This is an optimization exercise on Yosys and OpenROAD, whose aim is small area and a short achievable clock period, not a production implementation.
Where RTL was checked, it was by simulation tests only, not by an equivalence proof against the original.
The series may have gaps, and a smaller design here may also do less where the tests do not look.
The RTL of run 4 was laid out without a check of its function.
The flow treats the clock pin as an ideal source, which a real chip does not have.
Power is estimated from default activity; no workload was simulated.

===== run.sh =====
#!/bin/bash
# synth_recipe.tcl (not shown) runs the flow's synth.tcl, then flattens the netlist and writes it again
# the make line also repeats each setting of config.mk as NAME=value (left out here)
make -C /OpenROAD-flow-scripts/flow DESIGN_CONFIG=/design/flow/config.mk WORK_HOME=/design/flow/orfs CLKGATE_MAP_FILE= SYNTH_SCRIPT=/design/flow/synth_recipe.tcl finish

===== config.mk =====
export PLATFORM = sky130hd
export DESIGN_NAME = aes_ops_top
export DESIGN_NICKNAME = aes_ops_top
export VERILOG_FILES = /design/flow/design.v
export SDC_FILE = /design/flow/constraint.sdc
export NUM_CORES = 4
export LEC_CHECK = 0
export CAP_MARGIN = 20
export CELL_PAD_IN_SITES_DETAIL_PLACEMENT = 1
export CELL_PAD_IN_SITES_GLOBAL_PLACEMENT = 1
export CORE_MARGIN = 2
export CORE_UTILIZATION = 30
export SETUP_SLACK_MARGIN = 1.4
export SLEW_MARGIN = 20
export SYNTH_HIERARCHICAL = 1

===== constraint.sdc =====
create_clock -name core_clock -period 4.0 [get_ports {clk}]
set_input_delay 0.8000 -clock core_clock [delete_from_list [all_inputs] [get_ports {clk}]]
set_output_delay 0.8000 -clock core_clock [all_outputs]
set_load 0.01 [all_outputs]

===== design.v =====
module g_a21o (input logic A1, A2, B1, output logic X);
    assign X = (A1&A2) | (B1);
endmodule
module g_a221o (input logic A1, A2, B1, B2, C1, output logic X);
    assign X = (B1&B2) | (A1&A2) | (C1);
endmodule
module g_a222oi (input logic A1, A2, B1, B2, C1, C2, output logic Y);
    assign Y = (~A1&~B1&~C1) | (~A1&~B1&~C2) | (~A1&~B2&~C1) | (~A2&~B1&~C1) | (~A1&~B2&~C2) | (~A2&~B1&~C2) | (~A2&~B2&~C1) | (~A2&~B2&~C2);
endmodule
module g_a22o (input logic A1, A2, B1, B2, output logic X);
    assign X = (B1&B2) | (A1&A2);
endmodule
module g_a311oi (input logic A1, A2, A3, B1, C1, output logic Y);
    assign Y = (~A1&~B1&~C1) | (~A2&~B1&~C1) | (~A3&~B1&~C1);
endmodule
module g_a31oi (input logic A1, A2, A3, B1, output logic Y);
    assign Y = (~A1&~B1) | (~A2&~B1) | (~A3&~B1);
endmodule
module g_a32o (input logic A1, A2, A3, B1, B2, output logic X);
    assign X = (A1&A2&A3) | (B1&B2);
endmodule
module g_a32oi (input logic A1, A2, A3, B1, B2, output logic Y);
    assign Y = (~A1&~B1) | (~A1&~B2) | (~A2&~B1) | (~A3&~B1) | (~A2&~B2) | (~A3&~B2);
endmodule
module g_and3 (input logic A, B, C, output logic X);
    assign X = (A&B&C);
endmodule
module g_inv (input logic A, output logic Y);
    assign Y = (~A);
endmodule
module g_mux2i (input logic A0, A1, S, output logic Y);
    assign Y = (~A0&~S) | (~A1&S);
endmodule
module g_nand2 (input logic A, B, output logic Y);
    assign Y = (~A) | (~B);
endmodule
module g_nand3 (input logic A, B, C, output logic Y);
    assign Y = (~A) | (~B) | (~C);
endmodule
module g_nand4 (input logic A, B, C, D, output logic Y);
    assign Y = (~A) | (~B) | (~C) | (~D);
endmodule
module g_nor2 (input logic A, B, output logic Y);
    assign Y = (~A&~B);
endmodule
module g_o211a (input logic A1, A2, B1, C1, output logic X);
    assign X = (A1&B1&C1) | (A2&B1&C1);
endmodule
module g_o21a (input logic A1, A2, B1, output logic X);
    assign X = (A1&B1) | (A2&B1);
endmodule
module g_o21ai (input logic A1, A2, B1, output logic Y);
    assign Y = (~A1&~A2) | (~B1);
endmodule
module g_o22ai (input logic A1, A2, B1, B2, output logic Y);
    assign Y = (~B1&~B2) | (~A1&~A2);
endmodule
module g_o311a (input logic A1, A2, A3, B1, C1, output logic X);
    assign X = (A1&B1&C1) | (A2&B1&C1) | (A3&B1&C1);
endmodule
module g_o311ai (input logic A1, A2, A3, B1, C1, output logic Y);
    assign Y = (~A1&~A2&~A3) | (~B1) | (~C1);
endmodule
module g_xnor2 (input logic A, B, output logic Y);
    assign Y = (~A&~B) | (A&B);
endmodule
module g_xor2 (input logic A, B, output logic X);
    assign X = (A&~B) | (~A&B);
endmodule
module s_box (
    input  logic [7:0] a,
    output logic [7:0] y
);
    logic new_n100, new_n101, new_n102, new_n103, new_n104, new_n105, new_n106, new_n107, new_n108, new_n109, new_n110, new_n111, new_n112, new_n113, new_n114, new_n115, new_n116, new_n117, new_n118, new_n119, new_n120, new_n121, new_n122, new_n123, new_n124, new_n125, new_n126, new_n127, new_n128, new_n129, new_n131, new_n132, new_n133, new_n134, new_n135, new_n136, new_n137, new_n138, new_n139, new_n140, new_n141, new_n142, new_n143, new_n144, new_n145, new_n146, new_n147, new_n148, new_n149, new_n150, new_n151, new_n152, new_n153, new_n154, new_n155, new_n156, new_n157, new_n158, new_n159, new_n160, new_n161, new_n162, new_n163, new_n164, new_n165, new_n166, new_n167, new_n168, new_n169, new_n17, new_n170, new_n171, new_n172, new_n173, new_n174, new_n175, new_n176, new_n177, new_n178, new_n179, new_n18, new_n180, new_n181, new_n182, new_n183, new_n184, new_n185, new_n186, new_n187, new_n188, new_n189, new_n19, new_n190, new_n191, new_n192, new_n193, new_n194, new_n195, new_n196, new_n198, new_n199, new_n20, new_n200, new_n201, new_n202, new_n203, new_n204, new_n205, new_n206, new_n207, new_n208, new_n209, new_n21, new_n210, new_n211, new_n212, new_n213, new_n214, new_n215, new_n216, new_n217, new_n218, new_n219, new_n22, new_n220, new_n221, new_n222, new_n223, new_n224, new_n225, new_n226, new_n227, new_n228, new_n229, new_n23, new_n230, new_n231, new_n232, new_n233, new_n234, new_n235, new_n236, new_n237, new_n238, new_n239, new_n24, new_n240, new_n241, new_n242, new_n243, new_n244, new_n245, new_n246, new_n247, new_n248, new_n249, new_n25, new_n250, new_n251, new_n252, new_n254, new_n255, new_n256, new_n257, new_n258, new_n259, new_n26, new_n260, new_n261, new_n262, new_n263, new_n264, new_n265, new_n266, new_n267, new_n268, new_n269, new_n27, new_n270, new_n271, new_n272, new_n273, new_n274, new_n275, new_n276, new_n277, new_n278, new_n279, new_n28, new_n280, new_n281, new_n282, new_n283, new_n284, new_n285, new_n286, new_n287, new_n288, new_n289, new_n29, new_n290, new_n291, new_n292, new_n293, new_n294, new_n295, new_n296, new_n298, new_n299, new_n30, new_n300, new_n301, new_n302, new_n303, new_n304, new_n305, new_n306, new_n307, new_n308, new_n309, new_n31, new_n310, new_n311, new_n312, new_n313, new_n314, new_n315, new_n316, new_n317, new_n318, new_n319, new_n32, new_n320, new_n321, new_n322, new_n323, new_n324, new_n325, new_n326, new_n327, new_n328, new_n329, new_n33, new_n330, new_n331, new_n332, new_n333, new_n334, new_n335, new_n336, new_n337, new_n338, new_n339, new_n34, new_n341, new_n342, new_n343, new_n344, new_n345, new_n346, new_n347, new_n348, new_n349, new_n35, new_n350, new_n351, new_n352, new_n353, new_n354, new_n355, new_n356, new_n357, new_n358, new_n359, new_n36, new_n360, new_n361, new_n362, new_n363, new_n364, new_n365, new_n366, new_n367, new_n368, new_n369, new_n37, new_n370, new_n371, new_n372, new_n373, new_n374, new_n375, new_n376, new_n377, new_n378, new_n379, new_n38, new_n380, new_n381, new_n382, new_n383, new_n385, new_n386, new_n387, new_n388, new_n389, new_n39, new_n390, new_n391, new_n392, new_n393, new_n394, new_n395, new_n396, new_n397, new_n398, new_n399, new_n40, new_n400, new_n401, new_n402, new_n403, new_n404, new_n405, new_n406, new_n407, new_n408, new_n409, new_n41, new_n410, new_n411, new_n412, new_n413, new_n414, new_n415, new_n416, new_n417, new_n418, new_n419, new_n42, new_n420, new_n421, new_n422, new_n424, new_n425, new_n426, new_n427, new_n428, new_n429, new_n43, new_n430, new_n431, new_n432, new_n433, new_n434, new_n435, new_n436, new_n437, new_n438, new_n439, new_n44, new_n440, new_n441, new_n442, new_n443, new_n444, new_n445, new_n446, new_n447, new_n448, new_n449, new_n45, new_n450, new_n451, new_n452, new_n453, new_n454, new_n455, new_n456, new_n457, new_n458, new_n459, new_n46, new_n460, new_n461, new_n462, new_n463, new_n47, new_n48, new_n49, new_n50, new_n51, new_n52, new_n53, new_n54, new_n55, new_n56, new_n57, new_n58, new_n59, new_n60, new_n61, new_n62, new_n63, new_n64, new_n65, new_n66, new_n67, new_n68, new_n69, new_n70, new_n71, new_n72, new_n73, new_n74, new_n75, new_n76, new_n77, new_n78, new_n79, new_n80, new_n81, new_n82, new_n83, new_n84, new_n85, new_n86, new_n87, new_n88, new_n89, new_n90, new_n91, new_n92, new_n93, new_n94, new_n95, new_n96, new_n97, new_n98, new_n99;
    g_nand2 g000 (.A(a[1]), .B(a[3]), .Y(new_n17));
    g_inv g001 (.A(a[4]), .Y(new_n18));
    g_nand2 g002 (.A(new_n17), .B(new_n18), .Y(new_n19));
    g_inv g003 (.A(a[3]), .Y(new_n20));
    g_inv g004 (.A(a[0]), .Y(new_n21));
    g_inv g005 (.A(a[2]), .Y(new_n22));
    g_nand2 g006 (.A(new_n21), .B(new_n22), .Y(new_n23));
    g_nand2 g007 (.A(a[0]), .B(a[2]), .Y(new_n24));
    g_nand2 g008 (.A(new_n23), .B(new_n24), .Y(new_n25));
    g_nor2 g009 (.A(new_n20), .B(new_n25), .Y(new_n26));
    g_nand2 g010 (.A(new_n21), .B(a[1]), .Y(new_n27));
    g_inv g011 (.A(a[1]), .Y(new_n28));
    g_nand2 g012 (.A(new_n28), .B(a[0]), .Y(new_n29));
    g_nand2 g013 (.A(a[0]), .B(a[1]), .Y(new_n30));
    g_o21ai g014 (.A1(a[2]), .A2(new_n30), .B1(new_n20), .Y(new_n31));
    g_a31oi g015 (.A1(a[2]), .A2(new_n27), .A3(new_n29), .B1(new_n31), .Y(new_n32));
    g_nor2 g016 (.A(a[0]), .B(new_n28), .Y(new_n33));
    g_nand2 g017 (.A(new_n22), .B(a[0]), .Y(new_n34));
    g_nand2 g018 (.A(new_n34), .B(a[3]), .Y(new_n35));
    g_nor2 g019 (.A(new_n33), .B(new_n35), .Y(new_n36));
    g_inv g020 (.A(new_n36), .Y(new_n37));
    g_nor2 g021 (.A(a[0]), .B(a[3]), .Y(new_n38));
    g_nand2 g022 (.A(new_n38), .B(a[1]), .Y(new_n39));
    g_inv g023 (.A(new_n34), .Y(new_n40));
    g_nand2 g024 (.A(new_n40), .B(new_n20), .Y(new_n41));
    g_nand4 g025 (.A(new_n37), .B(a[4]), .C(new_n39), .D(new_n41), .Y(new_n42));
    g_o311ai g026 (.A1(new_n19), .A2(new_n26), .A3(new_n32), .B1(a[5]), .C1(new_n42), .Y(new_n43));
    g_nor2 g027 (.A(a[1]), .B(a[3]), .Y(new_n44));
    g_inv g028 (.A(new_n44), .Y(new_n45));
    g_nor2 g029 (.A(a[2]), .B(new_n28), .Y(new_n46));
    g_nor2 g030 (.A(new_n20), .B(new_n46), .Y(new_n47));
    g_nand2 g031 (.A(new_n21), .B(new_n28), .Y(new_n48));
    g_nand2 g032 (.A(new_n48), .B(new_n30), .Y(new_n49));
    g_nand2 g033 (.A(new_n47), .B(new_n49), .Y(new_n50));
    g_o21ai g034 (.A1(new_n45), .A2(new_n25), .B1(new_n50), .Y(new_n51));
    g_nand2 g035 (.A(new_n51), .B(new_n18), .Y(new_n52));
    g_inv g036 (.A(a[5]), .Y(new_n53));
    g_nand2 g037 (.A(new_n22), .B(a[3]), .Y(new_n54));
    g_nor2 g038 (.A(new_n54), .B(new_n33), .Y(new_n55));
    g_nand2 g039 (.A(new_n55), .B(new_n29), .Y(new_n56));
    g_inv g040 (.A(new_n38), .Y(new_n57));
    g_nand2 g041 (.A(a[1]), .B(a[2]), .Y(new_n58));
    g_nand2 g042 (.A(new_n58), .B(new_n20), .Y(new_n59));
    g_nand2 g043 (.A(new_n57), .B(new_n59), .Y(new_n60));
    g_nand2 g044 (.A(new_n24), .B(new_n28), .Y(new_n61));
    g_nand2 g045 (.A(new_n60), .B(new_n61), .Y(new_n62));
    g_nand3 g046 (.A(new_n56), .B(new_n62), .C(a[4]), .Y(new_n63));
    g_nand3 g047 (.A(new_n52), .B(new_n53), .C(new_n63), .Y(new_n64));
    g_inv g048 (.A(a[6]), .Y(new_n65));
    g_nand3 g049 (.A(new_n43), .B(new_n64), .C(new_n65), .Y(new_n66));
    g_inv g050 (.A(a[7]), .Y(new_n67));
    g_nand2 g051 (.A(new_n44), .B(new_n24), .Y(new_n68));
    g_nand3 g052 (.A(a[0]), .B(a[1]), .C(a[2]), .Y(new_n69));
    g_a31oi g053 (.A1(new_n23), .A2(a[3]), .A3(new_n69), .B1(a[4]), .Y(new_n70));
    g_nand2 g054 (.A(new_n33), .B(new_n22), .Y(new_n71));
    g_nor2 g055 (.A(a[0]), .B(new_n20), .Y(new_n72));
    g_inv g056 (.A(new_n72), .Y(new_n73));
    g_nand2 g057 (.A(new_n28), .B(a[2]), .Y(new_n74));
    g_nand3 g058 (.A(new_n71), .B(new_n73), .C(new_n74), .Y(new_n75));
    g_a221o g059 (.A1(new_n68), .A2(new_n70), .B1(new_n75), .B2(a[4]), .C1(a[5]), .X(new_n76));
    g_nand2 g060 (.A(new_n27), .B(a[2]), .Y(new_n77));
    g_a31oi g061 (.A1(new_n71), .A2(a[3]), .A3(new_n77), .B1(a[4]), .Y(new_n78));
    g_nor2 g062 (.A(a[0]), .B(a[2]), .Y(new_n79));
    g_nor2 g063 (.A(a[3]), .B(new_n79), .Y(new_n80));
    g_inv g064 (.A(new_n80), .Y(new_n81));
    g_nand2 g065 (.A(new_n78), .B(new_n81), .Y(new_n82));
    g_nand3 g066 (.A(new_n27), .B(new_n29), .C(a[2]), .Y(new_n83));
    g_nand2 g067 (.A(new_n30), .B(new_n22), .Y(new_n84));
    g_nand3 g068 (.A(new_n83), .B(a[3]), .C(new_n84), .Y(new_n85));
    g_nand2 g069 (.A(new_n21), .B(a[2]), .Y(new_n86));
    g_a31oi g070 (.A1(new_n27), .A2(new_n20), .A3(new_n86), .B1(new_n18), .Y(new_n87));
    g_nand2 g071 (.A(new_n85), .B(new_n87), .Y(new_n88));
    g_nand3 g072 (.A(new_n82), .B(a[5]), .C(new_n88), .Y(new_n89));
    g_nand3 g073 (.A(new_n76), .B(a[6]), .C(new_n89), .Y(new_n90));
    g_nor2 g074 (.A(a[0]), .B(a[1]), .Y(new_n91));
    g_nand2 g075 (.A(new_n91), .B(new_n22), .Y(new_n92));
    g_o21ai g076 (.A1(a[0]), .A2(a[1]), .B1(a[2]), .Y(new_n93));
    g_and3 g077 (.A(new_n92), .B(new_n20), .C(new_n93), .X(new_n94));
    g_nand2 g078 (.A(new_n74), .B(new_n24), .Y(new_n95));
    g_o21ai g079 (.A1(new_n20), .A2(new_n95), .B1(a[4]), .Y(new_n96));
    g_nor2 g080 (.A(a[0]), .B(new_n22), .Y(new_n97));
    g_nor2 g081 (.A(new_n20), .B(new_n97), .Y(new_n98));
    g_nor2 g082 (.A(a[1]), .B(a[2]), .Y(new_n99));
    g_nand2 g083 (.A(new_n99), .B(a[0]), .Y(new_n100));
    g_nand2 g084 (.A(new_n98), .B(new_n100), .Y(new_n101));
    g_nand3 g085 (.A(new_n48), .B(new_n22), .C(new_n30), .Y(new_n102));
    g_inv g086 (.A(new_n59), .Y(new_n103));
    g_nand2 g087 (.A(new_n102), .B(new_n103), .Y(new_n104));
    g_a31oi g088 (.A1(new_n101), .A2(new_n18), .A3(new_n104), .B1(new_n53), .Y(new_n105));
    g_o21ai g089 (.A1(new_n94), .A2(new_n96), .B1(new_n105), .Y(new_n106));
    g_nand2 g090 (.A(new_n83), .B(a[3]), .Y(new_n107));
    g_nand3 g091 (.A(new_n103), .B(new_n61), .C(new_n30), .Y(new_n108));
    g_nand3 g092 (.A(new_n107), .B(new_n108), .C(a[4]), .Y(new_n109));
    g_nand2 g093 (.A(new_n46), .B(new_n38), .Y(new_n110));
    g_nand2 g094 (.A(new_n70), .B(new_n110), .Y(new_n111));
    g_nand3 g095 (.A(new_n109), .B(new_n53), .C(new_n111), .Y(new_n112));
    g_a31oi g096 (.A1(new_n106), .A2(a[6]), .A3(new_n112), .B1(new_n67), .Y(new_n113));
    g_nor2 g097 (.A(new_n20), .B(new_n79), .Y(new_n114));
    g_nand2 g098 (.A(new_n114), .B(new_n48), .Y(new_n115));
    g_nand3 g099 (.A(new_n21), .B(a[1]), .C(a[2]), .Y(new_n116));
    g_nand3 g100 (.A(new_n116), .B(new_n20), .C(new_n34), .Y(new_n117));
    g_nor2 g101 (.A(a[4]), .B(new_n53), .Y(new_n118));
    g_a31oi g102 (.A1(new_n115), .A2(new_n18), .A3(new_n117), .B1(new_n118), .Y(new_n119));
    g_nand2 g103 (.A(new_n29), .B(new_n22), .Y(new_n120));
    g_nor2 g104 (.A(new_n86), .B(new_n45), .Y(new_n121));
    g_a31oi g105 (.A1(a[3]), .A2(new_n27), .A3(new_n120), .B1(new_n121), .Y(new_n122));
    g_nor2 g106 (.A(new_n53), .B(new_n122), .Y(new_n123));
    g_nand3 g107 (.A(new_n100), .B(a[5]), .C(new_n116), .Y(new_n124));
    g_nand2 g108 (.A(new_n102), .B(new_n17), .Y(new_n125));
    g_a31oi g109 (.A1(new_n125), .A2(new_n53), .A3(new_n54), .B1(new_n18), .Y(new_n126));
    g_o21ai g110 (.A1(new_n98), .A2(new_n124), .B1(new_n126), .Y(new_n127));
    g_o21ai g111 (.A1(new_n119), .A2(new_n123), .B1(new_n127), .Y(new_n128));
    g_nand2 g112 (.A(new_n128), .B(new_n65), .Y(new_n129));
    g_a32o g113 (.A1(new_n66), .A2(new_n67), .A3(new_n90), .B1(new_n113), .B2(new_n129), .X(y[0]));
    g_nand2 g114 (.A(new_n29), .B(a[3]), .Y(new_n131));
    g_o21ai g115 (.A1(new_n79), .A2(new_n131), .B1(new_n18), .Y(new_n132));
    g_a31oi g116 (.A1(new_n20), .A2(new_n86), .A3(new_n102), .B1(new_n132), .Y(new_n133));
    g_nand2 g117 (.A(new_n24), .B(new_n58), .Y(new_n134));
    g_nand2 g118 (.A(new_n134), .B(new_n30), .Y(new_n135));
    g_nand2 g119 (.A(new_n27), .B(new_n22), .Y(new_n136));
    g_nand3 g120 (.A(new_n135), .B(a[3]), .C(new_n136), .Y(new_n137));
    g_o211a g121 (.A1(new_n91), .A2(new_n81), .B1(a[4]), .C1(new_n137), .X(new_n138));
    g_o21ai g122 (.A1(new_n133), .A2(new_n138), .B1(a[6]), .Y(new_n139));
    g_nand3 g123 (.A(new_n22), .B(a[0]), .C(a[3]), .Y(new_n140));
    g_a32oi g124 (.A1(new_n23), .A2(a[1]), .A3(new_n24), .B1(new_n17), .B2(new_n140), .Y(new_n141));
    g_nand2 g125 (.A(new_n95), .B(new_n20), .Y(new_n142));
    g_nand3 g126 (.A(new_n142), .B(new_n18), .C(new_n110), .Y(new_n143));
    g_nand2 g127 (.A(new_n103), .B(new_n136), .Y(new_n144));
    g_nand2 g128 (.A(new_n22), .B(a[1]), .Y(new_n145));
    g_nand2 g129 (.A(new_n145), .B(a[3]), .Y(new_n146));
    g_nand3 g130 (.A(new_n144), .B(a[4]), .C(new_n146), .Y(new_n147));
    g_o21ai g131 (.A1(new_n141), .A2(new_n143), .B1(new_n147), .Y(new_n148));
    g_nand2 g132 (.A(new_n148), .B(new_n65), .Y(new_n149));
    g_nand3 g133 (.A(new_n139), .B(new_n149), .C(new_n53), .Y(new_n150));
    g_inv g134 (.A(new_n84), .Y(new_n151));
    g_inv g135 (.A(new_n17), .Y(new_n152));
    g_nand2 g136 (.A(new_n30), .B(new_n20), .Y(new_n153));
    g_inv g137 (.A(new_n153), .Y(new_n154));
    g_nor2 g138 (.A(new_n152), .B(new_n154), .Y(new_n155));
    g_nand2 g139 (.A(new_n20), .B(a[0]), .Y(new_n156));
    g_nand2 g140 (.A(new_n59), .B(new_n18), .Y(new_n157));
    g_inv g141 (.A(new_n157), .Y(new_n158));
    g_nand3 g142 (.A(new_n85), .B(new_n156), .C(new_n158), .Y(new_n159));
    g_o311ai g143 (.A1(new_n18), .A2(new_n151), .A3(new_n155), .B1(a[6]), .C1(new_n159), .Y(new_n160));
    g_inv g144 (.A(new_n30), .Y(new_n161));
    g_nor2 g145 (.A(new_n93), .B(new_n161), .Y(new_n162));
    g_a31oi g146 (.A1(new_n116), .A2(new_n20), .A3(new_n23), .B1(new_n18), .Y(new_n163));
    g_o21ai g147 (.A1(new_n35), .A2(new_n162), .B1(new_n163), .Y(new_n164));
    g_nor2 g148 (.A(new_n91), .B(new_n59), .Y(new_n165));
    g_o21ai g149 (.A1(new_n55), .A2(new_n165), .B1(new_n18), .Y(new_n166));
    g_nand3 g150 (.A(new_n164), .B(new_n65), .C(new_n166), .Y(new_n167));
    g_nand3 g151 (.A(new_n160), .B(a[5]), .C(new_n167), .Y(new_n168));
    g_o22ai g152 (.A1(new_n33), .A2(new_n120), .B1(new_n152), .B2(new_n98), .Y(new_n169));
    g_o21ai g153 (.A1(new_n25), .A2(new_n59), .B1(new_n169), .Y(new_n170));
    g_nand2 g154 (.A(new_n170), .B(a[5]), .Y(new_n171));
    g_nand2 g155 (.A(new_n60), .B(new_n92), .Y(new_n172));
    g_nand3 g156 (.A(new_n85), .B(new_n53), .C(new_n172), .Y(new_n173));
    g_nand3 g157 (.A(new_n171), .B(a[4]), .C(new_n173), .Y(new_n174));
    g_inv g158 (.A(new_n24), .Y(new_n175));
    g_nor2 g159 (.A(a[1]), .B(new_n80), .Y(new_n176));
    g_nand2 g160 (.A(new_n80), .B(new_n69), .Y(new_n177));
    g_nand2 g161 (.A(new_n107), .B(new_n177), .Y(new_n178));
    g_nand2 g162 (.A(new_n178), .B(new_n53), .Y(new_n179));
    g_o311ai g163 (.A1(new_n53), .A2(new_n175), .A3(new_n176), .B1(new_n18), .C1(new_n179), .Y(new_n180));
    g_nand3 g164 (.A(new_n174), .B(new_n180), .C(a[6]), .Y(new_n181));
    g_nand2 g165 (.A(new_n145), .B(new_n20), .Y(new_n182));
    g_inv g166 (.A(new_n182), .Y(new_n183));
    g_nand2 g167 (.A(new_n183), .B(new_n24), .Y(new_n184));
    g_a31oi g168 (.A1(new_n24), .A2(a[1]), .A3(a[3]), .B1(new_n18), .Y(new_n185));
    g_a31oi g169 (.A1(new_n184), .A2(new_n53), .A3(new_n185), .B1(a[6]), .Y(new_n186));
    g_a31oi g170 (.A1(a[2]), .A2(a[3]), .A3(new_n30), .B1(new_n55), .Y(new_n187));
    g_o21ai g171 (.A1(a[0]), .A2(new_n46), .B1(new_n20), .Y(new_n188));
    g_nand2 g172 (.A(a[4]), .B(a[5]), .Y(new_n189));
    g_inv g173 (.A(new_n189), .Y(new_n190));
    g_nand3 g174 (.A(new_n187), .B(new_n188), .C(new_n190), .Y(new_n191));
    g_nor2 g175 (.A(new_n20), .B(new_n99), .Y(new_n192));
    g_nand3 g176 (.A(new_n100), .B(new_n20), .C(new_n69), .Y(new_n193));
    g_nand2 g177 (.A(new_n193), .B(new_n18), .Y(new_n194));
    g_a21o g178 (.A1(new_n53), .A2(new_n192), .B1(new_n194), .X(new_n195));
    g_a31oi g179 (.A1(new_n186), .A2(new_n191), .A3(new_n195), .B1(a[7]), .Y(new_n196));
    g_a32oi g180 (.A1(new_n150), .A2(a[7]), .A3(new_n168), .B1(new_n181), .B2(new_n196), .Y(y[1]));
    g_nand2 g181 (.A(new_n58), .B(a[3]), .Y(new_n198));
    g_nor2 g182 (.A(new_n33), .B(new_n198), .Y(new_n199));
    g_o21ai g183 (.A1(a[3]), .A2(new_n145), .B1(a[4]), .Y(new_n200));
    g_nand2 g184 (.A(new_n198), .B(new_n18), .Y(new_n201));
    g_nand2 g185 (.A(new_n182), .B(new_n156), .Y(new_n202));
    g_o22ai g186 (.A1(new_n199), .A2(new_n200), .B1(new_n201), .B2(new_n202), .Y(new_n203));
    g_nand2 g187 (.A(new_n24), .B(new_n30), .Y(new_n204));
    g_o21ai g188 (.A1(new_n20), .A2(new_n204), .B1(new_n193), .Y(new_n205));
    g_nand2 g189 (.A(new_n205), .B(a[4]), .Y(new_n206));
    g_o21ai g190 (.A1(new_n22), .A2(new_n152), .B1(new_n73), .Y(new_n207));
    g_a31oi g191 (.A1(new_n207), .A2(new_n18), .A3(new_n48), .B1(new_n53), .Y(new_n208));
    g_a221o g192 (.A1(new_n203), .A2(new_n53), .B1(new_n206), .B2(new_n208), .C1(a[6]), .X(new_n209));
    g_inv g193 (.A(new_n192), .Y(new_n210));
    g_o21ai g194 (.A1(new_n97), .A2(new_n210), .B1(new_n104), .Y(new_n211));
    g_nand2 g195 (.A(new_n211), .B(a[4]), .Y(new_n212));
    g_a31oi g196 (.A1(new_n48), .A2(new_n22), .A3(new_n30), .B1(new_n20), .Y(new_n213));
    g_inv g197 (.A(new_n213), .Y(new_n214));
    g_o21ai g198 (.A1(new_n95), .A2(new_n214), .B1(new_n158), .Y(new_n215));
    g_nand3 g199 (.A(new_n212), .B(new_n215), .C(a[5]), .Y(new_n216));
    g_nand3 g200 (.A(new_n48), .B(new_n74), .C(new_n20), .Y(new_n217));
    g_nand2 g201 (.A(new_n217), .B(a[4]), .Y(new_n218));
    g_a31oi g202 (.A1(new_n102), .A2(new_n58), .A3(new_n86), .B1(new_n20), .Y(new_n219));
    g_inv g203 (.A(new_n198), .Y(new_n220));
    g_nand2 g204 (.A(new_n220), .B(new_n48), .Y(new_n221));
    g_nand2 g205 (.A(new_n28), .B(new_n22), .Y(new_n222));
    g_nand2 g206 (.A(new_n222), .B(new_n20), .Y(new_n223));
    g_nand3 g207 (.A(new_n221), .B(new_n18), .C(new_n223), .Y(new_n224));
    g_o21ai g208 (.A1(new_n218), .A2(new_n219), .B1(new_n224), .Y(new_n225));
    g_nand2 g209 (.A(new_n225), .B(new_n53), .Y(new_n226));
    g_nand3 g210 (.A(new_n216), .B(new_n226), .C(a[6]), .Y(new_n227));
    g_nand2 g211 (.A(new_n183), .B(new_n83), .Y(new_n228));
    g_nand2 g212 (.A(new_n47), .B(new_n25), .Y(new_n229));
    g_nor2 g213 (.A(new_n79), .B(new_n175), .Y(new_n230));
    g_o21ai g214 (.A1(new_n28), .A2(new_n230), .B1(new_n192), .Y(new_n231));
    g_nand2 g215 (.A(new_n231), .B(new_n110), .Y(new_n232));
    g_a32oi g216 (.A1(new_n190), .A2(new_n228), .A3(new_n229), .B1(new_n232), .B2(new_n118), .Y(new_n233));
    g_nand2 g217 (.A(new_n24), .B(a[1]), .Y(new_n234));
    g_nor2 g218 (.A(new_n79), .B(new_n234), .Y(new_n235));
    g_a21o g219 (.A1(new_n235), .A2(new_n20), .B1(new_n199), .X(new_n236));
    g_nand2 g220 (.A(new_n236), .B(a[4]), .Y(new_n237));
    g_nand2 g221 (.A(new_n78), .B(new_n104), .Y(new_n238));
    g_nand3 g222 (.A(new_n237), .B(new_n53), .C(new_n238), .Y(new_n239));
    g_a31oi g223 (.A1(new_n233), .A2(new_n65), .A3(new_n239), .B1(a[7]), .Y(new_n240));
    g_nand2 g224 (.A(new_n152), .B(new_n34), .Y(new_n241));
    g_nand2 g225 (.A(new_n213), .B(new_n83), .Y(new_n242));
    g_a31oi g226 (.A1(new_n145), .A2(a[0]), .A3(new_n20), .B1(new_n53), .Y(new_n243));
    g_a32oi g227 (.A1(new_n108), .A2(new_n53), .A3(new_n241), .B1(new_n242), .B2(new_n243), .Y(new_n244));
    g_inv g228 (.A(new_n31), .Y(new_n245));
    g_o21ai g229 (.A1(a[1]), .A2(new_n24), .B1(new_n245), .Y(new_n246));
    g_nand2 g230 (.A(new_n47), .B(new_n24), .Y(new_n247));
    g_nand4 g231 (.A(new_n246), .B(new_n53), .C(new_n140), .D(new_n247), .Y(new_n248));
    g_inv g232 (.A(new_n54), .Y(new_n249));
    g_o311ai g233 (.A1(new_n175), .A2(new_n161), .A3(new_n249), .B1(a[5]), .C1(new_n17), .Y(new_n250));
    g_a31oi g234 (.A1(new_n248), .A2(a[4]), .A3(new_n250), .B1(new_n65), .Y(new_n251));
    g_o21ai g235 (.A1(a[4]), .A2(new_n244), .B1(new_n251), .Y(new_n252));
    g_a32oi g236 (.A1(new_n209), .A2(a[7]), .A3(new_n227), .B1(new_n240), .B2(new_n252), .Y(y[2]));
    g_nand2 g237 (.A(new_n48), .B(new_n34), .Y(new_n254));
    g_nand2 g238 (.A(new_n254), .B(new_n20), .Y(new_n255));
    g_o21ai g239 (.A1(new_n91), .A2(new_n210), .B1(new_n255), .Y(new_n256));
    g_nand3 g240 (.A(new_n256), .B(new_n18), .C(new_n69), .Y(new_n257));
    g_nand3 g241 (.A(new_n184), .B(new_n56), .C(a[4]), .Y(new_n258));
    g_nand3 g242 (.A(new_n257), .B(new_n53), .C(new_n258), .Y(new_n259));
    g_nand2 g243 (.A(new_n102), .B(new_n86), .Y(new_n260));
    g_nand2 g244 (.A(new_n260), .B(new_n220), .Y(new_n261));
    g_nand2 g245 (.A(new_n25), .B(new_n103), .Y(new_n262));
    g_nand3 g246 (.A(new_n261), .B(a[4]), .C(new_n262), .Y(new_n263));
    g_nand3 g247 (.A(new_n187), .B(new_n18), .C(new_n228), .Y(new_n264));
    g_nand3 g248 (.A(new_n263), .B(new_n264), .C(a[5]), .Y(new_n265));
    g_nand3 g249 (.A(new_n259), .B(new_n265), .C(new_n65), .Y(new_n266));
    g_o21ai g250 (.A1(new_n17), .A2(new_n79), .B1(a[4]), .Y(new_n267));
    g_a31oi g251 (.A1(new_n135), .A2(new_n20), .A3(new_n120), .B1(new_n267), .Y(new_n268));
    g_nand2 g252 (.A(new_n71), .B(a[3]), .Y(new_n269));
    g_and3 g253 (.A(new_n269), .B(new_n255), .C(new_n18), .X(new_n270));
    g_o21ai g254 (.A1(new_n268), .A2(new_n270), .B1(new_n53), .Y(new_n271));
    g_nor2 g255 (.A(new_n49), .B(new_n81), .Y(new_n272));
    g_nor2 g256 (.A(new_n44), .B(new_n152), .Y(new_n273));
    g_a31oi g257 (.A1(new_n45), .A2(new_n17), .A3(new_n204), .B1(a[4]), .Y(new_n274));
    g_o21ai g258 (.A1(new_n23), .A2(new_n273), .B1(new_n274), .Y(new_n275));
    g_o311ai g259 (.A1(new_n18), .A2(new_n36), .A3(new_n272), .B1(a[5]), .C1(new_n275), .Y(new_n276));
    g_nand3 g260 (.A(new_n271), .B(new_n276), .C(a[6]), .Y(new_n277));
    g_o22ai g261 (.A1(a[3]), .A2(new_n34), .B1(new_n93), .B2(new_n153), .Y(new_n278));
    g_o21ai g262 (.A1(new_n25), .A2(new_n210), .B1(new_n53), .Y(new_n279));
    g_o21ai g263 (.A1(a[1]), .A2(new_n24), .B1(new_n243), .Y(new_n280));
    g_o21ai g264 (.A1(new_n278), .A2(new_n279), .B1(new_n280), .Y(new_n281));
    g_nand2 g265 (.A(new_n281), .B(new_n18), .Y(new_n282));
    g_nand3 g266 (.A(new_n120), .B(new_n20), .C(new_n74), .Y(new_n283));
    g_nand3 g267 (.A(new_n169), .B(new_n53), .C(new_n283), .Y(new_n284));
    g_o311ai g268 (.A1(new_n53), .A2(new_n83), .A3(new_n152), .B1(a[4]), .C1(new_n284), .Y(new_n285));
    g_a31oi g269 (.A1(new_n282), .A2(new_n65), .A3(new_n285), .B1(a[7]), .Y(new_n286));
    g_nand2 g270 (.A(new_n47), .B(new_n230), .Y(new_n287));
    g_nand2 g271 (.A(new_n20), .B(a[4]), .Y(new_n288));
    g_o21ai g272 (.A1(new_n288), .A2(new_n204), .B1(new_n53), .Y(new_n289));
    g_a31oi g273 (.A1(new_n287), .A2(new_n18), .A3(new_n193), .B1(new_n289), .Y(new_n290));
    g_nand2 g274 (.A(new_n25), .B(new_n220), .Y(new_n291));
    g_nand3 g275 (.A(new_n83), .B(new_n20), .C(new_n84), .Y(new_n292));
    g_nand2 g276 (.A(new_n115), .B(new_n18), .Y(new_n293));
    g_o21ai g277 (.A1(new_n165), .A2(new_n293), .B1(a[5]), .Y(new_n294));
    g_a31oi g278 (.A1(a[4]), .A2(new_n291), .A3(new_n292), .B1(new_n294), .Y(new_n295));
    g_o21ai g279 (.A1(new_n290), .A2(new_n295), .B1(a[6]), .Y(new_n296));
    g_a32oi g280 (.A1(a[7]), .A2(new_n266), .A3(new_n277), .B1(new_n286), .B2(new_n296), .Y(y[3]));
    g_o21ai g281 (.A1(new_n36), .A2(new_n94), .B1(new_n18), .Y(new_n298));
    g_nand2 g282 (.A(new_n154), .B(new_n74), .Y(new_n299));
    g_nand3 g283 (.A(new_n101), .B(a[4]), .C(new_n299), .Y(new_n300));
    g_nand3 g284 (.A(new_n298), .B(new_n53), .C(new_n300), .Y(new_n301));
    g_nand2 g285 (.A(new_n54), .B(new_n17), .Y(new_n302));
    g_nand2 g286 (.A(new_n302), .B(new_n120), .Y(new_n303));
    g_nand3 g287 (.A(new_n303), .B(new_n142), .C(new_n190), .Y(new_n304));
    g_nand3 g288 (.A(new_n214), .B(new_n118), .C(new_n153), .Y(new_n305));
    g_nand3 g289 (.A(new_n301), .B(new_n304), .C(new_n305), .Y(new_n306));
    g_nand2 g290 (.A(new_n306), .B(new_n65), .Y(new_n307));
    g_nor2 g291 (.A(new_n25), .B(new_n223), .Y(new_n308));
    g_nand2 g292 (.A(new_n97), .B(new_n28), .Y(new_n309));
    g_nand2 g293 (.A(new_n183), .B(new_n309), .Y(new_n310));
    g_nand2 g294 (.A(new_n310), .B(new_n185), .Y(new_n311));
    g_o311ai g295 (.A1(a[4]), .A2(new_n249), .A3(new_n308), .B1(new_n53), .C1(new_n311), .Y(new_n312));
    g_nand2 g296 (.A(new_n30), .B(a[3]), .Y(new_n313));
    g_a31oi g297 (.A1(new_n313), .A2(new_n22), .A3(new_n48), .B1(new_n53), .Y(new_n314));
    g_nand3 g298 (.A(new_n102), .B(new_n20), .C(new_n77), .Y(new_n315));
    g_nand2 g299 (.A(new_n315), .B(new_n70), .Y(new_n316));
    g_o21ai g300 (.A1(new_n118), .A2(new_n314), .B1(new_n316), .Y(new_n317));
    g_nand3 g301 (.A(new_n312), .B(a[6]), .C(new_n317), .Y(new_n318));
    g_nand3 g302 (.A(new_n307), .B(new_n67), .C(new_n318), .Y(new_n319));
    g_o22ai g303 (.A1(new_n22), .A2(new_n29), .B1(new_n213), .B2(new_n202), .Y(new_n320));
    g_nand2 g304 (.A(new_n320), .B(a[5]), .Y(new_n321));
    g_nand3 g305 (.A(new_n235), .B(new_n20), .C(new_n53), .Y(new_n322));
    g_a31oi g306 (.A1(new_n192), .A2(new_n53), .A3(new_n116), .B1(new_n18), .Y(new_n323));
    g_nand2 g307 (.A(new_n114), .B(new_n234), .Y(new_n324));
    g_o21ai g308 (.A1(new_n217), .A2(new_n235), .B1(new_n324), .Y(new_n325));
    g_nand2 g309 (.A(new_n325), .B(a[5]), .Y(new_n326));
    g_nor2 g310 (.A(new_n91), .B(new_n210), .Y(new_n327));
    g_o22ai g311 (.A1(a[4]), .A2(new_n53), .B1(new_n327), .B2(new_n143), .Y(new_n328));
    g_a32oi g312 (.A1(new_n321), .A2(new_n322), .A3(new_n323), .B1(new_n326), .B2(new_n328), .Y(new_n329));
    g_nand3 g313 (.A(new_n23), .B(new_n145), .C(a[3]), .Y(new_n330));
    g_inv g314 (.A(new_n330), .Y(new_n331));
    g_nand3 g315 (.A(new_n145), .B(new_n86), .C(a[3]), .Y(new_n332));
    g_nand3 g316 (.A(new_n188), .B(new_n18), .C(new_n332), .Y(new_n333));
    g_o311ai g317 (.A1(new_n18), .A2(new_n121), .A3(new_n331), .B1(a[5]), .C1(new_n333), .Y(new_n334));
    g_nand3 g318 (.A(new_n184), .B(new_n18), .C(new_n221), .Y(new_n335));
    g_nand4 g319 (.A(new_n299), .B(a[4]), .C(new_n17), .D(new_n140), .Y(new_n336));
    g_nand3 g320 (.A(new_n335), .B(new_n53), .C(new_n336), .Y(new_n337));
    g_a31oi g321 (.A1(new_n334), .A2(a[6]), .A3(new_n337), .B1(new_n67), .Y(new_n338));
    g_o21ai g322 (.A1(a[6]), .A2(new_n329), .B1(new_n338), .Y(new_n339));
    g_nand2 g323 (.A(new_n319), .B(new_n339), .Y(y[4]));
    g_a31oi g324 (.A1(new_n100), .A2(new_n20), .A3(new_n58), .B1(new_n18), .Y(new_n341));
    g_nand2 g325 (.A(new_n137), .B(new_n341), .Y(new_n342));
    g_nor2 g326 (.A(a[4]), .B(new_n72), .Y(new_n343));
    g_nand3 g327 (.A(new_n34), .B(new_n27), .C(new_n20), .Y(new_n344));
    g_nand2 g328 (.A(new_n343), .B(new_n344), .Y(new_n345));
    g_nand3 g329 (.A(new_n342), .B(a[5]), .C(new_n345), .Y(new_n346));
    g_nand2 g330 (.A(new_n346), .B(a[6]), .Y(new_n347));
    g_nand2 g331 (.A(new_n74), .B(new_n20), .Y(new_n348));
    g_nor2 g332 (.A(new_n348), .B(new_n235), .Y(new_n349));
    g_nand2 g333 (.A(new_n114), .B(new_n69), .Y(new_n350));
    g_o21ai g334 (.A1(new_n223), .A2(new_n230), .B1(new_n350), .Y(new_n351));
    g_nand2 g335 (.A(new_n351), .B(new_n18), .Y(new_n352));
    g_o311a g336 (.A1(new_n18), .A2(new_n331), .A3(new_n349), .B1(new_n53), .C1(new_n352), .X(new_n353));
    g_nand3 g337 (.A(new_n343), .B(new_n45), .C(new_n25), .Y(new_n354));
    g_nand2 g338 (.A(new_n84), .B(a[3]), .Y(new_n355));
    g_nand3 g339 (.A(new_n355), .B(new_n110), .C(a[4]), .Y(new_n356));
    g_nor2 g340 (.A(new_n330), .B(new_n162), .Y(new_n357));
    g_o21ai g341 (.A1(new_n32), .A2(new_n357), .B1(a[4]), .Y(new_n358));
    g_inv g342 (.A(new_n60), .Y(new_n359));
    g_a31oi g343 (.A1(new_n359), .A2(new_n18), .A3(new_n131), .B1(a[5]), .Y(new_n360));
    g_a32oi g344 (.A1(a[5]), .A2(new_n354), .A3(new_n356), .B1(new_n358), .B2(new_n360), .Y(new_n361));
    g_o22ai g345 (.A1(new_n347), .A2(new_n353), .B1(a[6]), .B2(new_n361), .Y(new_n362));
    g_nand2 g346 (.A(new_n362), .B(new_n67), .Y(new_n363));
    g_nor2 g347 (.A(new_n213), .B(new_n218), .Y(new_n364));
    g_nand2 g348 (.A(new_n48), .B(new_n22), .Y(new_n365));
    g_a311oi g349 (.A1(new_n83), .A2(new_n365), .A3(a[3]), .B1(a[4]), .C1(new_n245), .Y(new_n366));
    g_o21ai g350 (.A1(new_n364), .A2(new_n366), .B1(new_n53), .Y(new_n367));
    g_nand3 g351 (.A(new_n302), .B(a[0]), .C(new_n145), .Y(new_n368));
    g_o21ai g352 (.A1(new_n79), .A2(new_n153), .B1(new_n368), .Y(new_n369));
    g_nand2 g353 (.A(new_n369), .B(a[4]), .Y(new_n370));
    g_nand3 g354 (.A(new_n299), .B(new_n18), .C(new_n17), .Y(new_n371));
    g_nand3 g355 (.A(new_n370), .B(a[5]), .C(new_n371), .Y(new_n372));
    g_nand3 g356 (.A(new_n367), .B(new_n65), .C(new_n372), .Y(new_n373));
    g_a221o g357 (.A1(new_n222), .A2(new_n72), .B1(new_n80), .B2(new_n234), .C1(new_n18), .X(new_n374));
    g_nand2 g358 (.A(new_n71), .B(new_n24), .Y(new_n375));
    g_o21ai g359 (.A1(new_n273), .A2(new_n375), .B1(new_n18), .Y(new_n376));
    g_nand3 g360 (.A(new_n374), .B(new_n376), .C(a[5]), .Y(new_n377));
    g_nand2 g361 (.A(new_n83), .B(new_n20), .Y(new_n378));
    g_nand3 g362 (.A(new_n378), .B(new_n18), .C(new_n291), .Y(new_n379));
    g_nand3 g363 (.A(new_n136), .B(a[4]), .C(new_n39), .Y(new_n380));
    g_nand3 g364 (.A(new_n379), .B(new_n53), .C(new_n380), .Y(new_n381));
    g_nand3 g365 (.A(new_n377), .B(a[6]), .C(new_n381), .Y(new_n382));
    g_nand3 g366 (.A(new_n373), .B(a[7]), .C(new_n382), .Y(new_n383));
    g_nand2 g367 (.A(new_n363), .B(new_n383), .Y(y[5]));
    g_a31oi g368 (.A1(new_n303), .A2(new_n57), .A3(new_n223), .B1(new_n18), .Y(new_n385));
    g_nand2 g369 (.A(new_n192), .B(new_n58), .Y(new_n386));
    g_nand3 g370 (.A(new_n283), .B(new_n118), .C(new_n386), .Y(new_n387));
    g_nand2 g371 (.A(new_n49), .B(new_n192), .Y(new_n388));
    g_a31oi g372 (.A1(new_n388), .A2(new_n190), .A3(new_n41), .B1(a[6]), .Y(new_n389));
    g_o311ai g373 (.A1(a[5]), .A2(new_n78), .A3(new_n385), .B1(new_n387), .C1(new_n389), .Y(new_n390));
    g_nand2 g374 (.A(new_n154), .B(new_n134), .Y(new_n391));
    g_a32oi g375 (.A1(new_n291), .A2(new_n18), .A3(new_n391), .B1(new_n87), .B2(new_n146), .Y(new_n392));
    g_nand2 g376 (.A(new_n254), .B(a[3]), .Y(new_n393));
    g_nand3 g377 (.A(new_n393), .B(a[4]), .C(new_n177), .Y(new_n394));
    g_o21ai g378 (.A1(new_n44), .A2(new_n254), .B1(new_n18), .Y(new_n395));
    g_a31oi g379 (.A1(new_n394), .A2(a[5]), .A3(new_n395), .B1(new_n65), .Y(new_n396));
    g_o21ai g380 (.A1(a[5]), .A2(new_n392), .B1(new_n396), .Y(new_n397));
    g_nand2 g381 (.A(new_n390), .B(new_n397), .Y(new_n398));
    g_nand2 g382 (.A(new_n398), .B(new_n67), .Y(new_n399));
    g_nand2 g383 (.A(new_n145), .B(a[0]), .Y(new_n400));
    g_a32oi g384 (.A1(a[3]), .A2(new_n34), .A3(new_n116), .B1(new_n202), .B2(new_n400), .Y(new_n401));
    g_o21ai g385 (.A1(new_n79), .A2(new_n182), .B1(new_n185), .Y(new_n402));
    g_o21ai g386 (.A1(a[4]), .A2(new_n401), .B1(new_n402), .Y(new_n403));
    g_nand2 g387 (.A(new_n403), .B(new_n53), .Y(new_n404));
    g_inv g388 (.A(new_n74), .Y(new_n405));
    g_nand2 g389 (.A(new_n183), .B(new_n49), .Y(new_n406));
    g_o21ai g390 (.A1(new_n405), .A2(new_n269), .B1(new_n406), .Y(new_n407));
    g_nand2 g391 (.A(new_n202), .B(new_n83), .Y(new_n408));
    g_a31oi g392 (.A1(new_n408), .A2(a[4]), .A3(new_n198), .B1(new_n53), .Y(new_n409));
    g_o21ai g393 (.A1(a[4]), .A2(new_n407), .B1(new_n409), .Y(new_n410));
    g_nand3 g394 (.A(new_n404), .B(new_n65), .C(new_n410), .Y(new_n411));
    g_and3 g395 (.A(new_n309), .B(a[3]), .C(new_n84), .X(new_n412));
    g_a32oi g396 (.A1(new_n71), .A2(new_n20), .A3(new_n400), .B1(new_n25), .B2(new_n220), .Y(new_n413));
    g_o22ai g397 (.A1(new_n194), .A2(new_n412), .B1(new_n18), .B2(new_n413), .Y(new_n414));
    g_nand2 g398 (.A(new_n414), .B(new_n53), .Y(new_n415));
    g_nor2 g399 (.A(a[1]), .B(new_n230), .Y(new_n416));
    g_a31oi g400 (.A1(new_n93), .A2(new_n20), .A3(a[4]), .B1(new_n53), .Y(new_n417));
    g_nand2 g401 (.A(new_n192), .B(new_n27), .Y(new_n418));
    g_nand3 g402 (.A(new_n418), .B(new_n18), .C(new_n45), .Y(new_n419));
    g_o311ai g403 (.A1(new_n20), .A2(new_n18), .A3(new_n416), .B1(new_n417), .C1(new_n419), .Y(new_n420));
    g_nand3 g404 (.A(new_n415), .B(a[6]), .C(new_n420), .Y(new_n421));
    g_nand3 g405 (.A(new_n411), .B(a[7]), .C(new_n421), .Y(new_n422));
    g_nand2 g406 (.A(new_n399), .B(new_n422), .Y(y[6]));
    g_o21ai g407 (.A1(new_n134), .A2(new_n151), .B1(new_n20), .Y(new_n424));
    g_nand3 g408 (.A(new_n116), .B(a[3]), .C(new_n29), .Y(new_n425));
    g_nand3 g409 (.A(new_n424), .B(new_n18), .C(new_n425), .Y(new_n426));
    g_nand2 g410 (.A(new_n103), .B(new_n30), .Y(new_n427));
    g_nand3 g411 (.A(new_n287), .B(a[4]), .C(new_n427), .Y(new_n428));
    g_nand3 g412 (.A(new_n426), .B(a[5]), .C(new_n428), .Y(new_n429));
    g_nand3 g413 (.A(new_n418), .B(a[4]), .C(new_n39), .Y(new_n430));
    g_nand2 g414 (.A(new_n156), .B(new_n99), .Y(new_n431));
    g_nand3 g415 (.A(new_n431), .B(new_n18), .C(new_n93), .Y(new_n432));
    g_nand3 g416 (.A(new_n430), .B(new_n53), .C(new_n432), .Y(new_n433));
    g_a31oi g417 (.A1(new_n102), .A2(new_n58), .A3(new_n86), .B1(a[3]), .Y(new_n434));
    g_nand2 g418 (.A(new_n210), .B(new_n18), .Y(new_n435));
    g_a31oi g419 (.A1(new_n34), .A2(new_n20), .A3(new_n58), .B1(new_n18), .Y(new_n436));
    g_nand2 g420 (.A(new_n242), .B(new_n436), .Y(new_n437));
    g_o21ai g421 (.A1(new_n434), .A2(new_n435), .B1(new_n437), .Y(new_n438));
    g_nand2 g422 (.A(new_n438), .B(new_n53), .Y(new_n439));
    g_o21ai g423 (.A1(a[1]), .A2(new_n80), .B1(new_n343), .Y(new_n440));
    g_nand2 g424 (.A(new_n234), .B(new_n20), .Y(new_n441));
    g_nand2 g425 (.A(new_n441), .B(new_n185), .Y(new_n442));
    g_a31oi g426 (.A1(new_n440), .A2(a[5]), .A3(new_n442), .B1(a[6]), .Y(new_n443));
    g_a32oi g427 (.A1(a[6]), .A2(new_n429), .A3(new_n433), .B1(new_n439), .B2(new_n443), .Y(new_n444));
    g_o21ai g428 (.A1(new_n278), .A2(new_n141), .B1(a[4]), .Y(new_n445));
    g_nand3 g429 (.A(new_n247), .B(new_n18), .C(new_n193), .Y(new_n446));
    g_nand2 g430 (.A(new_n445), .B(new_n446), .Y(new_n447));
    g_nand3 g431 (.A(new_n74), .B(new_n86), .C(new_n20), .Y(new_n448));
    g_o21ai g432 (.A1(new_n134), .A2(new_n151), .B1(a[3]), .Y(new_n449));
    g_a32oi g433 (.A1(new_n303), .A2(new_n18), .A3(new_n448), .B1(new_n449), .B2(new_n163), .Y(new_n450));
    g_mux2i g434 (.A0(new_n447), .A1(new_n450), .S(a[5]), .Y(new_n451));
    g_nand2 g435 (.A(new_n97), .B(new_n152), .Y(new_n452));
    g_nand3 g436 (.A(new_n292), .B(a[4]), .C(new_n452), .Y(new_n453));
    g_nand4 g437 (.A(new_n27), .B(new_n29), .C(a[2]), .D(new_n20), .Y(new_n454));
    g_o21ai g438 (.A1(new_n22), .A2(new_n313), .B1(new_n454), .Y(new_n455));
    g_nand2 g439 (.A(new_n455), .B(new_n18), .Y(new_n456));
    g_nand3 g440 (.A(new_n453), .B(new_n456), .C(new_n53), .Y(new_n457));
    g_o22ai g441 (.A1(new_n91), .A2(new_n198), .B1(new_n405), .B2(new_n31), .Y(new_n458));
    g_nand2 g442 (.A(new_n458), .B(new_n18), .Y(new_n459));
    g_nand3 g443 (.A(new_n332), .B(a[4]), .C(new_n57), .Y(new_n460));
    g_nand3 g444 (.A(new_n459), .B(a[5]), .C(new_n460), .Y(new_n461));
    g_a31oi g445 (.A1(new_n457), .A2(new_n65), .A3(new_n461), .B1(a[7]), .Y(new_n462));
    g_o21ai g446 (.A1(new_n65), .A2(new_n451), .B1(new_n462), .Y(new_n463));
    g_o21a g447 (.A1(new_n67), .A2(new_n444), .B1(new_n463), .X(y[7]));
endmodule
module aes_ops_top (
    input  logic         clk,
    input  logic [2:0]   operation_select,
    input  logic [127:0] operand1,
    input  logic [127:0] operand2,
    output logic [127:0] result
);
    logic [127:0] x_q, x_d, r_d;
    logic         s_sb, s_ke, s_x, s_xsr, s_mc, s_sr;
    logic         e_ark, e_ke;
    logic [7:0]   rc, rck;
    logic [7:0]   sb00, sb01, sb02, sb03, sb10, sb11, sb12, sb13, sb20, sb21, sb22, sb23, sb30, sb31, sb32, sb33;
    assign e_ark = (operation_select == 3'd5);
    assign e_ke  = (operation_select == 3'd1);
    always_comb begin
        case (operand2[3:0])
            4'd0: rc = 8'h01;  4'd1: rc = 8'h02;  4'd2: rc = 8'h04;  4'd3: rc = 8'h08;
            4'd4: rc = 8'h10;  4'd5: rc = 8'h20;  4'd6: rc = 8'h40;  4'd7: rc = 8'h80;
            4'd8: rc = 8'h1b;  4'd9: rc = 8'h36;
            default: rc = 8'h00;
        endcase
    end
    assign rck = e_ke ? rc : 8'h00;
    always_ff @(posedge clk) begin
        x_q    <= x_d;
        s_sb   <= (operation_select == 3'd2);
        s_ke   <= (operation_select == 3'd1);
        s_x    <= (operation_select == 3'd1) || (operation_select == 3'd5);
        s_xsr  <= (operation_select == 3'd1) || (operation_select == 3'd3) || (operation_select == 3'd5);
        s_mc   <= (operation_select == 3'd4);
        s_sr   <= (operation_select == 3'd3);
        result <= r_d;
    end
    logic n1, n2, n3, n4, n5, n6, n7, n8, n9, n10, n11, n12, n13, n14, n15, n16, n17, n18, n19, n20, n21, n22, n23, n24, n25, n26, n27, n28, n29, n30, n31, n32, n33, n34, n35, n36, n37, n38, n39, n40, n41, n42, n43, n44, n45, n46, n47, n48, n49, n50, n51, n52, n53, n54, n55, n56, n57, n58, n59, n60, n61, n62, n63, n64, n65, n66, n67, n68, n69, n70, n71, n72, n73, n74, n75, n76, n77, n78, n79, n80, n81, n82, n83, n84, n85, n86, n87, n88, n89, n90, n91, n92, n93, n94, n95, n96, n97, n98, n99, n100, n101, n102, n103, n104, n105, n106, n107, n108, n109, n110, n111, n112, n113, n114, n115, n116, n117, n118, n119, n120, n121, n122, n123, n124, n125, n126, n127, n128, n129, n130, n131, n132, n133, n134, n135, n136, n137, n138, n139, n140, n141, n142, n143, n144, n145, n146, n147, n148, n149, n150, n151, n152, n153, n154, n155, n156, n157, n158, n159, n160, n161, n162, n163, n164, n165, n166, n167, n168, n169, n170, n171, n172, n173, n174, n175, n176, n177, n178, n179, n180, n181, n182, n183, n184, n185, n186, n187, n188, n189, n190, n191, n192, n193, n194, n195, n196, n197, n198, n199, n200, n201, n202, n203, n204, n205, n206, n207, n208, n209, n210, n211, n212, n213, n214, n215, n216, n217, n218, n219, n220, n221, n222, n223, n224, n225, n226, n227, n228, n229, n230, n231, n232, n233, n234, n235, n236, n237, n238, n239, n240, n241, n242, n243, n244, n245, n246, n247, n248, n249, n250, n251, n252, n253, n254, n255, n256, n257, n258, n259, n260, n261, n262, n263, n264, n265, n266, n267, n268, n269, n270, n271, n272, n273, n274, n275, n276, n277, n278, n279, n280, n281, n282, n283, n284, n285, n286, n287, n288, n289, n290, n291, n292, n293, n294, n295, n296, n297, n298, n299, n300, n301, n302, n303, n304, n305, n306, n307, n308, n309, n310, n311, n312, n313, n314, n315, n316, n317, n318, n319, n320, n321, n322, n323, n324, n325, n326, n327, n328, n329, n330, n331, n332, n333, n334, n335, n336, n337, n338, n339, n340, n341, n342, n343, n344, n345, n346, n347, n348, n349, n350, n351, n352, n353, n354, n355, n356, n357, n358, n359, n360, n361, n362, n363, n364, n365, n366, n367, n368, n369, n370, n371, n372, n373, n374, n375, n376, n377, n378, n379, n380, n381, n382, n383, n384, n385, n386, n387, n388, n389, n390, n391, n392, n393, n394, n395, n396, n397, n398, n399, n400, n401, n402, n403, n404, n405, n406, n407, n408, n409, n410, n411, n412, n413, n414, n415, n416, n417, n418, n419, n420, n421, n422, n423, n424, n425, n426, n427, n428, n429, n430, n431, n432, n433, n434, n435, n436, n437, n438, n439, n440, n441, n442, n443, n444, n445, n446, n447, n448, n449, n450, n451, n452, n453, n454, n455, n456, n457, n458, n459, n460, n461, n462, n463, n464, n465, n466, n467, n468, n469, n470, n471, n472, n473, n474, n475, n476, n477, n478, n479, n480, n481, n482, n483, n484, n485, n486, n487, n488, n489, n490, n491, n492, n493, n494, n495, n496, n497, n498, n499, n500, n501, n502, n503, n504, n505, n506, n507, n508, n509, n510, n511, n512, n513, n514, n515, n516, n517, n518, n519, n520, n521, n522, n523, n524, n525, n526, n527, n528, n529, n530, n531, n532, n533, n534, n535, n536, n537, n538, n539, n540, n541, n542, n543, n544, n545, n546, n547, n548, n549, n550, n551, n552, n553, n554, n555, n556, n557, n558, n559, n560, n561, n562, n563, n564, n565, n566, n567, n568, n569, n570, n571, n572, n573, n574, n575, n576, n577, n578, n579, n580, n581, n582, n583, n584, n585, n586, n587, n588, n589, n590, n591, n592, n593, n594, n595, n596, n597, n598, n599, n600, n601, n602, n603, n604, n605, n606, n607, n608, n609, n610, n611, n612, n613, n614, n615, n616, n617, n618, n619, n620, n621, n622, n623, n624, n625, n626, n627, n628, n629, n630, n631, n632, n633, n634, n635, n636, n637, n638, n639, n640, n641, n642, n643, n644, n645, n646, n647, n648, n649, n650, n651, n652, n653, n654, n655, n656, n657, n658, n659, n660, n661, n662, n663, n664, n665, n666, n667, n668, n669, n670, n671, n672, n673, n674, n675, n676, n677, n678, n679, n680, n681, n682, n683, n684, n685, n686, n687, n688, n689, n690, n691, n692, n693, n694, n695, n696, n697, n698, n699, n700, n701, n702, n703, n704, n705, n706, n707, n708, n709, n710, n711, n712, n713, n714, n715, n716, n717, n718, n719, n720, n721, n722, n723, n724, n725, n726, n727, n728, n729, n730, n731, n732, n733, n734, n735, n736, n737, n738, n739, n740, n741, n742, n743, n744, n745, n746, n747, n748, n749, n750, n751, n752, n753, n754, n755, n756, n757, n758, n759, n760, n761, n762, n763, n764, n765, n766, n767, n768, n769, n770, n771, n772, n773, n774, n775, n776, n777, n778, n779, n780, n781, n782, n783, n784, n785, n786, n787, n788, n789, n790, n791, n792, n793, n794, n795, n796, n797, n798, n799, n800, n801, n802, n803, n804, n805, n806, n807, n808, n809, n810, n811, n812, n813, n814, n815, n816, n817, n818, n819, n820, n821, n822, n823, n824, n825, n826, n827, n828, n829, n830, n831, n832, n833, n834, n835, n836, n837, n838, n839, n840, n841, n842, n843, n844, n845, n846, n847, n848, n849, n850, n851, n852, n853, n854, n855, n856, n857, n858, n859, n860, n861, n862, n863, n864, n865, n866, n867, n868, n869, n870, n871, n872, n873, n874, n875, n876, n877, n878, n879, n880, n881, n882, n883, n884, n885, n886, n887, n888, n889, n890, n891, n892, n893, n894, n895, n896, n897, n898, n899, n900, n901, n902, n903, n904, n905, n906, n907, n908, n909, n910, n911, n912, n913, n914, n915, n916, n917, n918, n919, n920, n921, n922, n923, n924, n925, n926, n927, n928, n929, n930, n931, n932, n933, n934, n935, n936, n937, n938, n939, n940, n941, n942, n943, n944, n945, n946, n947, n948, n949, n950, n951, n952, n953, n954, n955, n956, n957, n958, n959, n960, n961, n962, n963, n964, n965, n966, n967, n968, n969, n970, n971, n972, n973, n974, n975, n976, n977, n978, n979, n980, n981, n982, n983, n984, n985, n986, n987, n988, n989, n990, n991, n992, n993, n994, n995, n996, n997, n998, n999, n1000, n1001, n1002, n1003, n1004, n1005, n1006, n1007, n1008, n1009, n1010, n1011, n1012, n1013, n1014, n1015, n1016, n1017, n1018, n1019, n1020, n1021, n1022, n1023, n1024, n1025, n1026, n1027, n1028, n1029, n1030, n1031, n1032, n1033, n1034, n1035, n1036, n1037, n1038, n1039, n1040, n1041, n1042, n1043, n1044, n1045, n1046, n1047, n1048, n1049, n1050, n1051, n1052, n1053, n1054, n1055, n1056, n1057, n1058, n1059, n1060, n1061, n1062, n1063, n1064, n1065, n1066, n1067, n1068, n1069, n1070, n1071, n1072, n1073, n1074, n1075, n1076, n1077, n1078, n1079, n1080, n1081, n1082, n1083, n1084, n1085, n1086, n1087, n1088, n1089, n1090, n1091, n1092, n1093, n1094, n1095, n1096, n1097, n1098, n1099, n1100, n1101, n1102, n1103, n1104, n1105, n1106, n1107, n1108, n1109, n1110, n1111, n1112, n1113, n1114, n1115, n1116, n1117, n1118, n1119, n1120, n1121, n1122, n1123, n1124, n1125, n1126, n1127, n1128, n1129, n1130, n1131, n1132, n1133, n1134, n1135, n1136, n1137, n1138, n1139, n1140, n1141, n1142, n1143, n1144, n1145, n1146, n1147, n1148, n1149, n1150, n1151, n1152, n1153, n1154, n1155, n1156, n1157, n1158, n1159, n1160, n1161, n1162, n1163, n1164, n1165, n1166, n1167, n1168, n1169, n1170, n1171, n1172, n1173, n1174, n1175, n1176, n1177, n1178, n1179, n1180, n1181, n1182, n1183, n1184;
    g_a21o u1 (.A1(e_ark), .A2(operand2[24]), .B1(rck[0]), .X(n1));
    g_xor2 u2 (.A(operand1[24]), .B(n1), .X(n2));
    g_a21o u3 (.A1(e_ark), .A2(operand2[25]), .B1(rck[1]), .X(n3));
    g_xor2 u4 (.A(operand1[25]), .B(n3), .X(n4));
    g_a21o u5 (.A1(e_ark), .A2(operand2[26]), .B1(rck[2]), .X(n5));
    g_xor2 u6 (.A(operand1[26]), .B(n5), .X(n6));
    g_a21o u7 (.A1(e_ark), .A2(operand2[27]), .B1(rck[3]), .X(n7));
    g_xor2 u8 (.A(operand1[27]), .B(n7), .X(n8));
    g_a21o u9 (.A1(e_ark), .A2(operand2[28]), .B1(rck[4]), .X(n9));
    g_xor2 u10 (.A(operand1[28]), .B(n9), .X(n10));
    g_a21o u11 (.A1(e_ark), .A2(operand2[29]), .B1(rck[5]), .X(n11));
    g_xor2 u12 (.A(operand1[29]), .B(n11), .X(n12));
    g_a21o u13 (.A1(e_ark), .A2(operand2[30]), .B1(rck[6]), .X(n13));
    g_xor2 u14 (.A(operand1[30]), .B(n13), .X(n14));
    g_a21o u15 (.A1(e_ark), .A2(operand2[31]), .B1(rck[7]), .X(n15));
    g_xor2 u16 (.A(operand1[31]), .B(n15), .X(n16));
    g_nand2 u17 (.A(e_ark), .B(operand2[16]), .Y(n17));
    g_xnor2 u18 (.A(operand1[16]), .B(n17), .Y(n18));
    g_nand2 u19 (.A(e_ark), .B(operand2[17]), .Y(n19));
    g_xnor2 u20 (.A(operand1[17]), .B(n19), .Y(n20));
    g_nand2 u21 (.A(e_ark), .B(operand2[18]), .Y(n21));
    g_xnor2 u22 (.A(operand1[18]), .B(n21), .Y(n22));
    g_nand2 u23 (.A(e_ark), .B(operand2[19]), .Y(n23));
    g_xnor2 u24 (.A(operand1[19]), .B(n23), .Y(n24));
    g_nand2 u25 (.A(e_ark), .B(operand2[20]), .Y(n25));
    g_xnor2 u26 (.A(operand1[20]), .B(n25), .Y(n26));
    g_nand2 u27 (.A(e_ark), .B(operand2[21]), .Y(n27));
    g_xnor2 u28 (.A(operand1[21]), .B(n27), .Y(n28));
    g_nand2 u29 (.A(e_ark), .B(operand2[22]), .Y(n29));
    g_xnor2 u30 (.A(operand1[22]), .B(n29), .Y(n30));
    g_nand2 u31 (.A(e_ark), .B(operand2[23]), .Y(n31));
    g_xnor2 u32 (.A(operand1[23]), .B(n31), .Y(n32));
    g_nand2 u33 (.A(e_ark), .B(operand2[8]), .Y(n33));
    g_xnor2 u34 (.A(operand1[8]), .B(n33), .Y(n34));
    g_nand2 u35 (.A(e_ark), .B(operand2[9]), .Y(n35));
    g_xnor2 u36 (.A(operand1[9]), .B(n35), .Y(n36));
    g_nand2 u37 (.A(e_ark), .B(operand2[10]), .Y(n37));
    g_xnor2 u38 (.A(operand1[10]), .B(n37), .Y(n38));
    g_nand2 u39 (.A(e_ark), .B(operand2[11]), .Y(n39));
    g_xnor2 u40 (.A(operand1[11]), .B(n39), .Y(n40));
    g_nand2 u41 (.A(e_ark), .B(operand2[12]), .Y(n41));
    g_xnor2 u42 (.A(operand1[12]), .B(n41), .Y(n42));
    g_nand2 u43 (.A(e_ark), .B(operand2[13]), .Y(n43));
    g_xnor2 u44 (.A(operand1[13]), .B(n43), .Y(n44));
    g_nand2 u45 (.A(e_ark), .B(operand2[14]), .Y(n45));
    g_xnor2 u46 (.A(operand1[14]), .B(n45), .Y(n46));
    g_nand2 u47 (.A(e_ark), .B(operand2[15]), .Y(n47));
    g_xnor2 u48 (.A(operand1[15]), .B(n47), .Y(n48));
    g_nand2 u49 (.A(e_ark), .B(operand2[0]), .Y(n49));
    g_xnor2 u50 (.A(operand1[0]), .B(n49), .Y(n50));
    g_nand2 u51 (.A(e_ark), .B(operand2[1]), .Y(n51));
    g_xnor2 u52 (.A(operand1[1]), .B(n51), .Y(n52));
    g_nand2 u53 (.A(e_ark), .B(operand2[2]), .Y(n53));
    g_xnor2 u54 (.A(operand1[2]), .B(n53), .Y(n54));
    g_nand2 u55 (.A(e_ark), .B(operand2[3]), .Y(n55));
    g_xnor2 u56 (.A(operand1[3]), .B(n55), .Y(n56));
    g_nand2 u57 (.A(e_ark), .B(operand2[4]), .Y(n57));
    g_xnor2 u58 (.A(operand1[4]), .B(n57), .Y(n58));
    g_nand2 u59 (.A(e_ark), .B(operand2[5]), .Y(n59));
    g_xnor2 u60 (.A(operand1[5]), .B(n59), .Y(n60));
    g_nand2 u61 (.A(e_ark), .B(operand2[6]), .Y(n61));
    g_xnor2 u62 (.A(operand1[6]), .B(n61), .Y(n62));
    g_nand2 u63 (.A(e_ark), .B(operand2[7]), .Y(n63));
    g_xnor2 u64 (.A(operand1[7]), .B(n63), .Y(n64));
    g_xor2 u65 (.A(operand1[24]), .B(rc[0]), .X(n65));
    g_a22o u66 (.A1(e_ark), .A2(operand2[56]), .B1(e_ke), .B2(n65), .X(n66));
    g_xor2 u67 (.A(operand1[56]), .B(n66), .X(n67));
    g_xor2 u68 (.A(operand1[25]), .B(rc[1]), .X(n68));
    g_a22o u69 (.A1(e_ark), .A2(operand2[57]), .B1(e_ke), .B2(n68), .X(n69));
    g_xor2 u70 (.A(operand1[57]), .B(n69), .X(n70));
    g_xor2 u71 (.A(operand1[26]), .B(rc[2]), .X(n71));
    g_a22o u72 (.A1(e_ark), .A2(operand2[58]), .B1(e_ke), .B2(n71), .X(n72));
    g_xor2 u73 (.A(operand1[58]), .B(n72), .X(n73));
    g_xor2 u74 (.A(operand1[27]), .B(rc[3]), .X(n74));
    g_a22o u75 (.A1(e_ark), .A2(operand2[59]), .B1(e_ke), .B2(n74), .X(n75));
    g_xor2 u76 (.A(operand1[59]), .B(n75), .X(n76));
    g_xor2 u77 (.A(operand1[28]), .B(rc[4]), .X(n77));
    g_a22o u78 (.A1(e_ark), .A2(operand2[60]), .B1(e_ke), .B2(n77), .X(n78));
    g_xor2 u79 (.A(operand1[60]), .B(n78), .X(n79));
    g_xor2 u80 (.A(operand1[29]), .B(rc[5]), .X(n80));
    g_a22o u81 (.A1(e_ark), .A2(operand2[61]), .B1(e_ke), .B2(n80), .X(n81));
    g_xor2 u82 (.A(operand1[61]), .B(n81), .X(n82));
    g_xor2 u83 (.A(operand1[30]), .B(rc[6]), .X(n83));
    g_a22o u84 (.A1(e_ark), .A2(operand2[62]), .B1(e_ke), .B2(n83), .X(n84));
    g_xor2 u85 (.A(operand1[62]), .B(n84), .X(n85));
    g_xor2 u86 (.A(operand1[31]), .B(rc[7]), .X(n86));
    g_a22o u87 (.A1(e_ark), .A2(operand2[63]), .B1(e_ke), .B2(n86), .X(n87));
    g_xor2 u88 (.A(operand1[63]), .B(n87), .X(n88));
    g_a22o u89 (.A1(e_ark), .A2(operand2[48]), .B1(e_ke), .B2(operand1[16]), .X(n89));
    g_xor2 u90 (.A(operand1[48]), .B(n89), .X(n90));
    g_a22o u91 (.A1(e_ark), .A2(operand2[49]), .B1(e_ke), .B2(operand1[17]), .X(n91));
    g_xor2 u92 (.A(operand1[49]), .B(n91), .X(n92));
    g_a22o u93 (.A1(e_ark), .A2(operand2[50]), .B1(e_ke), .B2(operand1[18]), .X(n93));
    g_xor2 u94 (.A(operand1[50]), .B(n93), .X(n94));
    g_a22o u95 (.A1(e_ark), .A2(operand2[51]), .B1(e_ke), .B2(operand1[19]), .X(n95));
    g_xor2 u96 (.A(operand1[51]), .B(n95), .X(n96));
    g_a22o u97 (.A1(e_ark), .A2(operand2[52]), .B1(e_ke), .B2(operand1[20]), .X(n97));
    g_xor2 u98 (.A(operand1[52]), .B(n97), .X(n98));
    g_a22o u99 (.A1(e_ark), .A2(operand2[53]), .B1(e_ke), .B2(operand1[21]), .X(n99));
    g_xor2 u100 (.A(operand1[53]), .B(n99), .X(n100));
    g_a22o u101 (.A1(e_ark), .A2(operand2[54]), .B1(e_ke), .B2(operand1[22]), .X(n101));
    g_xor2 u102 (.A(operand1[54]), .B(n101), .X(n102));
    g_a22o u103 (.A1(e_ark), .A2(operand2[55]), .B1(e_ke), .B2(operand1[23]), .X(n103));
    g_xor2 u104 (.A(operand1[55]), .B(n103), .X(n104));
    g_a22o u105 (.A1(e_ark), .A2(operand2[40]), .B1(e_ke), .B2(operand1[8]), .X(n105));
    g_xor2 u106 (.A(operand1[40]), .B(n105), .X(n106));
    g_a22o u107 (.A1(e_ark), .A2(operand2[41]), .B1(e_ke), .B2(operand1[9]), .X(n107));
    g_xor2 u108 (.A(operand1[41]), .B(n107), .X(n108));
    g_a22o u109 (.A1(e_ark), .A2(operand2[42]), .B1(e_ke), .B2(operand1[10]), .X(n109));
    g_xor2 u110 (.A(operand1[42]), .B(n109), .X(n110));
    g_a22o u111 (.A1(e_ark), .A2(operand2[43]), .B1(e_ke), .B2(operand1[11]), .X(n111));
    g_xor2 u112 (.A(operand1[43]), .B(n111), .X(n112));
    g_a22o u113 (.A1(e_ark), .A2(operand2[44]), .B1(e_ke), .B2(operand1[12]), .X(n113));
    g_xor2 u114 (.A(operand1[44]), .B(n113), .X(n114));
    g_a22o u115 (.A1(e_ark), .A2(operand2[45]), .B1(e_ke), .B2(operand1[13]), .X(n115));
    g_xor2 u116 (.A(operand1[45]), .B(n115), .X(n116));
    g_a22o u117 (.A1(e_ark), .A2(operand2[46]), .B1(e_ke), .B2(operand1[14]), .X(n117));
    g_xor2 u118 (.A(operand1[46]), .B(n117), .X(n118));
    g_a22o u119 (.A1(e_ark), .A2(operand2[47]), .B1(e_ke), .B2(operand1[15]), .X(n119));
    g_xor2 u120 (.A(operand1[47]), .B(n119), .X(n120));
    g_a22o u121 (.A1(e_ark), .A2(operand2[32]), .B1(e_ke), .B2(operand1[0]), .X(n121));
    g_xor2 u122 (.A(operand1[32]), .B(n121), .X(n122));
    g_a22o u123 (.A1(e_ark), .A2(operand2[33]), .B1(e_ke), .B2(operand1[1]), .X(n123));
    g_xor2 u124 (.A(operand1[33]), .B(n123), .X(n124));
    g_a22o u125 (.A1(e_ark), .A2(operand2[34]), .B1(e_ke), .B2(operand1[2]), .X(n125));
    g_xor2 u126 (.A(operand1[34]), .B(n125), .X(n126));
    g_a22o u127 (.A1(e_ark), .A2(operand2[35]), .B1(e_ke), .B2(operand1[3]), .X(n127));
    g_xor2 u128 (.A(operand1[35]), .B(n127), .X(n128));
    g_a22o u129 (.A1(e_ark), .A2(operand2[36]), .B1(e_ke), .B2(operand1[4]), .X(n129));
    g_xor2 u130 (.A(operand1[36]), .B(n129), .X(n130));
    g_a22o u131 (.A1(e_ark), .A2(operand2[37]), .B1(e_ke), .B2(operand1[5]), .X(n131));
    g_xor2 u132 (.A(operand1[37]), .B(n131), .X(n132));
    g_a22o u133 (.A1(e_ark), .A2(operand2[38]), .B1(e_ke), .B2(operand1[6]), .X(n133));
    g_xor2 u134 (.A(operand1[38]), .B(n133), .X(n134));
    g_a22o u135 (.A1(e_ark), .A2(operand2[39]), .B1(e_ke), .B2(operand1[7]), .X(n135));
    g_xor2 u136 (.A(operand1[39]), .B(n135), .X(n136));
    g_xor2 u137 (.A(operand1[24]), .B(operand1[56]), .X(n137));
    g_xor2 u138 (.A(n137), .B(rc[0]), .X(n138));
    g_a22o u139 (.A1(e_ark), .A2(operand2[88]), .B1(e_ke), .B2(n138), .X(n139));
    g_xor2 u140 (.A(operand1[88]), .B(n139), .X(n140));
    g_xor2 u141 (.A(operand1[25]), .B(operand1[57]), .X(n141));
    g_xor2 u142 (.A(n141), .B(rc[1]), .X(n142));
    g_a22o u143 (.A1(e_ark), .A2(operand2[89]), .B1(e_ke), .B2(n142), .X(n143));
    g_xor2 u144 (.A(operand1[89]), .B(n143), .X(n144));
    g_xor2 u145 (.A(operand1[26]), .B(operand1[58]), .X(n145));
    g_xor2 u146 (.A(n145), .B(rc[2]), .X(n146));
    g_a22o u147 (.A1(e_ark), .A2(operand2[90]), .B1(e_ke), .B2(n146), .X(n147));
    g_xor2 u148 (.A(operand1[90]), .B(n147), .X(n148));
    g_xor2 u149 (.A(operand1[27]), .B(operand1[59]), .X(n149));
    g_xor2 u150 (.A(n149), .B(rc[3]), .X(n150));
    g_a22o u151 (.A1(e_ark), .A2(operand2[91]), .B1(e_ke), .B2(n150), .X(n151));
    g_xor2 u152 (.A(operand1[91]), .B(n151), .X(n152));
    g_xor2 u153 (.A(operand1[28]), .B(operand1[60]), .X(n153));
    g_xor2 u154 (.A(n153), .B(rc[4]), .X(n154));
    g_a22o u155 (.A1(e_ark), .A2(operand2[92]), .B1(e_ke), .B2(n154), .X(n155));
    g_xor2 u156 (.A(operand1[92]), .B(n155), .X(n156));
    g_xor2 u157 (.A(operand1[29]), .B(operand1[61]), .X(n157));
    g_xor2 u158 (.A(n157), .B(rc[5]), .X(n158));
    g_a22o u159 (.A1(e_ark), .A2(operand2[93]), .B1(e_ke), .B2(n158), .X(n159));
    g_xor2 u160 (.A(operand1[93]), .B(n159), .X(n160));
    g_xor2 u161 (.A(operand1[30]), .B(operand1[62]), .X(n161));
    g_xor2 u162 (.A(n161), .B(rc[6]), .X(n162));
    g_a22o u163 (.A1(e_ark), .A2(operand2[94]), .B1(e_ke), .B2(n162), .X(n163));
    g_xor2 u164 (.A(operand1[94]), .B(n163), .X(n164));
    g_xor2 u165 (.A(operand1[31]), .B(operand1[63]), .X(n165));
    g_xor2 u166 (.A(n165), .B(rc[7]), .X(n166));
    g_a22o u167 (.A1(e_ark), .A2(operand2[95]), .B1(e_ke), .B2(n166), .X(n167));
    g_xor2 u168 (.A(operand1[95]), .B(n167), .X(n168));
    g_xor2 u169 (.A(operand1[16]), .B(operand1[48]), .X(n169));
    g_a22o u170 (.A1(e_ark), .A2(operand2[80]), .B1(e_ke), .B2(n169), .X(n170));
    g_xor2 u171 (.A(operand1[80]), .B(n170), .X(n171));
    g_xor2 u172 (.A(operand1[17]), .B(operand1[49]), .X(n172));
    g_a22o u173 (.A1(e_ark), .A2(operand2[81]), .B1(e_ke), .B2(n172), .X(n173));
    g_xor2 u174 (.A(operand1[81]), .B(n173), .X(n174));
    g_xor2 u175 (.A(operand1[18]), .B(operand1[50]), .X(n175));
    g_a22o u176 (.A1(e_ark), .A2(operand2[82]), .B1(e_ke), .B2(n175), .X(n176));
    g_xor2 u177 (.A(operand1[82]), .B(n176), .X(n177));
    g_xor2 u178 (.A(operand1[19]), .B(operand1[51]), .X(n178));
    g_a22o u179 (.A1(e_ark), .A2(operand2[83]), .B1(e_ke), .B2(n178), .X(n179));
    g_xor2 u180 (.A(operand1[83]), .B(n179), .X(n180));
    g_xor2 u181 (.A(operand1[20]), .B(operand1[52]), .X(n181));
    g_a22o u182 (.A1(e_ark), .A2(operand2[84]), .B1(e_ke), .B2(n181), .X(n182));
    g_xor2 u183 (.A(operand1[84]), .B(n182), .X(n183));
    g_xor2 u184 (.A(operand1[21]), .B(operand1[53]), .X(n184));
    g_a22o u185 (.A1(e_ark), .A2(operand2[85]), .B1(e_ke), .B2(n184), .X(n185));
    g_xor2 u186 (.A(operand1[85]), .B(n185), .X(n186));
    g_xor2 u187 (.A(operand1[22]), .B(operand1[54]), .X(n187));
    g_a22o u188 (.A1(e_ark), .A2(operand2[86]), .B1(e_ke), .B2(n187), .X(n188));
    g_xor2 u189 (.A(operand1[86]), .B(n188), .X(n189));
    g_xor2 u190 (.A(operand1[23]), .B(operand1[55]), .X(n190));
    g_a22o u191 (.A1(e_ark), .A2(operand2[87]), .B1(e_ke), .B2(n190), .X(n191));
    g_xor2 u192 (.A(operand1[87]), .B(n191), .X(n192));
    g_xor2 u193 (.A(operand1[8]), .B(operand1[40]), .X(n193));
    g_a22o u194 (.A1(e_ark), .A2(operand2[72]), .B1(e_ke), .B2(n193), .X(n194));
    g_xor2 u195 (.A(operand1[72]), .B(n194), .X(n195));
    g_xor2 u196 (.A(operand1[9]), .B(operand1[41]), .X(n196));
    g_a22o u197 (.A1(e_ark), .A2(operand2[73]), .B1(e_ke), .B2(n196), .X(n197));
    g_xor2 u198 (.A(operand1[73]), .B(n197), .X(n198));
    g_xor2 u199 (.A(operand1[10]), .B(operand1[42]), .X(n199));
    g_a22o u200 (.A1(e_ark), .A2(operand2[74]), .B1(e_ke), .B2(n199), .X(n200));
    g_xor2 u201 (.A(operand1[74]), .B(n200), .X(n201));
    g_xor2 u202 (.A(operand1[11]), .B(operand1[43]), .X(n202));
    g_a22o u203 (.A1(e_ark), .A2(operand2[75]), .B1(e_ke), .B2(n202), .X(n203));
    g_xor2 u204 (.A(operand1[75]), .B(n203), .X(n204));
    g_xor2 u205 (.A(operand1[12]), .B(operand1[44]), .X(n205));
    g_a22o u206 (.A1(e_ark), .A2(operand2[76]), .B1(e_ke), .B2(n205), .X(n206));
    g_xor2 u207 (.A(operand1[76]), .B(n206), .X(n207));
    g_xor2 u208 (.A(operand1[13]), .B(operand1[45]), .X(n208));
    g_a22o u209 (.A1(e_ark), .A2(operand2[77]), .B1(e_ke), .B2(n208), .X(n209));
    g_xor2 u210 (.A(operand1[77]), .B(n209), .X(n210));
    g_xor2 u211 (.A(operand1[14]), .B(operand1[46]), .X(n211));
    g_a22o u212 (.A1(e_ark), .A2(operand2[78]), .B1(e_ke), .B2(n211), .X(n212));
    g_xor2 u213 (.A(operand1[78]), .B(n212), .X(n213));
    g_xor2 u214 (.A(operand1[15]), .B(operand1[47]), .X(n214));
    g_a22o u215 (.A1(e_ark), .A2(operand2[79]), .B1(e_ke), .B2(n214), .X(n215));
    g_xor2 u216 (.A(operand1[79]), .B(n215), .X(n216));
    g_xor2 u217 (.A(operand1[0]), .B(operand1[32]), .X(n217));
    g_a22o u218 (.A1(e_ark), .A2(operand2[64]), .B1(e_ke), .B2(n217), .X(n218));
    g_xor2 u219 (.A(operand1[64]), .B(n218), .X(n219));
    g_xor2 u220 (.A(operand1[1]), .B(operand1[33]), .X(n220));
    g_a22o u221 (.A1(e_ark), .A2(operand2[65]), .B1(e_ke), .B2(n220), .X(n221));
    g_xor2 u222 (.A(operand1[65]), .B(n221), .X(n222));
    g_xor2 u223 (.A(operand1[2]), .B(operand1[34]), .X(n223));
    g_a22o u224 (.A1(e_ark), .A2(operand2[66]), .B1(e_ke), .B2(n223), .X(n224));
    g_xor2 u225 (.A(operand1[66]), .B(n224), .X(n225));
    g_xor2 u226 (.A(operand1[3]), .B(operand1[35]), .X(n226));
    g_a22o u227 (.A1(e_ark), .A2(operand2[67]), .B1(e_ke), .B2(n226), .X(n227));
    g_xor2 u228 (.A(operand1[67]), .B(n227), .X(n228));
    g_xor2 u229 (.A(operand1[4]), .B(operand1[36]), .X(n229));
    g_a22o u230 (.A1(e_ark), .A2(operand2[68]), .B1(e_ke), .B2(n229), .X(n230));
    g_xor2 u231 (.A(operand1[68]), .B(n230), .X(n231));
    g_xor2 u232 (.A(operand1[5]), .B(operand1[37]), .X(n232));
    g_a22o u233 (.A1(e_ark), .A2(operand2[69]), .B1(e_ke), .B2(n232), .X(n233));
    g_xor2 u234 (.A(operand1[69]), .B(n233), .X(n234));
    g_xor2 u235 (.A(operand1[6]), .B(operand1[38]), .X(n235));
    g_a22o u236 (.A1(e_ark), .A2(operand2[70]), .B1(e_ke), .B2(n235), .X(n236));
    g_xor2 u237 (.A(operand1[70]), .B(n236), .X(n237));
    g_xor2 u238 (.A(operand1[7]), .B(operand1[39]), .X(n238));
    g_a22o u239 (.A1(e_ark), .A2(operand2[71]), .B1(e_ke), .B2(n238), .X(n239));
    g_xor2 u240 (.A(operand1[71]), .B(n239), .X(n240));
    g_nand2 u241 (.A(e_ark), .B(operand2[120]), .Y(n241));
    g_xnor2 u242 (.A(operand1[120]), .B(n241), .Y(n242));
    g_nand2 u243 (.A(e_ark), .B(operand2[121]), .Y(n243));
    g_xnor2 u244 (.A(operand1[121]), .B(n243), .Y(n244));
    g_nand2 u245 (.A(e_ark), .B(operand2[122]), .Y(n245));
    g_xnor2 u246 (.A(operand1[122]), .B(n245), .Y(n246));
    g_nand2 u247 (.A(e_ark), .B(operand2[123]), .Y(n247));
    g_xnor2 u248 (.A(operand1[123]), .B(n247), .Y(n248));
    g_nand2 u249 (.A(e_ark), .B(operand2[124]), .Y(n249));
    g_xnor2 u250 (.A(operand1[124]), .B(n249), .Y(n250));
    g_nand2 u251 (.A(e_ark), .B(operand2[125]), .Y(n251));
    g_xnor2 u252 (.A(operand1[125]), .B(n251), .Y(n252));
    g_nand2 u253 (.A(e_ark), .B(operand2[126]), .Y(n253));
    g_xnor2 u254 (.A(operand1[126]), .B(n253), .Y(n254));
    g_nand2 u255 (.A(e_ark), .B(operand2[127]), .Y(n255));
    g_xnor2 u256 (.A(operand1[127]), .B(n255), .Y(n256));
    g_nand2 u257 (.A(e_ark), .B(operand2[112]), .Y(n257));
    g_xnor2 u258 (.A(operand1[112]), .B(n257), .Y(n258));
    g_nand2 u259 (.A(e_ark), .B(operand2[113]), .Y(n259));
    g_xnor2 u260 (.A(operand1[113]), .B(n259), .Y(n260));
    g_nand2 u261 (.A(e_ark), .B(operand2[114]), .Y(n261));
    g_xnor2 u262 (.A(operand1[114]), .B(n261), .Y(n262));
    g_nand2 u263 (.A(e_ark), .B(operand2[115]), .Y(n263));
    g_xnor2 u264 (.A(operand1[115]), .B(n263), .Y(n264));
    g_nand2 u265 (.A(e_ark), .B(operand2[116]), .Y(n265));
    g_xnor2 u266 (.A(operand1[116]), .B(n265), .Y(n266));
    g_nand2 u267 (.A(e_ark), .B(operand2[117]), .Y(n267));
    g_xnor2 u268 (.A(operand1[117]), .B(n267), .Y(n268));
    g_nand2 u269 (.A(e_ark), .B(operand2[118]), .Y(n269));
    g_xnor2 u270 (.A(operand1[118]), .B(n269), .Y(n270));
    g_nand2 u271 (.A(e_ark), .B(operand2[119]), .Y(n271));
    g_xnor2 u272 (.A(operand1[119]), .B(n271), .Y(n272));
    g_nand2 u273 (.A(e_ark), .B(operand2[104]), .Y(n273));
    g_xnor2 u274 (.A(operand1[104]), .B(n273), .Y(n274));
    g_nand2 u275 (.A(e_ark), .B(operand2[105]), .Y(n275));
    g_xnor2 u276 (.A(operand1[105]), .B(n275), .Y(n276));
    g_nand2 u277 (.A(e_ark), .B(operand2[106]), .Y(n277));
    g_xnor2 u278 (.A(operand1[106]), .B(n277), .Y(n278));
    g_nand2 u279 (.A(e_ark), .B(operand2[107]), .Y(n279));
    g_xnor2 u280 (.A(operand1[107]), .B(n279), .Y(n280));
    g_nand2 u281 (.A(e_ark), .B(operand2[108]), .Y(n281));
    g_xnor2 u282 (.A(operand1[108]), .B(n281), .Y(n282));
    g_nand2 u283 (.A(e_ark), .B(operand2[109]), .Y(n283));
    g_xnor2 u284 (.A(operand1[109]), .B(n283), .Y(n284));
    g_nand2 u285 (.A(e_ark), .B(operand2[110]), .Y(n285));
    g_xnor2 u286 (.A(operand1[110]), .B(n285), .Y(n286));
    g_nand2 u287 (.A(e_ark), .B(operand2[111]), .Y(n287));
    g_xnor2 u288 (.A(operand1[111]), .B(n287), .Y(n288));
    g_nand2 u289 (.A(e_ark), .B(operand2[96]), .Y(n289));
    g_xnor2 u290 (.A(operand1[96]), .B(n289), .Y(n290));
    g_nand2 u291 (.A(e_ark), .B(operand2[97]), .Y(n291));
    g_xnor2 u292 (.A(operand1[97]), .B(n291), .Y(n292));
    g_nand2 u293 (.A(e_ark), .B(operand2[98]), .Y(n293));
    g_xnor2 u294 (.A(operand1[98]), .B(n293), .Y(n294));
    g_nand2 u295 (.A(e_ark), .B(operand2[99]), .Y(n295));
    g_xnor2 u296 (.A(operand1[99]), .B(n295), .Y(n296));
    g_nand2 u297 (.A(e_ark), .B(operand2[100]), .Y(n297));
    g_xnor2 u298 (.A(operand1[100]), .B(n297), .Y(n298));
    g_nand2 u299 (.A(e_ark), .B(operand2[101]), .Y(n299));
    g_xnor2 u300 (.A(operand1[101]), .B(n299), .Y(n300));
    g_nand2 u301 (.A(e_ark), .B(operand2[102]), .Y(n301));
    g_xnor2 u302 (.A(operand1[102]), .B(n301), .Y(n302));
    g_nand2 u303 (.A(e_ark), .B(operand2[103]), .Y(n303));
    g_xnor2 u304 (.A(operand1[103]), .B(n303), .Y(n304));
    g_xor2 u305 (.A(x_q[24]), .B(x_q[16]), .X(n305));
    g_xor2 u306 (.A(x_q[25]), .B(x_q[17]), .X(n306));
    g_xor2 u307 (.A(x_q[26]), .B(x_q[18]), .X(n307));
    g_xor2 u308 (.A(x_q[27]), .B(x_q[19]), .X(n308));
    g_xor2 u309 (.A(x_q[28]), .B(x_q[20]), .X(n309));
    g_xor2 u310 (.A(x_q[29]), .B(x_q[21]), .X(n310));
    g_xor2 u311 (.A(x_q[30]), .B(x_q[22]), .X(n311));
    g_xor2 u312 (.A(x_q[31]), .B(x_q[23]), .X(n312));
    g_xor2 u313 (.A(x_q[16]), .B(x_q[8]), .X(n313));
    g_xor2 u314 (.A(x_q[17]), .B(x_q[9]), .X(n314));
    g_xor2 u315 (.A(x_q[18]), .B(x_q[10]), .X(n315));
    g_xor2 u316 (.A(x_q[19]), .B(x_q[11]), .X(n316));
    g_xor2 u317 (.A(x_q[20]), .B(x_q[12]), .X(n317));
    g_xor2 u318 (.A(x_q[21]), .B(x_q[13]), .X(n318));
    g_xor2 u319 (.A(x_q[22]), .B(x_q[14]), .X(n319));
    g_xor2 u320 (.A(x_q[23]), .B(x_q[15]), .X(n320));
    g_xor2 u321 (.A(x_q[8]), .B(x_q[0]), .X(n321));
    g_xor2 u322 (.A(x_q[9]), .B(x_q[1]), .X(n322));
    g_xor2 u323 (.A(x_q[10]), .B(x_q[2]), .X(n323));
    g_xor2 u324 (.A(x_q[11]), .B(x_q[3]), .X(n324));
    g_xor2 u325 (.A(x_q[12]), .B(x_q[4]), .X(n325));
    g_xor2 u326 (.A(x_q[13]), .B(x_q[5]), .X(n326));
    g_xor2 u327 (.A(x_q[14]), .B(x_q[6]), .X(n327));
    g_xor2 u328 (.A(x_q[15]), .B(x_q[7]), .X(n328));
    g_xor2 u329 (.A(x_q[0]), .B(x_q[24]), .X(n329));
    g_xor2 u330 (.A(x_q[1]), .B(x_q[25]), .X(n330));
    g_xor2 u331 (.A(x_q[2]), .B(x_q[26]), .X(n331));
    g_xor2 u332 (.A(x_q[3]), .B(x_q[27]), .X(n332));
    g_xor2 u333 (.A(x_q[4]), .B(x_q[28]), .X(n333));
    g_xor2 u334 (.A(x_q[5]), .B(x_q[29]), .X(n334));
    g_xor2 u335 (.A(x_q[6]), .B(x_q[30]), .X(n335));
    g_xor2 u336 (.A(x_q[7]), .B(x_q[31]), .X(n336));
    g_xor2 u337 (.A(n305), .B(n312), .X(n337));
    g_xor2 u338 (.A(n307), .B(n312), .X(n338));
    g_xor2 u339 (.A(n308), .B(n312), .X(n339));
    g_xor2 u340 (.A(n313), .B(n320), .X(n340));
    g_xor2 u341 (.A(n315), .B(n320), .X(n341));
    g_xor2 u342 (.A(n316), .B(n320), .X(n342));
    g_xor2 u343 (.A(n321), .B(n328), .X(n343));
    g_xor2 u344 (.A(n323), .B(n328), .X(n344));
    g_xor2 u345 (.A(n324), .B(n328), .X(n345));
    g_xor2 u346 (.A(n329), .B(n336), .X(n346));
    g_xor2 u347 (.A(n331), .B(n336), .X(n347));
    g_xor2 u348 (.A(n332), .B(n336), .X(n348));
    g_xor2 u349 (.A(n312), .B(x_q[16]), .X(n349));
    g_xor2 u350 (.A(n349), .B(n321), .X(n350));
    g_xor2 u351 (.A(n337), .B(x_q[17]), .X(n351));
    g_xor2 u352 (.A(n351), .B(n322), .X(n352));
    g_xor2 u353 (.A(n306), .B(x_q[18]), .X(n353));
    g_xor2 u354 (.A(n353), .B(n323), .X(n354));
    g_xor2 u355 (.A(n338), .B(x_q[19]), .X(n355));
    g_xor2 u356 (.A(n355), .B(n324), .X(n356));
    g_xor2 u357 (.A(n339), .B(x_q[20]), .X(n357));
    g_xor2 u358 (.A(n357), .B(n325), .X(n358));
    g_xor2 u359 (.A(n309), .B(x_q[21]), .X(n359));
    g_xor2 u360 (.A(n359), .B(n326), .X(n360));
    g_xor2 u361 (.A(n310), .B(x_q[22]), .X(n361));
    g_xor2 u362 (.A(n361), .B(n327), .X(n362));
    g_xor2 u363 (.A(n311), .B(x_q[23]), .X(n363));
    g_xor2 u364 (.A(n363), .B(n328), .X(n364));
    g_xor2 u365 (.A(n320), .B(x_q[8]), .X(n365));
    g_xor2 u366 (.A(n365), .B(n329), .X(n366));
    g_xor2 u367 (.A(n340), .B(x_q[9]), .X(n367));
    g_xor2 u368 (.A(n367), .B(n330), .X(n368));
    g_xor2 u369 (.A(n314), .B(x_q[10]), .X(n369));
    g_xor2 u370 (.A(n369), .B(n331), .X(n370));
    g_xor2 u371 (.A(n341), .B(x_q[11]), .X(n371));
    g_xor2 u372 (.A(n371), .B(n332), .X(n372));
    g_xor2 u373 (.A(n342), .B(x_q[12]), .X(n373));
    g_xor2 u374 (.A(n373), .B(n333), .X(n374));
    g_xor2 u375 (.A(n317), .B(x_q[13]), .X(n375));
    g_xor2 u376 (.A(n375), .B(n334), .X(n376));
    g_xor2 u377 (.A(n318), .B(x_q[14]), .X(n377));
    g_xor2 u378 (.A(n377), .B(n335), .X(n378));
    g_xor2 u379 (.A(n319), .B(x_q[15]), .X(n379));
    g_xor2 u380 (.A(n379), .B(n336), .X(n380));
    g_xor2 u381 (.A(n328), .B(x_q[0]), .X(n381));
    g_xor2 u382 (.A(n381), .B(n305), .X(n382));
    g_xor2 u383 (.A(n343), .B(x_q[1]), .X(n383));
    g_xor2 u384 (.A(n383), .B(n306), .X(n384));
    g_xor2 u385 (.A(n322), .B(x_q[2]), .X(n385));
    g_xor2 u386 (.A(n385), .B(n307), .X(n386));
    g_xor2 u387 (.A(n344), .B(x_q[3]), .X(n387));
    g_xor2 u388 (.A(n387), .B(n308), .X(n388));
    g_xor2 u389 (.A(n345), .B(x_q[4]), .X(n389));
    g_xor2 u390 (.A(n389), .B(n309), .X(n390));
    g_xor2 u391 (.A(n325), .B(x_q[5]), .X(n391));
    g_xor2 u392 (.A(n391), .B(n310), .X(n392));
    g_xor2 u393 (.A(n326), .B(x_q[6]), .X(n393));
    g_xor2 u394 (.A(n393), .B(n311), .X(n394));
    g_xor2 u395 (.A(n327), .B(x_q[7]), .X(n395));
    g_xor2 u396 (.A(n395), .B(n312), .X(n396));
    g_xor2 u397 (.A(n336), .B(x_q[24]), .X(n397));
    g_xor2 u398 (.A(n397), .B(n313), .X(n398));
    g_xor2 u399 (.A(n346), .B(x_q[25]), .X(n399));
    g_xor2 u400 (.A(n399), .B(n314), .X(n400));
    g_xor2 u401 (.A(n330), .B(x_q[26]), .X(n401));
    g_xor2 u402 (.A(n401), .B(n315), .X(n402));
    g_xor2 u403 (.A(n347), .B(x_q[27]), .X(n403));
    g_xor2 u404 (.A(n403), .B(n316), .X(n404));
    g_xor2 u405 (.A(n348), .B(x_q[28]), .X(n405));
    g_xor2 u406 (.A(n405), .B(n317), .X(n406));
    g_xor2 u407 (.A(n333), .B(x_q[29]), .X(n407));
    g_xor2 u408 (.A(n407), .B(n318), .X(n408));
    g_xor2 u409 (.A(n334), .B(x_q[30]), .X(n409));
    g_xor2 u410 (.A(n409), .B(n319), .X(n410));
    g_xor2 u411 (.A(n335), .B(x_q[31]), .X(n411));
    g_xor2 u412 (.A(n411), .B(n320), .X(n412));
    g_xor2 u413 (.A(x_q[56]), .B(x_q[48]), .X(n413));
    g_xor2 u414 (.A(x_q[57]), .B(x_q[49]), .X(n414));
    g_xor2 u415 (.A(x_q[58]), .B(x_q[50]), .X(n415));
    g_xor2 u416 (.A(x_q[59]), .B(x_q[51]), .X(n416));
    g_xor2 u417 (.A(x_q[60]), .B(x_q[52]), .X(n417));
    g_xor2 u418 (.A(x_q[61]), .B(x_q[53]), .X(n418));
    g_xor2 u419 (.A(x_q[62]), .B(x_q[54]), .X(n419));
    g_xor2 u420 (.A(x_q[63]), .B(x_q[55]), .X(n420));
    g_xor2 u421 (.A(x_q[48]), .B(x_q[40]), .X(n421));
    g_xor2 u422 (.A(x_q[49]), .B(x_q[41]), .X(n422));
    g_xor2 u423 (.A(x_q[50]), .B(x_q[42]), .X(n423));
    g_xor2 u424 (.A(x_q[51]), .B(x_q[43]), .X(n424));
    g_xor2 u425 (.A(x_q[52]), .B(x_q[44]), .X(n425));
    g_xor2 u426 (.A(x_q[53]), .B(x_q[45]), .X(n426));
    g_xor2 u427 (.A(x_q[54]), .B(x_q[46]), .X(n427));
    g_xor2 u428 (.A(x_q[55]), .B(x_q[47]), .X(n428));
    g_xor2 u429 (.A(x_q[40]), .B(x_q[32]), .X(n429));
    g_xor2 u430 (.A(x_q[41]), .B(x_q[33]), .X(n430));
    g_xor2 u431 (.A(x_q[42]), .B(x_q[34]), .X(n431));
    g_xor2 u432 (.A(x_q[43]), .B(x_q[35]), .X(n432));
    g_xor2 u433 (.A(x_q[44]), .B(x_q[36]), .X(n433));
    g_xor2 u434 (.A(x_q[45]), .B(x_q[37]), .X(n434));
    g_xor2 u435 (.A(x_q[46]), .B(x_q[38]), .X(n435));
    g_xor2 u436 (.A(x_q[47]), .B(x_q[39]), .X(n436));
    g_xor2 u437 (.A(x_q[32]), .B(x_q[56]), .X(n437));
    g_xor2 u438 (.A(x_q[33]), .B(x_q[57]), .X(n438));
    g_xor2 u439 (.A(x_q[34]), .B(x_q[58]), .X(n439));
    g_xor2 u440 (.A(x_q[35]), .B(x_q[59]), .X(n440));
    g_xor2 u441 (.A(x_q[36]), .B(x_q[60]), .X(n441));
    g_xor2 u442 (.A(x_q[37]), .B(x_q[61]), .X(n442));
    g_xor2 u443 (.A(x_q[38]), .B(x_q[62]), .X(n443));
    g_xor2 u444 (.A(x_q[39]), .B(x_q[63]), .X(n444));
    g_xor2 u445 (.A(n413), .B(n420), .X(n445));
    g_xor2 u446 (.A(n415), .B(n420), .X(n446));
    g_xor2 u447 (.A(n416), .B(n420), .X(n447));
    g_xor2 u448 (.A(n421), .B(n428), .X(n448));
    g_xor2 u449 (.A(n423), .B(n428), .X(n449));
    g_xor2 u450 (.A(n424), .B(n428), .X(n450));
    g_xor2 u451 (.A(n429), .B(n436), .X(n451));
    g_xor2 u452 (.A(n431), .B(n436), .X(n452));
    g_xor2 u453 (.A(n432), .B(n436), .X(n453));
    g_xor2 u454 (.A(n437), .B(n444), .X(n454));
    g_xor2 u455 (.A(n439), .B(n444), .X(n455));
    g_xor2 u456 (.A(n440), .B(n444), .X(n456));
    g_xor2 u457 (.A(n420), .B(x_q[48]), .X(n457));
    g_xor2 u458 (.A(n457), .B(n429), .X(n458));
    g_xor2 u459 (.A(n445), .B(x_q[49]), .X(n459));
    g_xor2 u460 (.A(n459), .B(n430), .X(n460));
    g_xor2 u461 (.A(n414), .B(x_q[50]), .X(n461));
    g_xor2 u462 (.A(n461), .B(n431), .X(n462));
    g_xor2 u463 (.A(n446), .B(x_q[51]), .X(n463));
    g_xor2 u464 (.A(n463), .B(n432), .X(n464));
    g_xor2 u465 (.A(n447), .B(x_q[52]), .X(n465));
    g_xor2 u466 (.A(n465), .B(n433), .X(n466));
    g_xor2 u467 (.A(n417), .B(x_q[53]), .X(n467));
    g_xor2 u468 (.A(n467), .B(n434), .X(n468));
    g_xor2 u469 (.A(n418), .B(x_q[54]), .X(n469));
    g_xor2 u470 (.A(n469), .B(n435), .X(n470));
    g_xor2 u471 (.A(n419), .B(x_q[55]), .X(n471));
    g_xor2 u472 (.A(n471), .B(n436), .X(n472));
    g_xor2 u473 (.A(n428), .B(x_q[40]), .X(n473));
    g_xor2 u474 (.A(n473), .B(n437), .X(n474));
    g_xor2 u475 (.A(n448), .B(x_q[41]), .X(n475));
    g_xor2 u476 (.A(n475), .B(n438), .X(n476));
    g_xor2 u477 (.A(n422), .B(x_q[42]), .X(n477));
    g_xor2 u478 (.A(n477), .B(n439), .X(n478));
    g_xor2 u479 (.A(n449), .B(x_q[43]), .X(n479));
    g_xor2 u480 (.A(n479), .B(n440), .X(n480));
    g_xor2 u481 (.A(n450), .B(x_q[44]), .X(n481));
    g_xor2 u482 (.A(n481), .B(n441), .X(n482));
    g_xor2 u483 (.A(n425), .B(x_q[45]), .X(n483));
    g_xor2 u484 (.A(n483), .B(n442), .X(n484));
    g_xor2 u485 (.A(n426), .B(x_q[46]), .X(n485));
    g_xor2 u486 (.A(n485), .B(n443), .X(n486));
    g_xor2 u487 (.A(n427), .B(x_q[47]), .X(n487));
    g_xor2 u488 (.A(n487), .B(n444), .X(n488));
    g_xor2 u489 (.A(n436), .B(x_q[32]), .X(n489));
    g_xor2 u490 (.A(n489), .B(n413), .X(n490));
    g_xor2 u491 (.A(n451), .B(x_q[33]), .X(n491));
    g_xor2 u492 (.A(n491), .B(n414), .X(n492));
    g_xor2 u493 (.A(n430), .B(x_q[34]), .X(n493));
    g_xor2 u494 (.A(n493), .B(n415), .X(n494));
    g_xor2 u495 (.A(n452), .B(x_q[35]), .X(n495));
    g_xor2 u496 (.A(n495), .B(n416), .X(n496));
    g_xor2 u497 (.A(n453), .B(x_q[36]), .X(n497));
    g_xor2 u498 (.A(n497), .B(n417), .X(n498));
    g_xor2 u499 (.A(n433), .B(x_q[37]), .X(n499));
    g_xor2 u500 (.A(n499), .B(n418), .X(n500));
    g_xor2 u501 (.A(n434), .B(x_q[38]), .X(n501));
    g_xor2 u502 (.A(n501), .B(n419), .X(n502));
    g_xor2 u503 (.A(n435), .B(x_q[39]), .X(n503));
    g_xor2 u504 (.A(n503), .B(n420), .X(n504));
    g_xor2 u505 (.A(n444), .B(x_q[56]), .X(n505));
    g_xor2 u506 (.A(n505), .B(n421), .X(n506));
    g_xor2 u507 (.A(n454), .B(x_q[57]), .X(n507));
    g_xor2 u508 (.A(n507), .B(n422), .X(n508));
    g_xor2 u509 (.A(n438), .B(x_q[58]), .X(n509));
    g_xor2 u510 (.A(n509), .B(n423), .X(n510));
    g_xor2 u511 (.A(n455), .B(x_q[59]), .X(n511));
    g_xor2 u512 (.A(n511), .B(n424), .X(n512));
    g_xor2 u513 (.A(n456), .B(x_q[60]), .X(n513));
    g_xor2 u514 (.A(n513), .B(n425), .X(n514));
    g_xor2 u515 (.A(n441), .B(x_q[61]), .X(n515));
    g_xor2 u516 (.A(n515), .B(n426), .X(n516));
    g_xor2 u517 (.A(n442), .B(x_q[62]), .X(n517));
    g_xor2 u518 (.A(n517), .B(n427), .X(n518));
    g_xor2 u519 (.A(n443), .B(x_q[63]), .X(n519));
    g_xor2 u520 (.A(n519), .B(n428), .X(n520));
    g_xor2 u521 (.A(x_q[88]), .B(x_q[80]), .X(n521));
    g_xor2 u522 (.A(x_q[89]), .B(x_q[81]), .X(n522));
    g_xor2 u523 (.A(x_q[90]), .B(x_q[82]), .X(n523));
    g_xor2 u524 (.A(x_q[91]), .B(x_q[83]), .X(n524));
    g_xor2 u525 (.A(x_q[92]), .B(x_q[84]), .X(n525));
    g_xor2 u526 (.A(x_q[93]), .B(x_q[85]), .X(n526));
    g_xor2 u527 (.A(x_q[94]), .B(x_q[86]), .X(n527));
    g_xor2 u528 (.A(x_q[95]), .B(x_q[87]), .X(n528));
    g_xor2 u529 (.A(x_q[80]), .B(x_q[72]), .X(n529));
    g_xor2 u530 (.A(x_q[81]), .B(x_q[73]), .X(n530));
    g_xor2 u531 (.A(x_q[82]), .B(x_q[74]), .X(n531));
    g_xor2 u532 (.A(x_q[83]), .B(x_q[75]), .X(n532));
    g_xor2 u533 (.A(x_q[84]), .B(x_q[76]), .X(n533));
    g_xor2 u534 (.A(x_q[85]), .B(x_q[77]), .X(n534));
    g_xor2 u535 (.A(x_q[86]), .B(x_q[78]), .X(n535));
    g_xor2 u536 (.A(x_q[87]), .B(x_q[79]), .X(n536));
    g_xor2 u537 (.A(x_q[72]), .B(x_q[64]), .X(n537));
    g_xor2 u538 (.A(x_q[73]), .B(x_q[65]), .X(n538));
    g_xor2 u539 (.A(x_q[74]), .B(x_q[66]), .X(n539));
    g_xor2 u540 (.A(x_q[75]), .B(x_q[67]), .X(n540));
    g_xor2 u541 (.A(x_q[76]), .B(x_q[68]), .X(n541));
    g_xor2 u542 (.A(x_q[77]), .B(x_q[69]), .X(n542));
    g_xor2 u543 (.A(x_q[78]), .B(x_q[70]), .X(n543));
    g_xor2 u544 (.A(x_q[79]), .B(x_q[71]), .X(n544));
    g_xor2 u545 (.A(x_q[64]), .B(x_q[88]), .X(n545));
    g_xor2 u546 (.A(x_q[65]), .B(x_q[89]), .X(n546));
    g_xor2 u547 (.A(x_q[66]), .B(x_q[90]), .X(n547));
    g_xor2 u548 (.A(x_q[67]), .B(x_q[91]), .X(n548));
    g_xor2 u549 (.A(x_q[68]), .B(x_q[92]), .X(n549));
    g_xor2 u550 (.A(x_q[69]), .B(x_q[93]), .X(n550));
    g_xor2 u551 (.A(x_q[70]), .B(x_q[94]), .X(n551));
    g_xor2 u552 (.A(x_q[71]), .B(x_q[95]), .X(n552));
    g_xor2 u553 (.A(n521), .B(n528), .X(n553));
    g_xor2 u554 (.A(n523), .B(n528), .X(n554));
    g_xor2 u555 (.A(n524), .B(n528), .X(n555));
    g_xor2 u556 (.A(n529), .B(n536), .X(n556));
    g_xor2 u557 (.A(n531), .B(n536), .X(n557));
    g_xor2 u558 (.A(n532), .B(n536), .X(n558));
    g_xor2 u559 (.A(n537), .B(n544), .X(n559));
    g_xor2 u560 (.A(n539), .B(n544), .X(n560));
    g_xor2 u561 (.A(n540), .B(n544), .X(n561));
    g_xor2 u562 (.A(n545), .B(n552), .X(n562));
    g_xor2 u563 (.A(n547), .B(n552), .X(n563));
    g_xor2 u564 (.A(n548), .B(n552), .X(n564));
    g_xor2 u565 (.A(n528), .B(x_q[80]), .X(n565));
    g_xor2 u566 (.A(n565), .B(n537), .X(n566));
    g_xor2 u567 (.A(n553), .B(x_q[81]), .X(n567));
    g_xor2 u568 (.A(n567), .B(n538), .X(n568));
    g_xor2 u569 (.A(n522), .B(x_q[82]), .X(n569));
    g_xor2 u570 (.A(n569), .B(n539), .X(n570));
    g_xor2 u571 (.A(n554), .B(x_q[83]), .X(n571));
    g_xor2 u572 (.A(n571), .B(n540), .X(n572));
    g_xor2 u573 (.A(n555), .B(x_q[84]), .X(n573));
    g_xor2 u574 (.A(n573), .B(n541), .X(n574));
    g_xor2 u575 (.A(n525), .B(x_q[85]), .X(n575));
    g_xor2 u576 (.A(n575), .B(n542), .X(n576));
    g_xor2 u577 (.A(n526), .B(x_q[86]), .X(n577));
    g_xor2 u578 (.A(n577), .B(n543), .X(n578));
    g_xor2 u579 (.A(n527), .B(x_q[87]), .X(n579));
    g_xor2 u580 (.A(n579), .B(n544), .X(n580));
    g_xor2 u581 (.A(n536), .B(x_q[72]), .X(n581));
    g_xor2 u582 (.A(n581), .B(n545), .X(n582));
    g_xor2 u583 (.A(n556), .B(x_q[73]), .X(n583));
    g_xor2 u584 (.A(n583), .B(n546), .X(n584));
    g_xor2 u585 (.A(n530), .B(x_q[74]), .X(n585));
    g_xor2 u586 (.A(n585), .B(n547), .X(n586));
    g_xor2 u587 (.A(n557), .B(x_q[75]), .X(n587));
    g_xor2 u588 (.A(n587), .B(n548), .X(n588));
    g_xor2 u589 (.A(n558), .B(x_q[76]), .X(n589));
    g_xor2 u590 (.A(n589), .B(n549), .X(n590));
    g_xor2 u591 (.A(n533), .B(x_q[77]), .X(n591));
    g_xor2 u592 (.A(n591), .B(n550), .X(n592));
    g_xor2 u593 (.A(n534), .B(x_q[78]), .X(n593));
    g_xor2 u594 (.A(n593), .B(n551), .X(n594));
    g_xor2 u595 (.A(n535), .B(x_q[79]), .X(n595));
    g_xor2 u596 (.A(n595), .B(n552), .X(n596));
    g_xor2 u597 (.A(n544), .B(x_q[64]), .X(n597));
    g_xor2 u598 (.A(n597), .B(n521), .X(n598));
    g_xor2 u599 (.A(n559), .B(x_q[65]), .X(n599));
    g_xor2 u600 (.A(n599), .B(n522), .X(n600));
    g_xor2 u601 (.A(n538), .B(x_q[66]), .X(n601));
    g_xor2 u602 (.A(n601), .B(n523), .X(n602));
    g_xor2 u603 (.A(n560), .B(x_q[67]), .X(n603));
    g_xor2 u604 (.A(n603), .B(n524), .X(n604));
    g_xor2 u605 (.A(n561), .B(x_q[68]), .X(n605));
    g_xor2 u606 (.A(n605), .B(n525), .X(n606));
    g_xor2 u607 (.A(n541), .B(x_q[69]), .X(n607));
    g_xor2 u608 (.A(n607), .B(n526), .X(n608));
    g_xor2 u609 (.A(n542), .B(x_q[70]), .X(n609));
    g_xor2 u610 (.A(n609), .B(n527), .X(n610));
    g_xor2 u611 (.A(n543), .B(x_q[71]), .X(n611));
    g_xor2 u612 (.A(n611), .B(n528), .X(n612));
    g_xor2 u613 (.A(n552), .B(x_q[88]), .X(n613));
    g_xor2 u614 (.A(n613), .B(n529), .X(n614));
    g_xor2 u615 (.A(n562), .B(x_q[89]), .X(n615));
    g_xor2 u616 (.A(n615), .B(n530), .X(n616));
    g_xor2 u617 (.A(n546), .B(x_q[90]), .X(n617));
    g_xor2 u618 (.A(n617), .B(n531), .X(n618));
    g_xor2 u619 (.A(n563), .B(x_q[91]), .X(n619));
    g_xor2 u620 (.A(n619), .B(n532), .X(n620));
    g_xor2 u621 (.A(n564), .B(x_q[92]), .X(n621));
    g_xor2 u622 (.A(n621), .B(n533), .X(n622));
    g_xor2 u623 (.A(n549), .B(x_q[93]), .X(n623));
    g_xor2 u624 (.A(n623), .B(n534), .X(n624));
    g_xor2 u625 (.A(n550), .B(x_q[94]), .X(n625));
    g_xor2 u626 (.A(n625), .B(n535), .X(n626));
    g_xor2 u627 (.A(n551), .B(x_q[95]), .X(n627));
    g_xor2 u628 (.A(n627), .B(n536), .X(n628));
    g_xor2 u629 (.A(x_q[120]), .B(x_q[112]), .X(n629));
    g_xor2 u630 (.A(x_q[121]), .B(x_q[113]), .X(n630));
    g_xor2 u631 (.A(x_q[122]), .B(x_q[114]), .X(n631));
    g_xor2 u632 (.A(x_q[123]), .B(x_q[115]), .X(n632));
    g_xor2 u633 (.A(x_q[124]), .B(x_q[116]), .X(n633));
    g_xor2 u634 (.A(x_q[125]), .B(x_q[117]), .X(n634));
    g_xor2 u635 (.A(x_q[126]), .B(x_q[118]), .X(n635));
    g_xor2 u636 (.A(x_q[127]), .B(x_q[119]), .X(n636));
    g_xor2 u637 (.A(x_q[112]), .B(x_q[104]), .X(n637));
    g_xor2 u638 (.A(x_q[113]), .B(x_q[105]), .X(n638));
    g_xor2 u639 (.A(x_q[114]), .B(x_q[106]), .X(n639));
    g_xor2 u640 (.A(x_q[115]), .B(x_q[107]), .X(n640));
    g_xor2 u641 (.A(x_q[116]), .B(x_q[108]), .X(n641));
    g_xor2 u642 (.A(x_q[117]), .B(x_q[109]), .X(n642));
    g_xor2 u643 (.A(x_q[118]), .B(x_q[110]), .X(n643));
    g_xor2 u644 (.A(x_q[119]), .B(x_q[111]), .X(n644));
    g_xor2 u645 (.A(x_q[104]), .B(x_q[96]), .X(n645));
    g_xor2 u646 (.A(x_q[105]), .B(x_q[97]), .X(n646));
    g_xor2 u647 (.A(x_q[106]), .B(x_q[98]), .X(n647));
    g_xor2 u648 (.A(x_q[107]), .B(x_q[99]), .X(n648));
    g_xor2 u649 (.A(x_q[108]), .B(x_q[100]), .X(n649));
    g_xor2 u650 (.A(x_q[109]), .B(x_q[101]), .X(n650));
    g_xor2 u651 (.A(x_q[110]), .B(x_q[102]), .X(n651));
    g_xor2 u652 (.A(x_q[111]), .B(x_q[103]), .X(n652));
    g_xor2 u653 (.A(x_q[96]), .B(x_q[120]), .X(n653));
    g_xor2 u654 (.A(x_q[97]), .B(x_q[121]), .X(n654));
    g_xor2 u655 (.A(x_q[98]), .B(x_q[122]), .X(n655));
    g_xor2 u656 (.A(x_q[99]), .B(x_q[123]), .X(n656));
    g_xor2 u657 (.A(x_q[100]), .B(x_q[124]), .X(n657));
    g_xor2 u658 (.A(x_q[101]), .B(x_q[125]), .X(n658));
    g_xor2 u659 (.A(x_q[102]), .B(x_q[126]), .X(n659));
    g_xor2 u660 (.A(x_q[103]), .B(x_q[127]), .X(n660));
    g_xor2 u661 (.A(n629), .B(n636), .X(n661));
    g_xor2 u662 (.A(n631), .B(n636), .X(n662));
    g_xor2 u663 (.A(n632), .B(n636), .X(n663));
    g_xor2 u664 (.A(n637), .B(n644), .X(n664));
    g_xor2 u665 (.A(n639), .B(n644), .X(n665));
    g_xor2 u666 (.A(n640), .B(n644), .X(n666));
    g_xor2 u667 (.A(n645), .B(n652), .X(n667));
    g_xor2 u668 (.A(n647), .B(n652), .X(n668));
    g_xor2 u669 (.A(n648), .B(n652), .X(n669));
    g_xor2 u670 (.A(n653), .B(n660), .X(n670));
    g_xor2 u671 (.A(n655), .B(n660), .X(n671));
    g_xor2 u672 (.A(n656), .B(n660), .X(n672));
    g_xor2 u673 (.A(n636), .B(x_q[112]), .X(n673));
    g_xor2 u674 (.A(n673), .B(n645), .X(n674));
    g_xor2 u675 (.A(n661), .B(x_q[113]), .X(n675));
    g_xor2 u676 (.A(n675), .B(n646), .X(n676));
    g_xor2 u677 (.A(n630), .B(x_q[114]), .X(n677));
    g_xor2 u678 (.A(n677), .B(n647), .X(n678));
    g_xor2 u679 (.A(n662), .B(x_q[115]), .X(n679));
    g_xor2 u680 (.A(n679), .B(n648), .X(n680));
    g_xor2 u681 (.A(n663), .B(x_q[116]), .X(n681));
    g_xor2 u682 (.A(n681), .B(n649), .X(n682));
    g_xor2 u683 (.A(n633), .B(x_q[117]), .X(n683));
    g_xor2 u684 (.A(n683), .B(n650), .X(n684));
    g_xor2 u685 (.A(n634), .B(x_q[118]), .X(n685));
    g_xor2 u686 (.A(n685), .B(n651), .X(n686));
    g_xor2 u687 (.A(n635), .B(x_q[119]), .X(n687));
    g_xor2 u688 (.A(n687), .B(n652), .X(n688));
    g_xor2 u689 (.A(n644), .B(x_q[104]), .X(n689));
    g_xor2 u690 (.A(n689), .B(n653), .X(n690));
    g_xor2 u691 (.A(n664), .B(x_q[105]), .X(n691));
    g_xor2 u692 (.A(n691), .B(n654), .X(n692));
    g_xor2 u693 (.A(n638), .B(x_q[106]), .X(n693));
    g_xor2 u694 (.A(n693), .B(n655), .X(n694));
    g_xor2 u695 (.A(n665), .B(x_q[107]), .X(n695));
    g_xor2 u696 (.A(n695), .B(n656), .X(n696));
    g_xor2 u697 (.A(n666), .B(x_q[108]), .X(n697));
    g_xor2 u698 (.A(n697), .B(n657), .X(n698));
    g_xor2 u699 (.A(n641), .B(x_q[109]), .X(n699));
    g_xor2 u700 (.A(n699), .B(n658), .X(n700));
    g_xor2 u701 (.A(n642), .B(x_q[110]), .X(n701));
    g_xor2 u702 (.A(n701), .B(n659), .X(n702));
    g_xor2 u703 (.A(n643), .B(x_q[111]), .X(n703));
    g_xor2 u704 (.A(n703), .B(n660), .X(n704));
    g_xor2 u705 (.A(n652), .B(x_q[96]), .X(n705));
    g_xor2 u706 (.A(n705), .B(n629), .X(n706));
    g_xor2 u707 (.A(n667), .B(x_q[97]), .X(n707));
    g_xor2 u708 (.A(n707), .B(n630), .X(n708));
    g_xor2 u709 (.A(n646), .B(x_q[98]), .X(n709));
    g_xor2 u710 (.A(n709), .B(n631), .X(n710));
    g_xor2 u711 (.A(n668), .B(x_q[99]), .X(n711));
    g_xor2 u712 (.A(n711), .B(n632), .X(n712));
    g_xor2 u713 (.A(n669), .B(x_q[100]), .X(n713));
    g_xor2 u714 (.A(n713), .B(n633), .X(n714));
    g_xor2 u715 (.A(n649), .B(x_q[101]), .X(n715));
    g_xor2 u716 (.A(n715), .B(n634), .X(n716));
    g_xor2 u717 (.A(n650), .B(x_q[102]), .X(n717));
    g_xor2 u718 (.A(n717), .B(n635), .X(n718));
    g_xor2 u719 (.A(n651), .B(x_q[103]), .X(n719));
    g_xor2 u720 (.A(n719), .B(n636), .X(n720));
    g_xor2 u721 (.A(n660), .B(x_q[120]), .X(n721));
    g_xor2 u722 (.A(n721), .B(n637), .X(n722));
    g_xor2 u723 (.A(n670), .B(x_q[121]), .X(n723));
    g_xor2 u724 (.A(n723), .B(n638), .X(n724));
    g_xor2 u725 (.A(n654), .B(x_q[122]), .X(n725));
    g_xor2 u726 (.A(n725), .B(n639), .X(n726));
    g_xor2 u727 (.A(n671), .B(x_q[123]), .X(n727));
    g_xor2 u728 (.A(n727), .B(n640), .X(n728));
    g_xor2 u729 (.A(n672), .B(x_q[124]), .X(n729));
    g_xor2 u730 (.A(n729), .B(n641), .X(n730));
    g_xor2 u731 (.A(n657), .B(x_q[125]), .X(n731));
    g_xor2 u732 (.A(n731), .B(n642), .X(n732));
    g_xor2 u733 (.A(n658), .B(x_q[126]), .X(n733));
    g_xor2 u734 (.A(n733), .B(n643), .X(n734));
    g_xor2 u735 (.A(n659), .B(x_q[127]), .X(n735));
    g_xor2 u736 (.A(n735), .B(n644), .X(n736));
    g_a22o u737 (.A1(s_sb), .A2(sb00[0]), .B1(s_ke), .B2(sb31[0]), .X(n737));
    g_a22o u738 (.A1(s_xsr), .A2(x_q[24]), .B1(s_mc), .B2(n350), .X(n738));
    g_xor2 u739 (.A(n737), .B(n738), .X(n739));
    g_a22o u740 (.A1(s_sb), .A2(sb00[1]), .B1(s_ke), .B2(sb31[1]), .X(n740));
    g_a22o u741 (.A1(s_xsr), .A2(x_q[25]), .B1(s_mc), .B2(n352), .X(n741));
    g_xor2 u742 (.A(n740), .B(n741), .X(n742));
    g_a22o u743 (.A1(s_sb), .A2(sb00[2]), .B1(s_ke), .B2(sb31[2]), .X(n743));
    g_a22o u744 (.A1(s_xsr), .A2(x_q[26]), .B1(s_mc), .B2(n354), .X(n744));
    g_xor2 u745 (.A(n743), .B(n744), .X(n745));
    g_a22o u746 (.A1(s_sb), .A2(sb00[3]), .B1(s_ke), .B2(sb31[3]), .X(n746));
    g_a22o u747 (.A1(s_xsr), .A2(x_q[27]), .B1(s_mc), .B2(n356), .X(n747));
    g_xor2 u748 (.A(n746), .B(n747), .X(n748));
    g_a22o u749 (.A1(s_sb), .A2(sb00[4]), .B1(s_ke), .B2(sb31[4]), .X(n749));
    g_a22o u750 (.A1(s_xsr), .A2(x_q[28]), .B1(s_mc), .B2(n358), .X(n750));
    g_xor2 u751 (.A(n749), .B(n750), .X(n751));
    g_a22o u752 (.A1(s_sb), .A2(sb00[5]), .B1(s_ke), .B2(sb31[5]), .X(n752));
    g_a22o u753 (.A1(s_xsr), .A2(x_q[29]), .B1(s_mc), .B2(n360), .X(n753));
    g_xor2 u754 (.A(n752), .B(n753), .X(n754));
    g_a22o u755 (.A1(s_sb), .A2(sb00[6]), .B1(s_ke), .B2(sb31[6]), .X(n755));
    g_a22o u756 (.A1(s_xsr), .A2(x_q[30]), .B1(s_mc), .B2(n362), .X(n756));
    g_xor2 u757 (.A(n755), .B(n756), .X(n757));
    g_a22o u758 (.A1(s_sb), .A2(sb00[7]), .B1(s_ke), .B2(sb31[7]), .X(n758));
    g_a22o u759 (.A1(s_xsr), .A2(x_q[31]), .B1(s_mc), .B2(n364), .X(n759));
    g_xor2 u760 (.A(n758), .B(n759), .X(n760));
    g_a22o u761 (.A1(s_sb), .A2(sb01[0]), .B1(s_ke), .B2(sb32[0]), .X(n761));
    g_a222oi u762 (.A1(s_x), .A2(x_q[16]), .B1(s_sr), .B2(x_q[48]), .C1(s_mc), .C2(n366), .Y(n762));
    g_xnor2 u763 (.A(n761), .B(n762), .Y(n763));
    g_a22o u764 (.A1(s_sb), .A2(sb01[1]), .B1(s_ke), .B2(sb32[1]), .X(n764));
    g_a222oi u765 (.A1(s_x), .A2(x_q[17]), .B1(s_sr), .B2(x_q[49]), .C1(s_mc), .C2(n368), .Y(n765));
    g_xnor2 u766 (.A(n764), .B(n765), .Y(n766));
    g_a22o u767 (.A1(s_sb), .A2(sb01[2]), .B1(s_ke), .B2(sb32[2]), .X(n767));
    g_a222oi u768 (.A1(s_x), .A2(x_q[18]), .B1(s_sr), .B2(x_q[50]), .C1(s_mc), .C2(n370), .Y(n768));
    g_xnor2 u769 (.A(n767), .B(n768), .Y(n769));
    g_a22o u770 (.A1(s_sb), .A2(sb01[3]), .B1(s_ke), .B2(sb32[3]), .X(n770));
    g_a222oi u771 (.A1(s_x), .A2(x_q[19]), .B1(s_sr), .B2(x_q[51]), .C1(s_mc), .C2(n372), .Y(n771));
    g_xnor2 u772 (.A(n770), .B(n771), .Y(n772));
    g_a22o u773 (.A1(s_sb), .A2(sb01[4]), .B1(s_ke), .B2(sb32[4]), .X(n773));
    g_a222oi u774 (.A1(s_x), .A2(x_q[20]), .B1(s_sr), .B2(x_q[52]), .C1(s_mc), .C2(n374), .Y(n774));
    g_xnor2 u775 (.A(n773), .B(n774), .Y(n775));
    g_a22o u776 (.A1(s_sb), .A2(sb01[5]), .B1(s_ke), .B2(sb32[5]), .X(n776));
    g_a222oi u777 (.A1(s_x), .A2(x_q[21]), .B1(s_sr), .B2(x_q[53]), .C1(s_mc), .C2(n376), .Y(n777));
    g_xnor2 u778 (.A(n776), .B(n777), .Y(n778));
    g_a22o u779 (.A1(s_sb), .A2(sb01[6]), .B1(s_ke), .B2(sb32[6]), .X(n779));
    g_a222oi u780 (.A1(s_x), .A2(x_q[22]), .B1(s_sr), .B2(x_q[54]), .C1(s_mc), .C2(n378), .Y(n780));
    g_xnor2 u781 (.A(n779), .B(n780), .Y(n781));
    g_a22o u782 (.A1(s_sb), .A2(sb01[7]), .B1(s_ke), .B2(sb32[7]), .X(n782));
    g_a222oi u783 (.A1(s_x), .A2(x_q[23]), .B1(s_sr), .B2(x_q[55]), .C1(s_mc), .C2(n380), .Y(n783));
    g_xnor2 u784 (.A(n782), .B(n783), .Y(n784));
    g_a22o u785 (.A1(s_sb), .A2(sb02[0]), .B1(s_ke), .B2(sb33[0]), .X(n785));
    g_a222oi u786 (.A1(s_x), .A2(x_q[8]), .B1(s_sr), .B2(x_q[72]), .C1(s_mc), .C2(n382), .Y(n786));
    g_xnor2 u787 (.A(n785), .B(n786), .Y(n787));
    g_a22o u788 (.A1(s_sb), .A2(sb02[1]), .B1(s_ke), .B2(sb33[1]), .X(n788));
    g_a222oi u789 (.A1(s_x), .A2(x_q[9]), .B1(s_sr), .B2(x_q[73]), .C1(s_mc), .C2(n384), .Y(n789));
    g_xnor2 u790 (.A(n788), .B(n789), .Y(n790));
    g_a22o u791 (.A1(s_sb), .A2(sb02[2]), .B1(s_ke), .B2(sb33[2]), .X(n791));
    g_a222oi u792 (.A1(s_x), .A2(x_q[10]), .B1(s_sr), .B2(x_q[74]), .C1(s_mc), .C2(n386), .Y(n792));
    g_xnor2 u793 (.A(n791), .B(n792), .Y(n793));
    g_a22o u794 (.A1(s_sb), .A2(sb02[3]), .B1(s_ke), .B2(sb33[3]), .X(n794));
    g_a222oi u795 (.A1(s_x), .A2(x_q[11]), .B1(s_sr), .B2(x_q[75]), .C1(s_mc), .C2(n388), .Y(n795));
    g_xnor2 u796 (.A(n794), .B(n795), .Y(n796));
    g_a22o u797 (.A1(s_sb), .A2(sb02[4]), .B1(s_ke), .B2(sb33[4]), .X(n797));
    g_a222oi u798 (.A1(s_x), .A2(x_q[12]), .B1(s_sr), .B2(x_q[76]), .C1(s_mc), .C2(n390), .Y(n798));
    g_xnor2 u799 (.A(n797), .B(n798), .Y(n799));
    g_a22o u800 (.A1(s_sb), .A2(sb02[5]), .B1(s_ke), .B2(sb33[5]), .X(n800));
    g_a222oi u801 (.A1(s_x), .A2(x_q[13]), .B1(s_sr), .B2(x_q[77]), .C1(s_mc), .C2(n392), .Y(n801));
    g_xnor2 u802 (.A(n800), .B(n801), .Y(n802));
    g_a22o u803 (.A1(s_sb), .A2(sb02[6]), .B1(s_ke), .B2(sb33[6]), .X(n803));
    g_a222oi u804 (.A1(s_x), .A2(x_q[14]), .B1(s_sr), .B2(x_q[78]), .C1(s_mc), .C2(n394), .Y(n804));
    g_xnor2 u805 (.A(n803), .B(n804), .Y(n805));
    g_a22o u806 (.A1(s_sb), .A2(sb02[7]), .B1(s_ke), .B2(sb33[7]), .X(n806));
    g_a222oi u807 (.A1(s_x), .A2(x_q[15]), .B1(s_sr), .B2(x_q[79]), .C1(s_mc), .C2(n396), .Y(n807));
    g_xnor2 u808 (.A(n806), .B(n807), .Y(n808));
    g_a22o u809 (.A1(s_sb), .A2(sb03[0]), .B1(s_ke), .B2(sb30[0]), .X(n809));
    g_a222oi u810 (.A1(s_x), .A2(x_q[0]), .B1(s_sr), .B2(x_q[96]), .C1(s_mc), .C2(n398), .Y(n810));
    g_xnor2 u811 (.A(n809), .B(n810), .Y(n811));
    g_a22o u812 (.A1(s_sb), .A2(sb03[1]), .B1(s_ke), .B2(sb30[1]), .X(n812));
    g_a222oi u813 (.A1(s_x), .A2(x_q[1]), .B1(s_sr), .B2(x_q[97]), .C1(s_mc), .C2(n400), .Y(n813));
    g_xnor2 u814 (.A(n812), .B(n813), .Y(n814));
    g_a22o u815 (.A1(s_sb), .A2(sb03[2]), .B1(s_ke), .B2(sb30[2]), .X(n815));
    g_a222oi u816 (.A1(s_x), .A2(x_q[2]), .B1(s_sr), .B2(x_q[98]), .C1(s_mc), .C2(n402), .Y(n816));
    g_xnor2 u817 (.A(n815), .B(n816), .Y(n817));
    g_a22o u818 (.A1(s_sb), .A2(sb03[3]), .B1(s_ke), .B2(sb30[3]), .X(n818));
    g_a222oi u819 (.A1(s_x), .A2(x_q[3]), .B1(s_sr), .B2(x_q[99]), .C1(s_mc), .C2(n404), .Y(n819));
    g_xnor2 u820 (.A(n818), .B(n819), .Y(n820));
    g_a22o u821 (.A1(s_sb), .A2(sb03[4]), .B1(s_ke), .B2(sb30[4]), .X(n821));
    g_a222oi u822 (.A1(s_x), .A2(x_q[4]), .B1(s_sr), .B2(x_q[100]), .C1(s_mc), .C2(n406), .Y(n822));
    g_xnor2 u823 (.A(n821), .B(n822), .Y(n823));
    g_a22o u824 (.A1(s_sb), .A2(sb03[5]), .B1(s_ke), .B2(sb30[5]), .X(n824));
    g_a222oi u825 (.A1(s_x), .A2(x_q[5]), .B1(s_sr), .B2(x_q[101]), .C1(s_mc), .C2(n408), .Y(n825));
    g_xnor2 u826 (.A(n824), .B(n825), .Y(n826));
    g_a22o u827 (.A1(s_sb), .A2(sb03[6]), .B1(s_ke), .B2(sb30[6]), .X(n827));
    g_a222oi u828 (.A1(s_x), .A2(x_q[6]), .B1(s_sr), .B2(x_q[102]), .C1(s_mc), .C2(n410), .Y(n828));
    g_xnor2 u829 (.A(n827), .B(n828), .Y(n829));
    g_a22o u830 (.A1(s_sb), .A2(sb03[7]), .B1(s_ke), .B2(sb30[7]), .X(n830));
    g_a222oi u831 (.A1(s_x), .A2(x_q[7]), .B1(s_sr), .B2(x_q[103]), .C1(s_mc), .C2(n412), .Y(n831));
    g_xnor2 u832 (.A(n830), .B(n831), .Y(n832));
    g_a22o u833 (.A1(s_sb), .A2(sb10[0]), .B1(s_ke), .B2(sb31[0]), .X(n833));
    g_a22o u834 (.A1(s_xsr), .A2(x_q[56]), .B1(s_mc), .B2(n458), .X(n834));
    g_xor2 u835 (.A(n833), .B(n834), .X(n835));
    g_a22o u836 (.A1(s_sb), .A2(sb10[1]), .B1(s_ke), .B2(sb31[1]), .X(n836));
    g_a22o u837 (.A1(s_xsr), .A2(x_q[57]), .B1(s_mc), .B2(n460), .X(n837));
    g_xor2 u838 (.A(n836), .B(n837), .X(n838));
    g_a22o u839 (.A1(s_sb), .A2(sb10[2]), .B1(s_ke), .B2(sb31[2]), .X(n839));
    g_a22o u840 (.A1(s_xsr), .A2(x_q[58]), .B1(s_mc), .B2(n462), .X(n840));
    g_xor2 u841 (.A(n839), .B(n840), .X(n841));
    g_a22o u842 (.A1(s_sb), .A2(sb10[3]), .B1(s_ke), .B2(sb31[3]), .X(n842));
    g_a22o u843 (.A1(s_xsr), .A2(x_q[59]), .B1(s_mc), .B2(n464), .X(n843));
    g_xor2 u844 (.A(n842), .B(n843), .X(n844));
    g_a22o u845 (.A1(s_sb), .A2(sb10[4]), .B1(s_ke), .B2(sb31[4]), .X(n845));
    g_a22o u846 (.A1(s_xsr), .A2(x_q[60]), .B1(s_mc), .B2(n466), .X(n846));
    g_xor2 u847 (.A(n845), .B(n846), .X(n847));
    g_a22o u848 (.A1(s_sb), .A2(sb10[5]), .B1(s_ke), .B2(sb31[5]), .X(n848));
    g_a22o u849 (.A1(s_xsr), .A2(x_q[61]), .B1(s_mc), .B2(n468), .X(n849));
    g_xor2 u850 (.A(n848), .B(n849), .X(n850));
    g_a22o u851 (.A1(s_sb), .A2(sb10[6]), .B1(s_ke), .B2(sb31[6]), .X(n851));
    g_a22o u852 (.A1(s_xsr), .A2(x_q[62]), .B1(s_mc), .B2(n470), .X(n852));
    g_xor2 u853 (.A(n851), .B(n852), .X(n853));
    g_a22o u854 (.A1(s_sb), .A2(sb10[7]), .B1(s_ke), .B2(sb31[7]), .X(n854));
    g_a22o u855 (.A1(s_xsr), .A2(x_q[63]), .B1(s_mc), .B2(n472), .X(n855));
    g_xor2 u856 (.A(n854), .B(n855), .X(n856));
    g_a22o u857 (.A1(s_sb), .A2(sb11[0]), .B1(s_ke), .B2(sb32[0]), .X(n857));
    g_a222oi u858 (.A1(s_x), .A2(x_q[48]), .B1(s_sr), .B2(x_q[80]), .C1(s_mc), .C2(n474), .Y(n858));
    g_xnor2 u859 (.A(n857), .B(n858), .Y(n859));
    g_a22o u860 (.A1(s_sb), .A2(sb11[1]), .B1(s_ke), .B2(sb32[1]), .X(n860));
    g_a222oi u861 (.A1(s_x), .A2(x_q[49]), .B1(s_sr), .B2(x_q[81]), .C1(s_mc), .C2(n476), .Y(n861));
    g_xnor2 u862 (.A(n860), .B(n861), .Y(n862));
    g_a22o u863 (.A1(s_sb), .A2(sb11[2]), .B1(s_ke), .B2(sb32[2]), .X(n863));
    g_a222oi u864 (.A1(s_x), .A2(x_q[50]), .B1(s_sr), .B2(x_q[82]), .C1(s_mc), .C2(n478), .Y(n864));
    g_xnor2 u865 (.A(n863), .B(n864), .Y(n865));
    g_a22o u866 (.A1(s_sb), .A2(sb11[3]), .B1(s_ke), .B2(sb32[3]), .X(n866));
    g_a222oi u867 (.A1(s_x), .A2(x_q[51]), .B1(s_sr), .B2(x_q[83]), .C1(s_mc), .C2(n480), .Y(n867));
    g_xnor2 u868 (.A(n866), .B(n867), .Y(n868));
    g_a22o u869 (.A1(s_sb), .A2(sb11[4]), .B1(s_ke), .B2(sb32[4]), .X(n869));
    g_a222oi u870 (.A1(s_x), .A2(x_q[52]), .B1(s_sr), .B2(x_q[84]), .C1(s_mc), .C2(n482), .Y(n870));
    g_xnor2 u871 (.A(n869), .B(n870), .Y(n871));
    g_a22o u872 (.A1(s_sb), .A2(sb11[5]), .B1(s_ke), .B2(sb32[5]), .X(n872));
    g_a222oi u873 (.A1(s_x), .A2(x_q[53]), .B1(s_sr), .B2(x_q[85]), .C1(s_mc), .C2(n484), .Y(n873));
    g_xnor2 u874 (.A(n872), .B(n873), .Y(n874));
    g_a22o u875 (.A1(s_sb), .A2(sb11[6]), .B1(s_ke), .B2(sb32[6]), .X(n875));
    g_a222oi u876 (.A1(s_x), .A2(x_q[54]), .B1(s_sr), .B2(x_q[86]), .C1(s_mc), .C2(n486), .Y(n876));
    g_xnor2 u877 (.A(n875), .B(n876), .Y(n877));
    g_a22o u878 (.A1(s_sb), .A2(sb11[7]), .B1(s_ke), .B2(sb32[7]), .X(n878));
    g_a222oi u879 (.A1(s_x), .A2(x_q[55]), .B1(s_sr), .B2(x_q[87]), .C1(s_mc), .C2(n488), .Y(n879));
    g_xnor2 u880 (.A(n878), .B(n879), .Y(n880));
    g_a22o u881 (.A1(s_sb), .A2(sb12[0]), .B1(s_ke), .B2(sb33[0]), .X(n881));
    g_a222oi u882 (.A1(s_x), .A2(x_q[40]), .B1(s_sr), .B2(x_q[104]), .C1(s_mc), .C2(n490), .Y(n882));
    g_xnor2 u883 (.A(n881), .B(n882), .Y(n883));
    g_a22o u884 (.A1(s_sb), .A2(sb12[1]), .B1(s_ke), .B2(sb33[1]), .X(n884));
    g_a222oi u885 (.A1(s_x), .A2(x_q[41]), .B1(s_sr), .B2(x_q[105]), .C1(s_mc), .C2(n492), .Y(n885));
    g_xnor2 u886 (.A(n884), .B(n885), .Y(n886));
    g_a22o u887 (.A1(s_sb), .A2(sb12[2]), .B1(s_ke), .B2(sb33[2]), .X(n887));
    g_a222oi u888 (.A1(s_x), .A2(x_q[42]), .B1(s_sr), .B2(x_q[106]), .C1(s_mc), .C2(n494), .Y(n888));
    g_xnor2 u889 (.A(n887), .B(n888), .Y(n889));
    g_a22o u890 (.A1(s_sb), .A2(sb12[3]), .B1(s_ke), .B2(sb33[3]), .X(n890));
    g_a222oi u891 (.A1(s_x), .A2(x_q[43]), .B1(s_sr), .B2(x_q[107]), .C1(s_mc), .C2(n496), .Y(n891));
    g_xnor2 u892 (.A(n890), .B(n891), .Y(n892));
    g_a22o u893 (.A1(s_sb), .A2(sb12[4]), .B1(s_ke), .B2(sb33[4]), .X(n893));
    g_a222oi u894 (.A1(s_x), .A2(x_q[44]), .B1(s_sr), .B2(x_q[108]), .C1(s_mc), .C2(n498), .Y(n894));
    g_xnor2 u895 (.A(n893), .B(n894), .Y(n895));
    g_a22o u896 (.A1(s_sb), .A2(sb12[5]), .B1(s_ke), .B2(sb33[5]), .X(n896));
    g_a222oi u897 (.A1(s_x), .A2(x_q[45]), .B1(s_sr), .B2(x_q[109]), .C1(s_mc), .C2(n500), .Y(n897));
    g_xnor2 u898 (.A(n896), .B(n897), .Y(n898));
    g_a22o u899 (.A1(s_sb), .A2(sb12[6]), .B1(s_ke), .B2(sb33[6]), .X(n899));
    g_a222oi u900 (.A1(s_x), .A2(x_q[46]), .B1(s_sr), .B2(x_q[110]), .C1(s_mc), .C2(n502), .Y(n900));
    g_xnor2 u901 (.A(n899), .B(n900), .Y(n901));
    g_a22o u902 (.A1(s_sb), .A2(sb12[7]), .B1(s_ke), .B2(sb33[7]), .X(n902));
    g_a222oi u903 (.A1(s_x), .A2(x_q[47]), .B1(s_sr), .B2(x_q[111]), .C1(s_mc), .C2(n504), .Y(n903));
    g_xnor2 u904 (.A(n902), .B(n903), .Y(n904));
    g_a22o u905 (.A1(s_sb), .A2(sb13[0]), .B1(s_ke), .B2(sb30[0]), .X(n905));
    g_a222oi u906 (.A1(s_x), .A2(x_q[32]), .B1(s_sr), .B2(x_q[0]), .C1(s_mc), .C2(n506), .Y(n906));
    g_xnor2 u907 (.A(n905), .B(n906), .Y(n907));
    g_a22o u908 (.A1(s_sb), .A2(sb13[1]), .B1(s_ke), .B2(sb30[1]), .X(n908));
    g_a222oi u909 (.A1(s_x), .A2(x_q[33]), .B1(s_sr), .B2(x_q[1]), .C1(s_mc), .C2(n508), .Y(n909));
    g_xnor2 u910 (.A(n908), .B(n909), .Y(n910));
    g_a22o u911 (.A1(s_sb), .A2(sb13[2]), .B1(s_ke), .B2(sb30[2]), .X(n911));
    g_a222oi u912 (.A1(s_x), .A2(x_q[34]), .B1(s_sr), .B2(x_q[2]), .C1(s_mc), .C2(n510), .Y(n912));
    g_xnor2 u913 (.A(n911), .B(n912), .Y(n913));
    g_a22o u914 (.A1(s_sb), .A2(sb13[3]), .B1(s_ke), .B2(sb30[3]), .X(n914));
    g_a222oi u915 (.A1(s_x), .A2(x_q[35]), .B1(s_sr), .B2(x_q[3]), .C1(s_mc), .C2(n512), .Y(n915));
    g_xnor2 u916 (.A(n914), .B(n915), .Y(n916));
    g_a22o u917 (.A1(s_sb), .A2(sb13[4]), .B1(s_ke), .B2(sb30[4]), .X(n917));
    g_a222oi u918 (.A1(s_x), .A2(x_q[36]), .B1(s_sr), .B2(x_q[4]), .C1(s_mc), .C2(n514), .Y(n918));
    g_xnor2 u919 (.A(n917), .B(n918), .Y(n919));
    g_a22o u920 (.A1(s_sb), .A2(sb13[5]), .B1(s_ke), .B2(sb30[5]), .X(n920));
    g_a222oi u921 (.A1(s_x), .A2(x_q[37]), .B1(s_sr), .B2(x_q[5]), .C1(s_mc), .C2(n516), .Y(n921));
    g_xnor2 u922 (.A(n920), .B(n921), .Y(n922));
    g_a22o u923 (.A1(s_sb), .A2(sb13[6]), .B1(s_ke), .B2(sb30[6]), .X(n923));
    g_a222oi u924 (.A1(s_x), .A2(x_q[38]), .B1(s_sr), .B2(x_q[6]), .C1(s_mc), .C2(n518), .Y(n924));
    g_xnor2 u925 (.A(n923), .B(n924), .Y(n925));
    g_a22o u926 (.A1(s_sb), .A2(sb13[7]), .B1(s_ke), .B2(sb30[7]), .X(n926));
    g_a222oi u927 (.A1(s_x), .A2(x_q[39]), .B1(s_sr), .B2(x_q[7]), .C1(s_mc), .C2(n520), .Y(n927));
    g_xnor2 u928 (.A(n926), .B(n927), .Y(n928));
    g_a22o u929 (.A1(s_sb), .A2(sb20[0]), .B1(s_ke), .B2(sb31[0]), .X(n929));
    g_a22o u930 (.A1(s_xsr), .A2(x_q[88]), .B1(s_mc), .B2(n566), .X(n930));
    g_xor2 u931 (.A(n929), .B(n930), .X(n931));
    g_a22o u932 (.A1(s_sb), .A2(sb20[1]), .B1(s_ke), .B2(sb31[1]), .X(n932));
    g_a22o u933 (.A1(s_xsr), .A2(x_q[89]), .B1(s_mc), .B2(n568), .X(n933));
    g_xor2 u934 (.A(n932), .B(n933), .X(n934));
    g_a22o u935 (.A1(s_sb), .A2(sb20[2]), .B1(s_ke), .B2(sb31[2]), .X(n935));
    g_a22o u936 (.A1(s_xsr), .A2(x_q[90]), .B1(s_mc), .B2(n570), .X(n936));
    g_xor2 u937 (.A(n935), .B(n936), .X(n937));
    g_a22o u938 (.A1(s_sb), .A2(sb20[3]), .B1(s_ke), .B2(sb31[3]), .X(n938));
    g_a22o u939 (.A1(s_xsr), .A2(x_q[91]), .B1(s_mc), .B2(n572), .X(n939));
    g_xor2 u940 (.A(n938), .B(n939), .X(n940));
    g_a22o u941 (.A1(s_sb), .A2(sb20[4]), .B1(s_ke), .B2(sb31[4]), .X(n941));
    g_a22o u942 (.A1(s_xsr), .A2(x_q[92]), .B1(s_mc), .B2(n574), .X(n942));
    g_xor2 u943 (.A(n941), .B(n942), .X(n943));
    g_a22o u944 (.A1(s_sb), .A2(sb20[5]), .B1(s_ke), .B2(sb31[5]), .X(n944));
    g_a22o u945 (.A1(s_xsr), .A2(x_q[93]), .B1(s_mc), .B2(n576), .X(n945));
    g_xor2 u946 (.A(n944), .B(n945), .X(n946));
    g_a22o u947 (.A1(s_sb), .A2(sb20[6]), .B1(s_ke), .B2(sb31[6]), .X(n947));
    g_a22o u948 (.A1(s_xsr), .A2(x_q[94]), .B1(s_mc), .B2(n578), .X(n948));
    g_xor2 u949 (.A(n947), .B(n948), .X(n949));
    g_a22o u950 (.A1(s_sb), .A2(sb20[7]), .B1(s_ke), .B2(sb31[7]), .X(n950));
    g_a22o u951 (.A1(s_xsr), .A2(x_q[95]), .B1(s_mc), .B2(n580), .X(n951));
    g_xor2 u952 (.A(n950), .B(n951), .X(n952));
    g_a22o u953 (.A1(s_sb), .A2(sb21[0]), .B1(s_ke), .B2(sb32[0]), .X(n953));
    g_a222oi u954 (.A1(s_x), .A2(x_q[80]), .B1(s_sr), .B2(x_q[112]), .C1(s_mc), .C2(n582), .Y(n954));
    g_xnor2 u955 (.A(n953), .B(n954), .Y(n955));
    g_a22o u956 (.A1(s_sb), .A2(sb21[1]), .B1(s_ke), .B2(sb32[1]), .X(n956));
    g_a222oi u957 (.A1(s_x), .A2(x_q[81]), .B1(s_sr), .B2(x_q[113]), .C1(s_mc), .C2(n584), .Y(n957));
    g_xnor2 u958 (.A(n956), .B(n957), .Y(n958));
    g_a22o u959 (.A1(s_sb), .A2(sb21[2]), .B1(s_ke), .B2(sb32[2]), .X(n959));
    g_a222oi u960 (.A1(s_x), .A2(x_q[82]), .B1(s_sr), .B2(x_q[114]), .C1(s_mc), .C2(n586), .Y(n960));
    g_xnor2 u961 (.A(n959), .B(n960), .Y(n961));
    g_a22o u962 (.A1(s_sb), .A2(sb21[3]), .B1(s_ke), .B2(sb32[3]), .X(n962));
    g_a222oi u963 (.A1(s_x), .A2(x_q[83]), .B1(s_sr), .B2(x_q[115]), .C1(s_mc), .C2(n588), .Y(n963));
    g_xnor2 u964 (.A(n962), .B(n963), .Y(n964));
    g_a22o u965 (.A1(s_sb), .A2(sb21[4]), .B1(s_ke), .B2(sb32[4]), .X(n965));
    g_a222oi u966 (.A1(s_x), .A2(x_q[84]), .B1(s_sr), .B2(x_q[116]), .C1(s_mc), .C2(n590), .Y(n966));
    g_xnor2 u967 (.A(n965), .B(n966), .Y(n967));
    g_a22o u968 (.A1(s_sb), .A2(sb21[5]), .B1(s_ke), .B2(sb32[5]), .X(n968));
    g_a222oi u969 (.A1(s_x), .A2(x_q[85]), .B1(s_sr), .B2(x_q[117]), .C1(s_mc), .C2(n592), .Y(n969));
    g_xnor2 u970 (.A(n968), .B(n969), .Y(n970));
    g_a22o u971 (.A1(s_sb), .A2(sb21[6]), .B1(s_ke), .B2(sb32[6]), .X(n971));
    g_a222oi u972 (.A1(s_x), .A2(x_q[86]), .B1(s_sr), .B2(x_q[118]), .C1(s_mc), .C2(n594), .Y(n972));
    g_xnor2 u973 (.A(n971), .B(n972), .Y(n973));
    g_a22o u974 (.A1(s_sb), .A2(sb21[7]), .B1(s_ke), .B2(sb32[7]), .X(n974));
    g_a222oi u975 (.A1(s_x), .A2(x_q[87]), .B1(s_sr), .B2(x_q[119]), .C1(s_mc), .C2(n596), .Y(n975));
    g_xnor2 u976 (.A(n974), .B(n975), .Y(n976));
    g_a22o u977 (.A1(s_sb), .A2(sb22[0]), .B1(s_ke), .B2(sb33[0]), .X(n977));
    g_a222oi u978 (.A1(s_x), .A2(x_q[72]), .B1(s_sr), .B2(x_q[8]), .C1(s_mc), .C2(n598), .Y(n978));
    g_xnor2 u979 (.A(n977), .B(n978), .Y(n979));
    g_a22o u980 (.A1(s_sb), .A2(sb22[1]), .B1(s_ke), .B2(sb33[1]), .X(n980));
    g_a222oi u981 (.A1(s_x), .A2(x_q[73]), .B1(s_sr), .B2(x_q[9]), .C1(s_mc), .C2(n600), .Y(n981));
    g_xnor2 u982 (.A(n980), .B(n981), .Y(n982));
    g_a22o u983 (.A1(s_sb), .A2(sb22[2]), .B1(s_ke), .B2(sb33[2]), .X(n983));
    g_a222oi u984 (.A1(s_x), .A2(x_q[74]), .B1(s_sr), .B2(x_q[10]), .C1(s_mc), .C2(n602), .Y(n984));
    g_xnor2 u985 (.A(n983), .B(n984), .Y(n985));
    g_a22o u986 (.A1(s_sb), .A2(sb22[3]), .B1(s_ke), .B2(sb33[3]), .X(n986));
    g_a222oi u987 (.A1(s_x), .A2(x_q[75]), .B1(s_sr), .B2(x_q[11]), .C1(s_mc), .C2(n604), .Y(n987));
    g_xnor2 u988 (.A(n986), .B(n987), .Y(n988));
    g_a22o u989 (.A1(s_sb), .A2(sb22[4]), .B1(s_ke), .B2(sb33[4]), .X(n989));
    g_a222oi u990 (.A1(s_x), .A2(x_q[76]), .B1(s_sr), .B2(x_q[12]), .C1(s_mc), .C2(n606), .Y(n990));
    g_xnor2 u991 (.A(n989), .B(n990), .Y(n991));
    g_a22o u992 (.A1(s_sb), .A2(sb22[5]), .B1(s_ke), .B2(sb33[5]), .X(n992));
    g_a222oi u993 (.A1(s_x), .A2(x_q[77]), .B1(s_sr), .B2(x_q[13]), .C1(s_mc), .C2(n608), .Y(n993));
    g_xnor2 u994 (.A(n992), .B(n993), .Y(n994));
    g_a22o u995 (.A1(s_sb), .A2(sb22[6]), .B1(s_ke), .B2(sb33[6]), .X(n995));
    g_a222oi u996 (.A1(s_x), .A2(x_q[78]), .B1(s_sr), .B2(x_q[14]), .C1(s_mc), .C2(n610), .Y(n996));
    g_xnor2 u997 (.A(n995), .B(n996), .Y(n997));
    g_a22o u998 (.A1(s_sb), .A2(sb22[7]), .B1(s_ke), .B2(sb33[7]), .X(n998));
    g_a222oi u999 (.A1(s_x), .A2(x_q[79]), .B1(s_sr), .B2(x_q[15]), .C1(s_mc), .C2(n612), .Y(n999));
    g_xnor2 u1000 (.A(n998), .B(n999), .Y(n1000));
    g_a22o u1001 (.A1(s_sb), .A2(sb23[0]), .B1(s_ke), .B2(sb30[0]), .X(n1001));
    g_a222oi u1002 (.A1(s_x), .A2(x_q[64]), .B1(s_sr), .B2(x_q[32]), .C1(s_mc), .C2(n614), .Y(n1002));
    g_xnor2 u1003 (.A(n1001), .B(n1002), .Y(n1003));
    g_a22o u1004 (.A1(s_sb), .A2(sb23[1]), .B1(s_ke), .B2(sb30[1]), .X(n1004));
    g_a222oi u1005 (.A1(s_x), .A2(x_q[65]), .B1(s_sr), .B2(x_q[33]), .C1(s_mc), .C2(n616), .Y(n1005));
    g_xnor2 u1006 (.A(n1004), .B(n1005), .Y(n1006));
    g_a22o u1007 (.A1(s_sb), .A2(sb23[2]), .B1(s_ke), .B2(sb30[2]), .X(n1007));
    g_a222oi u1008 (.A1(s_x), .A2(x_q[66]), .B1(s_sr), .B2(x_q[34]), .C1(s_mc), .C2(n618), .Y(n1008));
    g_xnor2 u1009 (.A(n1007), .B(n1008), .Y(n1009));
    g_a22o u1010 (.A1(s_sb), .A2(sb23[3]), .B1(s_ke), .B2(sb30[3]), .X(n1010));
    g_a222oi u1011 (.A1(s_x), .A2(x_q[67]), .B1(s_sr), .B2(x_q[35]), .C1(s_mc), .C2(n620), .Y(n1011));
    g_xnor2 u1012 (.A(n1010), .B(n1011), .Y(n1012));
    g_a22o u1013 (.A1(s_sb), .A2(sb23[4]), .B1(s_ke), .B2(sb30[4]), .X(n1013));
    g_a222oi u1014 (.A1(s_x), .A2(x_q[68]), .B1(s_sr), .B2(x_q[36]), .C1(s_mc), .C2(n622), .Y(n1014));
    g_xnor2 u1015 (.A(n1013), .B(n1014), .Y(n1015));
    g_a22o u1016 (.A1(s_sb), .A2(sb23[5]), .B1(s_ke), .B2(sb30[5]), .X(n1016));
    g_a222oi u1017 (.A1(s_x), .A2(x_q[69]), .B1(s_sr), .B2(x_q[37]), .C1(s_mc), .C2(n624), .Y(n1017));
    g_xnor2 u1018 (.A(n1016), .B(n1017), .Y(n1018));
    g_a22o u1019 (.A1(s_sb), .A2(sb23[6]), .B1(s_ke), .B2(sb30[6]), .X(n1019));
    g_a222oi u1020 (.A1(s_x), .A2(x_q[70]), .B1(s_sr), .B2(x_q[38]), .C1(s_mc), .C2(n626), .Y(n1020));
    g_xnor2 u1021 (.A(n1019), .B(n1020), .Y(n1021));
    g_a22o u1022 (.A1(s_sb), .A2(sb23[7]), .B1(s_ke), .B2(sb30[7]), .X(n1022));
    g_a222oi u1023 (.A1(s_x), .A2(x_q[71]), .B1(s_sr), .B2(x_q[39]), .C1(s_mc), .C2(n628), .Y(n1023));
    g_xnor2 u1024 (.A(n1022), .B(n1023), .Y(n1024));
    g_a22o u1025 (.A1(s_sb), .A2(sb30[0]), .B1(s_ke), .B2(sb31[0]), .X(n1025));
    g_a22o u1026 (.A1(s_xsr), .A2(x_q[120]), .B1(s_mc), .B2(n674), .X(n1026));
    g_nand2 u1027 (.A(s_ke), .B(x_q[88]), .Y(n1027));
    g_xnor2 u1028 (.A(n1026), .B(n1027), .Y(n1028));
    g_xor2 u1029 (.A(n1025), .B(n1028), .X(n1029));
    g_a22o u1030 (.A1(s_sb), .A2(sb30[1]), .B1(s_ke), .B2(sb31[1]), .X(n1030));
    g_a22o u1031 (.A1(s_xsr), .A2(x_q[121]), .B1(s_mc), .B2(n676), .X(n1031));
    g_nand2 u1032 (.A(s_ke), .B(x_q[89]), .Y(n1032));
    g_xnor2 u1033 (.A(n1031), .B(n1032), .Y(n1033));
    g_xor2 u1034 (.A(n1030), .B(n1033), .X(n1034));
    g_a22o u1035 (.A1(s_sb), .A2(sb30[2]), .B1(s_ke), .B2(sb31[2]), .X(n1035));
    g_a22o u1036 (.A1(s_xsr), .A2(x_q[122]), .B1(s_mc), .B2(n678), .X(n1036));
    g_nand2 u1037 (.A(s_ke), .B(x_q[90]), .Y(n1037));
    g_xnor2 u1038 (.A(n1036), .B(n1037), .Y(n1038));
    g_xor2 u1039 (.A(n1035), .B(n1038), .X(n1039));
    g_a22o u1040 (.A1(s_sb), .A2(sb30[3]), .B1(s_ke), .B2(sb31[3]), .X(n1040));
    g_a22o u1041 (.A1(s_xsr), .A2(x_q[123]), .B1(s_mc), .B2(n680), .X(n1041));
    g_nand2 u1042 (.A(s_ke), .B(x_q[91]), .Y(n1042));
    g_xnor2 u1043 (.A(n1041), .B(n1042), .Y(n1043));
    g_xor2 u1044 (.A(n1040), .B(n1043), .X(n1044));
    g_a22o u1045 (.A1(s_sb), .A2(sb30[4]), .B1(s_ke), .B2(sb31[4]), .X(n1045));
    g_a22o u1046 (.A1(s_xsr), .A2(x_q[124]), .B1(s_mc), .B2(n682), .X(n1046));
    g_nand2 u1047 (.A(s_ke), .B(x_q[92]), .Y(n1047));
    g_xnor2 u1048 (.A(n1046), .B(n1047), .Y(n1048));
    g_xor2 u1049 (.A(n1045), .B(n1048), .X(n1049));
    g_a22o u1050 (.A1(s_sb), .A2(sb30[5]), .B1(s_ke), .B2(sb31[5]), .X(n1050));
    g_a22o u1051 (.A1(s_xsr), .A2(x_q[125]), .B1(s_mc), .B2(n684), .X(n1051));
    g_nand2 u1052 (.A(s_ke), .B(x_q[93]), .Y(n1052));
    g_xnor2 u1053 (.A(n1051), .B(n1052), .Y(n1053));
    g_xor2 u1054 (.A(n1050), .B(n1053), .X(n1054));
    g_a22o u1055 (.A1(s_sb), .A2(sb30[6]), .B1(s_ke), .B2(sb31[6]), .X(n1055));
    g_a22o u1056 (.A1(s_xsr), .A2(x_q[126]), .B1(s_mc), .B2(n686), .X(n1056));
    g_nand2 u1057 (.A(s_ke), .B(x_q[94]), .Y(n1057));
    g_xnor2 u1058 (.A(n1056), .B(n1057), .Y(n1058));
    g_xor2 u1059 (.A(n1055), .B(n1058), .X(n1059));
    g_a22o u1060 (.A1(s_sb), .A2(sb30[7]), .B1(s_ke), .B2(sb31[7]), .X(n1060));
    g_a22o u1061 (.A1(s_xsr), .A2(x_q[127]), .B1(s_mc), .B2(n688), .X(n1061));
    g_nand2 u1062 (.A(s_ke), .B(x_q[95]), .Y(n1062));
    g_xnor2 u1063 (.A(n1061), .B(n1062), .Y(n1063));
    g_xor2 u1064 (.A(n1060), .B(n1063), .X(n1064));
    g_a22o u1065 (.A1(s_sb), .A2(sb31[0]), .B1(s_ke), .B2(sb32[0]), .X(n1065));
    g_a222oi u1066 (.A1(s_x), .A2(x_q[112]), .B1(s_sr), .B2(x_q[16]), .C1(s_mc), .C2(n690), .Y(n1066));
    g_nand2 u1067 (.A(s_ke), .B(x_q[80]), .Y(n1067));
    g_xor2 u1068 (.A(n1066), .B(n1067), .X(n1068));
    g_xor2 u1069 (.A(n1065), .B(n1068), .X(n1069));
    g_a22o u1070 (.A1(s_sb), .A2(sb31[1]), .B1(s_ke), .B2(sb32[1]), .X(n1070));
    g_a222oi u1071 (.A1(s_x), .A2(x_q[113]), .B1(s_sr), .B2(x_q[17]), .C1(s_mc), .C2(n692), .Y(n1071));
    g_nand2 u1072 (.A(s_ke), .B(x_q[81]), .Y(n1072));
    g_xor2 u1073 (.A(n1071), .B(n1072), .X(n1073));
    g_xor2 u1074 (.A(n1070), .B(n1073), .X(n1074));
    g_a22o u1075 (.A1(s_sb), .A2(sb31[2]), .B1(s_ke), .B2(sb32[2]), .X(n1075));
    g_a222oi u1076 (.A1(s_x), .A2(x_q[114]), .B1(s_sr), .B2(x_q[18]), .C1(s_mc), .C2(n694), .Y(n1076));
    g_nand2 u1077 (.A(s_ke), .B(x_q[82]), .Y(n1077));
    g_xor2 u1078 (.A(n1076), .B(n1077), .X(n1078));
    g_xor2 u1079 (.A(n1075), .B(n1078), .X(n1079));
    g_a22o u1080 (.A1(s_sb), .A2(sb31[3]), .B1(s_ke), .B2(sb32[3]), .X(n1080));
    g_a222oi u1081 (.A1(s_x), .A2(x_q[115]), .B1(s_sr), .B2(x_q[19]), .C1(s_mc), .C2(n696), .Y(n1081));
    g_nand2 u1082 (.A(s_ke), .B(x_q[83]), .Y(n1082));
    g_xor2 u1083 (.A(n1081), .B(n1082), .X(n1083));
    g_xor2 u1084 (.A(n1080), .B(n1083), .X(n1084));
    g_a22o u1085 (.A1(s_sb), .A2(sb31[4]), .B1(s_ke), .B2(sb32[4]), .X(n1085));
    g_a222oi u1086 (.A1(s_x), .A2(x_q[116]), .B1(s_sr), .B2(x_q[20]), .C1(s_mc), .C2(n698), .Y(n1086));
    g_nand2 u1087 (.A(s_ke), .B(x_q[84]), .Y(n1087));
    g_xor2 u1088 (.A(n1086), .B(n1087), .X(n1088));
    g_xor2 u1089 (.A(n1085), .B(n1088), .X(n1089));
    g_a22o u1090 (.A1(s_sb), .A2(sb31[5]), .B1(s_ke), .B2(sb32[5]), .X(n1090));
    g_a222oi u1091 (.A1(s_x), .A2(x_q[117]), .B1(s_sr), .B2(x_q[21]), .C1(s_mc), .C2(n700), .Y(n1091));
    g_nand2 u1092 (.A(s_ke), .B(x_q[85]), .Y(n1092));
    g_xor2 u1093 (.A(n1091), .B(n1092), .X(n1093));
    g_xor2 u1094 (.A(n1090), .B(n1093), .X(n1094));
    g_a22o u1095 (.A1(s_sb), .A2(sb31[6]), .B1(s_ke), .B2(sb32[6]), .X(n1095));
    g_a222oi u1096 (.A1(s_x), .A2(x_q[118]), .B1(s_sr), .B2(x_q[22]), .C1(s_mc), .C2(n702), .Y(n1096));
    g_nand2 u1097 (.A(s_ke), .B(x_q[86]), .Y(n1097));
    g_xor2 u1098 (.A(n1096), .B(n1097), .X(n1098));
    g_xor2 u1099 (.A(n1095), .B(n1098), .X(n1099));
    g_a22o u1100 (.A1(s_sb), .A2(sb31[7]), .B1(s_ke), .B2(sb32[7]), .X(n1100));
    g_a222oi u1101 (.A1(s_x), .A2(x_q[119]), .B1(s_sr), .B2(x_q[23]), .C1(s_mc), .C2(n704), .Y(n1101));
    g_nand2 u1102 (.A(s_ke), .B(x_q[87]), .Y(n1102));
    g_xor2 u1103 (.A(n1101), .B(n1102), .X(n1103));
    g_xor2 u1104 (.A(n1100), .B(n1103), .X(n1104));
    g_a22o u1105 (.A1(s_sb), .A2(sb32[0]), .B1(s_ke), .B2(sb33[0]), .X(n1105));
    g_a222oi u1106 (.A1(s_x), .A2(x_q[104]), .B1(s_sr), .B2(x_q[40]), .C1(s_mc), .C2(n706), .Y(n1106));
    g_nand2 u1107 (.A(s_ke), .B(x_q[72]), .Y(n1107));
    g_xor2 u1108 (.A(n1106), .B(n1107), .X(n1108));
    g_xor2 u1109 (.A(n1105), .B(n1108), .X(n1109));
    g_a22o u1110 (.A1(s_sb), .A2(sb32[1]), .B1(s_ke), .B2(sb33[1]), .X(n1110));
    g_a222oi u1111 (.A1(s_x), .A2(x_q[105]), .B1(s_sr), .B2(x_q[41]), .C1(s_mc), .C2(n708), .Y(n1111));
    g_nand2 u1112 (.A(s_ke), .B(x_q[73]), .Y(n1112));
    g_xor2 u1113 (.A(n1111), .B(n1112), .X(n1113));
    g_xor2 u1114 (.A(n1110), .B(n1113), .X(n1114));
    g_a22o u1115 (.A1(s_sb), .A2(sb32[2]), .B1(s_ke), .B2(sb33[2]), .X(n1115));
    g_a222oi u1116 (.A1(s_x), .A2(x_q[106]), .B1(s_sr), .B2(x_q[42]), .C1(s_mc), .C2(n710), .Y(n1116));
    g_nand2 u1117 (.A(s_ke), .B(x_q[74]), .Y(n1117));
    g_xor2 u1118 (.A(n1116), .B(n1117), .X(n1118));
    g_xor2 u1119 (.A(n1115), .B(n1118), .X(n1119));
    g_a22o u1120 (.A1(s_sb), .A2(sb32[3]), .B1(s_ke), .B2(sb33[3]), .X(n1120));
    g_a222oi u1121 (.A1(s_x), .A2(x_q[107]), .B1(s_sr), .B2(x_q[43]), .C1(s_mc), .C2(n712), .Y(n1121));
    g_nand2 u1122 (.A(s_ke), .B(x_q[75]), .Y(n1122));
    g_xor2 u1123 (.A(n1121), .B(n1122), .X(n1123));
    g_xor2 u1124 (.A(n1120), .B(n1123), .X(n1124));
    g_a22o u1125 (.A1(s_sb), .A2(sb32[4]), .B1(s_ke), .B2(sb33[4]), .X(n1125));
    g_a222oi u1126 (.A1(s_x), .A2(x_q[108]), .B1(s_sr), .B2(x_q[44]), .C1(s_mc), .C2(n714), .Y(n1126));
    g_nand2 u1127 (.A(s_ke), .B(x_q[76]), .Y(n1127));
    g_xor2 u1128 (.A(n1126), .B(n1127), .X(n1128));
    g_xor2 u1129 (.A(n1125), .B(n1128), .X(n1129));
    g_a22o u1130 (.A1(s_sb), .A2(sb32[5]), .B1(s_ke), .B2(sb33[5]), .X(n1130));
    g_a222oi u1131 (.A1(s_x), .A2(x_q[109]), .B1(s_sr), .B2(x_q[45]), .C1(s_mc), .C2(n716), .Y(n1131));
    g_nand2 u1132 (.A(s_ke), .B(x_q[77]), .Y(n1132));
    g_xor2 u1133 (.A(n1131), .B(n1132), .X(n1133));
    g_xor2 u1134 (.A(n1130), .B(n1133), .X(n1134));
    g_a22o u1135 (.A1(s_sb), .A2(sb32[6]), .B1(s_ke), .B2(sb33[6]), .X(n1135));
    g_a222oi u1136 (.A1(s_x), .A2(x_q[110]), .B1(s_sr), .B2(x_q[46]), .C1(s_mc), .C2(n718), .Y(n1136));
    g_nand2 u1137 (.A(s_ke), .B(x_q[78]), .Y(n1137));
    g_xor2 u1138 (.A(n1136), .B(n1137), .X(n1138));
    g_xor2 u1139 (.A(n1135), .B(n1138), .X(n1139));
    g_a22o u1140 (.A1(s_sb), .A2(sb32[7]), .B1(s_ke), .B2(sb33[7]), .X(n1140));
    g_a222oi u1141 (.A1(s_x), .A2(x_q[111]), .B1(s_sr), .B2(x_q[47]), .C1(s_mc), .C2(n720), .Y(n1141));
    g_nand2 u1142 (.A(s_ke), .B(x_q[79]), .Y(n1142));
    g_xor2 u1143 (.A(n1141), .B(n1142), .X(n1143));
    g_xor2 u1144 (.A(n1140), .B(n1143), .X(n1144));
    g_a22o u1145 (.A1(s_sb), .A2(sb33[0]), .B1(s_ke), .B2(sb30[0]), .X(n1145));
    g_a222oi u1146 (.A1(s_x), .A2(x_q[96]), .B1(s_sr), .B2(x_q[64]), .C1(s_mc), .C2(n722), .Y(n1146));
    g_nand2 u1147 (.A(s_ke), .B(x_q[64]), .Y(n1147));
    g_xor2 u1148 (.A(n1146), .B(n1147), .X(n1148));
    g_xor2 u1149 (.A(n1145), .B(n1148), .X(n1149));
    g_a22o u1150 (.A1(s_sb), .A2(sb33[1]), .B1(s_ke), .B2(sb30[1]), .X(n1150));
    g_a222oi u1151 (.A1(s_x), .A2(x_q[97]), .B1(s_sr), .B2(x_q[65]), .C1(s_mc), .C2(n724), .Y(n1151));
    g_nand2 u1152 (.A(s_ke), .B(x_q[65]), .Y(n1152));
    g_xor2 u1153 (.A(n1151), .B(n1152), .X(n1153));
    g_xor2 u1154 (.A(n1150), .B(n1153), .X(n1154));
    g_a22o u1155 (.A1(s_sb), .A2(sb33[2]), .B1(s_ke), .B2(sb30[2]), .X(n1155));
    g_a222oi u1156 (.A1(s_x), .A2(x_q[98]), .B1(s_sr), .B2(x_q[66]), .C1(s_mc), .C2(n726), .Y(n1156));
    g_nand2 u1157 (.A(s_ke), .B(x_q[66]), .Y(n1157));
    g_xor2 u1158 (.A(n1156), .B(n1157), .X(n1158));
    g_xor2 u1159 (.A(n1155), .B(n1158), .X(n1159));
    g_a22o u1160 (.A1(s_sb), .A2(sb33[3]), .B1(s_ke), .B2(sb30[3]), .X(n1160));
    g_a222oi u1161 (.A1(s_x), .A2(x_q[99]), .B1(s_sr), .B2(x_q[67]), .C1(s_mc), .C2(n728), .Y(n1161));
    g_nand2 u1162 (.A(s_ke), .B(x_q[67]), .Y(n1162));
    g_xor2 u1163 (.A(n1161), .B(n1162), .X(n1163));
    g_xor2 u1164 (.A(n1160), .B(n1163), .X(n1164));
    g_a22o u1165 (.A1(s_sb), .A2(sb33[4]), .B1(s_ke), .B2(sb30[4]), .X(n1165));
    g_a222oi u1166 (.A1(s_x), .A2(x_q[100]), .B1(s_sr), .B2(x_q[68]), .C1(s_mc), .C2(n730), .Y(n1166));
    g_nand2 u1167 (.A(s_ke), .B(x_q[68]), .Y(n1167));
    g_xor2 u1168 (.A(n1166), .B(n1167), .X(n1168));
    g_xor2 u1169 (.A(n1165), .B(n1168), .X(n1169));
    g_a22o u1170 (.A1(s_sb), .A2(sb33[5]), .B1(s_ke), .B2(sb30[5]), .X(n1170));
    g_a222oi u1171 (.A1(s_x), .A2(x_q[101]), .B1(s_sr), .B2(x_q[69]), .C1(s_mc), .C2(n732), .Y(n1171));
    g_nand2 u1172 (.A(s_ke), .B(x_q[69]), .Y(n1172));
    g_xor2 u1173 (.A(n1171), .B(n1172), .X(n1173));
    g_xor2 u1174 (.A(n1170), .B(n1173), .X(n1174));
    g_a22o u1175 (.A1(s_sb), .A2(sb33[6]), .B1(s_ke), .B2(sb30[6]), .X(n1175));
    g_a222oi u1176 (.A1(s_x), .A2(x_q[102]), .B1(s_sr), .B2(x_q[70]), .C1(s_mc), .C2(n734), .Y(n1176));
    g_nand2 u1177 (.A(s_ke), .B(x_q[70]), .Y(n1177));
    g_xor2 u1178 (.A(n1176), .B(n1177), .X(n1178));
    g_xor2 u1179 (.A(n1175), .B(n1178), .X(n1179));
    g_a22o u1180 (.A1(s_sb), .A2(sb33[7]), .B1(s_ke), .B2(sb30[7]), .X(n1180));
    g_a222oi u1181 (.A1(s_x), .A2(x_q[103]), .B1(s_sr), .B2(x_q[71]), .C1(s_mc), .C2(n736), .Y(n1181));
    g_nand2 u1182 (.A(s_ke), .B(x_q[71]), .Y(n1182));
    g_xor2 u1183 (.A(n1181), .B(n1182), .X(n1183));
    g_xor2 u1184 (.A(n1180), .B(n1183), .X(n1184));
    s_box u_sb00 (.a(x_q[31:24]), .y(sb00));
    s_box u_sb01 (.a(x_q[23:16]), .y(sb01));
    s_box u_sb02 (.a(x_q[15:8]), .y(sb02));
    s_box u_sb03 (.a(x_q[7:0]), .y(sb03));
    s_box u_sb10 (.a(x_q[63:56]), .y(sb10));
    s_box u_sb11 (.a(x_q[55:48]), .y(sb11));
    s_box u_sb12 (.a(x_q[47:40]), .y(sb12));
    s_box u_sb13 (.a(x_q[39:32]), .y(sb13));
    s_box u_sb20 (.a(x_q[95:88]), .y(sb20));
    s_box u_sb21 (.a(x_q[87:80]), .y(sb21));
    s_box u_sb22 (.a(x_q[79:72]), .y(sb22));
    s_box u_sb23 (.a(x_q[71:64]), .y(sb23));
    s_box u_sb30 (.a(x_q[127:120]), .y(sb30));
    s_box u_sb31 (.a(x_q[119:112]), .y(sb31));
    s_box u_sb32 (.a(x_q[111:104]), .y(sb32));
    s_box u_sb33 (.a(x_q[103:96]), .y(sb33));
    assign x_d[24] = n2;
    assign x_d[25] = n4;
    assign x_d[26] = n6;
    assign x_d[27] = n8;
    assign x_d[28] = n10;
    assign x_d[29] = n12;
    assign x_d[30] = n14;
    assign x_d[31] = n16;
    assign x_d[16] = n18;
    assign x_d[17] = n20;
    assign x_d[18] = n22;
    assign x_d[19] = n24;
    assign x_d[20] = n26;
    assign x_d[21] = n28;
    assign x_d[22] = n30;
    assign x_d[23] = n32;
    assign x_d[8] = n34;
    assign x_d[9] = n36;
    assign x_d[10] = n38;
    assign x_d[11] = n40;
    assign x_d[12] = n42;
    assign x_d[13] = n44;
    assign x_d[14] = n46;
    assign x_d[15] = n48;
    assign x_d[0] = n50;
    assign x_d[1] = n52;
    assign x_d[2] = n54;
    assign x_d[3] = n56;
    assign x_d[4] = n58;
    assign x_d[5] = n60;
    assign x_d[6] = n62;
    assign x_d[7] = n64;
    assign x_d[56] = n67;
    assign x_d[57] = n70;
    assign x_d[58] = n73;
    assign x_d[59] = n76;
    assign x_d[60] = n79;
    assign x_d[61] = n82;
    assign x_d[62] = n85;
    assign x_d[63] = n88;
    assign x_d[48] = n90;
    assign x_d[49] = n92;
    assign x_d[50] = n94;
    assign x_d[51] = n96;
    assign x_d[52] = n98;
    assign x_d[53] = n100;
    assign x_d[54] = n102;
    assign x_d[55] = n104;
    assign x_d[40] = n106;
    assign x_d[41] = n108;
    assign x_d[42] = n110;
    assign x_d[43] = n112;
    assign x_d[44] = n114;
    assign x_d[45] = n116;
    assign x_d[46] = n118;
    assign x_d[47] = n120;
    assign x_d[32] = n122;
    assign x_d[33] = n124;
    assign x_d[34] = n126;
    assign x_d[35] = n128;
    assign x_d[36] = n130;
    assign x_d[37] = n132;
    assign x_d[38] = n134;
    assign x_d[39] = n136;
    assign x_d[88] = n140;
    assign x_d[89] = n144;
    assign x_d[90] = n148;
    assign x_d[91] = n152;
    assign x_d[92] = n156;
    assign x_d[93] = n160;
    assign x_d[94] = n164;
    assign x_d[95] = n168;
    assign x_d[80] = n171;
    assign x_d[81] = n174;
    assign x_d[82] = n177;
    assign x_d[83] = n180;
    assign x_d[84] = n183;
    assign x_d[85] = n186;
    assign x_d[86] = n189;
    assign x_d[87] = n192;
    assign x_d[72] = n195;
    assign x_d[73] = n198;
    assign x_d[74] = n201;
    assign x_d[75] = n204;
    assign x_d[76] = n207;
    assign x_d[77] = n210;
    assign x_d[78] = n213;
    assign x_d[79] = n216;
    assign x_d[64] = n219;
    assign x_d[65] = n222;
    assign x_d[66] = n225;
    assign x_d[67] = n228;
    assign x_d[68] = n231;
    assign x_d[69] = n234;
    assign x_d[70] = n237;
    assign x_d[71] = n240;
    assign x_d[120] = n242;
    assign x_d[121] = n244;
    assign x_d[122] = n246;
    assign x_d[123] = n248;
    assign x_d[124] = n250;
    assign x_d[125] = n252;
    assign x_d[126] = n254;
    assign x_d[127] = n256;
    assign x_d[112] = n258;
    assign x_d[113] = n260;
    assign x_d[114] = n262;
    assign x_d[115] = n264;
    assign x_d[116] = n266;
    assign x_d[117] = n268;
    assign x_d[118] = n270;
    assign x_d[119] = n272;
    assign x_d[104] = n274;
    assign x_d[105] = n276;
    assign x_d[106] = n278;
    assign x_d[107] = n280;
    assign x_d[108] = n282;
    assign x_d[109] = n284;
    assign x_d[110] = n286;
    assign x_d[111] = n288;
    assign x_d[96] = n290;
    assign x_d[97] = n292;
    assign x_d[98] = n294;
    assign x_d[99] = n296;
    assign x_d[100] = n298;
    assign x_d[101] = n300;
    assign x_d[102] = n302;
    assign x_d[103] = n304;
    assign r_d[24] = n739;
    assign r_d[25] = n742;
    assign r_d[26] = n745;
    assign r_d[27] = n748;
    assign r_d[28] = n751;
    assign r_d[29] = n754;
    assign r_d[30] = n757;
    assign r_d[31] = n760;
    assign r_d[16] = n763;
    assign r_d[17] = n766;
    assign r_d[18] = n769;
    assign r_d[19] = n772;
    assign r_d[20] = n775;
    assign r_d[21] = n778;
    assign r_d[22] = n781;
    assign r_d[23] = n784;
    assign r_d[8] = n787;
    assign r_d[9] = n790;
    assign r_d[10] = n793;
    assign r_d[11] = n796;
    assign r_d[12] = n799;
    assign r_d[13] = n802;
    assign r_d[14] = n805;
    assign r_d[15] = n808;
    assign r_d[0] = n811;
    assign r_d[1] = n814;
    assign r_d[2] = n817;
    assign r_d[3] = n820;
    assign r_d[4] = n823;
    assign r_d[5] = n826;
    assign r_d[6] = n829;
    assign r_d[7] = n832;
    assign r_d[56] = n835;
    assign r_d[57] = n838;
    assign r_d[58] = n841;
    assign r_d[59] = n844;
    assign r_d[60] = n847;
    assign r_d[61] = n850;
    assign r_d[62] = n853;
    assign r_d[63] = n856;
    assign r_d[48] = n859;
    assign r_d[49] = n862;
    assign r_d[50] = n865;
    assign r_d[51] = n868;
    assign r_d[52] = n871;
    assign r_d[53] = n874;
    assign r_d[54] = n877;
    assign r_d[55] = n880;
    assign r_d[40] = n883;
    assign r_d[41] = n886;
    assign r_d[42] = n889;
    assign r_d[43] = n892;
    assign r_d[44] = n895;
    assign r_d[45] = n898;
    assign r_d[46] = n901;
    assign r_d[47] = n904;
    assign r_d[32] = n907;
    assign r_d[33] = n910;
    assign r_d[34] = n913;
    assign r_d[35] = n916;
    assign r_d[36] = n919;
    assign r_d[37] = n922;
    assign r_d[38] = n925;
    assign r_d[39] = n928;
    assign r_d[88] = n931;
    assign r_d[89] = n934;
    assign r_d[90] = n937;
    assign r_d[91] = n940;
    assign r_d[92] = n943;
    assign r_d[93] = n946;
    assign r_d[94] = n949;
    assign r_d[95] = n952;
    assign r_d[80] = n955;
    assign r_d[81] = n958;
    assign r_d[82] = n961;
    assign r_d[83] = n964;
    assign r_d[84] = n967;
    assign r_d[85] = n970;
    assign r_d[86] = n973;
    assign r_d[87] = n976;
    assign r_d[72] = n979;
    assign r_d[73] = n982;
    assign r_d[74] = n985;
    assign r_d[75] = n988;
    assign r_d[76] = n991;
    assign r_d[77] = n994;
    assign r_d[78] = n997;
    assign r_d[79] = n1000;
    assign r_d[64] = n1003;
    assign r_d[65] = n1006;
    assign r_d[66] = n1009;
    assign r_d[67] = n1012;
    assign r_d[68] = n1015;
    assign r_d[69] = n1018;
    assign r_d[70] = n1021;
    assign r_d[71] = n1024;
    assign r_d[120] = n1029;
    assign r_d[121] = n1034;
    assign r_d[122] = n1039;
    assign r_d[123] = n1044;
    assign r_d[124] = n1049;
    assign r_d[125] = n1054;
    assign r_d[126] = n1059;
    assign r_d[127] = n1064;
    assign r_d[112] = n1069;
    assign r_d[113] = n1074;
    assign r_d[114] = n1079;
    assign r_d[115] = n1084;
    assign r_d[116] = n1089;
    assign r_d[117] = n1094;
    assign r_d[118] = n1099;
    assign r_d[119] = n1104;
    assign r_d[104] = n1109;
    assign r_d[105] = n1114;
    assign r_d[106] = n1119;
    assign r_d[107] = n1124;
    assign r_d[108] = n1129;
    assign r_d[109] = n1134;
    assign r_d[110] = n1139;
    assign r_d[111] = n1144;
    assign r_d[96] = n1149;
    assign r_d[97] = n1154;
    assign r_d[98] = n1159;
    assign r_d[99] = n1164;
    assign r_d[100] = n1169;
    assign r_d[101] = n1174;
    assign r_d[102] = n1179;
    assign r_d[103] = n1184;
endmodule

Fig. 1: run 1, ports around the boundary
Bar = 100 um. Pins as bars across the die edge, other pins in gray.
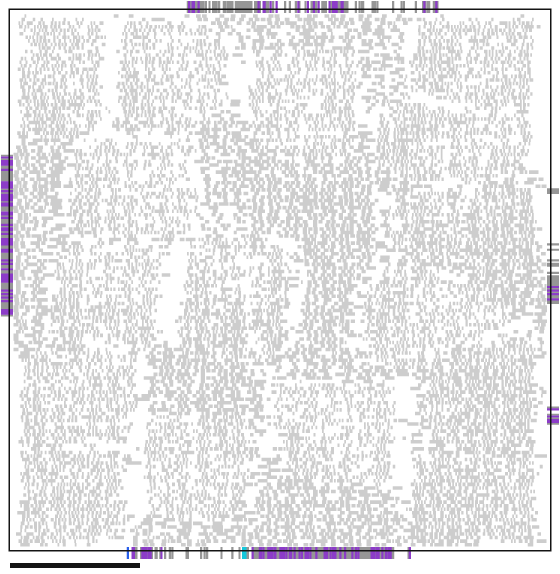
color	port	pins	direction	edge
cyan	operation_select	3	input	south
blue	clk	1	input	south
purple	operand2	128	input	55 south, 44 west, 21 north, 8 east
all pins by edge	155 south, 109 north, 91 west, 33 east
PortBufs: 387
Die Y: 414 um
die width: 414 um

Fig. 2: run 1, cell area per tile
Bar = 100 um. 21 x 21 tiles, from black (low) to pale yellow (high), 0 to 100% covered.
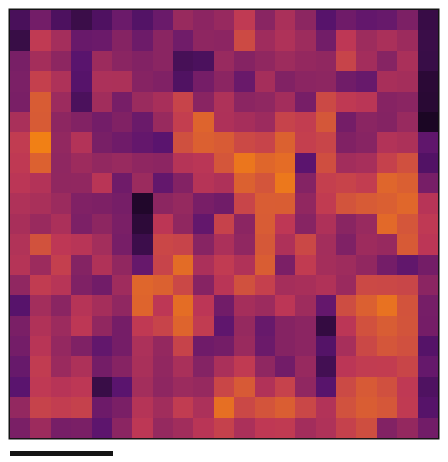
fullest tile	71%
mean over tiles	42%
final core area utilization: 45.2%
Core Area: 167000 sq um

==> flow_summary.toml, run 1 <==
[run_status]
status = "no timing/DRC/antenna violations"

[power_and_ir_drop]
pwr-share-seq_pct = 14.2
power-per-cell-area_nw_per_um2 = 375
clock_power_mw = 4.08
seq-power_mw = 4.01
comb-power_mw = 20.2

[layout]
multi_input_area_sq_um = 49500
antenna_cells = 23
inverters_excl_clock = 501
layout-drive-gt1-share_pct = 23.0
regArea_sq_um = 5600
layout.non_clock_buffers = 1408
seq_share_pct = 7.41

[route]
drc = 0
routed.top_layer = "met5"
ant_nets = 0
wl_per_cell_um = 35.4

[yosys]
syn_area_sq_um = 50400
synth_edf_count = 0
synth_most_common_cell = "nand2_1"
synth-compound-area-share_pct = 33.6
yosys_warnings = 7
yosys.area_share.simple_pct = 38.6
synth_flop_cell = "dfxtp_1"

[grt]
grtUsageMet1_pct = 58.5
grt_pass1_vias = 81700
grt_use_met2_pct = 66.9
gr-usage-all-layers_pct = 46.6

[timing]
grt_setup_unrepaired = "yes"
slew_headroom_pct = 19.5
finalSetupTns_ns = 0
setup_viol = 0
fin_ws_ns = 1.15

[worst_setup_path]
crit_path_start = "x_q[120]"
r2r_start = "x_q[120]"
endpoint_kind = "flop"
crit_type = "flop to flop"
cp_top_family = "compound AO/OA/AOI/OAI gates"
cp-start-kind = "flop"

[clocking]
post_cts.repair.setup_buffers = 188
cts.repair.resized = 794

[run]
drv_cap = 0

[placement]
place_inst = 11800
dpl.hpwl_um = 306000

[die]
die-area_sq_um = 171000
tap_cells = 2204
Fig. 3: run 1, wires at chosen ports, followed through buffers
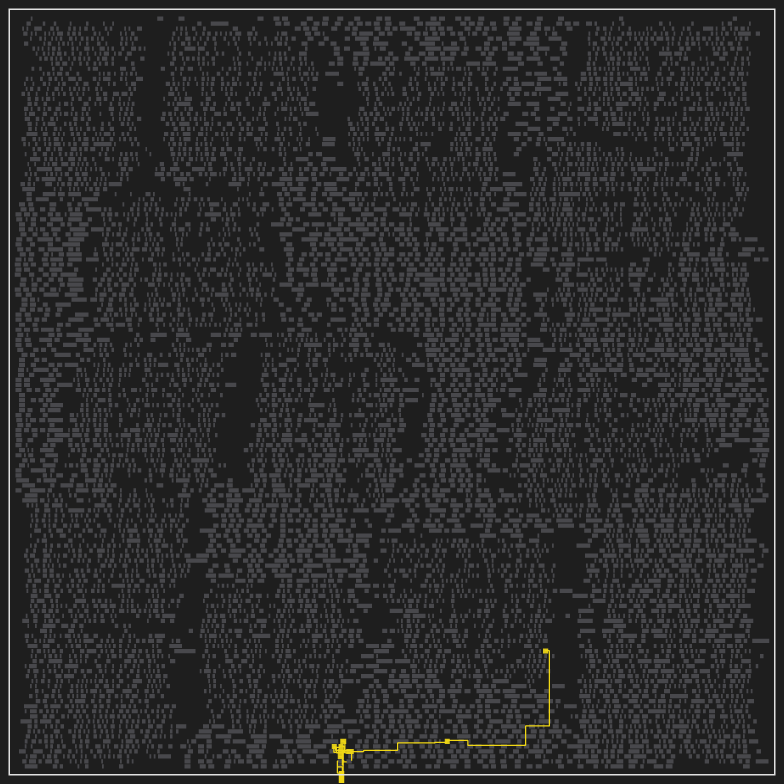
color	port	bits	direction	end cells	buffers	wire
yellow	operation_select	3	input	8	3	264 um
IO Pins: 388

Fig. 4: run 1, clock wiring as the flow saved it
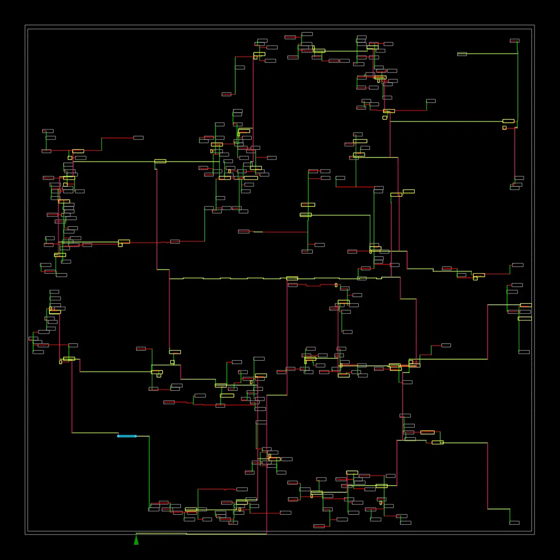

==> inputs of run 2 (changes only) <==
==> flow/run.sh (new file) <==
#!/bin/bash
# Layout flow: the standard ORFS flow (standard.sh) with
#  - buf_1 port buffers,
#  - the result registers' clock delayed by a few clock buffers after CTS
#    (useful skew for the paths from the stage-1 registers to the result registers),
#    planned from floorplan on as an ideal clock latency on those registers,
#  - timing repair after the skew is in place, and power (size) recovery after global route.
# Each tool's output goes to the ORFS logs (orfs/logs/...) and to standard.log here.
set -uo pipefail
HERE=$(pwd)
source "$HERE/flow/params.sh"
export BUFFER_PORTS_ARGS="-buffer_cell sky130_fd_sc_hd__buf_1"
export PRE_FLOORPLAN_TCL="$HERE/flow/pre_floorplan.tcl"
export POST_CTS_TCL="$HERE/flow/post_cts.tcl"
export SKIP_CTS_REPAIR_TIMING=1
bash standard.sh > "$HERE/standard.log" 2>&1
rc=$?
echo "standard.sh exit $rc"
exit $rc
==> flow/params.sh (new file) <==
# Flow parameters (sourced by run.sh)
export SETUP_SLACK_MARGIN=1.35
export RECOVER_POWER=0
export SKEW_LATENCY=0.33
export SKEW_CELLS="sky130_fd_sc_hd__clkbuf_2 sky130_fd_sc_hd__clkbuf_2 sky130_fd_sc_hd__clkbuf_8"
==> flow/post_cts.tcl (new file) <==
# Realise the planned skew: buffers between each clock-tree leaf net and the CLK
# pins of the result registers on it. Then repair setup and hold timing.
set_propagated_clock [all_clocks]
unset_clock_latency [get_pins -of_objects [get_cells {result*}] -filter "direction==input" -quiet]
set groups [dict create]
foreach c [get_cells {result*}] {
  foreach x [get_pins -of_objects $c -filter "direction==input"] {
    if {[string match "*/CLK" [get_full_name $x]]} {
      dict lappend groups [get_full_name [get_nets -of_objects $x]] $x
    }
  }
}
set i 0
foreach n [dict keys $groups] {
  set pins [dict get $groups $n]
  set sx 0; set sy 0
  foreach x $pins {
    set loc [[sta::sta_to_db_inst [get_cells -of_objects $x]] getLocation]
    set sx [expr {$sx + [lindex $loc 0]}]; set sy [expr {$sy + [lindex $loc 1]}]
  }
  set k [llength $pins]
  set loc [list [expr {double($sx) / $k / 1000.0}] [expr {double($sy) / $k / 1000.0}]]
  set net [get_nets $n]
  set s 0
  foreach cell $::env(SKEW_CELLS) {
    insert_buffer -buffer_cell $cell -net $net -load_pins $pins -location $loc -buffer_name skewbuf_${i}_$s -net_name skewnet_${i}_$s
    set net [get_nets -of_objects [lindex $pins 0]]
    incr s
  }
  incr i
}
puts "skew: $i groups of result registers, buffers $::env(SKEW_CELLS) each"
detailed_placement
estimate_parasitics -placement
report_clock_skew
repair_timing_helper -setup
repair_timing_helper -hold
detailed_placement
check_placement -verbose
estimate_parasitics -placement
report_worst_slack -max
report_worst_slack -min
report_checks -path_delay max -format end -group_path_count 3 -to [all_outputs]
report_checks -path_delay max -format end -group_path_count 3 -from [all_inputs]
report_checks -path_delay max -format end -group_path_count 3
==> flow/pre_floorplan.tcl (new file) <==
# Plan the useful skew: the result registers' clock arrives SKEW_LATENCY later.
set_clock_latency $::env(SKEW_LATENCY) [get_pins -of_objects [get_cells {result*}] -filter "direction==input" -quiet]
puts "skew plan: clock latency $::env(SKEW_LATENCY) on the result registers"
==> standard.sh (new file) <==
#!/bin/bash
# synth_recipe.tcl (not shown) runs the flow's synth.tcl, then flattens the netlist and writes it again
# the make line also repeats each setting of config.mk as NAME=value (left out here)
make -C /OpenROAD-flow-scripts/flow DESIGN_CONFIG=/design/flow/config.mk WORK_HOME=/design/flow/orfs CLKGATE_MAP_FILE= SYNTH_SCRIPT=/design/flow/synth_recipe.tcl "${@:-finish}"
--- a/config.mk
+++ b/config.mk
@@ -11,4 +11,3 @@
 export CORE_MARGIN = 2
-export CORE_UTILIZATION = 30
-export SETUP_SLACK_MARGIN = 1.4
+export CORE_UTILIZATION = 35
 export SLEW_MARGIN = 20
removed: run.sh
Fig. 5: run 2, clock wiring as the flow saved it
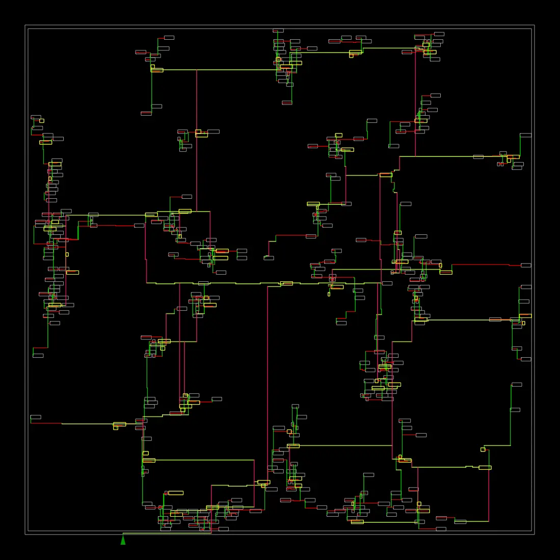
Seq Cell Count: 262
Clk. pwr: 5.27 mW

Fig. 6: run 2, routed metal, one color a layer
Bar = 100 um. Only two layers are drawn.
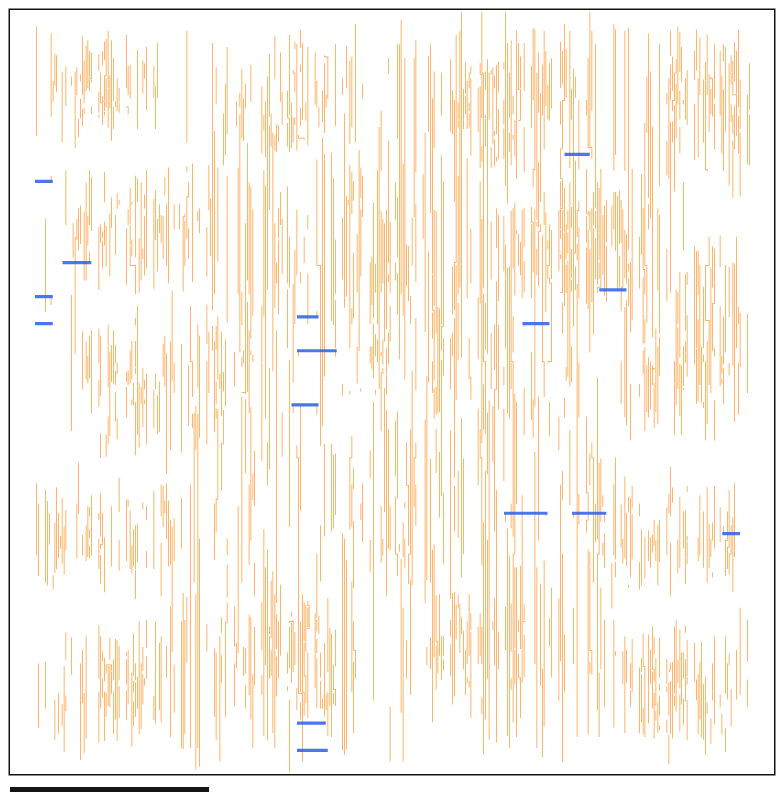
color	layer	wire length
orange	met4	37.6 mm
blue	met5	179 um
routed vias: 86700
total wire length: 405000 um

==> run 2 against run 1 <==
  * Still clean on timing, DRC and antenna
  * Power decreased by 6.5%
  * Worst setup slack got worse by 0.088 ns
  * Core utilization is 1.4 points lower
  * Critical path depth shrank 2
  * Clock skew up 0.35 ns
  * Combinational power is 15% lower
  * Flip-flop and latch count did not move
  * Sequential share of layout area is 1.2 points higher
  * Wire length shrank 7.4%
  * Worst hold slack got worse by 0.38 ns
==> flow_summary.toml, run 2 <==
[grt]
grt_pass1_vias = 82200
grtUsageMet1_pct = 62.4

[run]
drv_cap = 0

[timing]
setup_viol = 0
grt_setup_unrepaired = "yes"

[layout]
regArea_sq_um = 5400
inverters_excl_clock = 511
antenna_cells = 10
fin_util_pct = 43.8

[die]
tap_cells = 1903
io_pins = 388
die_w_um = 384
die-area_sq_um = 147000
die_y_um = 384

[power_and_ir_drop]
seq-power_mw = 3.99
comb-power_mw = 17.2
pwr-share-seq_pct = 15.1
power-per-cell-area_nw_per_um2 = 422

[yosys]
synth_edf_count = 0
synth-compound-area-share_pct = 33.6
yosys_warnings = 7
synth_flop_cell = "dfxtp_1"

[run_status]
status = "no timing/DRC/antenna violations"

[placement]
dpl.hpwl_um = 289000
port_buffers = 387

[worst_setup_path]
endpoint_kind = "flop"
cp_top_family = "compound AO/OA/AOI/OAI gates"
Fig. 7: run 2, cell area per tile
Bar = 100 um. 38 x 38 tiles, from black (low) to pale yellow (high), 0 to 100% covered.
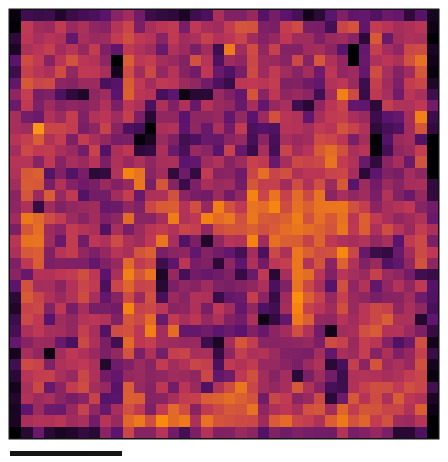
mean over tiles	41%
fullest tile	77%
nearly empty tiles	1.0%
tiles over 75% full	0.10%
Core Area: 143000 sq um
initial core utilization: 35.2%

Fig. 8: run 2, wires at chosen ports, followed through buffers
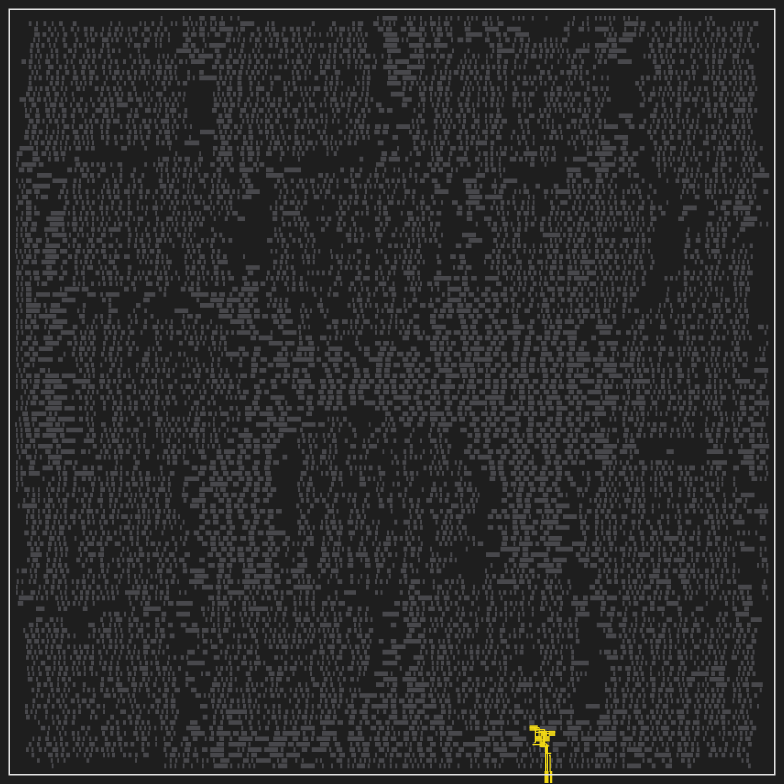
color	port	bits	direction	end cells	buffers	wire
yellow	operation_select	3	input	6	3	121 um

Fig. 9: run 2, ports around the boundary
Bar = 100 um. Pins as bars across the die edge, other pins in gray.
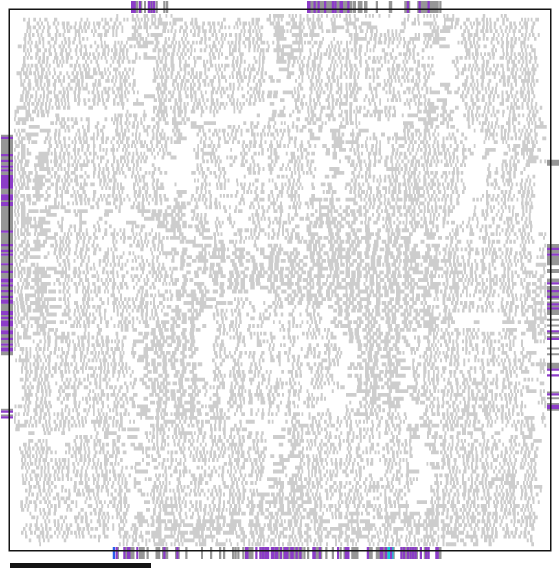

==> inputs of run 3 (changes only) <==
==> flow/params.sh (replaced) <==
# Flow parameters (sourced by run.sh)
export SETUP_SLACK_MARGIN=1.35
export RECOVER_POWER=0
export SKEW_LATENCY=0.45
export SKEW_CELLS="sky130_fd_sc_hd__clkbuf_2 sky130_fd_sc_hd__clkbuf_2 sky130_fd_sc_hd__clkbuf_2 sky130_fd_sc_hd__clkbuf_8"
Fig. 10: run 3, ports around the boundary
Bar = 100 um. Pins as bars across the die edge, other pins in gray.
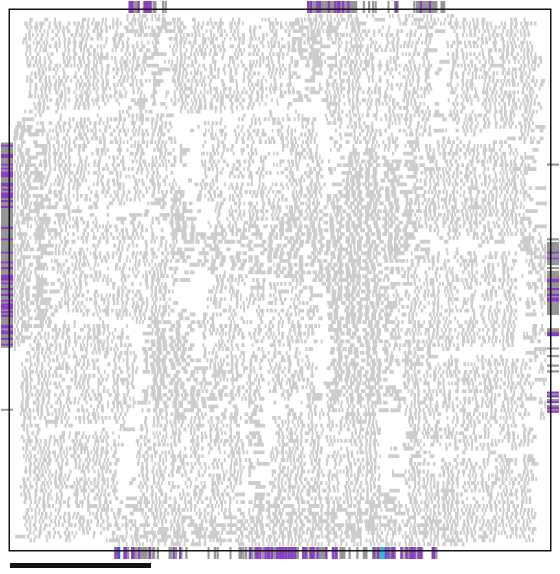
color	port	pins	direction	edge
blue	clk	1	input	south
purple	operand2	128	input	53 south, 39 west, 21 north, 15 east
cyan	operation_select	3	input	south
all pins by edge	140 south, 108 west, 85 north, 55 east
die width: 384 um
Die Y: 384 um

Fig. 11: run 3, routed metal, one color a layer
Bar = 100 um. Only two layers are drawn.
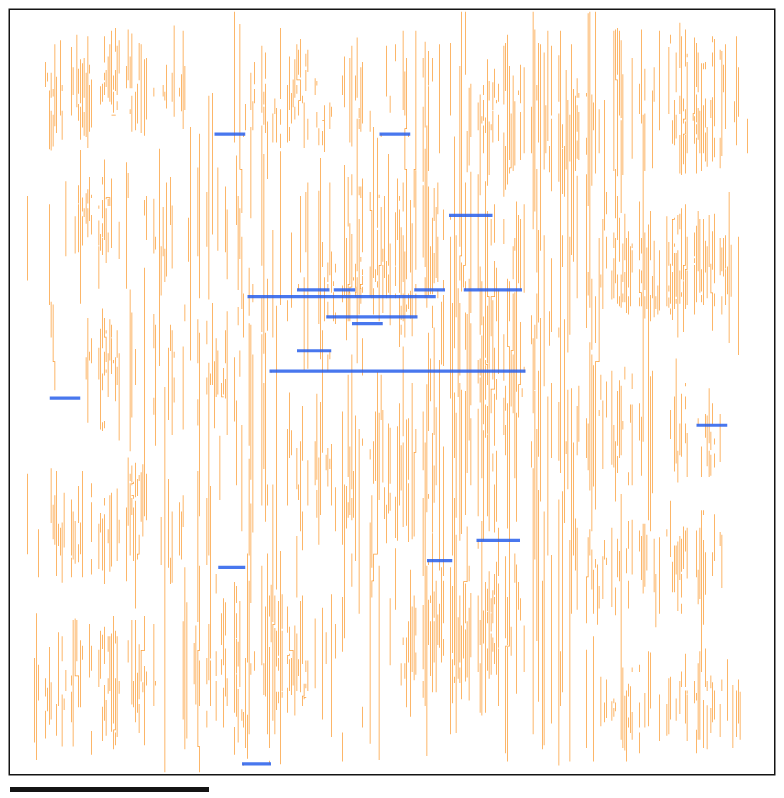
color	layer	wire length
orange	met4	35.9 mm
blue	met5	490 um
routed vias: 86300
total wire length: 401000 um
drt wl/cell: 34.6 um
GRT Total Usage: 50.9%

Fig. 12: run 3, clock wiring as the flow saved it
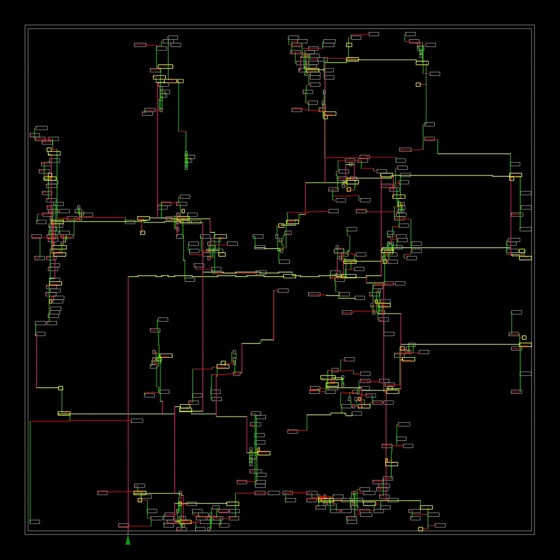
Clk. pwr: 5.56 mW
Worst-Skew Late Latency: 1.17 ns
clk_skew: 0.544 ns
CTS sink cnt: 262

Fig. 13: run 3, cell area per tile
Bar = 100 um. 38 x 38 tiles, from black (low) to pale yellow (high), 0 to 100% covered.
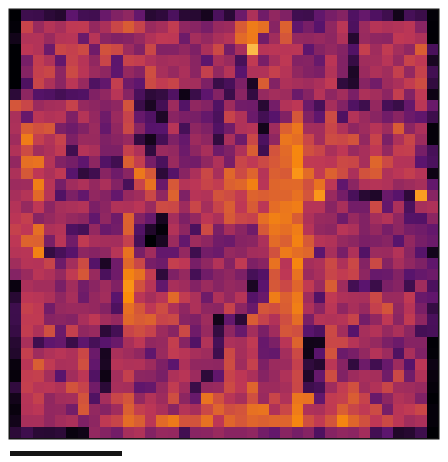
tiles over 75% full	0.40%
fullest tile	85%
nearly empty tiles	1.5%
mean over tiles	40%
final core area utilization: 43.0%

==> run 3 against run 2 <==
  * Worst setup slack better by 0.093 ns
  * Cell count down 0.51%
  * Largest power group unchanged
  * Critical endpoint is now result[41]
  * Area after synthesis stayed put
  * Clock skew increased by 0.14 ns
  * Core utilization is 0.84 points lower
  * First-iteration DRC count is 1.3% higher
  * Die area unchanged
==> flow_summary.toml, run 3 <==
[worst_setup_path]
crit_path_start = "x_q[45]"
endpoint_kind = "flop"
path_buf_inv = 3
crit_cells = 8
r2r_start = "x_q[45]"
crit_type = "flop to flop"
crit_end = "result[41]"
cp_common_cell = "buf_4"
cp_top_family = "buffers and inverters"
path_max_fanout = 34
cp_slowest_cell = "buf_4"

[die]
die-area_sq_um = 147000
initial_core_util_pct = 35.2
core_sq_um = 143000
tap_cells = 1903
io_pins = 388

[yosys]
ys_top_cells_by_area = "nand2_1, nand3_1, xor2_1"
synth_cells = 8653
synth_flop_cell = "dfxtp_1"
synth_mux_area_share_pct = 0.318
yosys.area_share.simple_pct = 38.6
synth_most_common_cell = "nand2_1"
synth_edf_count = 0
yosys_warnings = 7
synth-compound-area-share_pct = 33.6

[layout]
inverters_excl_clock = 512
multi_input_cells = 7889
regArea_sq_um = 5400
final_common_cell = "nand2_1"
syn_to_final_growth_pct = 22.2
antenna_cells = 7
layout_common_cells = "nand2_1, nand3_1, o21ai_1"
top_regs = "result: 128 flops, x_q: 128 flops"
nFlopsAndLatches = 262

[power_and_ir_drop]
power_switching_share_pct = 58.2
seq-power_mw = 3.98
power-per-cell-area_nw_per_um2 = 429
total_power_mw = 26.4
comb-power_mw = 16.9
combinationalPowerShare_pct = 63.9
pwr-share-seq_pct = 15.1
pwr-share-clk_pct = 21.1

[grt]
gr-usage-met3_pct = 21.9
grt_pass1_vias = 81800
grtUsageMet1_pct = 62.3
grt-ovfl-total = 0
grt_max_degree = 72

[placement]
port_buffers = 387
dpl.hpwl_um = 285000

[clocking]
cts_tree = "built"

[run]
drv_cap = 0

[timing]
grt_setup_unrepaired = "yes"
slew_headroom_pct = 19.0
setup_viol = 0

[min_path]
hold_depth = 2

[run_status]
status = "no timing/DRC/antenna violations"

[route]
drc = 0
Fig. 14: run 3, wires at chosen ports, followed through buffers
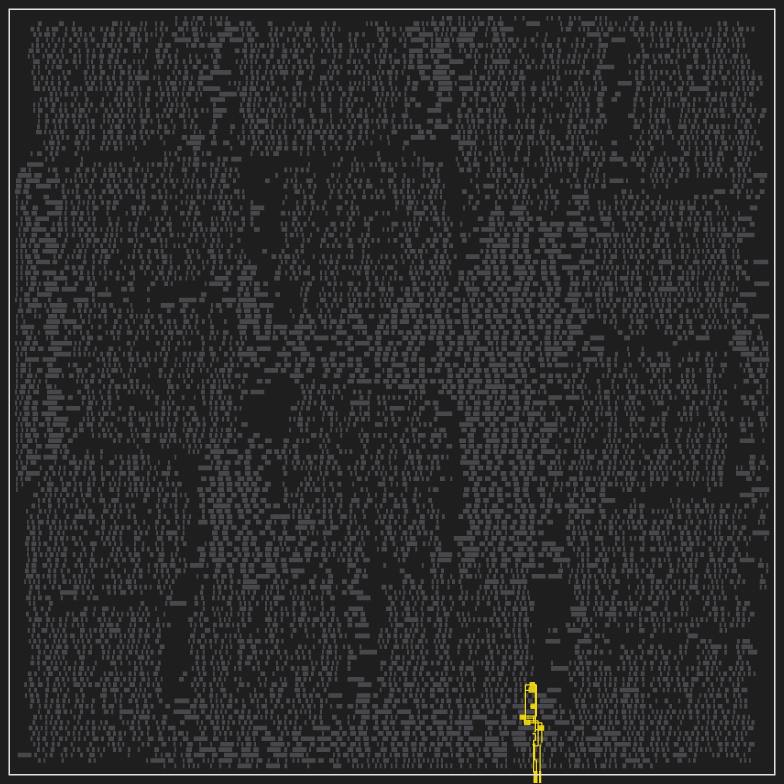

--- run 4 (changed files replaced; the others as in run 3) ---
removed: flow/run.sh
removed: flow/params.sh
removed: flow/post_cts.tcl
removed: flow/pre_floorplan.tcl
removed: standard.sh
==> design.v <==
module xor_32bit (
    input logic [31:0] a,       
    input logic [31:0] b,       
    output logic [31:0] result   
);
    always_comb begin
        result = a ^ b;  
    end
endmodule
module add_round_key #(parameter vecSize = 4) (
    input logic [vecSize-1:0][31:0] state,         
    input logic [vecSize-1:0][31:0] round_key,     
    output logic [vecSize-1:0][31:0] new_state      
);
    genvar i;  
    generate
        for (i = 0; i < vecSize; i++) begin : xor_inst
            xor_32bit xor_inst_i (
                .a(state[i]),
                .b(round_key[i]),
                .result(new_state[i])
            );
        end
    endgenerate
endmodule
module s_box (
    input logic [7:0] addr,   
    output logic [7:0] data   
);
    always_comb begin
        case (addr)
            8'h00: data = 8'h63;
            8'h01: data = 8'h7c;
            8'h02: data = 8'h77;
            8'h03: data = 8'h7b;
            8'h04: data = 8'hf2;
            8'h05: data = 8'h6b;
            8'h06: data = 8'h6f;
            8'h07: data = 8'hc5;
            8'h08: data = 8'h30;
            8'h09: data = 8'h01;
            8'h0a: data = 8'h67;
            8'h0b: data = 8'h2b;
            8'h0c: data = 8'hfe;
            8'h0d: data = 8'hd7;
            8'h0e: data = 8'hab;
            8'h0f: data = 8'h76;
            8'h10: data = 8'hca;
            8'h11: data = 8'h82;
            8'h12: data = 8'hc9;
            8'h13: data = 8'h7d;
            8'h14: data = 8'hfa;
            8'h15: data = 8'h59;
            8'h16: data = 8'h47;
            8'h17: data = 8'hf0;
            8'h18: data = 8'had;
            8'h19: data = 8'hd4;
            8'h1a: data = 8'ha2;
            8'h1b: data = 8'haf;
            8'h1c: data = 8'h9c;
            8'h1d: data = 8'ha4;
            8'h1e: data = 8'h72;
            8'h1f: data = 8'hc0;
            8'h20: data = 8'hb7;
            8'h21: data = 8'hfd;
            8'h22: data = 8'h93;
            8'h23: data = 8'h26;
            8'h24: data = 8'h36;
            8'h25: data = 8'h3f;
            8'h26: data = 8'hf7;
            8'h27: data = 8'hcc;
            8'h28: data = 8'h34;
            8'h29: data = 8'ha5;
            8'h2a: data = 8'he5;
            8'h2b: data = 8'hf1;
            8'h2c: data = 8'h71;
            8'h2d: data = 8'hd8;
            8'h2e: data = 8'h31;
            8'h2f: data = 8'h15;
            8'h30: data = 8'h04;
            8'h31: data = 8'hc7;
            8'h32: data = 8'h23;
            8'h33: data = 8'hc3;
            8'h34: data = 8'h18;
            8'h35: data = 8'h96;
            8'h36: data = 8'h05;
            8'h37: data = 8'h9a;
            8'h38: data = 8'h07;
            8'h39: data = 8'h12;
            8'h3a: data = 8'h80;
            8'h3b: data = 8'he2;
            8'h3c: data = 8'heb;
            8'h3d: data = 8'h27;
            8'h3e: data = 8'hb2;
            8'h3f: data = 8'h75;
            8'h40: data = 8'h09;
            8'h41: data = 8'h83;
            8'h42: data = 8'h2c;
            8'h43: data = 8'h1a;
            8'h44: data = 8'h1b;
            8'h45: data = 8'h6e;
            8'h46: data = 8'h5a;
            8'h47: data = 8'ha0;
            8'h48: data = 8'h52;
            8'h49: data = 8'h3b;
            8'h4a: data = 8'hd6;
            8'h4b: data = 8'hb3;
            8'h4c: data = 8'h29;
            8'h4d: data = 8'he3;
            8'h4e: data = 8'h2f;
            8'h4f: data = 8'h84;
            8'h50: data = 8'h53;
            8'h51: data = 8'hd1;
            8'h52: data = 8'h00;
            8'h53: data = 8'hed;
            8'h54: data = 8'h20;
            8'h55: data = 8'hfc;
            8'h56: data = 8'hb1;
            8'h57: data = 8'h5b;
            8'h58: data = 8'h6a;
            8'h59: data = 8'hcb;
            8'h5a: data = 8'hbe;
            8'h5b: data = 8'h39;
            8'h5c: data = 8'h4a;
            8'h5d: data = 8'h4c;
            8'h5e: data = 8'h58;
            8'h5f: data = 8'hcf;
            8'h60: data = 8'hd0;
            8'h61: data = 8'hef;
            8'h62: data = 8'haa;
            8'h63: data = 8'hfb;
            8'h64: data = 8'h43;
            8'h65: data = 8'h4d;
            8'h66: data = 8'h33;
            8'h67: data = 8'h85;
            8'h68: data = 8'h45;
            8'h69: data = 8'hf9;
            8'h6a: data = 8'h02;
            8'h6b: data = 8'h7f;
            8'h6c: data = 8'h50;
            8'h6d: data = 8'h3c;
            8'h6e: data = 8'h9f;
            8'h6f: data = 8'ha8;
            8'h70: data = 8'h51;
            8'h71: data = 8'ha3;
            8'h72: data = 8'h40;
            8'h73: data = 8'h8f;
            8'h74: data = 8'h92;
            8'h75: data = 8'h9d;
            8'h76: data = 8'h38;
            8'h77: data = 8'hf5;
            8'h78: data = 8'hbc;
            8'h79: data = 8'hb6;
            8'h7a: data = 8'hda;
            8'h7b: data = 8'h21;
            8'h7c: data = 8'h10;
            8'h7d: data = 8'hff;
            8'h7e: data = 8'hf3;
            8'h7f: data = 8'hd2;
            8'h80: data = 8'hcd;
            8'h81: data = 8'h0c;
            8'h82: data = 8'h13;
            8'h83: data = 8'hec;
            8'h84: data = 8'h5f;
            8'h85: data = 8'h97;
            8'h86: data = 8'h44;
            8'h87: data = 8'h17;
            8'h88: data = 8'hc4;
            8'h89: data = 8'ha7;
            8'h8a: data = 8'h7e;
            8'h8b: data = 8'h3d;
            8'h8c: data = 8'h64;
            8'h8d: data = 8'h5d;
            8'h8e: data = 8'h19;
            8'h8f: data = 8'h73;
            8'h90: data = 8'h60;
            8'h91: data = 8'h81;
            8'h92: data = 8'h4f;
            8'h93: data = 8'hdc;
            8'h94: data = 8'h22;
            8'h95: data = 8'h2a;
            8'h96: data = 8'h90;
            8'h97: data = 8'h88;
            8'h98: data = 8'h46;
            8'h99: data = 8'hee;
            8'h9a: data = 8'hb8;
            8'h9b: data = 8'h14;
            8'h9c: data = 8'hde;
            8'h9d: data = 8'h5e;
            8'h9e: data = 8'h0b;
            8'h9f: data = 8'hdb;
            8'ha0: data = 8'he0;
            8'ha1: data = 8'h32;
            8'ha2: data = 8'h3a;
            8'ha3: data = 8'h0a;
            8'ha4: data = 8'h49;
            8'ha5: data = 8'h06;
            8'ha6: data = 8'h24;
            8'ha7: data = 8'h5c;
            8'ha8: data = 8'hc2;
            8'ha9: data = 8'hd3;
            8'haa: data = 8'hac;
            8'hab: data = 8'h62;
            8'hac: data = 8'h91;
            8'had: data = 8'h95;
            8'hae: data = 8'he4;
            8'haf: data = 8'h79;
            8'hb0: data = 8'he7;
            8'hb1: data = 8'hc8;
            8'hb2: data = 8'h37;
            8'hb3: data = 8'h6d;
            8'hb4: data = 8'h8d;
            8'hb5: data = 8'hd5;
            8'hb6: data = 8'h4e;
            8'hb7: data = 8'ha9;
            8'hb8: data = 8'h6c;
            8'hb9: data = 8'h56;
            8'hba: data = 8'hf4;
            8'hbb: data = 8'hea;
            8'hbc: data = 8'h65;
            8'hbd: data = 8'h7a;
            8'hbe: data = 8'hae;
            8'hbf: data = 8'h08;
            8'hc0: data = 8'hba;
            8'hc1: data = 8'h78;
            8'hc2: data = 8'h25;
            8'hc3: data = 8'h2e;
            8'hc4: data = 8'h1c;
            8'hc5: data = 8'ha6;
            8'hc6: data = 8'hb4;
            8'hc7: data = 8'hc6;
            8'hc8: data = 8'he8;
            8'hc9: data = 8'hdd;
            8'hca: data = 8'h74;
            8'hcb: data = 8'h1f;
            8'hcc: data = 8'h4b;
            8'hcd: data = 8'hbd;
            8'hce: data = 8'h8b;
            8'hcf: data = 8'h8a;
            8'hd0: data = 8'h70;
            8'hd1: data = 8'h3e;
            8'hd2: data = 8'hb5;
            8'hd3: data = 8'h66;
            8'hd4: data = 8'h48;
            8'hd5: data = 8'h03;
            8'hd6: data = 8'hf6;
            8'hd7: data = 8'h0e;
            8'hd8: data = 8'h61;
            8'hd9: data = 8'h35;
            8'hda: data = 8'h57;
            8'hdb: data = 8'hb9;
            8'hdc: data = 8'h86;
            8'hdd: data = 8'hc1;
            8'hde: data = 8'h1d;
            8'hdf: data = 8'h9e;
            8'he0: data = 8'he1;
            8'he1: data = 8'hf8;
            8'he2: data = 8'h98;
            8'he3: data = 8'h11;
            8'he4: data = 8'h69;
            8'he5: data = 8'hd9;
            8'he6: data = 8'h8e;
            8'he7: data = 8'h94;
            8'he8: data = 8'h9b;
            8'he9: data = 8'h1e;
            8'hea: data = 8'h87;
            8'heb: data = 8'he9;
            8'hec: data = 8'hce;
            8'hed: data = 8'h55;
            8'hee: data = 8'h28;
            8'hef: data = 8'hdf;
            8'hf0: data = 8'h8c;
            8'hf1: data = 8'ha1;
            8'hf2: data = 8'h89;
            8'hf3: data = 8'h0d;
            8'hf4: data = 8'hbf;
            8'hf5: data = 8'he6;
            8'hf6: data = 8'h42;
            8'hf7: data = 8'h68;
            8'hf8: data = 8'h41;
            8'hf9: data = 8'h99;
            8'hfa: data = 8'h2d;
            8'hfb: data = 8'h0f;
            8'hfc: data = 8'hb0;
            8'hfd: data = 8'h54;
            8'hfe: data = 8'hbb;
            8'hff: data = 8'h16;
            default: data = 8'h00;
        endcase
    end
endmodule
module sub_word #(
    parameter regSize = 32                
) (
    input logic [regSize-1:0] word_in,    
    output logic [regSize-1:0] word_out    
);
    logic [7:0] sbox_outputs[0:3];  
    s_box sbox_inst0 (
        .addr(word_in[31:24]),  
        .data(sbox_outputs[0])   
    );
    s_box sbox_inst1 (
        .addr(word_in[23:16]),  
        .data(sbox_outputs[1])   
    );
    s_box sbox_inst2 (
        .addr(word_in[15:8]),   
        .data(sbox_outputs[2])   
    );
    s_box sbox_inst3 (
        .addr(word_in[7:0]),    
        .data(sbox_outputs[3])   
    );
    always_comb begin
        word_out[31:24] = sbox_outputs[0];
        word_out[23:16] = sbox_outputs[1];
        word_out[15:8]  = sbox_outputs[2];
        word_out[7:0]   = sbox_outputs[3];
    end
endmodule
module sub_bytes #(
    parameter regSize = 32,   
    parameter vecSize = 4     
) (
    input logic [vecSize-1:0][regSize-1:0] state,      
    output logic [vecSize-1:0][regSize-1:0] new_state  
);
    genvar i;
    generate
        for (i = 0; i < vecSize; i++) begin : sub_word_loop
            sub_word sub_word_inst (
                .word_in(state[i]),
                .word_out(new_state[i])
            );
        end
    endgenerate
endmodule
module shift_rows #(
    parameter regSize = 32,         
    parameter vecSize = 4           
)(
    input logic [vecSize-1:0][regSize-1:0] vect_in,    
    output logic [vecSize-1:0][regSize-1:0] vect_out
);
    always_comb begin
        logic [regSize-1:0] transposed [vecSize-1:0];
        logic [regSize-1:0] shifted [vecSize-1:0];
        transposed[0] = {vect_in[0][31:24], vect_in[1][31:24], vect_in[2][31:24], vect_in[3][31:24]};  
        transposed[1] = {vect_in[0][23:16], vect_in[1][23:16], vect_in[2][23:16], vect_in[3][23:16]};  
        transposed[2] = {vect_in[0][15:8],  vect_in[1][15:8],  vect_in[2][15:8],  vect_in[3][15:8]};   
        transposed[3] = {vect_in[0][7:0],   vect_in[1][7:0],   vect_in[2][7:0],   vect_in[3][7:0]};    
        shifted[0] = transposed[0];   
        shifted[1] = {transposed[1][23:0], transposed[1][31:24]};  
        shifted[2] = {transposed[2][15:0], transposed[2][31:16]};  
        shifted[3] = {transposed[3][7:0], transposed[3][31:8]};    
        vect_out[0] = {shifted[0][31:24], shifted[1][31:24], shifted[2][31:24], shifted[3][31:24]};  
        vect_out[1] = {shifted[0][23:16], shifted[1][23:16], shifted[2][23:16], shifted[3][23:16]};  
        vect_out[2] = {shifted[0][15:8],  shifted[1][15:8],  shifted[2][15:8],  shifted[3][15:8]};   
        vect_out[3] = {shifted[0][7:0],   shifted[1][7:0],   shifted[2][7:0],   shifted[3][7:0]};    
    end
endmodule
module mix_column (
    input logic [31:0] col,               
    output logic [31:0] new_col           
);
    logic [7:0] b0, b1, b2, b3;
    logic [7:0] xtime_b0, xtime_b1, xtime_b2, xtime_b3;
    logic [7:0] mul_by_3_b0, mul_by_3_b1, mul_by_3_b2, mul_by_3_b3;
    always_comb begin
        b0 = col[31:24];   
        b1 = col[23:16];   
        b2 = col[15:8];    
        b3 = col[7:0];     
        xtime_b0 = (b0 << 1) ^ ((b0 & 8'h80) ? 8'h1B : 8'h00);
        xtime_b1 = (b1 << 1) ^ ((b1 & 8'h80) ? 8'h1B : 8'h00);
        xtime_b2 = (b2 << 1) ^ ((b2 & 8'h80) ? 8'h1B : 8'h00);
        xtime_b3 = (b3 << 1) ^ ((b3 & 8'h80) ? 8'h1B : 8'h00);
        mul_by_3_b0 = xtime_b0 ^ b0;
        mul_by_3_b1 = xtime_b1 ^ b1;
        mul_by_3_b2 = xtime_b2 ^ b2;
        mul_by_3_b3 = xtime_b3 ^ b3;
        new_col[31:24] = xtime_b0 ^ mul_by_3_b1 ^ b2 ^ b3;  
        new_col[23:16] = b0 ^ xtime_b1 ^ mul_by_3_b2 ^ b3;  
        new_col[15:8]  = b0 ^ b1 ^ xtime_b2 ^ mul_by_3_b3;  
        new_col[7:0]   = mul_by_3_b0 ^ b1 ^ b2 ^ xtime_b3;  
    end
endmodule
module mix_columns #(
    parameter regSize = 32,   
    parameter vecSize = 4     
) (
    input logic [vecSize-1:0][regSize-1:0] vect,   
    output logic [vecSize-1:0][regSize-1:0] new_vect   
);
    genvar i;  
    generate
        for (i = 0; i < vecSize; i++) begin : mix_column_gen
            mix_column mc (
                .col(vect[i]),                
                .new_col(new_vect[i])        
            );
        end
    endgenerate
endmodule
module key_expansion #(
    parameter regSize = 32,          
    parameter vecSize = 4            
)(
    input logic [vecSize-1:0][regSize-1:0] current_key,  
    input logic [vecSize-1:0][regSize-1:0] round,        
    output logic [vecSize-1:0][regSize-1:0] next_key     
);
    logic [regSize-1:0] temp_word;    
    logic [regSize-1:0] rot_word;      
    logic [regSize-1:0] sub_word_out;  
    logic [31:0] rcon;
    logic [3:0]  round_idx;   
    assign round_idx = round[0][3:0];
    always_comb begin
        case (round_idx)
            4'd0: rcon = 32'h01000000;  4'd1: rcon = 32'h02000000;
            4'd2: rcon = 32'h04000000;  4'd3: rcon = 32'h08000000;
            4'd4: rcon = 32'h10000000;  4'd5: rcon = 32'h20000000;
            4'd6: rcon = 32'h40000000;  4'd7: rcon = 32'h80000000;
            4'd8: rcon = 32'h1b000000;  4'd9: rcon = 32'h36000000;
            default: rcon = 32'h00000000;  
        endcase
    end
    assign rot_word = {current_key[vecSize-1][23:0], current_key[vecSize-1][31:24]};
    sub_word #(.regSize(regSize)) sub_word_inst (
        .word_in(rot_word),
        .word_out(sub_word_out)
    );
    always_comb begin
        temp_word = sub_word_out ^ rcon;
        next_key[0] = current_key[0] ^ temp_word;         
        next_key[1] = current_key[1] ^ next_key[0];       
        next_key[2] = current_key[2] ^ next_key[1];       
        next_key[3] = current_key[3] ^ next_key[2];       
    end
endmodule
module aes_operations_unit #(
    parameter regSize = 32,         
    parameter vecSize = 4           
) (
    input logic [vecSize-1:0][regSize-1:0] operand1, 
    input logic [vecSize-1:0][regSize-1:0] operand2, 
    input logic [2:0] operation_select,
    output logic [vecSize-1:0][regSize-1:0] result
);
    logic [vecSize-1:0][regSize-1:0] outputSubBytes;
    logic [vecSize-1:0][regSize-1:0] outputShiftRows;
    logic [vecSize-1:0][regSize-1:0] outputMixColumns;
    logic [vecSize-1:0][regSize-1:0] outputAddRoundKey;
    logic [vecSize-1:0][regSize-1:0] expandedKey;
    sub_bytes #(
        .regSize(regSize),
        .vecSize(vecSize)
    ) sub_bytes_inst (
        .state(operand1),    
        .new_state(outputSubBytes) 
    );
    shift_rows #(
        .regSize(regSize),
        .vecSize(vecSize)
    ) shift_rows_inst (
        .vect_in(operand1),  
        .vect_out(outputShiftRows)  
    );
    mix_columns #(
        .regSize(regSize),
        .vecSize(vecSize)
    ) mix_columns_inst (
        .vect(operand1),  
        .new_vect(outputMixColumns)  
    );
    add_round_key #(
        .vecSize(vecSize)
    ) add_round_key_inst (
        .state(operand1),         
        .round_key(operand2),     
        .new_state(outputAddRoundKey)  
    );
    key_expansion #(
        .regSize(regSize),
        .vecSize(vecSize)
    ) key_expansion_inst (
        .current_key(operand1), 
        .round(operand2),        
        .next_key(expandedKey)  
    );
		assign result = (operation_select == 3'b001) ? expandedKey :
						    (operation_select == 3'b010) ? outputSubBytes :
                      (operation_select == 3'b011) ? outputShiftRows :
                      (operation_select == 3'b100) ? outputMixColumns :
                      (operation_select == 3'b101) ? outputAddRoundKey :
                      '0;  
endmodule
module aes_ops_top (
    input  logic         clk,
    input  logic [2:0]   operation_select,
    input  logic [127:0] operand1,
    input  logic [127:0] operand2,
    output logic [127:0] result
);
    logic [2:0]   op_q;
    logic [127:0] operand1_q, operand2_q;
    logic [127:0] result_d;
    always_ff @(posedge clk) begin
        op_q       <= operation_select;
        operand1_q <= operand1;
        operand2_q <= operand2;
        result     <= result_d;
    end
    aes_operations_unit #(
        .regSize(32),
        .vecSize(4)
    ) unit (
        .operand1(operand1_q),
        .operand2(operand2_q),
        .operation_select(op_q),
        .result(result_d)
    );
endmodule
==> run.sh <==
#!/bin/bash
# synth_recipe.tcl (not shown) runs the flow's synth.tcl, then flattens the netlist and writes it again
# the make line also repeats each setting of config.mk as NAME=value (left out here)
make -C /OpenROAD-flow-scripts/flow DESIGN_CONFIG=/design/flow/config.mk WORK_HOME=/design/flow/orfs CLKGATE_MAP_FILE= SYNTH_SCRIPT=/design/flow/synth_recipe.tcl finish
==> config.mk <==
export PLATFORM = sky130hd
export DESIGN_NAME = aes_ops_top
export DESIGN_NICKNAME = aes_ops_top
export VERILOG_FILES = /design/flow/design.v
export SDC_FILE = /design/flow/constraint.sdc
export NUM_CORES = 4
export LEC_CHECK = 0
export CAP_MARGIN = 20
export CELL_PAD_IN_SITES_DETAIL_PLACEMENT = 2
export CELL_PAD_IN_SITES_GLOBAL_PLACEMENT = 4
export CORE_MARGIN = 2
export CORE_UTILIZATION = 25
export SLEW_MARGIN = 20
Fig. 15: run 4, wires at chosen ports, followed through buffers
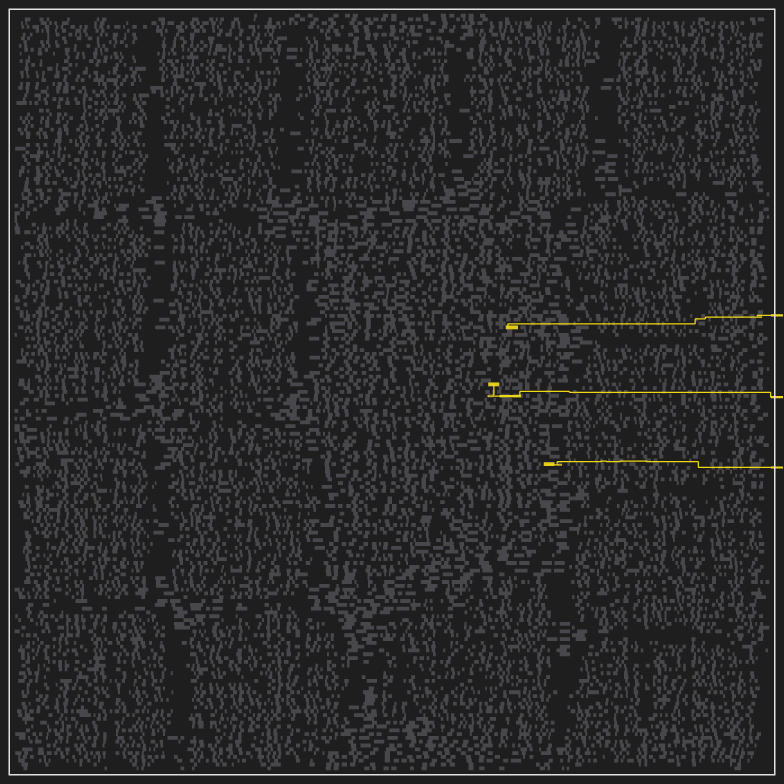
color	port	bits	direction	end cells	buffers	wire
yellow	operation_select	3	input	3	3	597 um

Fig. 16: run 4, routed metal, one color a layer
Bar = 200 um. Only two layers are drawn.
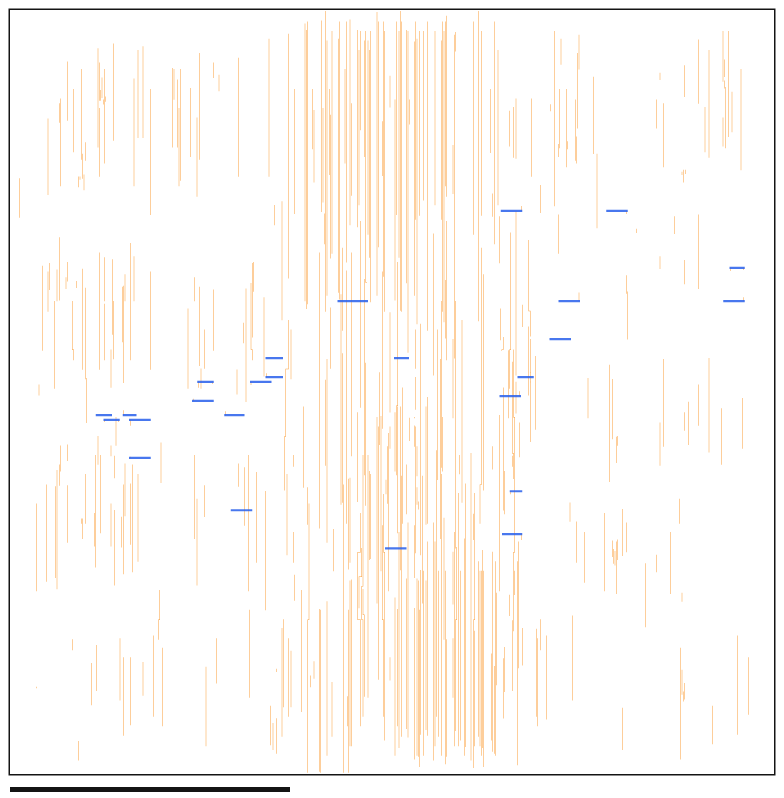
color	layer	wire length
blue	met5	308 um
orange	met4	32.5 mm
drt wl/cell: 37.9 um
total wire length: 568000 um

==> run 4 against run 3 <==
  * Flip-flop and latch count increased by 261
  * Maximum frequency decreased by 18%
  * Global-route usage decreased by 15 points
  * Cell count increased by 29%
  * Synthesized cell count increased by 25%
  * First-iteration DRC count decreased by 44%
  * Die area increased by 100%
  * Sequential power increased by 74%
  * Largest cell class unchanged
  * Highest routed layer unchanged
==> flow_summary.toml, run 4 <==
[worst_setup_path]
crit_type = "input port to flop"
path_buf_inv = 4
path_max_fanout = 7
cp_top_family = "compound AO/OA/AOI/OAI gates"
crit_cells = 11

[run_status]
status = "no timing/DRC/antenna violations"

[layout]
layout_common_cells = "buf_4, a21oi_1, o21ai_0"
antenna_cells = 14
final_common_cell = "buf_4"

[placement]
dpl.hpwl_um = 433000
port_buffers = 387

[timing]
slew_headroom_pct = 24.9
grt_setup_unrepaired = "no"

[power_and_ir_drop]
power-per-cell-area_nw_per_um2 = 308

[grt]
gr-usage-met3_pct = 5.57
grt_max_degree = 140
grtUsageMet1_pct = 47.6

[yosys]
yosys.area_share.simple_pct = 23.7
synth-compound-area-share_pct = 37.6
synth_most_common_cell = "a21oi_1"

[die]
die_w_um = 547
io_pins = 388
core_sq_um = 293000

[route]
dr_total_vias = 95300
drc = 0

[clocking]
cts_tree = "built"
Fig. 17: run 4, CTS result over the die
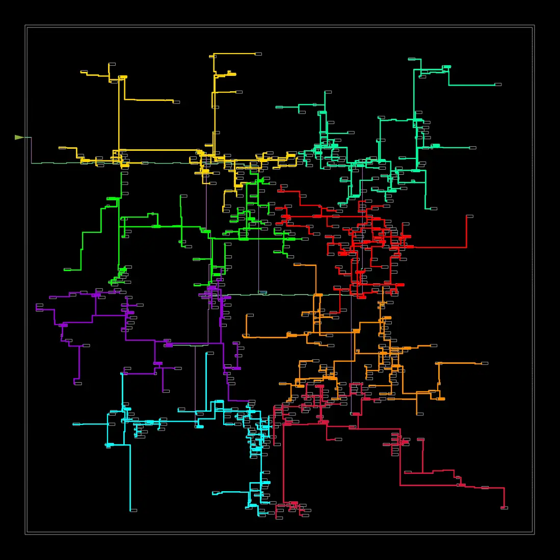
H-tree levels: 3
Seq Cell Count: 523
CTS sink cnt: 523
total clock buffers created by CTS: 79

Fig. 18: run 4, sequential cells grouped by signal name
Bar = 200 um. Other sequential cells in the stronger gray, the rest of the logic in the fainter gray.
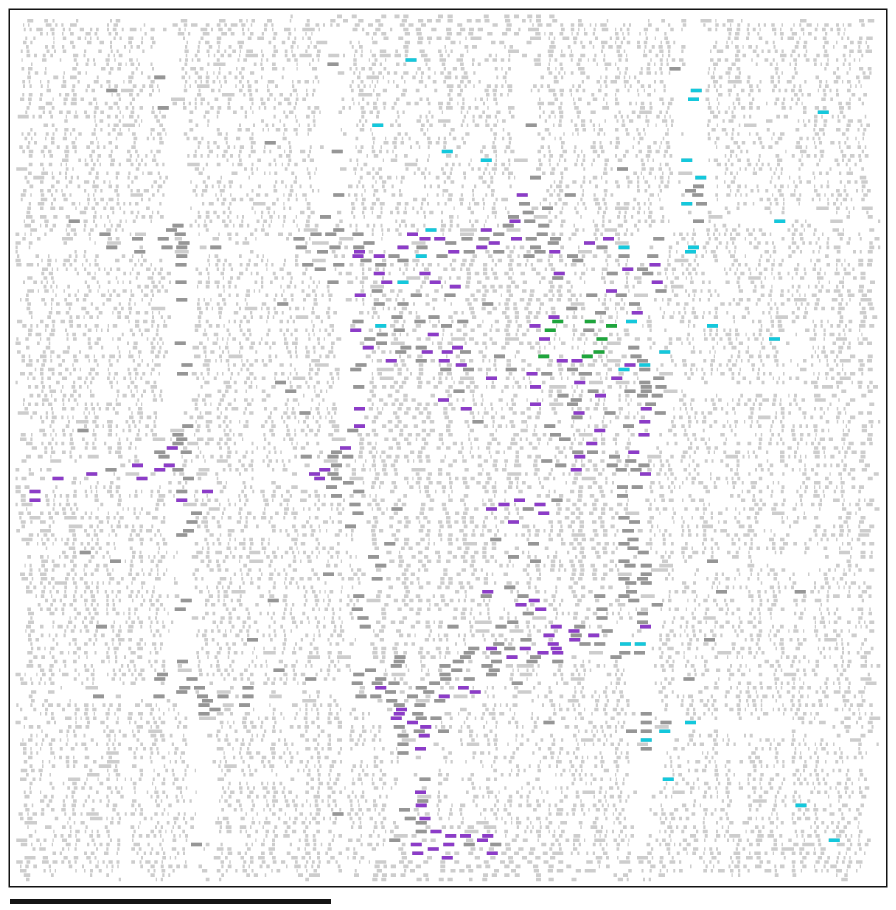
color	netlist name	placed flops
purple	operand2_q	128
green	unit.key_expansion_inst.rcon	8
cyan	unit.sub_bytes_inst.sub_word_loop.sub_word_inst.sbox_inst0.data	32
not colored	355
Sequential Area: 10500 sq um
final core area utilization: 29.9%
Seq area share: 11.9%
sequential-cell power consumption: 6.93 mW

==> what the ideal ports hide <==
The results above use ideal ports. As a check the final layouts listed here were re-extracted and re-timed, cells and wires unchanged. Step 1, drivers: a clkbuf_16 drives clk and a buf_2 each remaining input, both assumed. Step 2, shift: input delay + t, output delay - t, t = (earliest + latest rising clock arrival at the registers) / 2. This alone moves slack from input paths to output paths. Three values: ideal, step 1, step 2; two values: the first two.
run	shift t [ns]	setup slack, ns	worst hold slack (ns)	clock arrival spread, ns
run 1	0.737	1.150 / 1.150 / 0.722	0.696 / 0.648 / 0.792	0.052 / 0.052
run 2	0.902	1.061 / 1.061 / 0.605	0.317 / 0.265 / 0.510	0.409 / 0.409
run 3	0.974	1.154 / 1.154 / 0.492	0.288 / 0.227 / 0.402	0.555 / 0.556
run 4	0.813	0.520 / 0.595 / -0.218	0.452 / 0.374 / 0.460	0.044 / 0.044
In run 2 and run 3 the clock reaches the registers at very different times; t lies between them, and the last value is a rough guide only. With both steps, setup timing fails in run 4, where it was met with ideal ports. The setup slack of run 4, which loses most, moves by +0.075 ns with the drivers and by -0.738 ns with both steps.
